This design comes from an exercise in tuning for small area and a short achievable clock period on the open sky130 flow, not from production work.
Some runs may be left out. An edit can pass the tests and still lose a function that they never use.
No functional check of the RTL was part of any run shown here.
Power and IR drop assume default switching activity.

==> flow/design.v <==
module mul32_pipe(clk, rst, in_valid, a, b, out_valid, p);
  input clk, rst, in_valid;
  input [31:0] a, b;
  output out_valid;
  output [63:0] p;
  reg [4:0] vpipe;
  always @(posedge clk)
    if (rst) vpipe <= 5'd0;
    else vpipe <= {vpipe[3:0], in_valid};
  assign out_valid = vpipe[4];
  reg [416:0] rk1;
  reg [225:0] rk2;
  reg [136:0] rk3;
  reg [98:0] rk4;
  reg [63:0] rk5;
  wire n1 = b[1] & ~b[0];
  wire n2 = b[2] ^ b[1];
  wire n3 = (b[3] & ~b[2] & ~b[1]) | (~b[3] & b[2] & b[1]);
  wire n4 = b[4] ^ b[3];
  wire n5 = (b[5] & ~b[4] & ~b[3]) | (~b[5] & b[4] & b[3]);
  wire n6 = b[6] ^ b[5];
  wire n7 = (b[7] & ~b[6] & ~b[5]) | (~b[7] & b[6] & b[5]);
  wire n8 = b[8] ^ b[7];
  wire n9 = (b[9] & ~b[8] & ~b[7]) | (~b[9] & b[8] & b[7]);
  wire n10 = b[10] ^ b[9];
  wire n11 = (b[11] & ~b[10] & ~b[9]) | (~b[11] & b[10] & b[9]);
  wire n12 = b[12] ^ b[11];
  wire n13 = (b[13] & ~b[12] & ~b[11]) | (~b[13] & b[12] & b[11]);
  wire n14 = b[14] ^ b[13];
  wire n15 = (b[15] & ~b[14] & ~b[13]) | (~b[15] & b[14] & b[13]);
  wire n16 = b[16] ^ b[15];
  wire n17 = (b[17] & ~b[16] & ~b[15]) | (~b[17] & b[16] & b[15]);
  wire n18 = b[18] ^ b[17];
  wire n19 = (b[19] & ~b[18] & ~b[17]) | (~b[19] & b[18] & b[17]);
  wire n20 = b[20] ^ b[19];
  wire n21 = (b[21] & ~b[20] & ~b[19]) | (~b[21] & b[20] & b[19]);
  wire n22 = b[22] ^ b[21];
  wire n23 = (b[23] & ~b[22] & ~b[21]) | (~b[23] & b[22] & b[21]);
  wire n24 = b[24] ^ b[23];
  wire n25 = (b[25] & ~b[24] & ~b[23]) | (~b[25] & b[24] & b[23]);
  wire n26 = b[26] ^ b[25];
  wire n27 = (b[27] & ~b[26] & ~b[25]) | (~b[27] & b[26] & b[25]);
  wire n28 = b[28] ^ b[27];
  wire n29 = (b[29] & ~b[28] & ~b[27]) | (~b[29] & b[28] & b[27]);
  wire n30 = b[30] ^ b[29];
  wire n31 = (b[31] & ~b[30] & ~b[29]) | (~b[31] & b[30] & b[29]);
  wire n32 = ((b[0] & a[0])) ^ b[1];
  wire n33 = ((b[0] & a[1]) | (n1 & a[0])) ^ b[1];
  wire n34 = ((b[0] & a[2]) | (n1 & a[1])) ^ b[1];
  wire n35 = ((b[0] & a[3]) | (n1 & a[2])) ^ b[1];
  wire n36 = ((b[0] & a[4]) | (n1 & a[3])) ^ b[1];
  wire n37 = ((b[0] & a[5]) | (n1 & a[4])) ^ b[1];
  wire n38 = ((b[0] & a[6]) | (n1 & a[5])) ^ b[1];
  wire n39 = ((b[0] & a[7]) | (n1 & a[6])) ^ b[1];
  wire n40 = ((b[0] & a[8]) | (n1 & a[7])) ^ b[1];
  wire n41 = ((b[0] & a[9]) | (n1 & a[8])) ^ b[1];
  wire n42 = ((b[0] & a[10]) | (n1 & a[9])) ^ b[1];
  wire n43 = ((b[0] & a[11]) | (n1 & a[10])) ^ b[1];
  wire n44 = ((b[0] & a[12]) | (n1 & a[11])) ^ b[1];
  wire n45 = ((b[0] & a[13]) | (n1 & a[12])) ^ b[1];
  wire n46 = ((b[0] & a[14]) | (n1 & a[13])) ^ b[1];
  wire n47 = ((b[0] & a[15]) | (n1 & a[14])) ^ b[1];
  wire n48 = ((b[0] & a[16]) | (n1 & a[15])) ^ b[1];
  wire n49 = ((b[0] & a[17]) | (n1 & a[16])) ^ b[1];
  wire n50 = ((b[0] & a[18]) | (n1 & a[17])) ^ b[1];
  wire n51 = ((b[0] & a[19]) | (n1 & a[18])) ^ b[1];
  wire n52 = ((b[0] & a[20]) | (n1 & a[19])) ^ b[1];
  wire n53 = ((b[0] & a[21]) | (n1 & a[20])) ^ b[1];
  wire n54 = ((b[0] & a[22]) | (n1 & a[21])) ^ b[1];
  wire n55 = ((b[0] & a[23]) | (n1 & a[22])) ^ b[1];
  wire n56 = ((b[0] & a[24]) | (n1 & a[23])) ^ b[1];
  wire n57 = ((b[0] & a[25]) | (n1 & a[24])) ^ b[1];
  wire n58 = ((b[0] & a[26]) | (n1 & a[25])) ^ b[1];
  wire n59 = ((b[0] & a[27]) | (n1 & a[26])) ^ b[1];
  wire n60 = ((b[0] & a[28]) | (n1 & a[27])) ^ b[1];
  wire n61 = ((b[0] & a[29]) | (n1 & a[28])) ^ b[1];
  wire n62 = ((b[0] & a[30]) | (n1 & a[29])) ^ b[1];
  wire n63 = ((b[0] & a[31]) | (n1 & a[30])) ^ b[1];
  wire n64 = ((n1 & a[31])) ^ b[1];
  wire n65 = ~b[1];
  wire n66 = ((n2 & a[0])) ^ b[3];
  wire n67 = ((n2 & a[1]) | (n3 & a[0])) ^ b[3];
  wire n68 = ((n2 & a[2]) | (n3 & a[1])) ^ b[3];
  wire n69 = ((n2 & a[3]) | (n3 & a[2])) ^ b[3];
  wire n70 = ((n2 & a[4]) | (n3 & a[3])) ^ b[3];
  wire n71 = ((n2 & a[5]) | (n3 & a[4])) ^ b[3];
  wire n72 = ((n2 & a[6]) | (n3 & a[5])) ^ b[3];
  wire n73 = ((n2 & a[7]) | (n3 & a[6])) ^ b[3];
  wire n74 = ((n2 & a[8]) | (n3 & a[7])) ^ b[3];
  wire n75 = ((n2 & a[9]) | (n3 & a[8])) ^ b[3];
  wire n76 = ((n2 & a[10]) | (n3 & a[9])) ^ b[3];
  wire n77 = ((n2 & a[11]) | (n3 & a[10])) ^ b[3];
  wire n78 = ((n2 & a[12]) | (n3 & a[11])) ^ b[3];
  wire n79 = ((n2 & a[13]) | (n3 & a[12])) ^ b[3];
  wire n80 = ((n2 & a[14]) | (n3 & a[13])) ^ b[3];
  wire n81 = ((n2 & a[15]) | (n3 & a[14])) ^ b[3];
  wire n82 = ((n2 & a[16]) | (n3 & a[15])) ^ b[3];
  wire n83 = ((n2 & a[17]) | (n3 & a[16])) ^ b[3];
  wire n84 = ((n2 & a[18]) | (n3 & a[17])) ^ b[3];
  wire n85 = ((n2 & a[19]) | (n3 & a[18])) ^ b[3];
  wire n86 = ((n2 & a[20]) | (n3 & a[19])) ^ b[3];
  wire n87 = ((n2 & a[21]) | (n3 & a[20])) ^ b[3];
  wire n88 = ((n2 & a[22]) | (n3 & a[21])) ^ b[3];
  wire n89 = ((n2 & a[23]) | (n3 & a[22])) ^ b[3];
  wire n90 = ((n2 & a[24]) | (n3 & a[23])) ^ b[3];
  wire n91 = ((n2 & a[25]) | (n3 & a[24])) ^ b[3];
  wire n92 = ((n2 & a[26]) | (n3 & a[25])) ^ b[3];
  wire n93 = ((n2 & a[27]) | (n3 & a[26])) ^ b[3];
  wire n94 = ((n2 & a[28]) | (n3 & a[27])) ^ b[3];
  wire n95 = ((n2 & a[29]) | (n3 & a[28])) ^ b[3];
  wire n96 = ((n2 & a[30]) | (n3 & a[29])) ^ b[3];
  wire n97 = ((n2 & a[31]) | (n3 & a[30])) ^ b[3];
  wire n98 = ((n3 & a[31])) ^ b[3];
  wire n99 = ~b[3];
  wire n100 = ((n4 & a[0])) ^ b[5];
  wire n101 = ((n4 & a[1]) | (n5 & a[0])) ^ b[5];
  wire n102 = ((n4 & a[2]) | (n5 & a[1])) ^ b[5];
  wire n103 = ((n4 & a[3]) | (n5 & a[2])) ^ b[5];
  wire n104 = ((n4 & a[4]) | (n5 & a[3])) ^ b[5];
  wire n105 = ((n4 & a[5]) | (n5 & a[4])) ^ b[5];
  wire n106 = ((n4 & a[6]) | (n5 & a[5])) ^ b[5];
  wire n107 = ((n4 & a[7]) | (n5 & a[6])) ^ b[5];
  wire n108 = ((n4 & a[8]) | (n5 & a[7])) ^ b[5];
  wire n109 = ((n4 & a[9]) | (n5 & a[8])) ^ b[5];
  wire n110 = ((n4 & a[10]) | (n5 & a[9])) ^ b[5];
  wire n111 = ((n4 & a[11]) | (n5 & a[10])) ^ b[5];
  wire n112 = ((n4 & a[12]) | (n5 & a[11])) ^ b[5];
  wire n113 = ((n4 & a[13]) | (n5 & a[12])) ^ b[5];
  wire n114 = ((n4 & a[14]) | (n5 & a[13])) ^ b[5];
  wire n115 = ((n4 & a[15]) | (n5 & a[14])) ^ b[5];
  wire n116 = ((n4 & a[16]) | (n5 & a[15])) ^ b[5];
  wire n117 = ((n4 & a[17]) | (n5 & a[16])) ^ b[5];
  wire n118 = ((n4 & a[18]) | (n5 & a[17])) ^ b[5];
  wire n119 = ((n4 & a[19]) | (n5 & a[18])) ^ b[5];
  wire n120 = ((n4 & a[20]) | (n5 & a[19])) ^ b[5];
  wire n121 = ((n4 & a[21]) | (n5 & a[20])) ^ b[5];
  wire n122 = ((n4 & a[22]) | (n5 & a[21])) ^ b[5];
  wire n123 = ((n4 & a[23]) | (n5 & a[22])) ^ b[5];
  wire n124 = ((n4 & a[24]) | (n5 & a[23])) ^ b[5];
  wire n125 = ((n4 & a[25]) | (n5 & a[24])) ^ b[5];
  wire n126 = ((n4 & a[26]) | (n5 & a[25])) ^ b[5];
  wire n127 = ((n4 & a[27]) | (n5 & a[26])) ^ b[5];
  wire n128 = ((n4 & a[28]) | (n5 & a[27])) ^ b[5];
  wire n129 = ((n4 & a[29]) | (n5 & a[28])) ^ b[5];
  wire n130 = ((n4 & a[30]) | (n5 & a[29])) ^ b[5];
  wire n131 = ((n4 & a[31]) | (n5 & a[30])) ^ b[5];
  wire n132 = ((n5 & a[31])) ^ b[5];
  wire n133 = ~b[5];
  wire n134 = ((n6 & a[0])) ^ b[7];
  wire n135 = ((n6 & a[1]) | (n7 & a[0])) ^ b[7];
  wire n136 = ((n6 & a[2]) | (n7 & a[1])) ^ b[7];
  wire n137 = ((n6 & a[3]) | (n7 & a[2])) ^ b[7];
  wire n138 = ((n6 & a[4]) | (n7 & a[3])) ^ b[7];
  wire n139 = ((n6 & a[5]) | (n7 & a[4])) ^ b[7];
  wire n140 = ((n6 & a[6]) | (n7 & a[5])) ^ b[7];
  wire n141 = ((n6 & a[7]) | (n7 & a[6])) ^ b[7];
  wire n142 = ((n6 & a[8]) | (n7 & a[7])) ^ b[7];
  wire n143 = ((n6 & a[9]) | (n7 & a[8])) ^ b[7];
  wire n144 = ((n6 & a[10]) | (n7 & a[9])) ^ b[7];
  wire n145 = ((n6 & a[11]) | (n7 & a[10])) ^ b[7];
  wire n146 = ((n6 & a[12]) | (n7 & a[11])) ^ b[7];
  wire n147 = ((n6 & a[13]) | (n7 & a[12])) ^ b[7];
  wire n148 = ((n6 & a[14]) | (n7 & a[13])) ^ b[7];
  wire n149 = ((n6 & a[15]) | (n7 & a[14])) ^ b[7];
  wire n150 = ((n6 & a[16]) | (n7 & a[15])) ^ b[7];
  wire n151 = ((n6 & a[17]) | (n7 & a[16])) ^ b[7];
  wire n152 = ((n6 & a[18]) | (n7 & a[17])) ^ b[7];
  wire n153 = ((n6 & a[19]) | (n7 & a[18])) ^ b[7];
  wire n154 = ((n6 & a[20]) | (n7 & a[19])) ^ b[7];
  wire n155 = ((n6 & a[21]) | (n7 & a[20])) ^ b[7];
  wire n156 = ((n6 & a[22]) | (n7 & a[21])) ^ b[7];
  wire n157 = ((n6 & a[23]) | (n7 & a[22])) ^ b[7];
  wire n158 = ((n6 & a[24]) | (n7 & a[23])) ^ b[7];
  wire n159 = ((n6 & a[25]) | (n7 & a[24])) ^ b[7];
  wire n160 = ((n6 & a[26]) | (n7 & a[25])) ^ b[7];
  wire n161 = ((n6 & a[27]) | (n7 & a[26])) ^ b[7];
  wire n162 = ((n6 & a[28]) | (n7 & a[27])) ^ b[7];
  wire n163 = ((n6 & a[29]) | (n7 & a[28])) ^ b[7];
  wire n164 = ((n6 & a[30]) | (n7 & a[29])) ^ b[7];
  wire n165 = ((n6 & a[31]) | (n7 & a[30])) ^ b[7];
  wire n166 = ((n7 & a[31])) ^ b[7];
  wire n167 = ~b[7];
  wire n168 = ((n8 & a[0])) ^ b[9];
  wire n169 = ((n8 & a[1]) | (n9 & a[0])) ^ b[9];
  wire n170 = ((n8 & a[2]) | (n9 & a[1])) ^ b[9];
  wire n171 = ((n8 & a[3]) | (n9 & a[2])) ^ b[9];
  wire n172 = ((n8 & a[4]) | (n9 & a[3])) ^ b[9];
  wire n173 = ((n8 & a[5]) | (n9 & a[4])) ^ b[9];
  wire n174 = ((n8 & a[6]) | (n9 & a[5])) ^ b[9];
  wire n175 = ((n8 & a[7]) | (n9 & a[6])) ^ b[9];
  wire n176 = ((n8 & a[8]) | (n9 & a[7])) ^ b[9];
  wire n177 = ((n8 & a[9]) | (n9 & a[8])) ^ b[9];
  wire n178 = ((n8 & a[10]) | (n9 & a[9])) ^ b[9];
  wire n179 = ((n8 & a[11]) | (n9 & a[10])) ^ b[9];
  wire n180 = ((n8 & a[12]) | (n9 & a[11])) ^ b[9];
  wire n181 = ((n8 & a[13]) | (n9 & a[12])) ^ b[9];
  wire n182 = ((n8 & a[14]) | (n9 & a[13])) ^ b[9];
  wire n183 = ((n8 & a[15]) | (n9 & a[14])) ^ b[9];
  wire n184 = ((n8 & a[16]) | (n9 & a[15])) ^ b[9];
  wire n185 = ((n8 & a[17]) | (n9 & a[16])) ^ b[9];
  wire n186 = ((n8 & a[18]) | (n9 & a[17])) ^ b[9];
  wire n187 = ((n8 & a[19]) | (n9 & a[18])) ^ b[9];
  wire n188 = ((n8 & a[20]) | (n9 & a[19])) ^ b[9];
  wire n189 = ((n8 & a[21]) | (n9 & a[20])) ^ b[9];
  wire n190 = ((n8 & a[22]) | (n9 & a[21])) ^ b[9];
  wire n191 = ((n8 & a[23]) | (n9 & a[22])) ^ b[9];
  wire n192 = ((n8 & a[24]) | (n9 & a[23])) ^ b[9];
  wire n193 = ((n8 & a[25]) | (n9 & a[24])) ^ b[9];
  wire n194 = ((n8 & a[26]) | (n9 & a[25])) ^ b[9];
  wire n195 = ((n8 & a[27]) | (n9 & a[26])) ^ b[9];
  wire n196 = ((n8 & a[28]) | (n9 & a[27])) ^ b[9];
  wire n197 = ((n8 & a[29]) | (n9 & a[28])) ^ b[9];
  wire n198 = ((n8 & a[30]) | (n9 & a[29])) ^ b[9];
  wire n199 = ((n8 & a[31]) | (n9 & a[30])) ^ b[9];
  wire n200 = ((n9 & a[31])) ^ b[9];
  wire n201 = ~b[9];
  wire n202 = ((n10 & a[0])) ^ b[11];
  wire n203 = ((n10 & a[1]) | (n11 & a[0])) ^ b[11];
  wire n204 = ((n10 & a[2]) | (n11 & a[1])) ^ b[11];
  wire n205 = ((n10 & a[3]) | (n11 & a[2])) ^ b[11];
  wire n206 = ((n10 & a[4]) | (n11 & a[3])) ^ b[11];
  wire n207 = ((n10 & a[5]) | (n11 & a[4])) ^ b[11];
  wire n208 = ((n10 & a[6]) | (n11 & a[5])) ^ b[11];
  wire n209 = ((n10 & a[7]) | (n11 & a[6])) ^ b[11];
  wire n210 = ((n10 & a[8]) | (n11 & a[7])) ^ b[11];
  wire n211 = ((n10 & a[9]) | (n11 & a[8])) ^ b[11];
  wire n212 = ((n10 & a[10]) | (n11 & a[9])) ^ b[11];
  wire n213 = ((n10 & a[11]) | (n11 & a[10])) ^ b[11];
  wire n214 = ((n10 & a[12]) | (n11 & a[11])) ^ b[11];
  wire n215 = ((n10 & a[13]) | (n11 & a[12])) ^ b[11];
  wire n216 = ((n10 & a[14]) | (n11 & a[13])) ^ b[11];
  wire n217 = ((n10 & a[15]) | (n11 & a[14])) ^ b[11];
  wire n218 = ((n10 & a[16]) | (n11 & a[15])) ^ b[11];
  wire n219 = ((n10 & a[17]) | (n11 & a[16])) ^ b[11];
  wire n220 = ((n10 & a[18]) | (n11 & a[17])) ^ b[11];
  wire n221 = ((n10 & a[19]) | (n11 & a[18])) ^ b[11];
  wire n222 = ((n10 & a[20]) | (n11 & a[19])) ^ b[11];
  wire n223 = ((n10 & a[21]) | (n11 & a[20])) ^ b[11];
  wire n224 = ((n10 & a[22]) | (n11 & a[21])) ^ b[11];
  wire n225 = ((n10 & a[23]) | (n11 & a[22])) ^ b[11];
  wire n226 = ((n10 & a[24]) | (n11 & a[23])) ^ b[11];
  wire n227 = ((n10 & a[25]) | (n11 & a[24])) ^ b[11];
  wire n228 = ((n10 & a[26]) | (n11 & a[25])) ^ b[11];
  wire n229 = ((n10 & a[27]) | (n11 & a[26])) ^ b[11];
  wire n230 = ((n10 & a[28]) | (n11 & a[27])) ^ b[11];
  wire n231 = ((n10 & a[29]) | (n11 & a[28])) ^ b[11];
  wire n232 = ((n10 & a[30]) | (n11 & a[29])) ^ b[11];
  wire n233 = ((n10 & a[31]) | (n11 & a[30])) ^ b[11];
  wire n234 = ((n11 & a[31])) ^ b[11];
  wire n235 = ~b[11];
  wire n236 = ((n12 & a[0])) ^ b[13];
  wire n237 = ((n12 & a[1]) | (n13 & a[0])) ^ b[13];
  wire n238 = ((n12 & a[2]) | (n13 & a[1])) ^ b[13];
  wire n239 = ((n12 & a[3]) | (n13 & a[2])) ^ b[13];
  wire n240 = ((n12 & a[4]) | (n13 & a[3])) ^ b[13];
  wire n241 = ((n12 & a[5]) | (n13 & a[4])) ^ b[13];
  wire n242 = ((n12 & a[6]) | (n13 & a[5])) ^ b[13];
  wire n243 = ((n12 & a[7]) | (n13 & a[6])) ^ b[13];
  wire n244 = ((n12 & a[8]) | (n13 & a[7])) ^ b[13];
  wire n245 = ((n12 & a[9]) | (n13 & a[8])) ^ b[13];
  wire n246 = ((n12 & a[10]) | (n13 & a[9])) ^ b[13];
  wire n247 = ((n12 & a[11]) | (n13 & a[10])) ^ b[13];
  wire n248 = ((n12 & a[12]) | (n13 & a[11])) ^ b[13];
  wire n249 = ((n12 & a[13]) | (n13 & a[12])) ^ b[13];
  wire n250 = ((n12 & a[14]) | (n13 & a[13])) ^ b[13];
  wire n251 = ((n12 & a[15]) | (n13 & a[14])) ^ b[13];
  wire n252 = ((n12 & a[16]) | (n13 & a[15])) ^ b[13];
  wire n253 = ((n12 & a[17]) | (n13 & a[16])) ^ b[13];
  wire n254 = ((n12 & a[18]) | (n13 & a[17])) ^ b[13];
  wire n255 = ((n12 & a[19]) | (n13 & a[18])) ^ b[13];
  wire n256 = ((n12 & a[20]) | (n13 & a[19])) ^ b[13];
  wire n257 = ((n12 & a[21]) | (n13 & a[20])) ^ b[13];
  wire n258 = ((n12 & a[22]) | (n13 & a[21])) ^ b[13];
  wire n259 = ((n12 & a[23]) | (n13 & a[22])) ^ b[13];
  wire n260 = ((n12 & a[24]) | (n13 & a[23])) ^ b[13];
  wire n261 = ((n12 & a[25]) | (n13 & a[24])) ^ b[13];
  wire n262 = ((n12 & a[26]) | (n13 & a[25])) ^ b[13];
  wire n263 = ((n12 & a[27]) | (n13 & a[26])) ^ b[13];
  wire n264 = ((n12 & a[28]) | (n13 & a[27])) ^ b[13];
  wire n265 = ((n12 & a[29]) | (n13 & a[28])) ^ b[13];
  wire n266 = ((n12 & a[30]) | (n13 & a[29])) ^ b[13];
  wire n267 = ((n12 & a[31]) | (n13 & a[30])) ^ b[13];
  wire n268 = ((n13 & a[31])) ^ b[13];
  wire n269 = ~b[13];
  wire n270 = ((n14 & a[0])) ^ b[15];
  wire n271 = ((n14 & a[1]) | (n15 & a[0])) ^ b[15];
  wire n272 = ((n14 & a[2]) | (n15 & a[1])) ^ b[15];
  wire n273 = ((n14 & a[3]) | (n15 & a[2])) ^ b[15];
  wire n274 = ((n14 & a[4]) | (n15 & a[3])) ^ b[15];
  wire n275 = ((n14 & a[5]) | (n15 & a[4])) ^ b[15];
  wire n276 = ((n14 & a[6]) | (n15 & a[5])) ^ b[15];
  wire n277 = ((n14 & a[7]) | (n15 & a[6])) ^ b[15];
  wire n278 = ((n14 & a[8]) | (n15 & a[7])) ^ b[15];
  wire n279 = ((n14 & a[9]) | (n15 & a[8])) ^ b[15];
  wire n280 = ((n14 & a[10]) | (n15 & a[9])) ^ b[15];
  wire n281 = ((n14 & a[11]) | (n15 & a[10])) ^ b[15];
  wire n282 = ((n14 & a[12]) | (n15 & a[11])) ^ b[15];
  wire n283 = ((n14 & a[13]) | (n15 & a[12])) ^ b[15];
  wire n284 = ((n14 & a[14]) | (n15 & a[13])) ^ b[15];
  wire n285 = ((n14 & a[15]) | (n15 & a[14])) ^ b[15];
  wire n286 = ((n14 & a[16]) | (n15 & a[15])) ^ b[15];
  wire n287 = ((n14 & a[17]) | (n15 & a[16])) ^ b[15];
  wire n288 = ((n14 & a[18]) | (n15 & a[17])) ^ b[15];
  wire n289 = ((n14 & a[19]) | (n15 & a[18])) ^ b[15];
  wire n290 = ((n14 & a[20]) | (n15 & a[19])) ^ b[15];
  wire n291 = ((n14 & a[21]) | (n15 & a[20])) ^ b[15];
  wire n292 = ((n14 & a[22]) | (n15 & a[21])) ^ b[15];
  wire n293 = ((n14 & a[23]) | (n15 & a[22])) ^ b[15];
  wire n294 = ((n14 & a[24]) | (n15 & a[23])) ^ b[15];
  wire n295 = ((n14 & a[25]) | (n15 & a[24])) ^ b[15];
  wire n296 = ((n14 & a[26]) | (n15 & a[25])) ^ b[15];
  wire n297 = ((n14 & a[27]) | (n15 & a[26])) ^ b[15];
  wire n298 = ((n14 & a[28]) | (n15 & a[27])) ^ b[15];
  wire n299 = ((n14 & a[29]) | (n15 & a[28])) ^ b[15];
  wire n300 = ((n14 & a[30]) | (n15 & a[29])) ^ b[15];
  wire n301 = ((n14 & a[31]) | (n15 & a[30])) ^ b[15];
  wire n302 = ((n15 & a[31])) ^ b[15];
  wire n303 = ~b[15];
  wire n304 = ((n16 & a[0])) ^ b[17];
  wire n305 = ((n16 & a[1]) | (n17 & a[0])) ^ b[17];
  wire n306 = ((n16 & a[2]) | (n17 & a[1])) ^ b[17];
  wire n307 = ((n16 & a[3]) | (n17 & a[2])) ^ b[17];
  wire n308 = ((n16 & a[4]) | (n17 & a[3])) ^ b[17];
  wire n309 = ((n16 & a[5]) | (n17 & a[4])) ^ b[17];
  wire n310 = ((n16 & a[6]) | (n17 & a[5])) ^ b[17];
  wire n311 = ((n16 & a[7]) | (n17 & a[6])) ^ b[17];
  wire n312 = ((n16 & a[8]) | (n17 & a[7])) ^ b[17];
  wire n313 = ((n16 & a[9]) | (n17 & a[8])) ^ b[17];
  wire n314 = ((n16 & a[10]) | (n17 & a[9])) ^ b[17];
  wire n315 = ((n16 & a[11]) | (n17 & a[10])) ^ b[17];
  wire n316 = ((n16 & a[12]) | (n17 & a[11])) ^ b[17];
  wire n317 = ((n16 & a[13]) | (n17 & a[12])) ^ b[17];
  wire n318 = ((n16 & a[14]) | (n17 & a[13])) ^ b[17];
  wire n319 = ((n16 & a[15]) | (n17 & a[14])) ^ b[17];
  wire n320 = ((n16 & a[16]) | (n17 & a[15])) ^ b[17];
  wire n321 = ((n16 & a[17]) | (n17 & a[16])) ^ b[17];
  wire n322 = ((n16 & a[18]) | (n17 & a[17])) ^ b[17];
  wire n323 = ((n16 & a[19]) | (n17 & a[18])) ^ b[17];
  wire n324 = ((n16 & a[20]) | (n17 & a[19])) ^ b[17];
  wire n325 = ((n16 & a[21]) | (n17 & a[20])) ^ b[17];
  wire n326 = ((n16 & a[22]) | (n17 & a[21])) ^ b[17];
  wire n327 = ((n16 & a[23]) | (n17 & a[22])) ^ b[17];
  wire n328 = ((n16 & a[24]) | (n17 & a[23])) ^ b[17];
  wire n329 = ((n16 & a[25]) | (n17 & a[24])) ^ b[17];
  wire n330 = ((n16 & a[26]) | (n17 & a[25])) ^ b[17];
  wire n331 = ((n16 & a[27]) | (n17 & a[26])) ^ b[17];
  wire n332 = ((n16 & a[28]) | (n17 & a[27])) ^ b[17];
  wire n333 = ((n16 & a[29]) | (n17 & a[28])) ^ b[17];
  wire n334 = ((n16 & a[30]) | (n17 & a[29])) ^ b[17];
  wire n335 = ((n16 & a[31]) | (n17 & a[30])) ^ b[17];
  wire n336 = ((n17 & a[31])) ^ b[17];
  wire n337 = ~b[17];
  wire n338 = ((n18 & a[0])) ^ b[19];
  wire n339 = ((n18 & a[1]) | (n19 & a[0])) ^ b[19];
  wire n340 = ((n18 & a[2]) | (n19 & a[1])) ^ b[19];
  wire n341 = ((n18 & a[3]) | (n19 & a[2])) ^ b[19];
  wire n342 = ((n18 & a[4]) | (n19 & a[3])) ^ b[19];
  wire n343 = ((n18 & a[5]) | (n19 & a[4])) ^ b[19];
  wire n344 = ((n18 & a[6]) | (n19 & a[5])) ^ b[19];
  wire n345 = ((n18 & a[7]) | (n19 & a[6])) ^ b[19];
  wire n346 = ((n18 & a[8]) | (n19 & a[7])) ^ b[19];
  wire n347 = ((n18 & a[9]) | (n19 & a[8])) ^ b[19];
  wire n348 = ((n18 & a[10]) | (n19 & a[9])) ^ b[19];
  wire n349 = ((n18 & a[11]) | (n19 & a[10])) ^ b[19];
  wire n350 = ((n18 & a[12]) | (n19 & a[11])) ^ b[19];
  wire n351 = ((n18 & a[13]) | (n19 & a[12])) ^ b[19];
  wire n352 = ((n18 & a[14]) | (n19 & a[13])) ^ b[19];
  wire n353 = ((n18 & a[15]) | (n19 & a[14])) ^ b[19];
  wire n354 = ((n18 & a[16]) | (n19 & a[15])) ^ b[19];
  wire n355 = ((n18 & a[17]) | (n19 & a[16])) ^ b[19];
  wire n356 = ((n18 & a[18]) | (n19 & a[17])) ^ b[19];
  wire n357 = ((n18 & a[19]) | (n19 & a[18])) ^ b[19];
  wire n358 = ((n18 & a[20]) | (n19 & a[19])) ^ b[19];
  wire n359 = ((n18 & a[21]) | (n19 & a[20])) ^ b[19];
  wire n360 = ((n18 & a[22]) | (n19 & a[21])) ^ b[19];
  wire n361 = ((n18 & a[23]) | (n19 & a[22])) ^ b[19];
  wire n362 = ((n18 & a[24]) | (n19 & a[23])) ^ b[19];
  wire n363 = ((n18 & a[25]) | (n19 & a[24])) ^ b[19];
  wire n364 = ((n18 & a[26]) | (n19 & a[25])) ^ b[19];
  wire n365 = ((n18 & a[27]) | (n19 & a[26])) ^ b[19];
  wire n366 = ((n18 & a[28]) | (n19 & a[27])) ^ b[19];
  wire n367 = ((n18 & a[29]) | (n19 & a[28])) ^ b[19];
  wire n368 = ((n18 & a[30]) | (n19 & a[29])) ^ b[19];
  wire n369 = ((n18 & a[31]) | (n19 & a[30])) ^ b[19];
  wire n370 = ((n19 & a[31])) ^ b[19];
  wire n371 = ~b[19];
  wire n372 = ((n20 & a[0])) ^ b[21];
  wire n373 = ((n20 & a[1]) | (n21 & a[0])) ^ b[21];
  wire n374 = ((n20 & a[2]) | (n21 & a[1])) ^ b[21];
  wire n375 = ((n20 & a[3]) | (n21 & a[2])) ^ b[21];
  wire n376 = ((n20 & a[4]) | (n21 & a[3])) ^ b[21];
  wire n377 = ((n20 & a[5]) | (n21 & a[4])) ^ b[21];
  wire n378 = ((n20 & a[6]) | (n21 & a[5])) ^ b[21];
  wire n379 = ((n20 & a[7]) | (n21 & a[6])) ^ b[21];
  wire n380 = ((n20 & a[8]) | (n21 & a[7])) ^ b[21];
  wire n381 = ((n20 & a[9]) | (n21 & a[8])) ^ b[21];
  wire n382 = ((n20 & a[10]) | (n21 & a[9])) ^ b[21];
  wire n383 = ((n20 & a[11]) | (n21 & a[10])) ^ b[21];
  wire n384 = ((n20 & a[12]) | (n21 & a[11])) ^ b[21];
  wire n385 = ((n20 & a[13]) | (n21 & a[12])) ^ b[21];
  wire n386 = ((n20 & a[14]) | (n21 & a[13])) ^ b[21];
  wire n387 = ((n20 & a[15]) | (n21 & a[14])) ^ b[21];
  wire n388 = ((n20 & a[16]) | (n21 & a[15])) ^ b[21];
  wire n389 = ((n20 & a[17]) | (n21 & a[16])) ^ b[21];
  wire n390 = ((n20 & a[18]) | (n21 & a[17])) ^ b[21];
  wire n391 = ((n20 & a[19]) | (n21 & a[18])) ^ b[21];
  wire n392 = ((n20 & a[20]) | (n21 & a[19])) ^ b[21];
  wire n393 = ((n20 & a[21]) | (n21 & a[20])) ^ b[21];
  wire n394 = ((n20 & a[22]) | (n21 & a[21])) ^ b[21];
  wire n395 = ((n20 & a[23]) | (n21 & a[22])) ^ b[21];
  wire n396 = ((n20 & a[24]) | (n21 & a[23])) ^ b[21];
  wire n397 = ((n20 & a[25]) | (n21 & a[24])) ^ b[21];
  wire n398 = ((n20 & a[26]) | (n21 & a[25])) ^ b[21];
  wire n399 = ((n20 & a[27]) | (n21 & a[26])) ^ b[21];
  wire n400 = ((n20 & a[28]) | (n21 & a[27])) ^ b[21];
  wire n401 = ((n20 & a[29]) | (n21 & a[28])) ^ b[21];
  wire n402 = ((n20 & a[30]) | (n21 & a[29])) ^ b[21];
  wire n403 = ((n20 & a[31]) | (n21 & a[30])) ^ b[21];
  wire n404 = ((n21 & a[31])) ^ b[21];
  wire n405 = ~b[21];
  wire n406 = ((n22 & a[0])) ^ b[23];
  wire n407 = ((n22 & a[1]) | (n23 & a[0])) ^ b[23];
  wire n408 = ((n22 & a[2]) | (n23 & a[1])) ^ b[23];
  wire n409 = ((n22 & a[3]) | (n23 & a[2])) ^ b[23];
  wire n410 = ((n22 & a[4]) | (n23 & a[3])) ^ b[23];
  wire n411 = ((n22 & a[5]) | (n23 & a[4])) ^ b[23];
  wire n412 = ((n22 & a[6]) | (n23 & a[5])) ^ b[23];
  wire n413 = ((n22 & a[7]) | (n23 & a[6])) ^ b[23];
  wire n414 = ((n22 & a[8]) | (n23 & a[7])) ^ b[23];
  wire n415 = ((n22 & a[9]) | (n23 & a[8])) ^ b[23];
  wire n416 = ((n22 & a[10]) | (n23 & a[9])) ^ b[23];
  wire n417 = ((n22 & a[11]) | (n23 & a[10])) ^ b[23];
  wire n418 = ((n22 & a[12]) | (n23 & a[11])) ^ b[23];
  wire n419 = ((n22 & a[13]) | (n23 & a[12])) ^ b[23];
  wire n420 = ((n22 & a[14]) | (n23 & a[13])) ^ b[23];
  wire n421 = ((n22 & a[15]) | (n23 & a[14])) ^ b[23];
  wire n422 = ((n22 & a[16]) | (n23 & a[15])) ^ b[23];
  wire n423 = ((n22 & a[17]) | (n23 & a[16])) ^ b[23];
  wire n424 = ((n22 & a[18]) | (n23 & a[17])) ^ b[23];
  wire n425 = ((n22 & a[19]) | (n23 & a[18])) ^ b[23];
  wire n426 = ((n22 & a[20]) | (n23 & a[19])) ^ b[23];
  wire n427 = ((n22 & a[21]) | (n23 & a[20])) ^ b[23];
  wire n428 = ((n22 & a[22]) | (n23 & a[21])) ^ b[23];
  wire n429 = ((n22 & a[23]) | (n23 & a[22])) ^ b[23];
  wire n430 = ((n22 & a[24]) | (n23 & a[23])) ^ b[23];
  wire n431 = ((n22 & a[25]) | (n23 & a[24])) ^ b[23];
  wire n432 = ((n22 & a[26]) | (n23 & a[25])) ^ b[23];
  wire n433 = ((n22 & a[27]) | (n23 & a[26])) ^ b[23];
  wire n434 = ((n22 & a[28]) | (n23 & a[27])) ^ b[23];
  wire n435 = ((n22 & a[29]) | (n23 & a[28])) ^ b[23];
  wire n436 = ((n22 & a[30]) | (n23 & a[29])) ^ b[23];
  wire n437 = ((n22 & a[31]) | (n23 & a[30])) ^ b[23];
  wire n438 = ((n23 & a[31])) ^ b[23];
  wire n439 = ~b[23];
  wire n440 = ((n24 & a[0])) ^ b[25];
  wire n441 = ((n24 & a[1]) | (n25 & a[0])) ^ b[25];
  wire n442 = ((n24 & a[2]) | (n25 & a[1])) ^ b[25];
  wire n443 = ((n24 & a[3]) | (n25 & a[2])) ^ b[25];
  wire n444 = ((n24 & a[4]) | (n25 & a[3])) ^ b[25];
  wire n445 = ((n24 & a[5]) | (n25 & a[4])) ^ b[25];
  wire n446 = ((n24 & a[6]) | (n25 & a[5])) ^ b[25];
  wire n447 = ((n24 & a[7]) | (n25 & a[6])) ^ b[25];
  wire n448 = ((n24 & a[8]) | (n25 & a[7])) ^ b[25];
  wire n449 = ((n24 & a[9]) | (n25 & a[8])) ^ b[25];
  wire n450 = ((n24 & a[10]) | (n25 & a[9])) ^ b[25];
  wire n451 = ((n24 & a[11]) | (n25 & a[10])) ^ b[25];
  wire n452 = ((n24 & a[12]) | (n25 & a[11])) ^ b[25];
  wire n453 = ((n24 & a[13]) | (n25 & a[12])) ^ b[25];
  wire n454 = ((n24 & a[14]) | (n25 & a[13])) ^ b[25];
  wire n455 = ((n24 & a[15]) | (n25 & a[14])) ^ b[25];
  wire n456 = ((n24 & a[16]) | (n25 & a[15])) ^ b[25];
  wire n457 = ((n24 & a[17]) | (n25 & a[16])) ^ b[25];
  wire n458 = ((n24 & a[18]) | (n25 & a[17])) ^ b[25];
  wire n459 = ((n24 & a[19]) | (n25 & a[18])) ^ b[25];
  wire n460 = ((n24 & a[20]) | (n25 & a[19])) ^ b[25];
  wire n461 = ((n24 & a[21]) | (n25 & a[20])) ^ b[25];
  wire n462 = ((n24 & a[22]) | (n25 & a[21])) ^ b[25];
  wire n463 = ((n24 & a[23]) | (n25 & a[22])) ^ b[25];
  wire n464 = ((n24 & a[24]) | (n25 & a[23])) ^ b[25];
  wire n465 = ((n24 & a[25]) | (n25 & a[24])) ^ b[25];
  wire n466 = ((n24 & a[26]) | (n25 & a[25])) ^ b[25];
  wire n467 = ((n24 & a[27]) | (n25 & a[26])) ^ b[25];
  wire n468 = ((n24 & a[28]) | (n25 & a[27])) ^ b[25];
  wire n469 = ((n24 & a[29]) | (n25 & a[28])) ^ b[25];
  wire n470 = ((n24 & a[30]) | (n25 & a[29])) ^ b[25];
  wire n471 = ((n24 & a[31]) | (n25 & a[30])) ^ b[25];
  wire n472 = ((n25 & a[31])) ^ b[25];
  wire n473 = ~b[25];
  wire n474 = ((n26 & a[0])) ^ b[27];
  wire n475 = ((n26 & a[1]) | (n27 & a[0])) ^ b[27];
  wire n476 = ((n26 & a[2]) | (n27 & a[1])) ^ b[27];
  wire n477 = ((n26 & a[3]) | (n27 & a[2])) ^ b[27];
  wire n478 = ((n26 & a[4]) | (n27 & a[3])) ^ b[27];
  wire n479 = ((n26 & a[5]) | (n27 & a[4])) ^ b[27];
  wire n480 = ((n26 & a[6]) | (n27 & a[5])) ^ b[27];
  wire n481 = ((n26 & a[7]) | (n27 & a[6])) ^ b[27];
  wire n482 = ((n26 & a[8]) | (n27 & a[7])) ^ b[27];
  wire n483 = ((n26 & a[9]) | (n27 & a[8])) ^ b[27];
  wire n484 = ((n26 & a[10]) | (n27 & a[9])) ^ b[27];
  wire n485 = ((n26 & a[11]) | (n27 & a[10])) ^ b[27];
  wire n486 = ((n26 & a[12]) | (n27 & a[11])) ^ b[27];
  wire n487 = ((n26 & a[13]) | (n27 & a[12])) ^ b[27];
  wire n488 = ((n26 & a[14]) | (n27 & a[13])) ^ b[27];
  wire n489 = ((n26 & a[15]) | (n27 & a[14])) ^ b[27];
  wire n490 = ((n26 & a[16]) | (n27 & a[15])) ^ b[27];
  wire n491 = ((n26 & a[17]) | (n27 & a[16])) ^ b[27];
  wire n492 = ((n26 & a[18]) | (n27 & a[17])) ^ b[27];
  wire n493 = ((n26 & a[19]) | (n27 & a[18])) ^ b[27];
  wire n494 = ((n26 & a[20]) | (n27 & a[19])) ^ b[27];
  wire n495 = ((n26 & a[21]) | (n27 & a[20])) ^ b[27];
  wire n496 = ((n26 & a[22]) | (n27 & a[21])) ^ b[27];
  wire n497 = ((n26 & a[23]) | (n27 & a[22])) ^ b[27];
  wire n498 = ((n26 & a[24]) | (n27 & a[23])) ^ b[27];
  wire n499 = ((n26 & a[25]) | (n27 & a[24])) ^ b[27];
  wire n500 = ((n26 & a[26]) | (n27 & a[25])) ^ b[27];
  wire n501 = ((n26 & a[27]) | (n27 & a[26])) ^ b[27];
  wire n502 = ((n26 & a[28]) | (n27 & a[27])) ^ b[27];
  wire n503 = ((n26 & a[29]) | (n27 & a[28])) ^ b[27];
  wire n504 = ((n26 & a[30]) | (n27 & a[29])) ^ b[27];
  wire n505 = ((n26 & a[31]) | (n27 & a[30])) ^ b[27];
  wire n506 = ((n27 & a[31])) ^ b[27];
  wire n507 = ~b[27];
  wire n508 = ((n28 & a[0])) ^ b[29];
  wire n509 = ((n28 & a[1]) | (n29 & a[0])) ^ b[29];
  wire n510 = ((n28 & a[2]) | (n29 & a[1])) ^ b[29];
  wire n511 = ((n28 & a[3]) | (n29 & a[2])) ^ b[29];
  wire n512 = ((n28 & a[4]) | (n29 & a[3])) ^ b[29];
  wire n513 = ((n28 & a[5]) | (n29 & a[4])) ^ b[29];
  wire n514 = ((n28 & a[6]) | (n29 & a[5])) ^ b[29];
  wire n515 = ((n28 & a[7]) | (n29 & a[6])) ^ b[29];
  wire n516 = ((n28 & a[8]) | (n29 & a[7])) ^ b[29];
  wire n517 = ((n28 & a[9]) | (n29 & a[8])) ^ b[29];
  wire n518 = ((n28 & a[10]) | (n29 & a[9])) ^ b[29];
  wire n519 = ((n28 & a[11]) | (n29 & a[10])) ^ b[29];
  wire n520 = ((n28 & a[12]) | (n29 & a[11])) ^ b[29];
  wire n521 = ((n28 & a[13]) | (n29 & a[12])) ^ b[29];
  wire n522 = ((n28 & a[14]) | (n29 & a[13])) ^ b[29];
  wire n523 = ((n28 & a[15]) | (n29 & a[14])) ^ b[29];
  wire n524 = ((n28 & a[16]) | (n29 & a[15])) ^ b[29];
  wire n525 = ((n28 & a[17]) | (n29 & a[16])) ^ b[29];
  wire n526 = ((n28 & a[18]) | (n29 & a[17])) ^ b[29];
  wire n527 = ((n28 & a[19]) | (n29 & a[18])) ^ b[29];
  wire n528 = ((n28 & a[20]) | (n29 & a[19])) ^ b[29];
  wire n529 = ((n28 & a[21]) | (n29 & a[20])) ^ b[29];
  wire n530 = ((n28 & a[22]) | (n29 & a[21])) ^ b[29];
  wire n531 = ((n28 & a[23]) | (n29 & a[22])) ^ b[29];
  wire n532 = ((n28 & a[24]) | (n29 & a[23])) ^ b[29];
  wire n533 = ((n28 & a[25]) | (n29 & a[24])) ^ b[29];
  wire n534 = ((n28 & a[26]) | (n29 & a[25])) ^ b[29];
  wire n535 = ((n28 & a[27]) | (n29 & a[26])) ^ b[29];
  wire n536 = ((n28 & a[28]) | (n29 & a[27])) ^ b[29];
  wire n537 = ((n28 & a[29]) | (n29 & a[28])) ^ b[29];
  wire n538 = ((n28 & a[30]) | (n29 & a[29])) ^ b[29];
  wire n539 = ((n28 & a[31]) | (n29 & a[30])) ^ b[29];
  wire n540 = ((n29 & a[31])) ^ b[29];
  wire n541 = ~b[29];
  wire n542 = ((n30 & a[0])) ^ b[31];
  wire n543 = ((n30 & a[1]) | (n31 & a[0])) ^ b[31];
  wire n544 = ((n30 & a[2]) | (n31 & a[1])) ^ b[31];
  wire n545 = ((n30 & a[3]) | (n31 & a[2])) ^ b[31];
  wire n546 = ((n30 & a[4]) | (n31 & a[3])) ^ b[31];
  wire n547 = ((n30 & a[5]) | (n31 & a[4])) ^ b[31];
  wire n548 = ((n30 & a[6]) | (n31 & a[5])) ^ b[31];
  wire n549 = ((n30 & a[7]) | (n31 & a[6])) ^ b[31];
  wire n550 = ((n30 & a[8]) | (n31 & a[7])) ^ b[31];
  wire n551 = ((n30 & a[9]) | (n31 & a[8])) ^ b[31];
  wire n552 = ((n30 & a[10]) | (n31 & a[9])) ^ b[31];
  wire n553 = ((n30 & a[11]) | (n31 & a[10])) ^ b[31];
  wire n554 = ((n30 & a[12]) | (n31 & a[11])) ^ b[31];
  wire n555 = ((n30 & a[13]) | (n31 & a[12])) ^ b[31];
  wire n556 = ((n30 & a[14]) | (n31 & a[13])) ^ b[31];
  wire n557 = ((n30 & a[15]) | (n31 & a[14])) ^ b[31];
  wire n558 = ((n30 & a[16]) | (n31 & a[15])) ^ b[31];
  wire n559 = ((n30 & a[17]) | (n31 & a[16])) ^ b[31];
  wire n560 = ((n30 & a[18]) | (n31 & a[17])) ^ b[31];
  wire n561 = ((n30 & a[19]) | (n31 & a[18])) ^ b[31];
  wire n562 = ((n30 & a[20]) | (n31 & a[19])) ^ b[31];
  wire n563 = ((n30 & a[21]) | (n31 & a[20])) ^ b[31];
  wire n564 = ((n30 & a[22]) | (n31 & a[21])) ^ b[31];
  wire n565 = ((n30 & a[23]) | (n31 & a[22])) ^ b[31];
  wire n566 = ((n30 & a[24]) | (n31 & a[23])) ^ b[31];
  wire n567 = ((n30 & a[25]) | (n31 & a[24])) ^ b[31];
  wire n568 = ((n30 & a[26]) | (n31 & a[25])) ^ b[31];
  wire n569 = ((n30 & a[27]) | (n31 & a[26])) ^ b[31];
  wire n570 = ((n30 & a[28]) | (n31 & a[27])) ^ b[31];
  wire n571 = ((n30 & a[29]) | (n31 & a[28])) ^ b[31];
  wire n572 = ((n30 & a[30]) | (n31 & a[29])) ^ b[31];
  wire n573 = ((n30 & a[31]) | (n31 & a[30])) ^ b[31];
  wire n574 = ((n31 & a[31])) ^ b[31];
  wire n575 = ~b[31];
  wire n576 = a[0] & b[31];
  wire n577 = a[1] & b[31];
  wire n578 = a[2] & b[31];
  wire n579 = a[3] & b[31];
  wire n580 = a[4] & b[31];
  wire n581 = a[5] & b[31];
  wire n582 = a[6] & b[31];
  wire n583 = a[7] & b[31];
  wire n584 = a[8] & b[31];
  wire n585 = a[9] & b[31];
  wire n586 = a[10] & b[31];
  wire n587 = a[11] & b[31];
  wire n588 = a[12] & b[31];
  wire n589 = a[13] & b[31];
  wire n590 = a[14] & b[31];
  wire n591 = a[15] & b[31];
  wire n592 = a[16] & b[31];
  wire n593 = a[17] & b[31];
  wire n594 = a[18] & b[31];
  wire n595 = a[19] & b[31];
  wire n596 = a[20] & b[31];
  wire n597 = a[21] & b[31];
  wire n598 = a[22] & b[31];
  wire n599 = a[23] & b[31];
  wire n600 = a[24] & b[31];
  wire n601 = a[25] & b[31];
  wire n602 = a[26] & b[31];
  wire n603 = a[27] & b[31];
  wire n604 = a[28] & b[31];
  wire n605 = a[29] & b[31];
  wire n606 = a[30] & b[31];
  wire n607 = a[31] & b[31];
  wire fs608, fc608;
  mul_fa u608(b[3], n34, n66, fs608, fc608);
  wire fs609, fc609;
  mul_fa u609(b[5], n36, n68, fs609, fc609);
  wire fs610, fc610;
  mul_fa u610(n37, n69, n101, fs610, fc610);
  wire fs611, fc611;
  mul_fa u611(b[7], n38, n70, fs611, fc611);
  wire fs612, fc612;
  mul_fa u612(n39, n71, n103, fs612, fc612);
  wire fs613, fc613;
  mul_fa u613(b[9], n40, n72, fs613, fc613);
  wire fs614, fc614;
  mul_fa u614(n104, n136, n168, fs614, fc614);
  wire fs615, fc615;
  mul_fa u615(n41, n73, n105, fs615, fc615);
  wire fs616, fc616;
  mul_fa u616(b[11], n42, n74, fs616, fc616);
  wire fs617, fc617;
  mul_fa u617(n106, n138, n170, fs617, fc617);
  wire fs618, fc618;
  mul_fa u618(n43, n75, n107, fs618, fc618);
  wire fs619, fc619;
  mul_fa u619(n139, n171, n203, fs619, fc619);
  wire fs620, fc620;
  mul_fa u620(b[13], n44, n76, fs620, fc620);
  wire fs621, fc621;
  mul_fa u621(n108, n140, n172, fs621, fc621);
  wire fs622, fc622;
  mul_fa u622(n45, n77, n109, fs622, fc622);
  wire fs623, fc623;
  mul_fa u623(n141, n173, n205, fs623, fc623);
  wire fs624, fc624;
  mul_fa u624(b[15], n46, n78, fs624, fc624);
  wire fs625, fc625;
  mul_fa u625(n110, n142, n174, fs625, fc625);
  wire fs626, fc626;
  mul_fa u626(n206, n238, n270, fs626, fc626);
  wire fs627, fc627;
  mul_fa u627(n47, n79, n111, fs627, fc627);
  wire fs628, fc628;
  mul_fa u628(n143, n175, n207, fs628, fc628);
  wire fs629, fc629;
  mul_fa u629(b[17], n48, n80, fs629, fc629);
  wire fs630, fc630;
  mul_fa u630(n112, n144, n176, fs630, fc630);
  wire fs631, fc631;
  mul_fa u631(n208, n240, n272, fs631, fc631);
  wire fs632, fc632;
  mul_fa u632(n49, n81, n113, fs632, fc632);
  wire fs633, fc633;
  mul_fa u633(n145, n177, n209, fs633, fc633);
  wire fs634, fc634;
  mul_fa u634(n241, n273, n305, fs634, fc634);
  wire fs635, fc635;
  mul_fa u635(b[19], n50, n82, fs635, fc635);
  wire fs636, fc636;
  mul_fa u636(n114, n146, n178, fs636, fc636);
  wire fs637, fc637;
  mul_fa u637(n210, n242, n274, fs637, fc637);
  wire fs638, fc638;
  mul_fa u638(n51, n83, n115, fs638, fc638);
  wire fs639, fc639;
  mul_fa u639(n147, n179, n211, fs639, fc639);
  wire fs640, fc640;
  mul_fa u640(n243, n275, n307, fs640, fc640);
  wire fs641, fc641;
  mul_fa u641(b[21], n52, n84, fs641, fc641);
  wire fs642, fc642;
  mul_fa u642(n116, n148, n180, fs642, fc642);
  wire fs643, fc643;
  mul_fa u643(n212, n244, n276, fs643, fc643);
  wire fs644, fc644;
  mul_fa u644(n308, n340, n372, fs644, fc644);
  wire fs645, fc645;
  mul_fa u645(n53, n85, n117, fs645, fc645);
  wire fs646, fc646;
  mul_fa u646(n149, n181, n213, fs646, fc646);
  wire fs647, fc647;
  mul_fa u647(n245, n277, n309, fs647, fc647);
  wire fs648, fc648;
  mul_fa u648(b[23], n54, n86, fs648, fc648);
  wire fs649, fc649;
  mul_fa u649(n118, n150, n182, fs649, fc649);
  wire fs650, fc650;
  mul_fa u650(n214, n246, n278, fs650, fc650);
  wire fs651, fc651;
  mul_fa u651(n310, n342, n374, fs651, fc651);
  wire fs652, fc652;
  mul_fa u652(n55, n87, n119, fs652, fc652);
  wire fs653, fc653;
  mul_fa u653(n151, n183, n215, fs653, fc653);
  wire fs654, fc654;
  mul_fa u654(n247, n279, n311, fs654, fc654);
  wire fs655, fc655;
  mul_fa u655(n343, n375, n407, fs655, fc655);
  wire fs656, fc656;
  mul_fa u656(b[25], n56, n88, fs656, fc656);
  wire fs657, fc657;
  mul_fa u657(n120, n152, n184, fs657, fc657);
  wire fs658, fc658;
  mul_fa u658(n216, n248, n280, fs658, fc658);
  wire fs659, fc659;
  mul_fa u659(n312, n344, n376, fs659, fc659);
  wire fs660, fc660;
  mul_fa u660(n57, n89, n121, fs660, fc660);
  wire fs661, fc661;
  mul_fa u661(n153, n185, n217, fs661, fc661);
  wire fs662, fc662;
  mul_fa u662(n249, n281, n313, fs662, fc662);
  wire fs663, fc663;
  mul_fa u663(n345, n377, n409, fs663, fc663);
  wire fs664, fc664;
  mul_fa u664(b[27], n58, n90, fs664, fc664);
  wire fs665, fc665;
  mul_fa u665(n122, n154, n186, fs665, fc665);
  wire fs666, fc666;
  mul_fa u666(n218, n250, n282, fs666, fc666);
  wire fs667, fc667;
  mul_fa u667(n314, n346, n378, fs667, fc667);
  wire fs668, fc668;
  mul_fa u668(n410, n442, n474, fs668, fc668);
  wire fs669, fc669;
  mul_fa u669(n59, n91, n123, fs669, fc669);
  wire fs670, fc670;
  mul_fa u670(n155, n187, n219, fs670, fc670);
  wire fs671, fc671;
  mul_fa u671(n251, n283, n315, fs671, fc671);
  wire fs672, fc672;
  mul_fa u672(n347, n379, n411, fs672, fc672);
  wire fs673, fc673;
  mul_fa u673(b[29], n60, n92, fs673, fc673);
  wire fs674, fc674;
  mul_fa u674(n124, n156, n188, fs674, fc674);
  wire fs675, fc675;
  mul_fa u675(n220, n252, n284, fs675, fc675);
  wire fs676, fc676;
  mul_fa u676(n316, n348, n380, fs676, fc676);
  wire fs677, fc677;
  mul_fa u677(n412, n444, n476, fs677, fc677);
  wire fs678, fc678;
  mul_fa u678(n61, n93, n125, fs678, fc678);
  wire fs679, fc679;
  mul_fa u679(n157, n189, n221, fs679, fc679);
  wire fs680, fc680;
  mul_fa u680(n253, n285, n317, fs680, fc680);
  wire fs681, fc681;
  mul_fa u681(n349, n381, n413, fs681, fc681);
  wire fs682, fc682;
  mul_fa u682(n445, n477, n509, fs682, fc682);
  wire fs683, fc683;
  mul_fa u683(b[31], n62, n94, fs683, fc683);
  wire fs684, fc684;
  mul_fa u684(n126, n158, n190, fs684, fc684);
  wire fs685, fc685;
  mul_fa u685(n222, n254, n286, fs685, fc685);
  wire fs686, fc686;
  mul_fa u686(n318, n350, n382, fs686, fc686);
  wire fs687, fc687;
  mul_fa u687(n414, n446, n478, fs687, fc687);
  wire fs688, fc688;
  mul_fa u688(n63, n95, n127, fs688, fc688);
  wire fs689, fc689;
  mul_fa u689(n159, n191, n223, fs689, fc689);
  wire fs690, fc690;
  mul_fa u690(n255, n287, n319, fs690, fc690);
  wire fs691, fc691;
  mul_fa u691(n351, n383, n415, fs691, fc691);
  wire fs692, fc692;
  mul_fa u692(n447, n479, n511, fs692, fc692);
  wire fs693, fc693;
  mul_fa u693(n64, n96, n128, fs693, fc693);
  wire fs694, fc694;
  mul_fa u694(n160, n192, n224, fs694, fc694);
  wire fs695, fc695;
  mul_fa u695(n256, n288, n320, fs695, fc695);
  wire fs696, fc696;
  mul_fa u696(n352, n384, n416, fs696, fc696);
  wire fs697, fc697;
  mul_fa u697(n448, n480, n512, fs697, fc697);
  wire fs698, fc698;
  mul_fa u698(n65, n97, n129, fs698, fc698);
  wire fs699, fc699;
  mul_fa u699(n161, n193, n225, fs699, fc699);
  wire fs700, fc700;
  mul_fa u700(n257, n289, n321, fs700, fc700);
  wire fs701, fc701;
  mul_fa u701(n353, n385, n417, fs701, fc701);
  wire fs702, fc702;
  mul_fa u702(n449, n481, n513, fs702, fc702);
  wire fs703, fc703;
  mul_fa u703(n545, n577, 1'b1, fs703, fc703);
  wire fs704, fc704;
  mul_fa u704(n98, n130, n162, fs704, fc704);
  wire fs705, fc705;
  mul_fa u705(n194, n226, n258, fs705, fc705);
  wire fs706, fc706;
  mul_fa u706(n290, n322, n354, fs706, fc706);
  wire fs707, fc707;
  mul_fa u707(n386, n418, n450, fs707, fc707);
  wire fs708, fc708;
  mul_fa u708(n482, n514, n546, fs708, fc708);
  wire fs709, fc709;
  mul_fa u709(n99, n131, n163, fs709, fc709);
  wire fs710, fc710;
  mul_fa u710(n195, n227, n259, fs710, fc710);
  wire fs711, fc711;
  mul_fa u711(n291, n323, n355, fs711, fc711);
  wire fs712, fc712;
  mul_fa u712(n387, n419, n451, fs712, fc712);
  wire fs713, fc713;
  mul_fa u713(n483, n515, n547, fs713, fc713);
  wire fs714, fc714;
  mul_fa u714(n132, n164, n196, fs714, fc714);
  wire fs715, fc715;
  mul_fa u715(n228, n260, n292, fs715, fc715);
  wire fs716, fc716;
  mul_fa u716(n324, n356, n388, fs716, fc716);
  wire fs717, fc717;
  mul_fa u717(n420, n452, n484, fs717, fc717);
  wire fs718, fc718;
  mul_fa u718(n516, n548, n580, fs718, fc718);
  wire fs719, fc719;
  mul_fa u719(n133, n165, n197, fs719, fc719);
  wire fs720, fc720;
  mul_fa u720(n229, n261, n293, fs720, fc720);
  wire fs721, fc721;
  mul_fa u721(n325, n357, n389, fs721, fc721);
  wire fs722, fc722;
  mul_fa u722(n421, n453, n485, fs722, fc722);
  wire fs723, fc723;
  mul_fa u723(n517, n549, n581, fs723, fc723);
  wire fs724, fc724;
  mul_fa u724(n166, n198, n230, fs724, fc724);
  wire fs725, fc725;
  mul_fa u725(n262, n294, n326, fs725, fc725);
  wire fs726, fc726;
  mul_fa u726(n358, n390, n422, fs726, fc726);
  wire fs727, fc727;
  mul_fa u727(n454, n486, n518, fs727, fc727);
  wire fs728, fc728;
  mul_fa u728(n550, n582, 1'b1, fs728, fc728);
  wire fs729, fc729;
  mul_fa u729(n167, n199, n231, fs729, fc729);
  wire fs730, fc730;
  mul_fa u730(n263, n295, n327, fs730, fc730);
  wire fs731, fc731;
  mul_fa u731(n359, n391, n423, fs731, fc731);
  wire fs732, fc732;
  mul_fa u732(n455, n487, n519, fs732, fc732);
  wire fs733, fc733;
  mul_fa u733(n200, n232, n264, fs733, fc733);
  wire fs734, fc734;
  mul_fa u734(n296, n328, n360, fs734, fc734);
  wire fs735, fc735;
  mul_fa u735(n392, n424, n456, fs735, fc735);
  wire fs736, fc736;
  mul_fa u736(n488, n520, n552, fs736, fc736);
  wire fs737, fc737;
  mul_fa u737(n201, n233, n265, fs737, fc737);
  wire fs738, fc738;
  mul_fa u738(n297, n329, n361, fs738, fc738);
  wire fs739, fc739;
  mul_fa u739(n393, n425, n457, fs739, fc739);
  wire fs740, fc740;
  mul_fa u740(n489, n521, n553, fs740, fc740);
  wire fs741, fc741;
  mul_fa u741(n234, n266, n298, fs741, fc741);
  wire fs742, fc742;
  mul_fa u742(n330, n362, n394, fs742, fc742);
  wire fs743, fc743;
  mul_fa u743(n426, n458, n490, fs743, fc743);
  wire fs744, fc744;
  mul_fa u744(n522, n554, n586, fs744, fc744);
  wire fs745, fc745;
  mul_fa u745(n235, n267, n299, fs745, fc745);
  wire fs746, fc746;
  mul_fa u746(n331, n363, n395, fs746, fc746);
  wire fs747, fc747;
  mul_fa u747(n427, n459, n491, fs747, fc747);
  wire fs748, fc748;
  mul_fa u748(n523, n555, n587, fs748, fc748);
  wire fs749, fc749;
  mul_fa u749(n268, n300, n332, fs749, fc749);
  wire fs750, fc750;
  mul_fa u750(n364, n396, n428, fs750, fc750);
  wire fs751, fc751;
  mul_fa u751(n460, n492, n524, fs751, fc751);
  wire fs752, fc752;
  mul_fa u752(n556, n588, 1'b1, fs752, fc752);
  wire fs753, fc753;
  mul_fa u753(n269, n301, n333, fs753, fc753);
  wire fs754, fc754;
  mul_fa u754(n365, n397, n429, fs754, fc754);
  wire fs755, fc755;
  mul_fa u755(n461, n493, n525, fs755, fc755);
  wire fs756, fc756;
  mul_fa u756(n302, n334, n366, fs756, fc756);
  wire fs757, fc757;
  mul_fa u757(n398, n430, n462, fs757, fc757);
  wire fs758, fc758;
  mul_fa u758(n494, n526, n558, fs758, fc758);
  wire fs759, fc759;
  mul_fa u759(n303, n335, n367, fs759, fc759);
  wire fs760, fc760;
  mul_fa u760(n399, n431, n463, fs760, fc760);
  wire fs761, fc761;
  mul_fa u761(n495, n527, n559, fs761, fc761);
  wire fs762, fc762;
  mul_fa u762(n336, n368, n400, fs762, fc762);
  wire fs763, fc763;
  mul_fa u763(n432, n464, n496, fs763, fc763);
  wire fs764, fc764;
  mul_fa u764(n528, n560, n592, fs764, fc764);
  wire fs765, fc765;
  mul_fa u765(n337, n369, n401, fs765, fc765);
  wire fs766, fc766;
  mul_fa u766(n433, n465, n497, fs766, fc766);
  wire fs767, fc767;
  mul_fa u767(n529, n561, n593, fs767, fc767);
  wire fs768, fc768;
  mul_fa u768(n370, n402, n434, fs768, fc768);
  wire fs769, fc769;
  mul_fa u769(n466, n498, n530, fs769, fc769);
  wire fs770, fc770;
  mul_fa u770(n562, n594, 1'b1, fs770, fc770);
  wire fs771, fc771;
  mul_fa u771(n371, n403, n435, fs771, fc771);
  wire fs772, fc772;
  mul_fa u772(n467, n499, n531, fs772, fc772);
  wire fs773, fc773;
  mul_fa u773(n404, n436, n468, fs773, fc773);
  wire fs774, fc774;
  mul_fa u774(n500, n532, n564, fs774, fc774);
  wire fs775, fc775;
  mul_fa u775(n405, n437, n469, fs775, fc775);
  wire fs776, fc776;
  mul_fa u776(n501, n533, n565, fs776, fc776);
  wire fs777, fc777;
  mul_fa u777(n438, n470, n502, fs777, fc777);
  wire fs778, fc778;
  mul_fa u778(n534, n566, n598, fs778, fc778);
  wire fs779, fc779;
  mul_fa u779(n439, n471, n503, fs779, fc779);
  wire fs780, fc780;
  mul_fa u780(n535, n567, n599, fs780, fc780);
  wire fs781, fc781;
  mul_fa u781(n472, n504, n536, fs781, fc781);
  wire fs782, fc782;
  mul_fa u782(n568, n600, 1'b1, fs782, fc782);
  wire fs783, fc783;
  mul_fa u783(n473, n505, n537, fs783, fc783);
  wire fs784, fc784;
  mul_fa u784(n506, n538, n570, fs784, fc784);
  wire fs785, fc785;
  mul_fa u785(n507, n539, n571, fs785, fc785);
  wire fs786, fc786;
  mul_fa u786(n540, n572, n604, fs786, fc786);
  wire fs787, fc787;
  mul_fa u787(n541, n573, n605, fs787, fc787);
  wire fs788, fc788;
  mul_fa u788(n574, n606, 1'b1, fs788, fc788);
  wire fs789, fc789;
  mul_fa u789(rk1[4], rk1[5], rk1[6], fs789, fc789);
  wire fs790, fc790;
  mul_fa u790(rk1[11], rk1[12], rk1[13], fs790, fc790);
  wire fs791, fc791;
  mul_fa u791(rk1[15], rk1[16], rk1[17], fs791, fc791);
  wire fs792, fc792;
  mul_fa u792(rk1[18], rk1[19], rk1[20], fs792, fc792);
  wire fs793, fc793;
  mul_fa u793(rk1[21], rk1[22], rk1[23], fs793, fc793);
  wire fs794, fc794;
  mul_fa u794(rk1[26], rk1[27], rk1[28], fs794, fc794);
  wire fs795, fc795;
  mul_fa u795(rk1[30], rk1[31], rk1[32], fs795, fc795);
  wire fs796, fc796;
  mul_fa u796(rk1[34], rk1[35], rk1[36], fs796, fc796);
  wire fs797, fc797;
  mul_fa u797(rk1[37], rk1[38], rk1[39], fs797, fc797);
  wire fs798, fc798;
  mul_fa u798(rk1[40], rk1[41], rk1[42], fs798, fc798);
  wire fs799, fc799;
  mul_fa u799(rk1[45], rk1[46], rk1[47], fs799, fc799);
  wire fs800, fc800;
  mul_fa u800(rk1[50], rk1[51], rk1[52], fs800, fc800);
  wire fs801, fc801;
  mul_fa u801(rk1[53], rk1[54], rk1[55], fs801, fc801);
  wire fs802, fc802;
  mul_fa u802(rk1[57], rk1[58], rk1[59], fs802, fc802);
  wire fs803, fc803;
  mul_fa u803(rk1[60], rk1[61], rk1[62], fs803, fc803);
  wire fs804, fc804;
  mul_fa u804(rk1[63], rk1[64], rk1[65], fs804, fc804);
  wire fs805, fc805;
  mul_fa u805(rk1[66], rk1[67], rk1[68], fs805, fc805);
  wire fs806, fc806;
  mul_fa u806(rk1[69], rk1[70], rk1[71], fs806, fc806);
  wire fs807, fc807;
  mul_fa u807(rk1[72], rk1[73], rk1[74], fs807, fc807);
  wire fs808, fc808;
  mul_fa u808(rk1[77], rk1[78], rk1[79], fs808, fc808);
  wire fs809, fc809;
  mul_fa u809(rk1[80], rk1[81], rk1[82], fs809, fc809);
  wire fs810, fc810;
  mul_fa u810(rk1[84], rk1[85], rk1[86], fs810, fc810);
  wire fs811, fc811;
  mul_fa u811(rk1[87], rk1[88], rk1[89], fs811, fc811);
  wire fs812, fc812;
  mul_fa u812(rk1[91], rk1[92], rk1[93], fs812, fc812);
  wire fs813, fc813;
  mul_fa u813(rk1[94], rk1[95], rk1[96], fs813, fc813);
  wire fs814, fc814;
  mul_fa u814(rk1[97], rk1[98], rk1[99], fs814, fc814);
  wire fs815, fc815;
  mul_fa u815(rk1[100], rk1[101], rk1[102], fs815, fc815);
  wire fs816, fc816;
  mul_fa u816(rk1[103], rk1[104], rk1[105], fs816, fc816);
  wire fs817, fc817;
  mul_fa u817(rk1[108], rk1[109], rk1[110], fs817, fc817);
  wire fs818, fc818;
  mul_fa u818(rk1[111], rk1[112], rk1[113], fs818, fc818);
  wire fs819, fc819;
  mul_fa u819(rk1[116], rk1[117], rk1[118], fs819, fc819);
  wire fs820, fc820;
  mul_fa u820(rk1[119], rk1[120], rk1[121], fs820, fc820);
  wire fs821, fc821;
  mul_fa u821(rk1[122], rk1[123], rk1[124], fs821, fc821);
  wire fs822, fc822;
  mul_fa u822(rk1[126], rk1[127], rk1[128], fs822, fc822);
  wire fs823, fc823;
  mul_fa u823(rk1[129], rk1[130], rk1[131], fs823, fc823);
  wire fs824, fc824;
  mul_fa u824(rk1[132], rk1[133], rk1[134], fs824, fc824);
  wire fs825, fc825;
  mul_fa u825(rk1[135], rk1[136], rk1[137], fs825, fc825);
  wire fs826, fc826;
  mul_fa u826(rk1[138], rk1[139], rk1[140], fs826, fc826);
  wire fs827, fc827;
  mul_fa u827(rk1[141], rk1[142], rk1[143], fs827, fc827);
  wire fs828, fc828;
  mul_fa u828(rk1[144], rk1[145], rk1[146], fs828, fc828);
  wire fs829, fc829;
  mul_fa u829(rk1[147], rk1[148], rk1[149], fs829, fc829);
  wire fs830, fc830;
  mul_fa u830(rk1[150], rk1[151], rk1[152], fs830, fc830);
  wire fs831, fc831;
  mul_fa u831(rk1[155], rk1[156], rk1[157], fs831, fc831);
  wire fs832, fc832;
  mul_fa u832(rk1[158], rk1[159], rk1[160], fs832, fc832);
  wire fs833, fc833;
  mul_fa u833(rk1[161], rk1[162], rk1[163], fs833, fc833);
  wire fs834, fc834;
  mul_fa u834(rk1[165], rk1[166], rk1[167], fs834, fc834);
  wire fs835, fc835;
  mul_fa u835(rk1[168], rk1[169], rk1[170], fs835, fc835);
  wire fs836, fc836;
  mul_fa u836(rk1[171], rk1[172], rk1[173], fs836, fc836);
  wire fs837, fc837;
  mul_fa u837(rk1[175], rk1[176], rk1[177], fs837, fc837);
  wire fs838, fc838;
  mul_fa u838(rk1[178], rk1[179], rk1[180], fs838, fc838);
  wire fs839, fc839;
  mul_fa u839(rk1[181], rk1[182], rk1[183], fs839, fc839);
  wire fs840, fc840;
  mul_fa u840(rk1[184], rk1[185], rk1[186], fs840, fc840);
  wire fs841, fc841;
  mul_fa u841(rk1[187], rk1[188], rk1[189], fs841, fc841);
  wire fs842, fc842;
  mul_fa u842(rk1[190], rk1[191], rk1[192], fs842, fc842);
  wire fs843, fc843;
  mul_fa u843(rk1[193], rk1[194], rk1[195], fs843, fc843);
  wire fs844, fc844;
  mul_fa u844(rk1[198], rk1[199], rk1[200], fs844, fc844);
  wire fs845, fc845;
  mul_fa u845(rk1[201], rk1[202], rk1[203], fs845, fc845);
  wire fs846, fc846;
  mul_fa u846(rk1[204], rk1[205], rk1[206], fs846, fc846);
  wire fs847, fc847;
  mul_fa u847(rk1[207], rk1[208], rk1[209], fs847, fc847);
  wire fs848, fc848;
  mul_fa u848(rk1[210], rk1[211], rk1[212], fs848, fc848);
  wire fs849, fc849;
  mul_fa u849(rk1[213], rk1[214], rk1[215], fs849, fc849);
  wire fs850, fc850;
  mul_fa u850(rk1[216], rk1[217], rk1[218], fs850, fc850);
  wire fs851, fc851;
  mul_fa u851(rk1[221], rk1[222], rk1[223], fs851, fc851);
  wire fs852, fc852;
  mul_fa u852(rk1[224], rk1[225], rk1[226], fs852, fc852);
  wire fs853, fc853;
  mul_fa u853(rk1[227], rk1[228], rk1[229], fs853, fc853);
  wire fs854, fc854;
  mul_fa u854(rk1[230], rk1[231], rk1[232], fs854, fc854);
  wire fs855, fc855;
  mul_fa u855(rk1[233], rk1[234], rk1[235], fs855, fc855);
  wire fs856, fc856;
  mul_fa u856(rk1[236], rk1[237], rk1[238], fs856, fc856);
  wire fs857, fc857;
  mul_fa u857(rk1[239], rk1[240], rk1[241], fs857, fc857);
  wire fs858, fc858;
  mul_fa u858(rk1[244], rk1[245], rk1[246], fs858, fc858);
  wire fs859, fc859;
  mul_fa u859(rk1[247], rk1[248], rk1[249], fs859, fc859);
  wire fs860, fc860;
  mul_fa u860(rk1[250], rk1[251], rk1[252], fs860, fc860);
  wire fs861, fc861;
  mul_fa u861(rk1[254], rk1[255], rk1[256], fs861, fc861);
  wire fs862, fc862;
  mul_fa u862(rk1[257], rk1[258], rk1[259], fs862, fc862);
  wire fs863, fc863;
  mul_fa u863(rk1[260], rk1[261], rk1[262], fs863, fc863);
  wire fs864, fc864;
  mul_fa u864(rk1[264], rk1[265], rk1[266], fs864, fc864);
  wire fs865, fc865;
  mul_fa u865(rk1[267], rk1[268], rk1[269], fs865, fc865);
  wire fs866, fc866;
  mul_fa u866(rk1[270], rk1[271], rk1[272], fs866, fc866);
  wire fs867, fc867;
  mul_fa u867(rk1[274], rk1[275], rk1[276], fs867, fc867);
  wire fs868, fc868;
  mul_fa u868(rk1[277], rk1[278], rk1[279], fs868, fc868);
  wire fs869, fc869;
  mul_fa u869(rk1[280], rk1[281], rk1[282], fs869, fc869);
  wire fs870, fc870;
  mul_fa u870(rk1[285], rk1[286], rk1[287], fs870, fc870);
  wire fs871, fc871;
  mul_fa u871(rk1[288], rk1[289], rk1[290], fs871, fc871);
  wire fs872, fc872;
  mul_fa u872(rk1[291], rk1[292], rk1[293], fs872, fc872);
  wire fs873, fc873;
  mul_fa u873(rk1[294], rk1[295], rk1[296], fs873, fc873);
  wire fs874, fc874;
  mul_fa u874(rk1[297], rk1[298], rk1[299], fs874, fc874);
  wire fs875, fc875;
  mul_fa u875(rk1[300], rk1[301], rk1[302], fs875, fc875);
  wire fs876, fc876;
  mul_fa u876(rk1[303], rk1[304], rk1[305], fs876, fc876);
  wire fs877, fc877;
  mul_fa u877(rk1[306], rk1[307], rk1[308], fs877, fc877);
  wire fs878, fc878;
  mul_fa u878(rk1[309], rk1[310], 1'b1, fs878, fc878);
  wire fs879, fc879;
  mul_fa u879(rk1[311], rk1[312], rk1[313], fs879, fc879);
  wire fs880, fc880;
  mul_fa u880(rk1[314], rk1[315], rk1[316], fs880, fc880);
  wire fs881, fc881;
  mul_fa u881(rk1[319], rk1[320], rk1[321], fs881, fc881);
  wire fs882, fc882;
  mul_fa u882(rk1[322], rk1[323], rk1[324], fs882, fc882);
  wire fs883, fc883;
  mul_fa u883(rk1[327], rk1[328], rk1[329], fs883, fc883);
  wire fs884, fc884;
  mul_fa u884(rk1[330], rk1[331], rk1[332], fs884, fc884);
  wire fs885, fc885;
  mul_fa u885(rk1[333], rk1[334], rk1[335], fs885, fc885);
  wire fs886, fc886;
  mul_fa u886(rk1[336], rk1[337], rk1[338], fs886, fc886);
  wire fs887, fc887;
  mul_fa u887(rk1[339], rk1[340], rk1[341], fs887, fc887);
  wire fs888, fc888;
  mul_fa u888(rk1[343], rk1[344], rk1[345], fs888, fc888);
  wire fs889, fc889;
  mul_fa u889(rk1[346], rk1[347], rk1[348], fs889, fc889);
  wire fs890, fc890;
  mul_fa u890(rk1[350], rk1[351], rk1[352], fs890, fc890);
  wire fs891, fc891;
  mul_fa u891(rk1[353], rk1[354], rk1[355], fs891, fc891);
  wire fs892, fc892;
  mul_fa u892(rk1[356], rk1[357], rk1[358], fs892, fc892);
  wire fs893, fc893;
  mul_fa u893(rk1[359], rk1[360], rk1[361], fs893, fc893);
  wire fs894, fc894;
  mul_fa u894(rk1[362], rk1[363], rk1[364], fs894, fc894);
  wire fs895, fc895;
  mul_fa u895(rk1[365], rk1[366], rk1[367], fs895, fc895);
  wire fs896, fc896;
  mul_fa u896(rk1[368], rk1[369], rk1[370], fs896, fc896);
  wire fs897, fc897;
  mul_fa u897(rk1[371], rk1[372], rk1[373], fs897, fc897);
  wire fs898, fc898;
  mul_fa u898(rk1[375], rk1[376], rk1[377], fs898, fc898);
  wire fs899, fc899;
  mul_fa u899(rk1[378], rk1[379], 1'b1, fs899, fc899);
  wire fs900, fc900;
  mul_fa u900(rk1[380], rk1[381], rk1[382], fs900, fc900);
  wire fs901, fc901;
  mul_fa u901(rk1[385], rk1[386], rk1[387], fs901, fc901);
  wire fs902, fc902;
  mul_fa u902(rk1[389], rk1[390], rk1[391], fs902, fc902);
  wire fs903, fc903;
  mul_fa u903(rk1[393], rk1[394], rk1[395], fs903, fc903);
  wire fs904, fc904;
  mul_fa u904(rk1[397], rk1[398], rk1[399], fs904, fc904);
  wire fs905, fc905;
  mul_fa u905(rk1[402], rk1[403], rk1[404], fs905, fc905);
  wire fs906, fc906;
  mul_fa u906(rk1[405], rk1[406], rk1[407], fs906, fc906);
  wire fs907, fc907;
  mul_fa u907(rk1[408], rk1[409], 1'b1, fs907, fc907);
  wire fs908, fc908;
  mul_fa u908(rk1[414], rk1[415], rk1[416], fs908, fc908);
  wire fs909, fc909;
  mul_fa u909(rk1[7], rk1[8], fc789, fs909, fc909);
  wire fs910, fc910;
  mul_fa u910(rk1[24], rk1[25], fc792, fs910, fc910);
  wire fs911, fc911;
  mul_fa u911(rk1[29], fc793, fs794, fs911, fc911);
  wire fs912, fc912;
  mul_fa u912(rk1[33], fc794, fs795, fs912, fc912);
  wire fs913, fc913;
  mul_fa u913(fc795, fs796, fs797, fs913, fc913);
  wire fs914, fc914;
  mul_fa u914(rk1[43], rk1[44], fc796, fs914, fc914);
  wire fs915, fc915;
  mul_fa u915(rk1[48], rk1[49], fc798, fs915, fc915);
  wire fs916, fc916;
  mul_fa u916(rk1[56], fc799, fs800, fs916, fc916);
  wire fs917, fc917;
  mul_fa u917(fc800, fc801, fs802, fs917, fc917);
  wire fs918, fc918;
  mul_fa u918(fc802, fc803, fs804, fs918, fc918);
  wire fs919, fc919;
  mul_fa u919(rk1[75], rk1[76], fc804, fs919, fc919);
  wire fs920, fc920;
  mul_fa u920(fc805, fs806, fs807, fs920, fc920);
  wire fs921, fc921;
  mul_fa u921(rk1[83], fc806, fc807, fs921, fc921);
  wire fs922, fc922;
  mul_fa u922(rk1[90], fc808, fc809, fs922, fc922);
  wire fs923, fc923;
  mul_fa u923(fc810, fc811, fs812, fs923, fc923);
  wire fs924, fc924;
  mul_fa u924(rk1[106], rk1[107], fc812, fs924, fc924);
  wire fs925, fc925;
  mul_fa u925(fc813, fc814, fs815, fs925, fc925);
  wire fs926, fc926;
  mul_fa u926(rk1[114], rk1[115], fc815, fs926, fc926);
  wire fs927, fc927;
  mul_fa u927(fc816, fs817, fs818, fs927, fc927);
  wire fs928, fc928;
  mul_fa u928(rk1[125], fc817, fc818, fs928, fc928);
  wire fs929, fc929;
  mul_fa u929(fs819, fs820, fs821, fs929, fc929);
  wire fs930, fc930;
  mul_fa u930(fc819, fc820, fc821, fs930, fc930);
  wire fs931, fc931;
  mul_fa u931(fs822, fs823, fs824, fs931, fc931);
  wire fs932, fc932;
  mul_fa u932(fc822, fc823, fc824, fs932, fc932);
  wire fs933, fc933;
  mul_fa u933(fs825, fs826, fs827, fs933, fc933);
  wire fs934, fc934;
  mul_fa u934(rk1[153], rk1[154], fc825, fs934, fc934);
  wire fs935, fc935;
  mul_fa u935(fc826, fc827, fs828, fs935, fc935);
  wire fs936, fc936;
  mul_fa u936(rk1[164], fc828, fc829, fs936, fc936);
  wire fs937, fc937;
  mul_fa u937(fc830, fs831, fs832, fs937, fc937);
  wire fs938, fc938;
  mul_fa u938(rk1[174], fc831, fc832, fs938, fc938);
  wire fs939, fc939;
  mul_fa u939(fc833, fs834, fs835, fs939, fc939);
  wire fs940, fc940;
  mul_fa u940(fc834, fc835, fc836, fs940, fc940);
  wire fs941, fc941;
  mul_fa u941(fs837, fs838, fs839, fs941, fc941);
  wire fs942, fc942;
  mul_fa u942(rk1[196], rk1[197], fc837, fs942, fc942);
  wire fs943, fc943;
  mul_fa u943(fc838, fc839, fc840, fs943, fc943);
  wire fs944, fc944;
  mul_fa u944(fs841, fs842, fs843, fs944, fc944);
  wire fs945, fc945;
  mul_fa u945(fc841, fc842, fc843, fs945, fc945);
  wire fs946, fc946;
  mul_fa u946(fs844, fs845, fs846, fs946, fc946);
  wire fs947, fc947;
  mul_fa u947(rk1[219], rk1[220], fc844, fs947, fc947);
  wire fs948, fc948;
  mul_fa u948(fc845, fc846, fc847, fs948, fc948);
  wire fs949, fc949;
  mul_fa u949(fs848, fs849, fs850, fs949, fc949);
  wire fs950, fc950;
  mul_fa u950(1'b1, fc848, fc849, fs950, fc950);
  wire fs951, fc951;
  mul_fa u951(fc850, fs851, fs852, fs951, fc951);
  wire hs952, hc952;
  mul_ha u952(fs853, fs854, hs952, hc952);
  wire fs953, fc953;
  mul_fa u953(rk1[242], rk1[243], fc851, fs953, fc953);
  wire fs954, fc954;
  mul_fa u954(fc852, fc853, fc854, fs954, fc954);
  wire fs955, fc955;
  mul_fa u955(fs855, fs856, fs857, fs955, fc955);
  wire fs956, fc956;
  mul_fa u956(rk1[253], 1'b1, fc855, fs956, fc956);
  wire fs957, fc957;
  mul_fa u957(fc856, fc857, fs858, fs957, fc957);
  wire hs958, hc958;
  mul_ha u958(fs859, fs860, hs958, hc958);
  wire fs959, fc959;
  mul_fa u959(rk1[263], fc858, fc859, fs959, fc959);
  wire fs960, fc960;
  mul_fa u960(fc860, fs861, fs862, fs960, fc960);
  wire fs961, fc961;
  mul_fa u961(rk1[273], fc861, fc862, fs961, fc961);
  wire fs962, fc962;
  mul_fa u962(fc863, fs864, fs865, fs962, fc962);
  wire fs963, fc963;
  mul_fa u963(rk1[283], rk1[284], fc864, fs963, fc963);
  wire fs964, fc964;
  mul_fa u964(fc865, fc866, fs867, fs964, fc964);
  wire fs965, fc965;
  mul_fa u965(1'b1, fc867, fc868, fs965, fc965);
  wire fs966, fc966;
  mul_fa u966(fc869, fs870, fs871, fs966, fc966);
  wire fs967, fc967;
  mul_fa u967(fc870, fc871, fc872, fs967, fc967);
  wire fs968, fc968;
  mul_fa u968(fs873, fs874, fs875, fs968, fc968);
  wire fs969, fc969;
  mul_fa u969(fc873, fc874, fc875, fs969, fc969);
  wire fs970, fc970;
  mul_fa u970(fs876, fs877, fs878, fs970, fc970);
  wire fs971, fc971;
  mul_fa u971(rk1[317], rk1[318], fc876, fs971, fc971);
  wire fs972, fc972;
  mul_fa u972(fc877, fc878, fs879, fs972, fc972);
  wire fs973, fc973;
  mul_fa u973(rk1[325], rk1[326], fc879, fs973, fc973);
  wire fs974, fc974;
  mul_fa u974(fc880, fs881, fs882, fs974, fc974);
  wire fs975, fc975;
  mul_fa u975(fc881, fc882, fs883, fs975, fc975);
  wire fs976, fc976;
  mul_fa u976(rk1[342], 1'b1, fc883, fs976, fc976);
  wire fs977, fc977;
  mul_fa u977(fc884, fc885, fs886, fs977, fc977);
  wire fs978, fc978;
  mul_fa u978(rk1[349], fc886, fc887, fs978, fc978);
  wire fs979, fc979;
  mul_fa u979(1'b1, fc888, fc889, fs979, fc979);
  wire fs980, fc980;
  mul_fa u980(fc890, fc891, fs892, fs980, fc980);
  wire fs981, fc981;
  mul_fa u981(fc892, fc893, fs894, fs981, fc981);
  wire fs982, fc982;
  mul_fa u982(rk1[374], fc894, fc895, fs982, fc982);
  wire fs983, fc983;
  mul_fa u983(fc896, fc897, fs898, fs983, fc983);
  wire fs984, fc984;
  mul_fa u984(rk1[383], rk1[384], fc898, fs984, fc984);
  wire fs985, fc985;
  mul_fa u985(rk1[388], 1'b1, fc900, fs985, fc985);
  wire fs986, fc986;
  mul_fa u986(rk1[392], fc901, fs902, fs986, fc986);
  wire fs987, fc987;
  mul_fa u987(rk1[396], fc902, fs903, fs987, fc987);
  wire fs988, fc988;
  mul_fa u988(rk1[400], rk1[401], fc903, fs988, fc988);
  wire fs989, fc989;
  mul_fa u989(1'b1, fc904, fs905, fs989, fc989);
  wire fs990, fc990;
  mul_fa u990(rk1[410], rk1[411], fc907, fs990, fc990);
  wire fs991, fc991;
  mul_fa u991(rk2[6], rk2[7], rk2[8], fs991, fc991);
  wire fs992, fc992;
  mul_fa u992(rk2[23], rk2[24], rk2[25], fs992, fc992);
  wire fs993, fc993;
  mul_fa u993(rk2[27], rk2[28], rk2[29], fs993, fc993);
  wire fs994, fc994;
  mul_fa u994(rk2[30], rk2[31], rk2[32], fs994, fc994);
  wire fs995, fc995;
  mul_fa u995(rk2[33], rk2[34], rk2[35], fs995, fc995);
  wire fs996, fc996;
  mul_fa u996(rk2[36], rk2[37], rk2[38], fs996, fc996);
  wire fs997, fc997;
  mul_fa u997(rk2[39], rk2[40], rk2[41], fs997, fc997);
  wire fs998, fc998;
  mul_fa u998(rk2[42], rk2[43], rk2[44], fs998, fc998);
  wire fs999, fc999;
  mul_fa u999(rk2[47], rk2[48], rk2[49], fs999, fc999);
  wire fs1000, fc1000;
  mul_fa u1000(rk2[51], rk2[52], rk2[53], fs1000, fc1000);
  wire fs1001, fc1001;
  mul_fa u1001(rk2[55], rk2[56], rk2[57], fs1001, fc1001);
  wire fs1002, fc1002;
  mul_fa u1002(rk2[59], rk2[60], rk2[61], fs1002, fc1002);
  wire fs1003, fc1003;
  mul_fa u1003(rk2[63], rk2[64], rk2[65], fs1003, fc1003);
  wire fs1004, fc1004;
  mul_fa u1004(rk2[67], rk2[68], rk2[69], fs1004, fc1004);
  wire fs1005, fc1005;
  mul_fa u1005(rk2[71], rk2[72], rk2[73], fs1005, fc1005);
  wire fs1006, fc1006;
  mul_fa u1006(rk2[75], rk2[76], rk2[77], fs1006, fc1006);
  wire fs1007, fc1007;
  mul_fa u1007(rk2[78], rk2[79], rk2[80], fs1007, fc1007);
  wire fs1008, fc1008;
  mul_fa u1008(rk2[81], rk2[82], rk2[83], fs1008, fc1008);
  wire hs1009, hc1009;
  mul_ha u1009(rk2[84], rk2[85], hs1009, hc1009);
  wire fs1010, fc1010;
  mul_fa u1010(rk2[86], rk2[87], rk2[88], fs1010, fc1010);
  wire hs1011, hc1011;
  mul_ha u1011(rk2[89], rk2[90], hs1011, hc1011);
  wire fs1012, fc1012;
  mul_fa u1012(rk2[91], rk2[92], rk2[93], fs1012, fc1012);
  wire hs1013, hc1013;
  mul_ha u1013(rk2[94], rk2[95], hs1013, hc1013);
  wire fs1014, fc1014;
  mul_fa u1014(rk2[96], rk2[97], rk2[98], fs1014, fc1014);
  wire hs1015, hc1015;
  mul_ha u1015(rk2[99], rk2[100], hs1015, hc1015);
  wire fs1016, fc1016;
  mul_fa u1016(rk2[101], rk2[102], rk2[103], fs1016, fc1016);
  wire fs1017, fc1017;
  mul_fa u1017(rk2[104], rk2[105], rk2[106], fs1017, fc1017);
  wire fs1018, fc1018;
  mul_fa u1018(rk2[107], rk2[108], rk2[109], fs1018, fc1018);
  wire hs1019, hc1019;
  mul_ha u1019(rk2[110], rk2[111], hs1019, hc1019);
  wire fs1020, fc1020;
  mul_fa u1020(rk2[112], rk2[113], rk2[114], fs1020, fc1020);
  wire fs1021, fc1021;
  mul_fa u1021(rk2[115], rk2[116], rk2[117], fs1021, fc1021);
  wire fs1022, fc1022;
  mul_fa u1022(rk2[118], rk2[119], rk2[120], fs1022, fc1022);
  wire fs1023, fc1023;
  mul_fa u1023(rk2[121], rk2[122], rk2[123], fs1023, fc1023);
  wire fs1024, fc1024;
  mul_fa u1024(rk2[124], rk2[125], rk2[126], fs1024, fc1024);
  wire fs1025, fc1025;
  mul_fa u1025(rk2[127], rk2[128], rk2[129], fs1025, fc1025);
  wire fs1026, fc1026;
  mul_fa u1026(rk2[130], rk2[131], rk2[132], fs1026, fc1026);
  wire fs1027, fc1027;
  mul_fa u1027(rk2[133], rk2[134], rk2[135], fs1027, fc1027);
  wire fs1028, fc1028;
  mul_fa u1028(rk2[136], rk2[137], rk2[138], fs1028, fc1028);
  wire hs1029, hc1029;
  mul_ha u1029(rk2[139], rk2[140], hs1029, hc1029);
  wire fs1030, fc1030;
  mul_fa u1030(rk2[141], rk2[142], rk2[143], fs1030, fc1030);
  wire fs1031, fc1031;
  mul_fa u1031(rk2[144], rk2[145], rk2[146], fs1031, fc1031);
  wire fs1032, fc1032;
  mul_fa u1032(rk2[147], rk2[148], rk2[149], fs1032, fc1032);
  wire hs1033, hc1033;
  mul_ha u1033(rk2[150], rk2[151], hs1033, hc1033);
  wire fs1034, fc1034;
  mul_fa u1034(rk2[152], rk2[153], rk2[154], fs1034, fc1034);
  wire fs1035, fc1035;
  mul_fa u1035(rk2[156], rk2[157], rk2[158], fs1035, fc1035);
  wire fs1036, fc1036;
  mul_fa u1036(rk2[160], rk2[161], rk2[162], fs1036, fc1036);
  wire fs1037, fc1037;
  mul_fa u1037(rk2[165], rk2[166], rk2[167], fs1037, fc1037);
  wire fs1038, fc1038;
  mul_fa u1038(rk2[169], rk2[170], rk2[171], fs1038, fc1038);
  wire fs1039, fc1039;
  mul_fa u1039(rk2[174], rk2[175], rk2[176], fs1039, fc1039);
  wire fs1040, fc1040;
  mul_fa u1040(rk2[178], rk2[179], rk2[180], fs1040, fc1040);
  wire fs1041, fc1041;
  mul_fa u1041(rk2[183], rk2[184], rk2[185], fs1041, fc1041);
  wire fs1042, fc1042;
  mul_fa u1042(rk2[187], rk2[188], rk2[189], fs1042, fc1042);
  wire fs1043, fc1043;
  mul_fa u1043(rk2[190], rk2[191], rk2[192], fs1043, fc1043);
  wire fs1044, fc1044;
  mul_fa u1044(rk2[193], rk2[194], rk2[195], fs1044, fc1044);
  wire fs1045, fc1045;
  mul_fa u1045(rk2[197], rk2[198], rk2[199], fs1045, fc1045);
  wire fs1046, fc1046;
  mul_fa u1046(rk2[200], rk2[201], rk2[202], fs1046, fc1046);
  wire fs1047, fc1047;
  mul_fa u1047(rk2[204], rk2[205], rk2[206], fs1047, fc1047);
  wire fs1048, fc1048;
  mul_fa u1048(rk2[211], rk2[212], rk2[213], fs1048, fc1048);
  wire fs1049, fc1049;
  mul_fa u1049(rk2[216], rk2[217], rk2[218], fs1049, fc1049);
  wire fs1050, fc1050;
  mul_fa u1050(rk2[222], rk2[223], rk2[224], fs1050, fc1050);
  wire fs1051, fc1051;
  mul_fa u1051(rk2[9], rk2[10], fc991, fs1051, fc1051);
  wire fs1052, fc1052;
  mul_fa u1052(rk2[45], rk2[46], fc997, fs1052, fc1052);
  wire fs1053, fc1053;
  mul_fa u1053(rk2[50], fc998, fs999, fs1053, fc1053);
  wire fs1054, fc1054;
  mul_fa u1054(rk2[54], fc999, fs1000, fs1054, fc1054);
  wire fs1055, fc1055;
  mul_fa u1055(rk2[58], fc1000, fs1001, fs1055, fc1055);
  wire fs1056, fc1056;
  mul_fa u1056(rk2[62], fc1001, fs1002, fs1056, fc1056);
  wire fs1057, fc1057;
  mul_fa u1057(rk2[66], fc1002, fs1003, fs1057, fc1057);
  wire fs1058, fc1058;
  mul_fa u1058(rk2[70], fc1003, fs1004, fs1058, fc1058);
  wire fs1059, fc1059;
  mul_fa u1059(rk2[74], fc1004, fs1005, fs1059, fc1059);
  wire fs1060, fc1060;
  mul_fa u1060(fc1005, fs1006, fs1007, fs1060, fc1060);
  wire fs1061, fc1061;
  mul_fa u1061(hs1009, fc1006, fc1007, fs1061, fc1061);
  wire fs1062, fc1062;
  mul_fa u1062(hc1009, hs1011, fc1008, fs1062, fc1062);
  wire fs1063, fc1063;
  mul_fa u1063(hc1011, hs1013, fc1010, fs1063, fc1063);
  wire fs1064, fc1064;
  mul_fa u1064(hc1013, hs1015, fc1012, fs1064, fc1064);
  wire fs1065, fc1065;
  mul_fa u1065(hc1015, fc1014, fs1016, fs1065, fc1065);
  wire fs1066, fc1066;
  mul_fa u1066(hs1019, fc1016, fc1017, fs1066, fc1066);
  wire fs1067, fc1067;
  mul_fa u1067(hc1019, fc1018, fs1020, fs1067, fc1067);
  wire fs1068, fc1068;
  mul_fa u1068(fc1020, fc1021, fs1022, fs1068, fc1068);
  wire fs1069, fc1069;
  mul_fa u1069(fc1022, fc1023, fs1024, fs1069, fc1069);
  wire fs1070, fc1070;
  mul_fa u1070(fc1024, fc1025, fs1026, fs1070, fc1070);
  wire fs1071, fc1071;
  mul_fa u1071(hs1029, fc1026, fc1027, fs1071, fc1071);
  wire fs1072, fc1072;
  mul_fa u1072(hc1029, fc1028, fs1030, fs1072, fc1072);
  wire fs1073, fc1073;
  mul_fa u1073(hs1033, fc1030, fc1031, fs1073, fc1073);
  wire fs1074, fc1074;
  mul_fa u1074(rk2[155], hc1033, fc1032, fs1074, fc1074);
  wire fs1075, fc1075;
  mul_fa u1075(rk2[159], fc1034, fs1035, fs1075, fc1075);
  wire fs1076, fc1076;
  mul_fa u1076(rk2[163], rk2[164], fc1035, fs1076, fc1076);
  wire fs1077, fc1077;
  mul_fa u1077(rk2[168], fc1036, fs1037, fs1077, fc1077);
  wire fs1078, fc1078;
  mul_fa u1078(rk2[172], rk2[173], fc1037, fs1078, fc1078);
  wire fs1079, fc1079;
  mul_fa u1079(rk2[177], fc1038, fs1039, fs1079, fc1079);
  wire fs1080, fc1080;
  mul_fa u1080(rk2[181], rk2[182], fc1039, fs1080, fc1080);
  wire fs1081, fc1081;
  mul_fa u1081(rk2[186], fc1040, fs1041, fs1081, fc1081);
  wire fs1082, fc1082;
  mul_fa u1082(rk2[196], fc1043, fs1044, fs1082, fc1082);
  wire fs1083, fc1083;
  mul_fa u1083(rk2[203], fc1045, fs1046, fs1083, fc1083);
  wire fs1084, fc1084;
  mul_fa u1084(rk2[207], rk2[208], fc1047, fs1084, fc1084);
  wire fs1085, fc1085;
  mul_fa u1085(rk2[214], rk2[215], fc1048, fs1085, fc1085);
  wire fs1086, fc1086;
  mul_fa u1086(rk2[219], rk2[220], fc1049, fs1086, fc1086);
  wire fs1087, fc1087;
  mul_fa u1087(rk3[8], rk3[9], rk3[10], fs1087, fc1087);
  wire hs1088, hc1088;
  mul_ha u1088(rk3[11], rk3[12], hs1088, hc1088);
  wire hs1089, hc1089;
  mul_ha u1089(rk3[13], rk3[14], hs1089, hc1089);
  wire hs1090, hc1090;
  mul_ha u1090(rk3[15], rk3[16], hs1090, hc1090);
  wire hs1091, hc1091;
  mul_ha u1091(rk3[17], rk3[18], hs1091, hc1091);
  wire hs1092, hc1092;
  mul_ha u1092(rk3[19], rk3[20], hs1092, hc1092);
  wire hs1093, hc1093;
  mul_ha u1093(rk3[21], rk3[22], hs1093, hc1093);
  wire hs1094, hc1094;
  mul_ha u1094(rk3[23], rk3[24], hs1094, hc1094);
  wire hs1095, hc1095;
  mul_ha u1095(rk3[25], rk3[26], hs1095, hc1095);
  wire hs1096, hc1096;
  mul_ha u1096(rk3[27], rk3[28], hs1096, hc1096);
  wire hs1097, hc1097;
  mul_ha u1097(rk3[29], rk3[30], hs1097, hc1097);
  wire hs1098, hc1098;
  mul_ha u1098(rk3[31], rk3[32], hs1098, hc1098);
  wire hs1099, hc1099;
  mul_ha u1099(rk3[33], rk3[34], hs1099, hc1099);
  wire hs1100, hc1100;
  mul_ha u1100(rk3[35], rk3[36], hs1100, hc1100);
  wire hs1101, hc1101;
  mul_ha u1101(rk3[37], rk3[38], hs1101, hc1101);
  wire hs1102, hc1102;
  mul_ha u1102(rk3[39], rk3[40], hs1102, hc1102);
  wire hs1103, hc1103;
  mul_ha u1103(rk3[41], rk3[42], hs1103, hc1103);
  wire hs1104, hc1104;
  mul_ha u1104(rk3[43], rk3[44], hs1104, hc1104);
  wire hs1105, hc1105;
  mul_ha u1105(rk3[45], rk3[46], hs1105, hc1105);
  wire hs1106, hc1106;
  mul_ha u1106(rk3[47], rk3[48], hs1106, hc1106);
  wire hs1107, hc1107;
  mul_ha u1107(rk3[49], rk3[50], hs1107, hc1107);
  wire fs1108, fc1108;
  mul_fa u1108(rk3[51], rk3[52], rk3[53], fs1108, fc1108);
  wire fs1109, fc1109;
  mul_fa u1109(rk3[54], rk3[55], rk3[56], fs1109, fc1109);
  wire fs1110, fc1110;
  mul_fa u1110(rk3[57], rk3[58], rk3[59], fs1110, fc1110);
  wire fs1111, fc1111;
  mul_fa u1111(rk3[60], rk3[61], rk3[62], fs1111, fc1111);
  wire fs1112, fc1112;
  mul_fa u1112(rk3[63], rk3[64], rk3[65], fs1112, fc1112);
  wire fs1113, fc1113;
  mul_fa u1113(rk3[66], rk3[67], rk3[68], fs1113, fc1113);
  wire fs1114, fc1114;
  mul_fa u1114(rk3[69], rk3[70], rk3[71], fs1114, fc1114);
  wire fs1115, fc1115;
  mul_fa u1115(rk3[72], rk3[73], rk3[74], fs1115, fc1115);
  wire fs1116, fc1116;
  mul_fa u1116(rk3[75], rk3[76], rk3[77], fs1116, fc1116);
  wire fs1117, fc1117;
  mul_fa u1117(rk3[78], rk3[79], rk3[80], fs1117, fc1117);
  wire fs1118, fc1118;
  mul_fa u1118(rk3[81], rk3[82], rk3[83], fs1118, fc1118);
  wire fs1119, fc1119;
  mul_fa u1119(rk3[84], rk3[85], rk3[86], fs1119, fc1119);
  wire fs1120, fc1120;
  mul_fa u1120(rk3[87], rk3[88], rk3[89], fs1120, fc1120);
  wire fs1121, fc1121;
  mul_fa u1121(rk3[90], rk3[91], rk3[92], fs1121, fc1121);
  wire hs1122, hc1122;
  mul_ha u1122(rk3[93], rk3[94], hs1122, hc1122);
  wire fs1123, fc1123;
  mul_fa u1123(rk3[95], rk3[96], rk3[97], fs1123, fc1123);
  wire hs1124, hc1124;
  mul_ha u1124(rk3[98], rk3[99], hs1124, hc1124);
  wire fs1125, fc1125;
  mul_fa u1125(rk3[100], rk3[101], rk3[102], fs1125, fc1125);
  wire hs1126, hc1126;
  mul_ha u1126(rk3[103], rk3[104], hs1126, hc1126);
  wire fs1127, fc1127;
  mul_fa u1127(rk3[105], rk3[106], rk3[107], fs1127, fc1127);
  wire hs1128, hc1128;
  mul_ha u1128(rk3[108], rk3[109], hs1128, hc1128);
  wire fs1129, fc1129;
  mul_fa u1129(rk3[110], rk3[111], rk3[112], fs1129, fc1129);
  wire hs1130, hc1130;
  mul_ha u1130(rk3[113], rk3[114], hs1130, hc1130);
  wire fs1131, fc1131;
  mul_fa u1131(rk3[116], rk3[117], rk3[118], fs1131, fc1131);
  wire fs1132, fc1132;
  mul_fa u1132(rk3[120], rk3[121], rk3[122], fs1132, fc1132);
  wire fs1133, fc1133;
  mul_fa u1133(rk3[124], rk3[125], rk3[126], fs1133, fc1133);
  wire [24:0] s1134;
  assign s1134 = {hc1102, hc1101, hc1100, hc1099, hc1098, hc1097, hc1096, hc1095, hc1094, hc1093, hc1092, hc1091, hc1090, hc1089, hc1088, fc1087, fs1087, rk3[7], rk3[6], rk3[5], rk3[4], rk3[3], rk3[2], rk3[0]} + {hs1103, hs1102, hs1101, hs1100, hs1099, hs1098, hs1097, hs1096, hs1095, hs1094, hs1093, hs1092, hs1091, hs1090, hs1089, hs1088, 1'b0, 1'b0, 1'b0, 1'b0, 1'b0, 1'b0, 1'b0, rk3[1]} + 1'b0;
  wire [40:0] s1135;
  assign s1135 = {rk4[72], rk4[71], rk4[69], rk4[68], rk4[66], rk4[65], rk4[63], rk4[62], rk4[60], rk4[59], rk4[57], rk4[56], rk4[54], rk4[52], rk4[50], rk4[48], rk4[46], rk4[44], rk4[42], rk4[40], rk4[38], rk4[36], rk4[34], rk4[32], rk4[30], rk4[28], rk4[26], rk4[24], rk4[22], rk4[20], rk4[18], rk4[16], rk4[14], rk4[12], rk4[10], rk4[8], rk4[6], rk4[4], rk4[2], rk4[0]} + {rk4[73], 1'b0, rk4[70], 1'b0, rk4[67], 1'b0, rk4[64], 1'b0, rk4[61], 1'b0, rk4[58], 1'b0, rk4[55], rk4[53], rk4[51], rk4[49], rk4[47], rk4[45], rk4[43], rk4[41], rk4[39], rk4[37], rk4[35], rk4[33], rk4[31], rk4[29], rk4[27], rk4[25], rk4[23], rk4[21], rk4[19], rk4[17], rk4[15], rk4[13], rk4[11], rk4[9], rk4[7], rk4[5], rk4[3], rk4[1]} + rk4[98];
  always @(posedge clk) rk1 <= {n607, n575, fc788, fs788, fc787, fs787, fc786, fs786, fc785, n603, fs785, fc784, n602, fs784, fc783, n601, n569, fs783, fc782, fc781, fs782, fs781, fc780, fc779, fs780, fs779, fc778, fc777, fs778, fs777, fc776, fc775, n597, fs776, fs775, fc774, fc773, n596, fs774, fs773, fc772, fc771, n595, n563, fs772, fs771, fc770, fc769, fc768, fs770, fs769, fs768, fc767, fc766, fc765, fs767, fs766, fs765, fc764, fc763, fc762, fs764, fs763, fs762, fc761, fc760, fc759, n591, fs761, fs760, fs759, fc758, fc757, fc756, n590, fs758, fs757, fs756, fc755, fc754, fc753, n589, n557, fs755, fs754, fs753, fc752, fc751, fc750, fc749, fs752, fs751, fs750, fs749, fc748, fc747, fc746, fc745, fs748, fs747, fs746, fs745, fc744, fc743, fc742, fc741, fs744, fs743, fs742, fs741, fc740, fc739, fc738, fc737, n585, fs740, fs739, fs738, fs737, fc736, fc735, fc734, fc733, n584, fs736, fs735, fs734, fs733, fc732, fc731, fc730, fc729, n583, n551, fs732, fs731, fs730, fs729, fc728, fc727, fc726, fc725, fc724, fs728, fs727, fs726, fs725, fs724, fc723, fc722, fc721, fc720, fc719, fs723, fs722, fs721, fs720, fs719, fc718, fc717, fc716, fc715, fc714, fs718, fs717, fs716, fs715, fs714, fc713, fc712, fc711, fc710, fc709, n579, fs713, fs712, fs711, fs710, fs709, fc708, fc707, fc706, fc705, fc704, n578, fs708, fs707, fs706, fs705, fs704, fc703, fc702, fc701, fc700, fc699, fc698, fs703, fs702, fs701, fs700, fs699, fs698, fc697, fc696, fc695, fc694, fc693, n576, n544, fs697, fs696, fs695, fs694, fs693, fc692, fc691, fc690, fc689, fc688, n543, fs692, fs691, fs690, fs689, fs688, fc687, fc686, fc685, fc684, fc683, n542, n510, fs687, fs686, fs685, fs684, fs683, fc682, fc681, fc680, fc679, fc678, fs682, fs681, fs680, fs679, fs678, fc677, fc676, fc675, fc674, fc673, n508, fs677, fs676, fs675, fs674, fs673, fc672, fc671, fc670, fc669, n475, n443, fs672, fs671, fs670, fs669, fc668, fc667, fc666, fc665, fc664, fs668, fs667, fs666, fs665, fs664, fc663, fc662, fc661, fc660, n441, fs663, fs662, fs661, fs660, fc659, fc658, fc657, fc656, n440, n408, fs659, fs658, fs657, fs656, fc655, fc654, fc653, fc652, fs655, fs654, fs653, fs652, fc651, fc650, fc649, fc648, n406, fs651, fs650, fs649, fs648, fc647, fc646, fc645, n373, n341, fs647, fs646, fs645, fc644, fc643, fc642, fc641, fs644, fs643, fs642, fs641, fc640, fc639, fc638, n339, fs640, fs639, fs638, fc637, fc636, fc635, n338, n306, fs637, fs636, fs635, fc634, fc633, fc632, fs634, fs633, fs632, fc631, fc630, fc629, n304, fs631, fs630, fs629, fc628, fc627, n271, n239, fs628, fs627, fc626, fc625, fc624, fs626, fs625, fs624, fc623, fc622, n237, fs623, fs622, fc621, fc620, n236, n204, fs621, fs620, fc619, fc618, fs619, fs618, fc617, fc616, n202, fs617, fs616, fc615, n169, n137, fs615, fc614, fc613, fs614, fs613, fc612, n135, fs612, fc611, n134, n102, fs611, fc610, fs610, fc609, n100, fs609, n67, n35, fc608, fs608, n33, n32, b[1]};
  always @(posedge clk) rk2 <= {fs908, rk1[413], rk1[412], fc990, fs990, fs907, fc906, fs906, fc905, fc989, fs989, fc988, fs904, fs988, fc987, fs987, fc986, fs986, fc985, fs901, fs985, fc984, fs900, fc899, fs984, fc983, fs899, fs983, fc982, fs897, fs896, fs982, fc981, fs895, fs981, fc980, fs893, fs980, fc979, fs891, fs890, fs979, fc978, fs889, fs888, fs978, fc977, fc976, fs887, fs977, fs976, fc975, fs885, fs884, fs975, fc974, fc973, fs974, fs973, fc972, fc971, fs880, fs972, fs971, fc970, fc969, fs970, fs969, fc968, fc967, fs968, fs967, fc966, fc965, fs872, fs966, fs965, fc964, fc963, fs869, fs868, fs964, fs963, fc962, fc961, fs866, fs962, fs961, fc960, fc959, fs863, fs960, fs959, hc958, fc957, fc956, hs958, fs957, fs956, fc955, fc954, fc953, fs955, fs954, fs953, hc952, fc951, fc950, hs952, fs951, fs950, fc949, fc948, fc947, fs949, fs948, fs947, fc946, fc945, fs847, fs946, fs945, fc944, fc943, fc942, fs944, fs943, fs942, fc941, fc940, fs840, fs941, fs940, fc939, fc938, fs836, fs939, fs938, fc937, fc936, fs833, fs937, fs936, fc935, fc934, fs830, fs829, fs935, fs934, fc933, fc932, fs933, fs932, fc931, fc930, fs931, fs930, fc929, fc928, fs929, fs928, fc927, fc926, fs927, fs926, fc925, fc924, fs816, fs925, fs924, fc923, fs814, fs813, fs923, fc922, fs811, fs810, fs922, fc921, fs809, fs808, fs921, fc920, fc919, fs920, fs919, fc918, fs805, fs918, fc917, fs803, fs917, fc916, fs801, fs916, fc915, fs799, fs915, fc914, fs798, fc797, fs914, fc913, fs913, fc912, fs912, fc911, fs911, fc910, fs793, fs910, fs792, fc791, fs791, fc790, fs790, rk1[14], rk1[10], rk1[9], fc909, fs909, fs789, rk1[3], rk1[2], rk1[1], rk1[0]};
  always @(posedge clk) rk3 <= {fc1050, rk2[225], fs1050, rk2[221], fc1086, fs1086, fs1049, fc1085, fs1085, fs1048, rk2[210], rk2[209], fc1084, fs1084, fs1047, fc1046, fc1083, fs1083, fs1045, fc1044, fc1082, fs1082, fs1043, fc1042, fs1042, fc1041, fc1081, fs1081, fc1080, fs1040, fs1080, fc1079, fs1079, fc1078, fs1038, fs1078, fc1077, fs1077, fc1076, fs1036, fs1076, fc1075, fs1075, fc1074, fs1034, fs1074, fc1073, fs1032, fs1073, fc1072, fs1031, fs1072, fc1071, fs1028, fs1071, fc1070, fs1027, fs1070, fc1069, fs1025, fs1069, fc1068, fs1023, fs1068, fc1067, fs1021, fs1067, fc1066, fs1018, fs1066, fc1065, fs1017, fs1065, fc1064, fs1014, fs1064, fc1063, fs1012, fs1063, fc1062, fs1010, fs1062, fc1061, fs1008, fs1061, fc1060, fs1060, fc1059, fs1059, fc1058, fs1058, fc1057, fs1057, fc1056, fs1056, fc1055, fs1055, fc1054, fs1054, fc1053, fs1053, fc1052, fs998, fs1052, fs997, fc996, fs996, fc995, fs995, fc994, fs994, fc993, fs993, fc992, fs992, rk2[26], rk2[22], rk2[21], rk2[20], rk2[19], rk2[18], rk2[17], rk2[16], rk2[15], rk2[14], rk2[13], rk2[12], rk2[11], fc1051, fs1051, fs991, rk2[5], rk2[4], rk2[3], rk2[2], rk2[1], rk2[0]};
  always @(posedge clk) rk4 <= {s1134[24], s1134[23], s1134[22], s1134[21], s1134[20], s1134[19], s1134[18], s1134[17], s1134[16], s1134[15], s1134[14], s1134[13], s1134[12], s1134[11], s1134[10], s1134[9], s1134[8], s1134[7], s1134[6], s1134[5], s1134[4], s1134[3], s1134[2], s1134[1], s1134[0], rk3[136], rk3[135], rk3[134], rk3[133], rk3[132], rk3[131], rk3[130], rk3[129], rk3[128], rk3[127], fc1133, fs1133, rk3[123], fc1132, fs1132, rk3[119], fc1131, fs1131, rk3[115], hc1130, hs1130, fc1129, fs1129, hc1128, hs1128, fc1127, fs1127, hc1126, hs1126, fc1125, fs1125, hc1124, hs1124, fc1123, fs1123, hc1122, hs1122, fc1121, fs1121, fc1120, fs1120, fc1119, fs1119, fc1118, fs1118, fc1117, fs1117, fc1116, fs1116, fc1115, fs1115, fc1114, fs1114, fc1113, fs1113, fc1112, fs1112, fc1111, fs1111, fc1110, fs1110, fc1109, fs1109, fc1108, fs1108, hc1107, hs1107, hc1106, hs1106, hc1105, hs1105, hc1104, hs1104, hc1103};
  always @(posedge clk) rk5 <= {s1135[39], s1135[38], s1135[37], s1135[36], s1135[35], s1135[34], s1135[33], s1135[32], s1135[31], s1135[30], s1135[29], s1135[28], s1135[27], s1135[26], s1135[25], s1135[24], s1135[23], s1135[22], s1135[21], s1135[20], s1135[19], s1135[18], s1135[17], s1135[16], s1135[15], s1135[14], s1135[13], s1135[12], s1135[11], s1135[10], s1135[9], s1135[8], s1135[7], s1135[6], s1135[5], s1135[4], s1135[3], s1135[2], s1135[1], s1135[0], rk4[97], rk4[96], rk4[95], rk4[94], rk4[93], rk4[92], rk4[91], rk4[90], rk4[89], rk4[88], rk4[87], rk4[86], rk4[85], rk4[84], rk4[83], rk4[82], rk4[81], rk4[80], rk4[79], rk4[78], rk4[77], rk4[76], rk4[75], rk4[74]};
  assign p = {rk5[63], rk5[62], rk5[61], rk5[60], rk5[59], rk5[58], rk5[57], rk5[56], rk5[55], rk5[54], rk5[53], rk5[52], rk5[51], rk5[50], rk5[49], rk5[48], rk5[47], rk5[46], rk5[45], rk5[44], rk5[43], rk5[42], rk5[41], rk5[40], rk5[39], rk5[38], rk5[37], rk5[36], rk5[35], rk5[34], rk5[33], rk5[32], rk5[31], rk5[30], rk5[29], rk5[28], rk5[27], rk5[26], rk5[25], rk5[24], rk5[23], rk5[22], rk5[21], rk5[20], rk5[19], rk5[18], rk5[17], rk5[16], rk5[15], rk5[14], rk5[13], rk5[12], rk5[11], rk5[10], rk5[9], rk5[8], rk5[7], rk5[6], rk5[5], rk5[4], rk5[3], rk5[2], rk5[1], rk5[0]};
endmodule
module mul_fa(x, y, z, s, c);
  input x, y, z;
  output s, c;
  assign s = x ^ y ^ z;
  assign c = (x & y) | (y & z) | (x & z);
endmodule
module mul_xor2(x, y, s);
  input x, y;
  output s;
  assign s = x ^ y;
endmodule
module mul_maj3(x, y, z, c);
  input x, y, z;
  output c;
  assign c = (x & y) | (y & z) | (x & z);
endmodule
module mul_enc(b1, b0, bm, one, two);
  input b1, b0, bm;
  output one, two;
  assign one = b0 ^ bm;
  assign two = (b1 & ~b0 & ~bm) | (~b1 & b0 & bm);
endmodule
module mul_ha(x, y, s, c);
  input x, y;
  output s, c;
  assign s = x ^ y;
  assign c = x & y;
endmodule
==> flow/flow/run.sh <==
#!/bin/bash
# Own layout flow: the standard ORFS flow (standard.sh), unchanged except that the
# port buffers that global placement inserts on every input and output use a plain buffer
# (buf_4) instead of the delay cell buffer_ports picks by default.
set -euo pipefail
export BUFFER_PORTS_ARGS="-buffer_cell sky130_fd_sc_hd__buf_4"
bash standard.sh finish > standard_flow.log 2>&1
==> flow/standard.sh <==
#!/bin/bash
# synth_recipe.tcl (not shown) runs the flow's synth.tcl, then flattens the netlist and writes it again
# the make line also repeats each setting of config.mk as NAME=value (left out here)
make -C /OpenROAD-flow-scripts/flow DESIGN_CONFIG=/design/flow/config.mk WORK_HOME=/design/flow/orfs CLKGATE_MAP_FILE= SYNTH_SCRIPT=/design/flow/synth_recipe.tcl "${@:-finish}"
==> flow/config.mk <==
export PLATFORM = sky130hd
export DESIGN_NAME = mul32_pipe
export DESIGN_NICKNAME = mul32_pipe
export VERILOG_FILES = /design/flow/design.v
export SDC_FILE = /design/flow/constraint.sdc
export NUM_CORES = 4
export LEC_CHECK = 0
export ABC_AREA = 1
export CAP_MARGIN = 20
export CORE_MARGIN = 2
export CORE_UTILIZATION = 40
export SLEW_MARGIN = 20
export SYNTH_HIERARCHICAL = 1
==> flow/constraint.sdc <==
create_clock -name core_clock -period 2.5 [get_ports {clk}]
set_input_delay 0.5000 -clock core_clock [delete_from_list [all_inputs] [get_ports {clk}]]
set_output_delay 0.5000 -clock core_clock [all_outputs]
set_load 0.01 [all_outputs]
run_1/met2.png
(1.5 px per um)
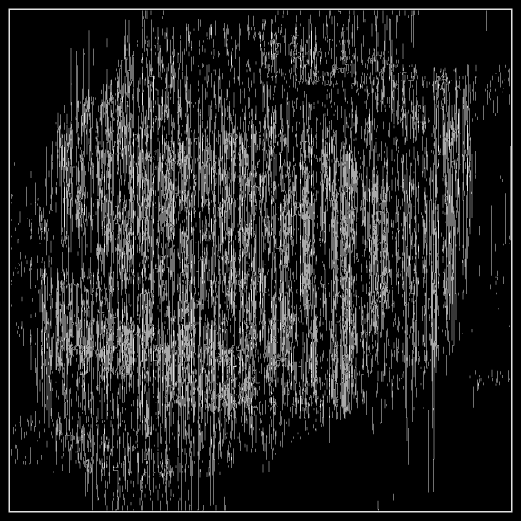
longest straight run: 114 um
wire length on this layer: 56.8 mm

run_1/cell_classes.png
(1.5 px per um)
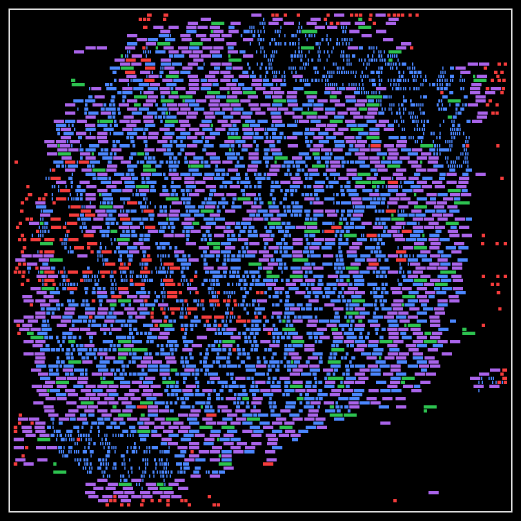
| colour | class | cells | share of their area |
|---|---|---|---|
| blue | all other logic | 2617 | 48% |
| green | clock drivers and dummy loads | 187 | 7.1% |
| red | other buffers and delay cells | 253 | 5.7% |
| purple | flip-flops | 948 | 39% |

run_1/final_worst_path.png
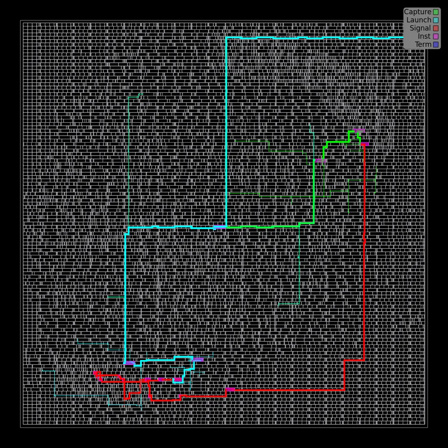
setup tns final: 0 ns
Core Util, Final: 0.465
post-route non-filler standard cell count: 5422
worst setup margin: 0.194 ns

==> run_results.csv, run 1 <==
group,metric,value,unit
yosys,synthMuxAreaShare,0,
yosys,yosysWarningCount,7,
timing,setup_viol_count_final,0,
yosys,synthArstFlopShare,0,
timing,period_minus_slack,2.31,ns
power,switching_share,0.376,
drt,drc,0,
hold_path,hp-class,"in -> reg",
timing,hold_slack,0.0343,ns
layout,buffers,253,
global_routing,use_met2,0.354,
drt,via_count,28400,
layout,multiInputGateArea,22400,sq um
worst_setup_path,crit_slowest_cell,"ha_1",
floorplanning,die_h,334,um
power,pwr-share-clk,0.233,
yosys,synth_commonest_cells,"dfxtp_1, xor2_1, fa_1, o22ai_1, nand2_1",
power,p_int,0.0414,W
timing,max_freq,434,MHz
global_routing,grt_max_degree,66,
drt,via_per_inst,5.25,
worst_setup_path,crit_top_cell,"nand2_1",
placement,dpl_cell_area,46800,sq um
clock_network,clock_sinks,948,
worst_setup_path,rr_endpoint,"rk4[98]",
clock_network,cts_hold_buf,6,
layout,multi_input_gates,2355,
worst_setup_path,rrSetupSlack,0.19,ns
yosys,synth_top_family_by_area,"adder cells",
layout,buf_share,0.0546,
clock_network,clock_path_buffers,3,
layout,reg_top3,"rk1: 417 flops, rk2: 226 flops, rk3: 137 flops",
hold_path,hold_end,"rk1[335]",
worst_setup_path,cp_cell_sequence,"ha_1 > ha_1 > nand2_1 > nor2_1 > nand2_1 > nor2_1 > nand2_1 > o211ai_1 > nand2_1 > nand2_1 > buf_12",
worst_setup_path,worstPathRequired,3.12,ns
global_routing,grt_pass1_wl,190,mm
worst_setup_path,cp.arrival,2.93,ns
layout,multi_input_area_share,0.445,
layout,synthToLayoutAreaGrowth,15.7,%
layout,largest-register,"rk1",
timing,fin_crit_sh,0.922,
clock_network,cts_resized,0,
placement,dp.cells,5226,
run,drv_cap,0,
layout,seq_share,0.377,
power,pwr-share-comb,0.382,
drt,wl_met2,56.8,mm
power,netSwitchingPower,0.0249,W
global_routing,first_global_vias,29700,
layout,layout_common_cells,"dfxtp_1, xor2_1, fa_1, o22ai_1, nand2_1",
worst_setup_path,critical_path.top_delay_family,"simple AND/OR/NAND/NOR gates",
clock_network,cts_tree,"done",
worst_setup_path,r2r-start,"rk3[34]",
yosys,postSynthCellCount,3811,
power,seq_power_share,0.384,
hold_path,hold_depth,3,
global_routing,grt_use_met3,0.0467,
layout,fin_nets,4566,
power,p_leak,21.8,nW
layout,drive_above_1_share,0.136,
yosys,ys_ff_latch,948,
worst_setup_path,cp-startpoint,"rk3[34]",
yosys,synth_compound_area_frac,0.0939,
layout,design.seq.count,948,
yosys,synthTopCellsByArea,"dfxtp_1, fa_1, xor2_1",
worst_setup_path,path_depth,11,
yosys,synth.largest_area_cell,"dfxtp_1",
global_routing,overflow,0,
global_routing,use_met1,0.315,
floorplanning,nWellTaps,1414,
yosys,synth_cell_type_count,39,
power,power_density,1320,nW/um^2
yosys,synth-xor-area-share,0.111,
placement,portBuffers,131,
worst_setup_path,path_buf_inv,1,
layout,antennaDiodeCount,3,
clock_network,clk_pin_slew,0.07,ns
layout,largest_reg_flops,417,
layout,clkCellAreaFrac,0.0687,
drt,finalWirelength,127,mm
timing,rsz0062_at_grt,"no",
floorplanning,core-area,108000,sq um
global_routing,antenna_found_initial,6,
floorplanning,dieWidth,334,um
worst_setup_path,end_kind,"flip-flop",
worst_setup_path,worstSetupPathType,"reg -> reg",
yosys,yosysMostFrequentCell,"dfxtp_1",
worst_setup_path,crit_path_end,"rk4[98]",
power,maxPowerGroup,"registers",
floorplanning,start_util,0.402,
layout,n_fill_cell,9929,
drt,first_pass_iters,5,
drt,wl_met1,55.2,mm
placement,gp_congestion,0.852,
timing,slew_headroom,0.462,
layout,largestClassByArea,"multi-input gates",
power,ir_worst_vdd,0.000594,V
placement,hpwl,88.7,mm
yosys,synth_area_per_cell,11.4,sq um
yosys,netlist_area,43500,sq um
yosys,yosysSeqAreaShare,0.436,
yosys,synth_top_area_share,0.436,
timing,finClkSkew,0.0296,ns
clock_network,post_cts_buffers,0,
layout,postLayoutCellArea,50400,sq um
power,sequentialPower,0.0255,W
floorplanning,die-area,112000,sq um
drt,highest_layer,"met5",
floorplanning,pin_count,132,
global_routing,gr-max-usage-layer,"met2",
drt,routedWlPerCell,23.3,um
worst_setup_path,startpoint_type,"flip-flop",
hold_path,hold_start,"a[13]",
placement,dp_slack,0.188,ns
layout,clkbuf_count,135,
clock_network,cts_made_buffers,101,
worst_setup_path,path_max_fanout,6,
layout,n_all_inverters,262,
layout,ff_latch_area,19000,sq um
timing,drv_slew,0,
floorplanning,rows,121,
yosys,yosys.area_share.simple,0.0575,
worst_setup_path,r2r_cells,11,
yosys,synth_edf_count,0,
drt,ant_nets,0,
layout,layout_commonest_cell,"dfxtp_1",
yosys,synth_adder_area_share,0.251,
run_status,status,"finished clean",
run_1/port_nets.png
(1 px per um)
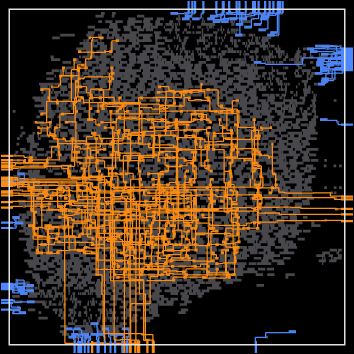

--- run 2 (diff from run 1) ---
--- a/flow/config.mk
+++ b/flow/config.mk
@@ -11,2 +11,3 @@
 export CORE_UTILIZATION = 40
+export SETUP_SLACK_MARGIN = 0.5
 export SLEW_MARGIN = 20
run_2/port_nets.png
(1 px per um)
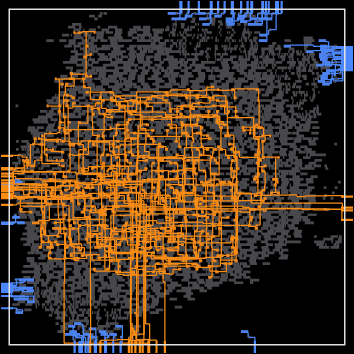
| colour | port | direction | end cells | buffers | wire |
|---|---|---|---|---|---|
| orange | `b` | input | 636 | 59 | 15300 um |
| blue | `p` | output | 64 | 64 | 1210 um |

run_2/final_worst_path.png
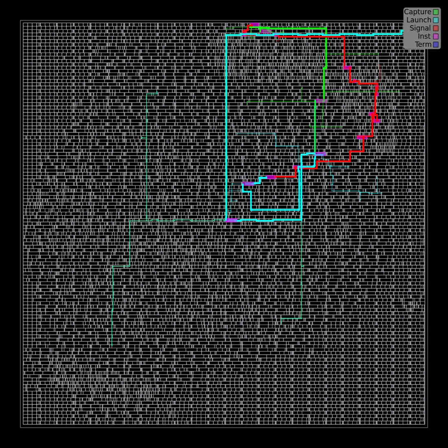
Core Util, Final: 0.473
worst setup margin: 0.414 ns
Period minus WS final: 2.09 ns
post-route non-filler standard cell count: 5444

run_2/metal_stack.png
(1 px per um) Two of the layers only.
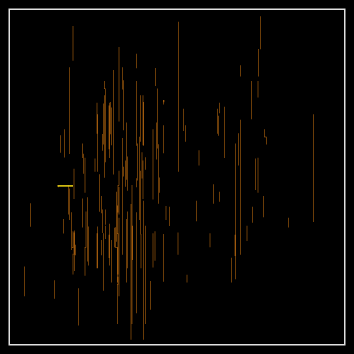
| colour | layer | wire length |
|---|---|---|
| orange | met4 | 5400 um |
| yellow | met5 | 13.8 um |

run_2/met2.png
(1.5 px per um)
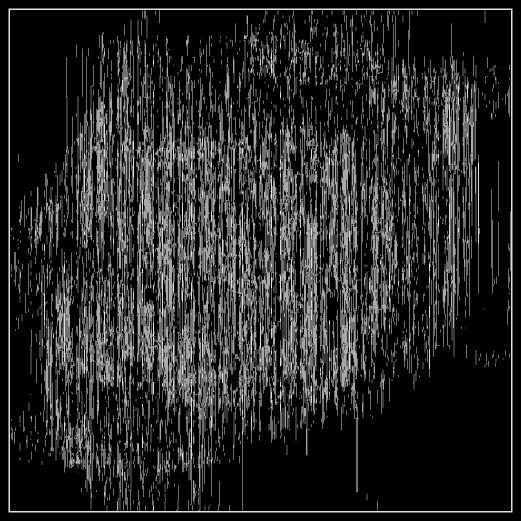
Post-Route WL: 130 mm
Vias: 28.7k
global-route met2 utilization: 0.363

==> run_results.csv, run 2 <==
group,metric,value,unit
run_status,status,"finished clean",
yosys,synth_compound_area_frac,0.0939,
layout,buffers,280,
power,ir_worst_vdd,0.000758,V
placement,gp_congestion,0.859,
floorplanning,dieWidth,334,um
layout,largest-register,"rk1",
layout,seq_share,0.370,
drt,highest_layer,"met5",
timing,finClkSkew,0.0516,ns
yosys,synth_top_family_by_area,"adder cells",
power,seq_power_share,0.366,
power,p_int,0.0434,W
worst_setup_path,path_max_fanout,3,
timing,fin_crit_sh,0.834,
power,maxPowerGroup,"combinational logic",
power,pwr-share-comb,0.407,
yosys,synth_adder_area_share,0.251,
floorplanning,pin_count,132,
clock_network,post_cts_buffers,12,
layout,multi_input_area_share,0.451,
floorplanning,die_h,334,um
run,drv_cap,0,
floorplanning,core-area,108000,sq um
yosys,yosysSeqAreaShare,0.436,
yosys,yosys.area_share.simple,0.0575,
yosys,postSynthCellCount,3811,
yosys,yosysWarningCount,7,
timing,drv_slew,0,
worst_setup_path,r2r_cells,12,
drt,wl_met1,55.5,mm
layout,largest_reg_flops,417,
yosys,synthMuxAreaShare,0,
yosys,synth_commonest_cells,"dfxtp_1, xor2_1, fa_1, o22ai_1, nand2_1",
hold_path,hold_end,"rk1[384]",
drt,ant_nets,0,
power,power_density,1360,nW/um^2
power,netSwitchingPower,0.0263,W
layout,reg_top3,"rk1: 417 flops, rk2: 226 flops, rk3: 137 flops",
worst_setup_path,rrSetupSlack,0.41,ns
layout,clkbuf_count,129,
floorplanning,nWellTaps,1414,
layout,layout_common_cells,"dfxtp_1, xor2_1, fa_1, o22ai_1, nand2_1",
timing,slew_headroom,0.476,
yosys,synth_area_per_cell,11.4,sq um
global_routing,grt_pass1_wl,195,mm
placement,dp_slack,0.0185,ns
layout,drive_above_1_share,0.175,
worst_setup_path,rr_endpoint,"rk5[62]",
layout,clkCellAreaFrac,0.0691,
placement,dpl_cell_area,46800,sq um
drt,routedWlPerCell,23.8,um
drt,wl_met2,58.0,mm
layout,fin_nets,4593,
layout,n_all_inverters,262,
worst_setup_path,path_depth,12,
layout,n_fill_cell,9766,
hold_path,hold_depth,3,
worst_setup_path,worstPathRequired,3.08,ns
drt,via_per_inst,5.28,
run_2/cell_classes.png
(1.5 px per um)
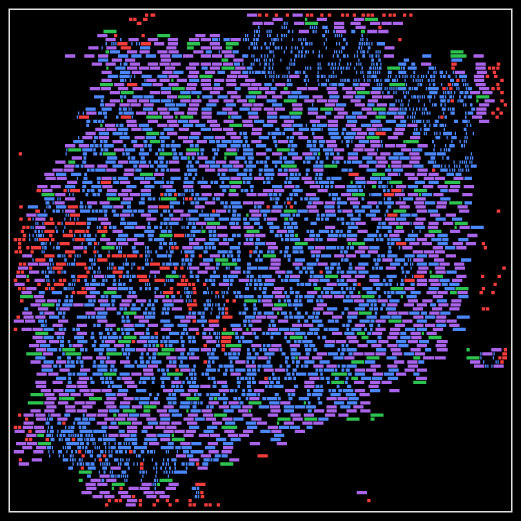

--- run 3 (diff from run 2) ---
--- a/flow/design.v
+++ b/flow/design.v
@@ -13,3 +13,3 @@
   reg [136:0] rk3;
-  reg [98:0] rk4;
+  reg [114:0] rk4;
   reg [63:0] rk5;
@@ -1674,6 +1674,4 @@
   mul_fa u1133(rk3[124], rk3[125], rk3[126], fs1133, fc1133);
-  wire [24:0] s1134;
-  assign s1134 = {hc1102, hc1101, hc1100, hc1099, hc1098, hc1097, hc1096, hc1095, hc1094, hc1093, hc1092, hc1091, hc1090, hc1089, hc1088, fc1087, fs1087, rk3[7], rk3[6], rk3[5], rk3[4], rk3[3], rk3[2], rk3[0]} + {hs1103, hs1102, hs1101, hs1100, hs1099, hs1098, hs1097, hs1096, hs1095, hs1094, hs1093, hs1092, hs1091, hs1090, hs1089, hs1088, 1'b0, 1'b0, 1'b0, 1'b0, 1'b0, 1'b0, 1'b0, rk3[1]} + 1'b0;
-  wire [40:0] s1135;
-  assign s1135 = {rk4[72], rk4[71], rk4[69], rk4[68], rk4[66], rk4[65], rk4[63], rk4[62], rk4[60], rk4[59], rk4[57], rk4[56], rk4[54], rk4[52], rk4[50], rk4[48], rk4[46], rk4[44], rk4[42], rk4[40], rk4[38], rk4[36], rk4[34], rk4[32], rk4[30], rk4[28], rk4[26], rk4[24], rk4[22], rk4[20], rk4[18], rk4[16], rk4[14], rk4[12], rk4[10], rk4[8], rk4[6], rk4[4], rk4[2], rk4[0]} + {rk4[73], 1'b0, rk4[70], 1'b0, rk4[67], 1'b0, rk4[64], 1'b0, rk4[61], 1'b0, rk4[58], 1'b0, rk4[55], rk4[53], rk4[51], rk4[49], rk4[47], rk4[45], rk4[43], rk4[41], rk4[39], rk4[37], rk4[35], rk4[33], rk4[31], rk4[29], rk4[27], rk4[25], rk4[23], rk4[21], rk4[19], rk4[17], rk4[15], rk4[13], rk4[11], rk4[9], rk4[7], rk4[5], rk4[3], rk4[1]} + rk4[98];
+  wire [64:0] s1134;
+  assign s1134 = {rk4[113], rk4[112], rk4[110], rk4[109], rk4[107], rk4[106], rk4[104], rk4[103], rk4[101], rk4[100], rk4[98], rk4[97], rk4[95], rk4[93], rk4[91], rk4[89], rk4[87], rk4[85], rk4[83], rk4[81], rk4[79], rk4[77], rk4[75], rk4[73], rk4[71], rk4[69], rk4[67], rk4[65], rk4[63], rk4[61], rk4[59], rk4[57], rk4[55], rk4[53], rk4[51], rk4[49], rk4[47], rk4[45], rk4[43], rk4[41], rk4[39], rk4[37], rk4[35], rk4[33], rk4[31], rk4[29], rk4[27], rk4[25], rk4[23], rk4[21], rk4[19], rk4[17], rk4[15], rk4[13], rk4[11], rk4[9], rk4[8], rk4[7], rk4[6], rk4[5], rk4[4], rk4[3], rk4[2], rk4[0]} + {rk4[114], 1'b0, rk4[111], 1'b0, rk4[108], 1'b0, rk4[105], 1'b0, rk4[102], 1'b0, rk4[99], 1'b0, rk4[96], rk4[94], rk4[92], rk4[90], rk4[88], rk4[86], rk4[84], rk4[82], rk4[80], rk4[78], rk4[76], rk4[74], rk4[72], rk4[70], rk4[68], rk4[66], rk4[64], rk4[62], rk4[60], rk4[58], rk4[56], rk4[54], rk4[52], rk4[50], rk4[48], rk4[46], rk4[44], rk4[42], rk4[40], rk4[38], rk4[36], rk4[34], rk4[32], rk4[30], rk4[28], rk4[26], rk4[24], rk4[22], rk4[20], rk4[18], rk4[16], rk4[14], rk4[12], rk4[10], 1'b0, 1'b0, 1'b0, 1'b0, 1'b0, 1'b0, 1'b0, rk4[1]} + 1'b0;
   always @(posedge clk) rk1 <= {n607, n575, fc788, fs788, fc787, fs787, fc786, fs786, fc785, n603, fs785, fc784, n602, fs784, fc783, n601, n569, fs783, fc782, fc781, fs782, fs781, fc780, fc779, fs780, fs779, fc778, fc777, fs778, fs777, fc776, fc775, n597, fs776, fs775, fc774, fc773, n596, fs774, fs773, fc772, fc771, n595, n563, fs772, fs771, fc770, fc769, fc768, fs770, fs769, fs768, fc767, fc766, fc765, fs767, fs766, fs765, fc764, fc763, fc762, fs764, fs763, fs762, fc761, fc760, fc759, n591, fs761, fs760, fs759, fc758, fc757, fc756, n590, fs758, fs757, fs756, fc755, fc754, fc753, n589, n557, fs755, fs754, fs753, fc752, fc751, fc750, fc749, fs752, fs751, fs750, fs749, fc748, fc747, fc746, fc745, fs748, fs747, fs746, fs745, fc744, fc743, fc742, fc741, fs744, fs743, fs742, fs741, fc740, fc739, fc738, fc737, n585, fs740, fs739, fs738, fs737, fc736, fc735, fc734, fc733, n584, fs736, fs735, fs734, fs733, fc732, fc731, fc730, fc729, n583, n551, fs732, fs731, fs730, fs729, fc728, fc727, fc726, fc725, fc724, fs728, fs727, fs726, fs725, fs724, fc723, fc722, fc721, fc720, fc719, fs723, fs722, fs721, fs720, fs719, fc718, fc717, fc716, fc715, fc714, fs718, fs717, fs716, fs715, fs714, fc713, fc712, fc711, fc710, fc709, n579, fs713, fs712, fs711, fs710, fs709, fc708, fc707, fc706, fc705, fc704, n578, fs708, fs707, fs706, fs705, fs704, fc703, fc702, fc701, fc700, fc699, fc698, fs703, fs702, fs701, fs700, fs699, fs698, fc697, fc696, fc695, fc694, fc693, n576, n544, fs697, fs696, fs695, fs694, fs693, fc692, fc691, fc690, fc689, fc688, n543, fs692, fs691, fs690, fs689, fs688, fc687, fc686, fc685, fc684, fc683, n542, n510, fs687, fs686, fs685, fs684, fs683, fc682, fc681, fc680, fc679, fc678, fs682, fs681, fs680, fs679, fs678, fc677, fc676, fc675, fc674, fc673, n508, fs677, fs676, fs675, fs674, fs673, fc672, fc671, fc670, fc669, n475, n443, fs672, fs671, fs670, fs669, fc668, fc667, fc666, fc665, fc664, fs668, fs667, fs666, fs665, fs664, fc663, fc662, fc661, fc660, n441, fs663, fs662, fs661, fs660, fc659, fc658, fc657, fc656, n440, n408, fs659, fs658, fs657, fs656, fc655, fc654, fc653, fc652, fs655, fs654, fs653, fs652, fc651, fc650, fc649, fc648, n406, fs651, fs650, fs649, fs648, fc647, fc646, fc645, n373, n341, fs647, fs646, fs645, fc644, fc643, fc642, fc641, fs644, fs643, fs642, fs641, fc640, fc639, fc638, n339, fs640, fs639, fs638, fc637, fc636, fc635, n338, n306, fs637, fs636, fs635, fc634, fc633, fc632, fs634, fs633, fs632, fc631, fc630, fc629, n304, fs631, fs630, fs629, fc628, fc627, n271, n239, fs628, fs627, fc626, fc625, fc624, fs626, fs625, fs624, fc623, fc622, n237, fs623, fs622, fc621, fc620, n236, n204, fs621, fs620, fc619, fc618, fs619, fs618, fc617, fc616, n202, fs617, fs616, fc615, n169, n137, fs615, fc614, fc613, fs614, fs613, fc612, n135, fs612, fc611, n134, n102, fs611, fc610, fs610, fc609, n100, fs609, n67, n35, fc608, fs608, n33, n32, b[1]};
@@ -1681,4 +1679,4 @@
   always @(posedge clk) rk3 <= {fc1050, rk2[225], fs1050, rk2[221], fc1086, fs1086, fs1049, fc1085, fs1085, fs1048, rk2[210], rk2[209], fc1084, fs1084, fs1047, fc1046, fc1083, fs1083, fs1045, fc1044, fc1082, fs1082, fs1043, fc1042, fs1042, fc1041, fc1081, fs1081, fc1080, fs1040, fs1080, fc1079, fs1079, fc1078, fs1038, fs1078, fc1077, fs1077, fc1076, fs1036, fs1076, fc1075, fs1075, fc1074, fs1034, fs1074, fc1073, fs1032, fs1073, fc1072, fs1031, fs1072, fc1071, fs1028, fs1071, fc1070, fs1027, fs1070, fc1069, fs1025, fs1069, fc1068, fs1023, fs1068, fc1067, fs1021, fs1067, fc1066, fs1018, fs1066, fc1065, fs1017, fs1065, fc1064, fs1014, fs1064, fc1063, fs1012, fs1063, fc1062, fs1010, fs1062, fc1061, fs1008, fs1061, fc1060, fs1060, fc1059, fs1059, fc1058, fs1058, fc1057, fs1057, fc1056, fs1056, fc1055, fs1055, fc1054, fs1054, fc1053, fs1053, fc1052, fs998, fs1052, fs997, fc996, fs996, fc995, fs995, fc994, fs994, fc993, fs993, fc992, fs992, rk2[26], rk2[22], rk2[21], rk2[20], rk2[19], rk2[18], rk2[17], rk2[16], rk2[15], rk2[14], rk2[13], rk2[12], rk2[11], fc1051, fs1051, fs991, rk2[5], rk2[4], rk2[3], rk2[2], rk2[1], rk2[0]};
-  always @(posedge clk) rk4 <= {s1134[24], s1134[23], s1134[22], s1134[21], s1134[20], s1134[19], s1134[18], s1134[17], s1134[16], s1134[15], s1134[14], s1134[13], s1134[12], s1134[11], s1134[10], s1134[9], s1134[8], s1134[7], s1134[6], s1134[5], s1134[4], s1134[3], s1134[2], s1134[1], s1134[0], rk3[136], rk3[135], rk3[134], rk3[133], rk3[132], rk3[131], rk3[130], rk3[129], rk3[128], rk3[127], fc1133, fs1133, rk3[123], fc1132, fs1132, rk3[119], fc1131, fs1131, rk3[115], hc1130, hs1130, fc1129, fs1129, hc1128, hs1128, fc1127, fs1127, hc1126, hs1126, fc1125, fs1125, hc1124, hs1124, fc1123, fs1123, hc1122, hs1122, fc1121, fs1121, fc1120, fs1120, fc1119, fs1119, fc1118, fs1118, fc1117, fs1117, fc1116, fs1116, fc1115, fs1115, fc1114, fs1114, fc1113, fs1113, fc1112, fs1112, fc1111, fs1111, fc1110, fs1110, fc1109, fs1109, fc1108, fs1108, hc1107, hs1107, hc1106, hs1106, hc1105, hs1105, hc1104, hs1104, hc1103};
-  always @(posedge clk) rk5 <= {s1135[39], s1135[38], s1135[37], s1135[36], s1135[35], s1135[34], s1135[33], s1135[32], s1135[31], s1135[30], s1135[29], s1135[28], s1135[27], s1135[26], s1135[25], s1135[24], s1135[23], s1135[22], s1135[21], s1135[20], s1135[19], s1135[18], s1135[17], s1135[16], s1135[15], s1135[14], s1135[13], s1135[12], s1135[11], s1135[10], s1135[9], s1135[8], s1135[7], s1135[6], s1135[5], s1135[4], s1135[3], s1135[2], s1135[1], s1135[0], rk4[97], rk4[96], rk4[95], rk4[94], rk4[93], rk4[92], rk4[91], rk4[90], rk4[89], rk4[88], rk4[87], rk4[86], rk4[85], rk4[84], rk4[83], rk4[82], rk4[81], rk4[80], rk4[79], rk4[78], rk4[77], rk4[76], rk4[75], rk4[74]};
+  always @(posedge clk) rk4 <= {rk3[136], rk3[135], rk3[134], rk3[133], rk3[132], rk3[131], rk3[130], rk3[129], rk3[128], rk3[127], fc1133, fs1133, rk3[123], fc1132, fs1132, rk3[119], fc1131, fs1131, rk3[115], hc1130, hs1130, fc1129, fs1129, hc1128, hs1128, fc1127, fs1127, hc1126, hs1126, fc1125, fs1125, hc1124, hs1124, fc1123, fs1123, hc1122, hs1122, fc1121, fs1121, fc1120, fs1120, fc1119, fs1119, fc1118, fs1118, fc1117, fs1117, fc1116, fs1116, fc1115, fs1115, fc1114, fs1114, fc1113, fs1113, fc1112, fs1112, fc1111, fs1111, fc1110, fs1110, fc1109, fs1109, fc1108, fs1108, hc1107, hs1107, hc1106, hs1106, hc1105, hs1105, hc1104, hs1104, hc1103, hs1103, hc1102, hs1102, hc1101, hs1101, hc1100, hs1100, hc1099, hs1099, hc1098, hs1098, hc1097, hs1097, hc1096, hs1096, hc1095, hs1095, hc1094, hs1094, hc1093, hs1093, hc1092, hs1092, hc1091, hs1091, hc1090, hs1090, hc1089, hs1089, hc1088, hs1088, fc1087, fs1087, rk3[7], rk3[6], rk3[5], rk3[4], rk3[3], rk3[2], rk3[1], rk3[0]};
+  always @(posedge clk) rk5 <= {s1134[63], s1134[62], s1134[61], s1134[60], s1134[59], s1134[58], s1134[57], s1134[56], s1134[55], s1134[54], s1134[53], s1134[52], s1134[51], s1134[50], s1134[49], s1134[48], s1134[47], s1134[46], s1134[45], s1134[44], s1134[43], s1134[42], s1134[41], s1134[40], s1134[39], s1134[38], s1134[37], s1134[36], s1134[35], s1134[34], s1134[33], s1134[32], s1134[31], s1134[30], s1134[29], s1134[28], s1134[27], s1134[26], s1134[25], s1134[24], s1134[23], s1134[22], s1134[21], s1134[20], s1134[19], s1134[18], s1134[17], s1134[16], s1134[15], s1134[14], s1134[13], s1134[12], s1134[11], s1134[10], s1134[9], s1134[8], s1134[7], s1134[6], s1134[5], s1134[4], s1134[3], s1134[2], s1134[1], s1134[0]};
   assign p = {rk5[63], rk5[62], rk5[61], rk5[60], rk5[59], rk5[58], rk5[57], rk5[56], rk5[55], rk5[54], rk5[53], rk5[52], rk5[51], rk5[50], rk5[49], rk5[48], rk5[47], rk5[46], rk5[45], rk5[44], rk5[43], rk5[42], rk5[41], rk5[40], rk5[39], rk5[38], rk5[37], rk5[36], rk5[35], rk5[34], rk5[33], rk5[32], rk5[31], rk5[30], rk5[29], rk5[28], rk5[27], rk5[26], rk5[25], rk5[24], rk5[23], rk5[22], rk5[21], rk5[20], rk5[19], rk5[18], rk5[17], rk5[16], rk5[15], rk5[14], rk5[13], rk5[12], rk5[11], rk5[10], rk5[9], rk5[8], rk5[7], rk5[6], rk5[5], rk5[4], rk5[3], rk5[2], rk5[1], rk5[0]};
--- a/flow/config.mk
+++ b/flow/config.mk
@@ -11,3 +11,2 @@
 export CORE_UTILIZATION = 40
-export SETUP_SLACK_MARGIN = 0.5
 export SLEW_MARGIN = 20
run_3/cell_classes.png
(1.5 px per um)
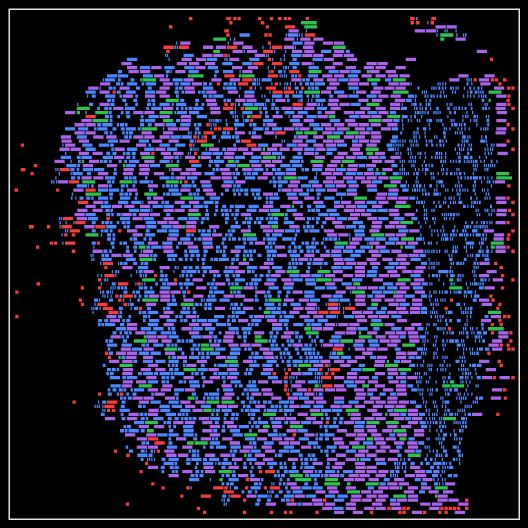
cell area after layout: 52000 sq um
Core Util, Final: 0.468
# rows: 122
core area: 111000 sq um
fraction of area in registers: 0.371

run_3/metal_stack.png
(1 px per um) Two of the layers only.
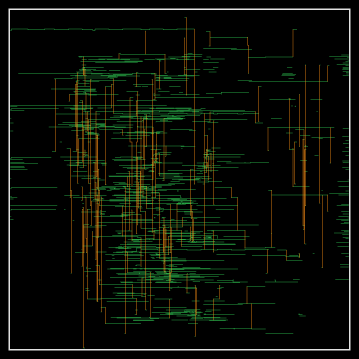
| colour | layer | wire length |
|---|---|---|
| orange | met4 | 6320 um |
| green | met3 | 12500 um |

==> run_results.csv, run 3 <==
group,metric,value,unit
placement,gp_congestion,0.913,
layout,largest_reg_flops,417,
worst_setup_path,cp_cell_sequence,"ha_1 > nand2_1 > inv_1 > nand2_1 > nand2_1 > a21oi_1 > nand3_2 > nand2_1 > nand3_1 > nand2_1 > nand2_1",
drt,initialDrtViolationCount,2894,
yosys,synth_top_family_by_area,"adder cells",
run,drv_cap,0,
worst_setup_path,path_buf_inv,1,
power,power_density,1340,nW/um^2
yosys,synthMuxAreaShare,0,
layout,reg_top3,"rk1: 417 flops, rk2: 226 flops, rk3: 137 flops",
worst_setup_path,worstPathRequired,3.04,ns
clock_network,clock_path_buffers,3,
layout,synthToLayoutAreaGrowth,15.7,%
clock_network,cts_root_buf,"clkbuf_16",
timing,fin_crit_sh,0.923,
worst_setup_path,crit_slowest_cell,"a21oi_1",
clock_network,post_cts_buffers,0,
layout,multi_input_gates,2578,
clock_network,htree_levels,3,
yosys,synth_top_flop_cell,"dfxtp_1",
layout,design.seq.count,964,
power,pwr-share-clk,0.225,
floorplanning,start_util,0.404,
power,p_int,0.0427,W
layout,n_all_inverters,377,
drt,ant_nets,0,
global_routing,grt.total_usage,0.241,
worst_setup_path,worstSetupPathType,"reg -> reg",
global_routing,grt_pass1_wl,205,mm
global_routing,gr-max-usage-layer,"met2",
timing,hold_slack,0.0197,ns
power,pwr-share-comb,0.405,
hold_path,hold_depth,3,
clock_network,cts_made_buffers,98,
global_routing,overflow,0,
hold_path,hold_start,"a[9]",
drt,wl_met2,62.4,mm
layout,multi_input_area_share,0.444,
layout,multiInputGateArea,23100,sq um
yosys,yosysMostFrequentCell,"dfxtp_1",
run_status,status,"finished clean",
power,maxPowerGroup,"combinational logic",
yosys,netlist_area,44900,sq um
yosys,synthTopCellsByArea,"dfxtp_1, fa_1, xor2_1",
yosys,synth_edf_count,0,
placement,dpl_cell_area,48400,sq um
floorplanning,pin_count,132,
power,seq_power_share,0.370,
yosys,synth_area_per_cell,10.8,sq um
clock_network,cts_hold_buf,6,
drt,wl_met3,12.5,mm
worst_setup_path,path_depth,11,
power,p_leak,23.0,nW
floorplanning,die_h,339,um
floorplanning,nWellTaps,1488,
power,sequentialPower,0.0258,W
worst_setup_path,r2r-start,"rk4[31]",
yosys,postSynthCellCount,4165,
worst_setup_path,crit_path_end,"rk5[56]",
hold_path,hp-class,"in -> reg",
layout,ff_latch_area,19300,sq um
yosys,yosysSeqAreaShare,0.430,
yosys,synth_compound_area_frac,0.0824,
global_routing,use_met1,0.317,
worst_setup_path,cp_slowest_stage_delay,0.41,ns
layout,n_fill_cell,10200,
drt,drc,0,
power,p_total,0.0697,W
yosys,synth_adder_area_share,0.243,
placement,dp_slack,0.196,ns
timing,setup_viol_count_final,0,
worst_setup_path,startpoint_type,"flip-flop",
layout,largestClassByArea,"multi-input gates",
layout,largest-register,"rk1",
yosys,ys_ff_latch,964,
global_routing,antenna_found_initial,8,
yosys,synth_commonest_cells,"dfxtp_1, nand2_1, xor2_1, o22ai_1, fa_1",
timing,drv_slew,0,
floorplanning,die-area,115000,sq um
global_routing,grt_max_degree,66,
worst_setup_path,r2r_cells,11,
worst_setup_path,rrSetupSlack,0.19,ns
layout,buffers,267,
yosys,synth-xor-area-share,0.107,
global_routing,grt_use_met3,0.0547,
drt,via_per_inst,5.16,
drt,first_pass_iters,7,
layout,clkCellAreaFrac,0.0672,
clock_network,clock_latency,0.69,ns
layout,clkbuf_count,138,
power,netSwitchingPower,0.0270,W
timing,rsz0062_at_grt,"no",
timing,tightest_slew,0.756,ns
layout,antennaDiodeCount,3,
timing,final_hold_viol_count,0,
drt,highest_layer,"met4",
worst_setup_path,path_max_fanout,4,
layout,layout_common_cells,"dfxtp_1, nand2_1, xor2_1, o22ai_1, fa_1",
layout,buf_share,0.0543,
worst_setup_path,crit_top_cell,"nand2_1",
yosys,synth.largest_area_cell,"dfxtp_1",
drt,wl_met1,57.5,mm
clock_network,cts_tree,"done",
layout,layout_commonest_cell,"dfxtp_1",
yosys,synth_top_area_share,0.430,
worst_setup_path,cp.arrival,2.85,ns
global_routing,first_global_vias,31300,
yosys,synthArstFlopShare,0,
worst_setup_path,critical_path.top_delay_family,"simple AND/OR/NAND/NOR gates",
hold_path,hold_end,"rk1[302]",
yosys,yosys.area_share.simple,0.0802,
worst_setup_path,end_kind,"flip-flop",
placement,portBuffers,131,
timing,slew_headroom,0.496,
timing,finClkSkew,0.0327,ns
power,switching_share,0.388,
yosys,yosysWarningCount,7,
drt,routedWlPerCell,23.7,um
timing,tns,0,ns
clock_network,clk_pin_slew,0.06,ns
yosys,synth_cell_type_count,39,
worst_setup_path,cp-startpoint,"rk4[31]",
worst_setup_path,rr_endpoint,"rk5[56]",
placement,hpwl,98.1,mm
layout,drive_above_1_share,0.126,
clock_network,cts_resized,0,
clock_network,clock_sinks,964,
placement,dp.cells,5668,
power,ir_worst_vdd,0.000689,V
power,p_comb,0.0282,W
floorplanning,dieWidth,339,um
layout,fin_nets,4930,
power,pg_clk,0.0157,W
timing,max_freq,433,MHz
run_3/met2.png
(1.5 px per um)
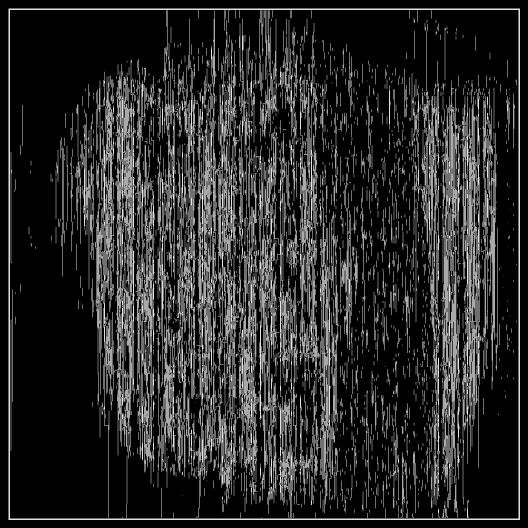
Vias: 30.2k
global-route met2 utilization: 0.380
Post-Route WL: 139 mm

run_3/final_worst_path.png
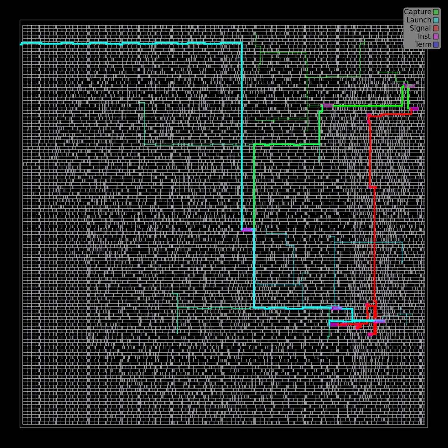
worst setup margin: 0.191 ns
Period minus WS final: 2.31 ns
post-route non-filler standard cell count: 5858

run_3/port_nets.png
(1 px per um)
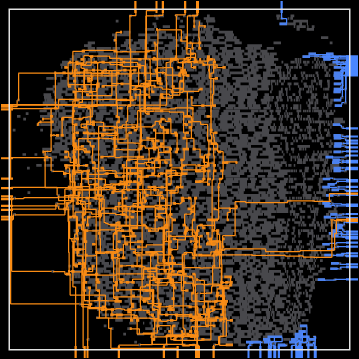

==> run 4: too many edits to list; what changed since run 3 <==
flow/design.v: 1711 -> 2084 lines; modules unchanged: 4
  mul32_pipe: edited, 1683 -> 2062 lines
  removed: mul_enc
run_4/port_nets.png
(1 px per um)
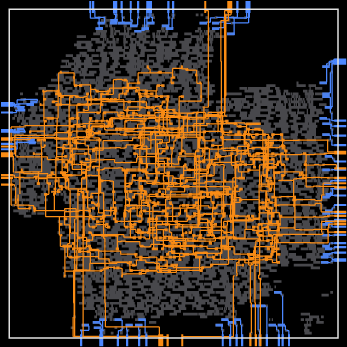
| colour | port | direction | end cells | buffers | wire |
|---|---|---|---|---|---|
| orange | `b` | input | 636 | 64 | 15100 um |
| blue | `p` | output | 64 | 64 | 1250 um |

run_4/cell_classes.png
(1.5 px per um)
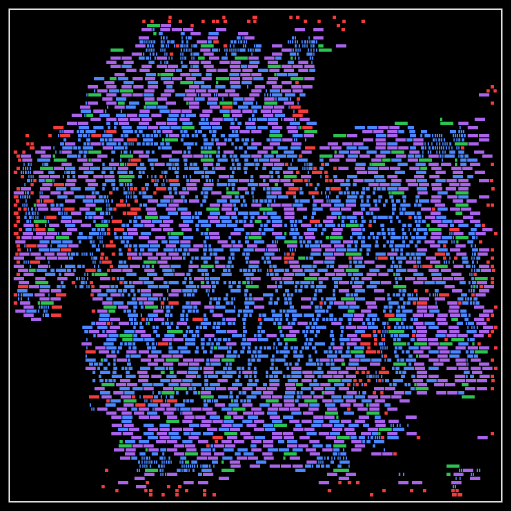
| colour | class | cells | share of their area |
|---|---|---|---|
| green | clock drivers and dummy loads | 188 | 7.1% |
| purple | flip-flops | 948 | 40% |
| red | other buffers and delay cells | 291 | 6.4% |
| blue | all other logic | 2291 | 46% |

==> run_results.csv, run 4 <==
group,metric,value,unit
layout,synthToLayoutAreaGrowth,16.8,%
layout,multiInputGateArea,21000,sq um
drt,finalWirelength,114,mm
timing,max_freq,422,MHz
yosys,synth_top_area_share,0.454,
global_routing,grt.total_usage,0.214,
yosys,yosysSeqAreaShare,0.454,
timing,final_hold_viol_count,0,
layout,multi_input_gates,2087,
worst_setup_path,crit_slowest_cell,"fa_2",
yosys,synth_compound_area_frac,0.0861,
worst_setup_path,path_max_fanout,7,
drt,initialDrtViolationCount,2233,
worst_setup_path,cp.arrival,2.97,ns
power,switching_share,0.343,
timing,postLayoutSetupSlackWorst,0.130,ns
worst_setup_path,end_kind,"flip-flop",
yosys,yosysWarningCount,7,
layout,layout_common_cells,"dfxtp_1, xor2_1, fa_1, o22ai_1, nand2_1",
layout,n_fill_cell,9350,
clock_network,post_cts_buffers,2,
clock_network,clock_latency,0.69,ns
yosys,synth_edf_count,0,
yosys,synth_top_family_by_area,"adder cells",
timing,tightest_slew,0.726,ns
drt,wl_met1,46.6,mm
timing,fin_crit_sh,0.948,
placement,dp_slack,-0.0673,ns
power,ir_worst_vdd,0.000809,V
timing,tns,0,ns
layout,antennaDiodeCount,2,
yosys,synth_adder_area_share,0.265,
yosys,synthMuxAreaShare,0,
floorplanning,core-area,104000,sq um
global_routing,grt_use_met3,0.0463,
power,p_leak,21.1,nW
worst_setup_path,rrSetupSlack,0.13,ns
timing,slew_headroom,0.516,
global_routing,use_met2,0.344,
yosys,synth_commonest_cells,"dfxtp_1, xor2_1, fa_1, o22ai_1, nand2_1",
drt,routedWlPerCell,22.3,um
hold_path,hp-class,"in -> reg",
yosys,synth.largest_area_cell,"dfxtp_1",
drt,wl_met2,52.9,mm
timing,finClkSkew,0.0336,ns
run_status,status,"finished clean",
yosys,netlist_area,41800,sq um
clock_network,cts_hold_buf,7,
layout,postLayoutCellArea,48800,sq um
drt,wl_met3,9.70,mm
clock_network,cts_resized,4,
worst_setup_path,critical_path.top_delay_family,"adder cells",
layout,reg_top3,"rk1: 417 flops, rk2: 226 flops, rk3: 137 flops",
yosys,synth-xor-area-share,0.113,
layout,layout_commonest_cell,"dfxtp_1",
placement,dpl_cell_area,45300,sq um
worst_setup_path,crit_top_cell,"nand2_2",
floorplanning,rows,118,
global_routing,antenna_found_initial,5,
clock_network,clock_path_buffers,3,
power,maxPowerGroup,"registers",
worst_setup_path,cp-startpoint,"rk4[98]",
hold_path,hold_end,"rk1[243]",
power,p_total,0.0613,W
worst_setup_path,worstSetupPathType,"reg -> reg",
layout,buf_share,0.0616,
clock_network,htree_levels,3,
clock_network,clk_pin_slew,0.06,ns
layout,buffers,291,
layout,ff_latch_area,19000,sq um
power,pwr-share-clk,0.245,
run_4/final_worst_path.png
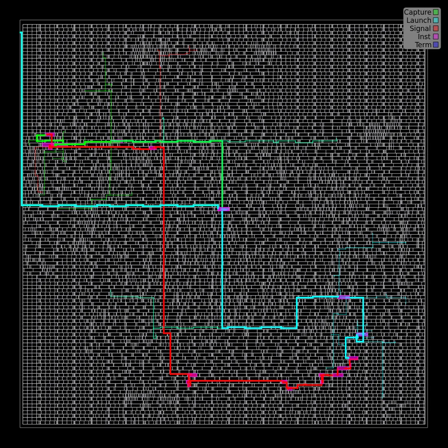
Period minus WS final: 2.37 ns
post-route non-filler standard cell count: 5100

run_4/met2.png
(1.5 px per um)
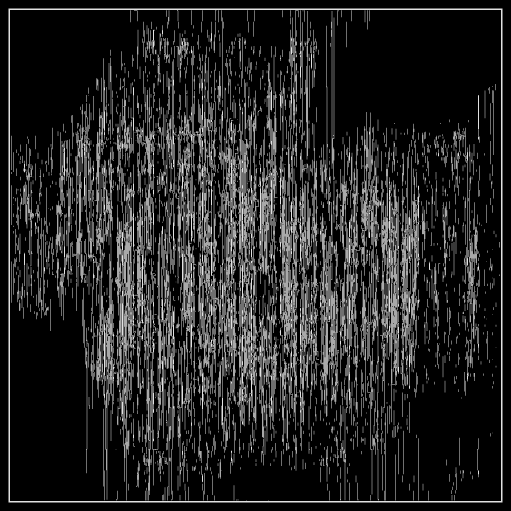
main direction: vertical
wire length on this layer: 52.9 mm
nets with wire on the layer: 3601
longest straight run: 117 um

run_4/metal_stack.png
(1 px per um) Two of the layers only.
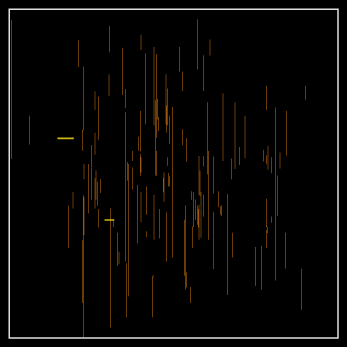

==> run 5: too many edits to list; what changed since run 4 <==
flow/design.v: 2084 -> 2324 lines; modules unchanged: 4
  mul32_pipe: edited, 2062 -> 2291 lines
  mul_ao21: new, 5 lines
  mul_enc: new, 6 lines
==> module mul_enc as of run 5 <==
module mul_enc(b1, b0, bm, one, two);
  input b1, b0, bm;
  output one, two;
  assign one = b0 ^ bm;
  assign two = (b1 & ~b0 & ~bm) | (~b1 & b0 & bm);
endmodule
==> module mul_ao21 as of run 5 <==
module mul_ao21(g, p, c, y);
  input g, p, c;
  output y;
  assign y = g | (p & c);
endmodule
run_5/metal_stack.png
(1 px per um) Two of the layers only.
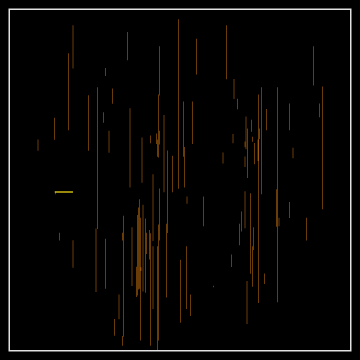
| colour | layer | wire length |
|---|---|---|
| yellow | met5 | 16.6 um |
| orange | met4 | 4430 um |

run_5/port_nets.png
(1 px per um)
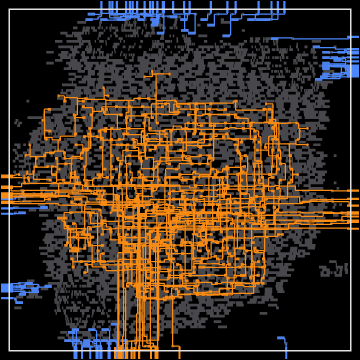
| colour | port | direction | end cells | buffers | wire |
|---|---|---|---|---|---|
| blue | `p` | output | 64 | 64 | 1420 um |
| orange | `b` | input | 636 | 61 | 15300 um |

==> run_results.csv, run 5 <==
group,metric,value,unit
run_status,status,"finished clean",
power,pg_clk,0.0167,W
drt,wl_met1,55.9,mm
yosys,synth.largest_area_cell,"dfxtp_1",
hold_path,hold_depth,3,
floorplanning,dieWidth,340,um
power,ir_worst_vdd,0.000597,V
layout,buf_share,0.0540,
floorplanning,die_h,340,um
yosys,synth_compound_area_frac,0.118,
clock_network,cts_made_buffers,102,
yosys,yosys.area_share.simple,0.0571,
layout,reg_top3,"rk1: 417 flops, rk2: 226 flops, rk3: 137 flops",
worst_setup_path,rr_endpoint,"rk5[56]",
layout,clkbuf_count,138,
power,p_total,0.0684,W
hold_path,hold_start,"a[3]",
placement,dp.cells,5322,
power,p_comb,0.0262,W
global_routing,antenna_found_initial,7,
placement,hpwl,92.9,mm
global_routing,grt.total_usage,0.221,
global_routing,overflow,0,
clock_network,clock_sinks,948,
clock_network,htree_levels,3,
timing,drv_slew,0,
worst_setup_path,startpoint_type,"flip-flop",
clock_network,cts_root_buf,"clkbuf_16",
layout,postLayoutCellArea,52200,sq um
layout,fin_nets,4579,
placement,dpl_cell_area,48400,sq um
layout,drive_above_1_share,0.198,
worst_setup_path,cp-startpoint,"rk4[0]",
worst_setup_path,rrSetupSlack,0.25,ns
drt,drc,0,
placement,portBuffers,131,
drt,first_pass_iters,8,
floorplanning,start_util,0.402,
hold_path,hold_end,"rk1[243]",
drt,via_per_inst,5.06,
power,p_int,0.0429,W
layout,multi_input_gates,2353,
power,p_leak,22.4,nW
drt,routedWlPerCell,23.0,um
yosys,synth_top_family_by_area,"adder cells",
layout,clkCellAreaFrac,0.0723,
layout,layout_common_cells,"dfxtp_1, xor2_1, fa_1, nand2_1, o22ai_1",
global_routing,first_global_vias,29400,
clock_network,cts_hold_buf,8,
yosys,synthArstFlopShare,0,
yosys,synth_top_area_share,0.420,
yosys,synth-xor-area-share,0.107,
floorplanning,nWellTaps,1500,
timing,tns,0,ns
clock_network,clock_latency,0.68,ns
drt,wl_met2,59.1,mm
yosys,synth_edf_count,0,
layout,ff_latch_area,19000,sq um
timing,slew_headroom,0.496,
yosys,synth_commonest_cells,"dfxtp_1, xor2_1, fa_1, nand2_1, o22ai_1",
power,netSwitchingPower,0.0255,W
worst_setup_path,r2r_cells,15,
yosys,ys_ff_latch,948,
global_routing,use_met2,0.356,
yosys,yosysMostFrequentCell,"dfxtp_1",
yosys,synth_top_flop_cell,"dfxtp_1",
layout,n_all_inverters,264,
layout,buffers,265,
worst_setup_path,cp_slowest_stage_delay,0.39,ns
hold_path,hp-class,"in -> reg",
drt,finalWirelength,127,mm
layout,layout_commonest_cell,"dfxtp_1",
layout,multi_input_area_share,0.455,
drt,wl_met3,7.44,mm
worst_setup_path,crit_path_end,"rk5[56]",
global_routing,use_met1,0.302,
run_5/final_worst_path.png
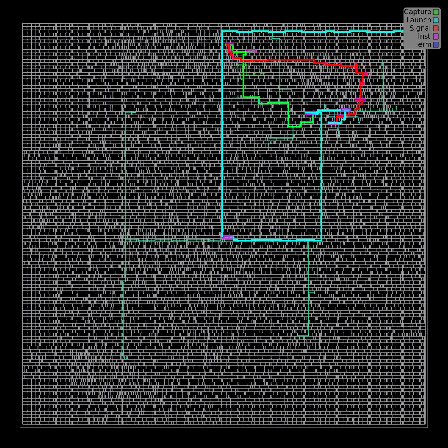
worst setup margin: 0.246 ns
Period minus WS final: 2.25 ns
Core Util, Final: 0.465
post-route non-filler standard cell count: 5526

run_5/cell_classes.png
(1.5 px per um)
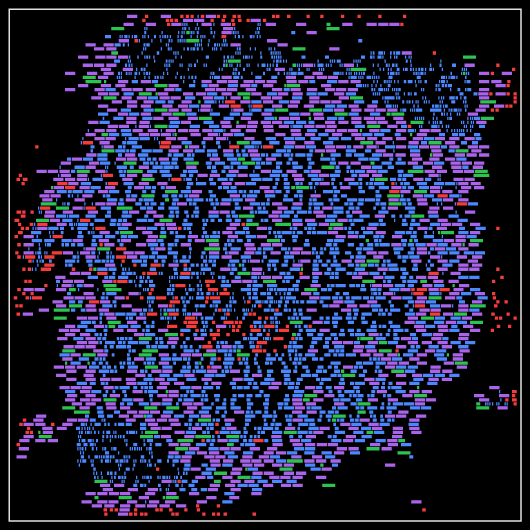
| colour | class | cells | share of their area |
|---|---|---|---|
| purple | flip-flops | 948 | 38% |
| green | clock drivers and dummy loads | 194 | 7.5% |
| red | other buffers and delay cells | 265 | 5.6% |
| blue | all other logic | 2617 | 49% |

==> static timing again, ports no longer ideal <==
How much do the figures lean on ideal ports? The routed layouts below were timed once more, with nothing changed but the port constraints. Step 1: set_driving_cell puts a clkbuf_16 on clk and a buf_2 on each other input, an assumption about the parent block. Step 2 adds t to the input delays and takes it off the output delays; t is the mean of the earliest and latest rising clock arrival at the registers after step 1. Input paths then give back, and output paths get back, about the clock's delay inside the block. Slacks: ideal / step 1 / step 2; pairs: ideal / step 1.
run	t (ns)	slack for setup (ns)	worst hold slack (ns)	worst data-port slew with drivers (ns)	cell pins on the clock port's net
run 1	0.756	0.194 / 0.194 / -0.096	0.034 / -0.010 / 0.320	0.22	1
run 2	0.754	0.414 / 0.414 / -0.112	0.022 / -0.015 / 0.322	0.16	1
run 3	0.752	0.191 / 0.191 / -0.081	0.020 / -0.020 / 0.322	0.18	1
run 4	0.739	0.130 / 0.130 / -0.120	0.035 / -0.003 / 0.324	0.20	1
run 5	0.752	0.246 / 0.246 / -0.115	0.037 / -0.005 / 0.324	0.23	1
With both steps, setup timing fails in every run listed, where it was met with ideal ports. The setup slack of run 2, which loses most, moves by 0.000 ns with the drivers and by -0.526 ns with both steps.
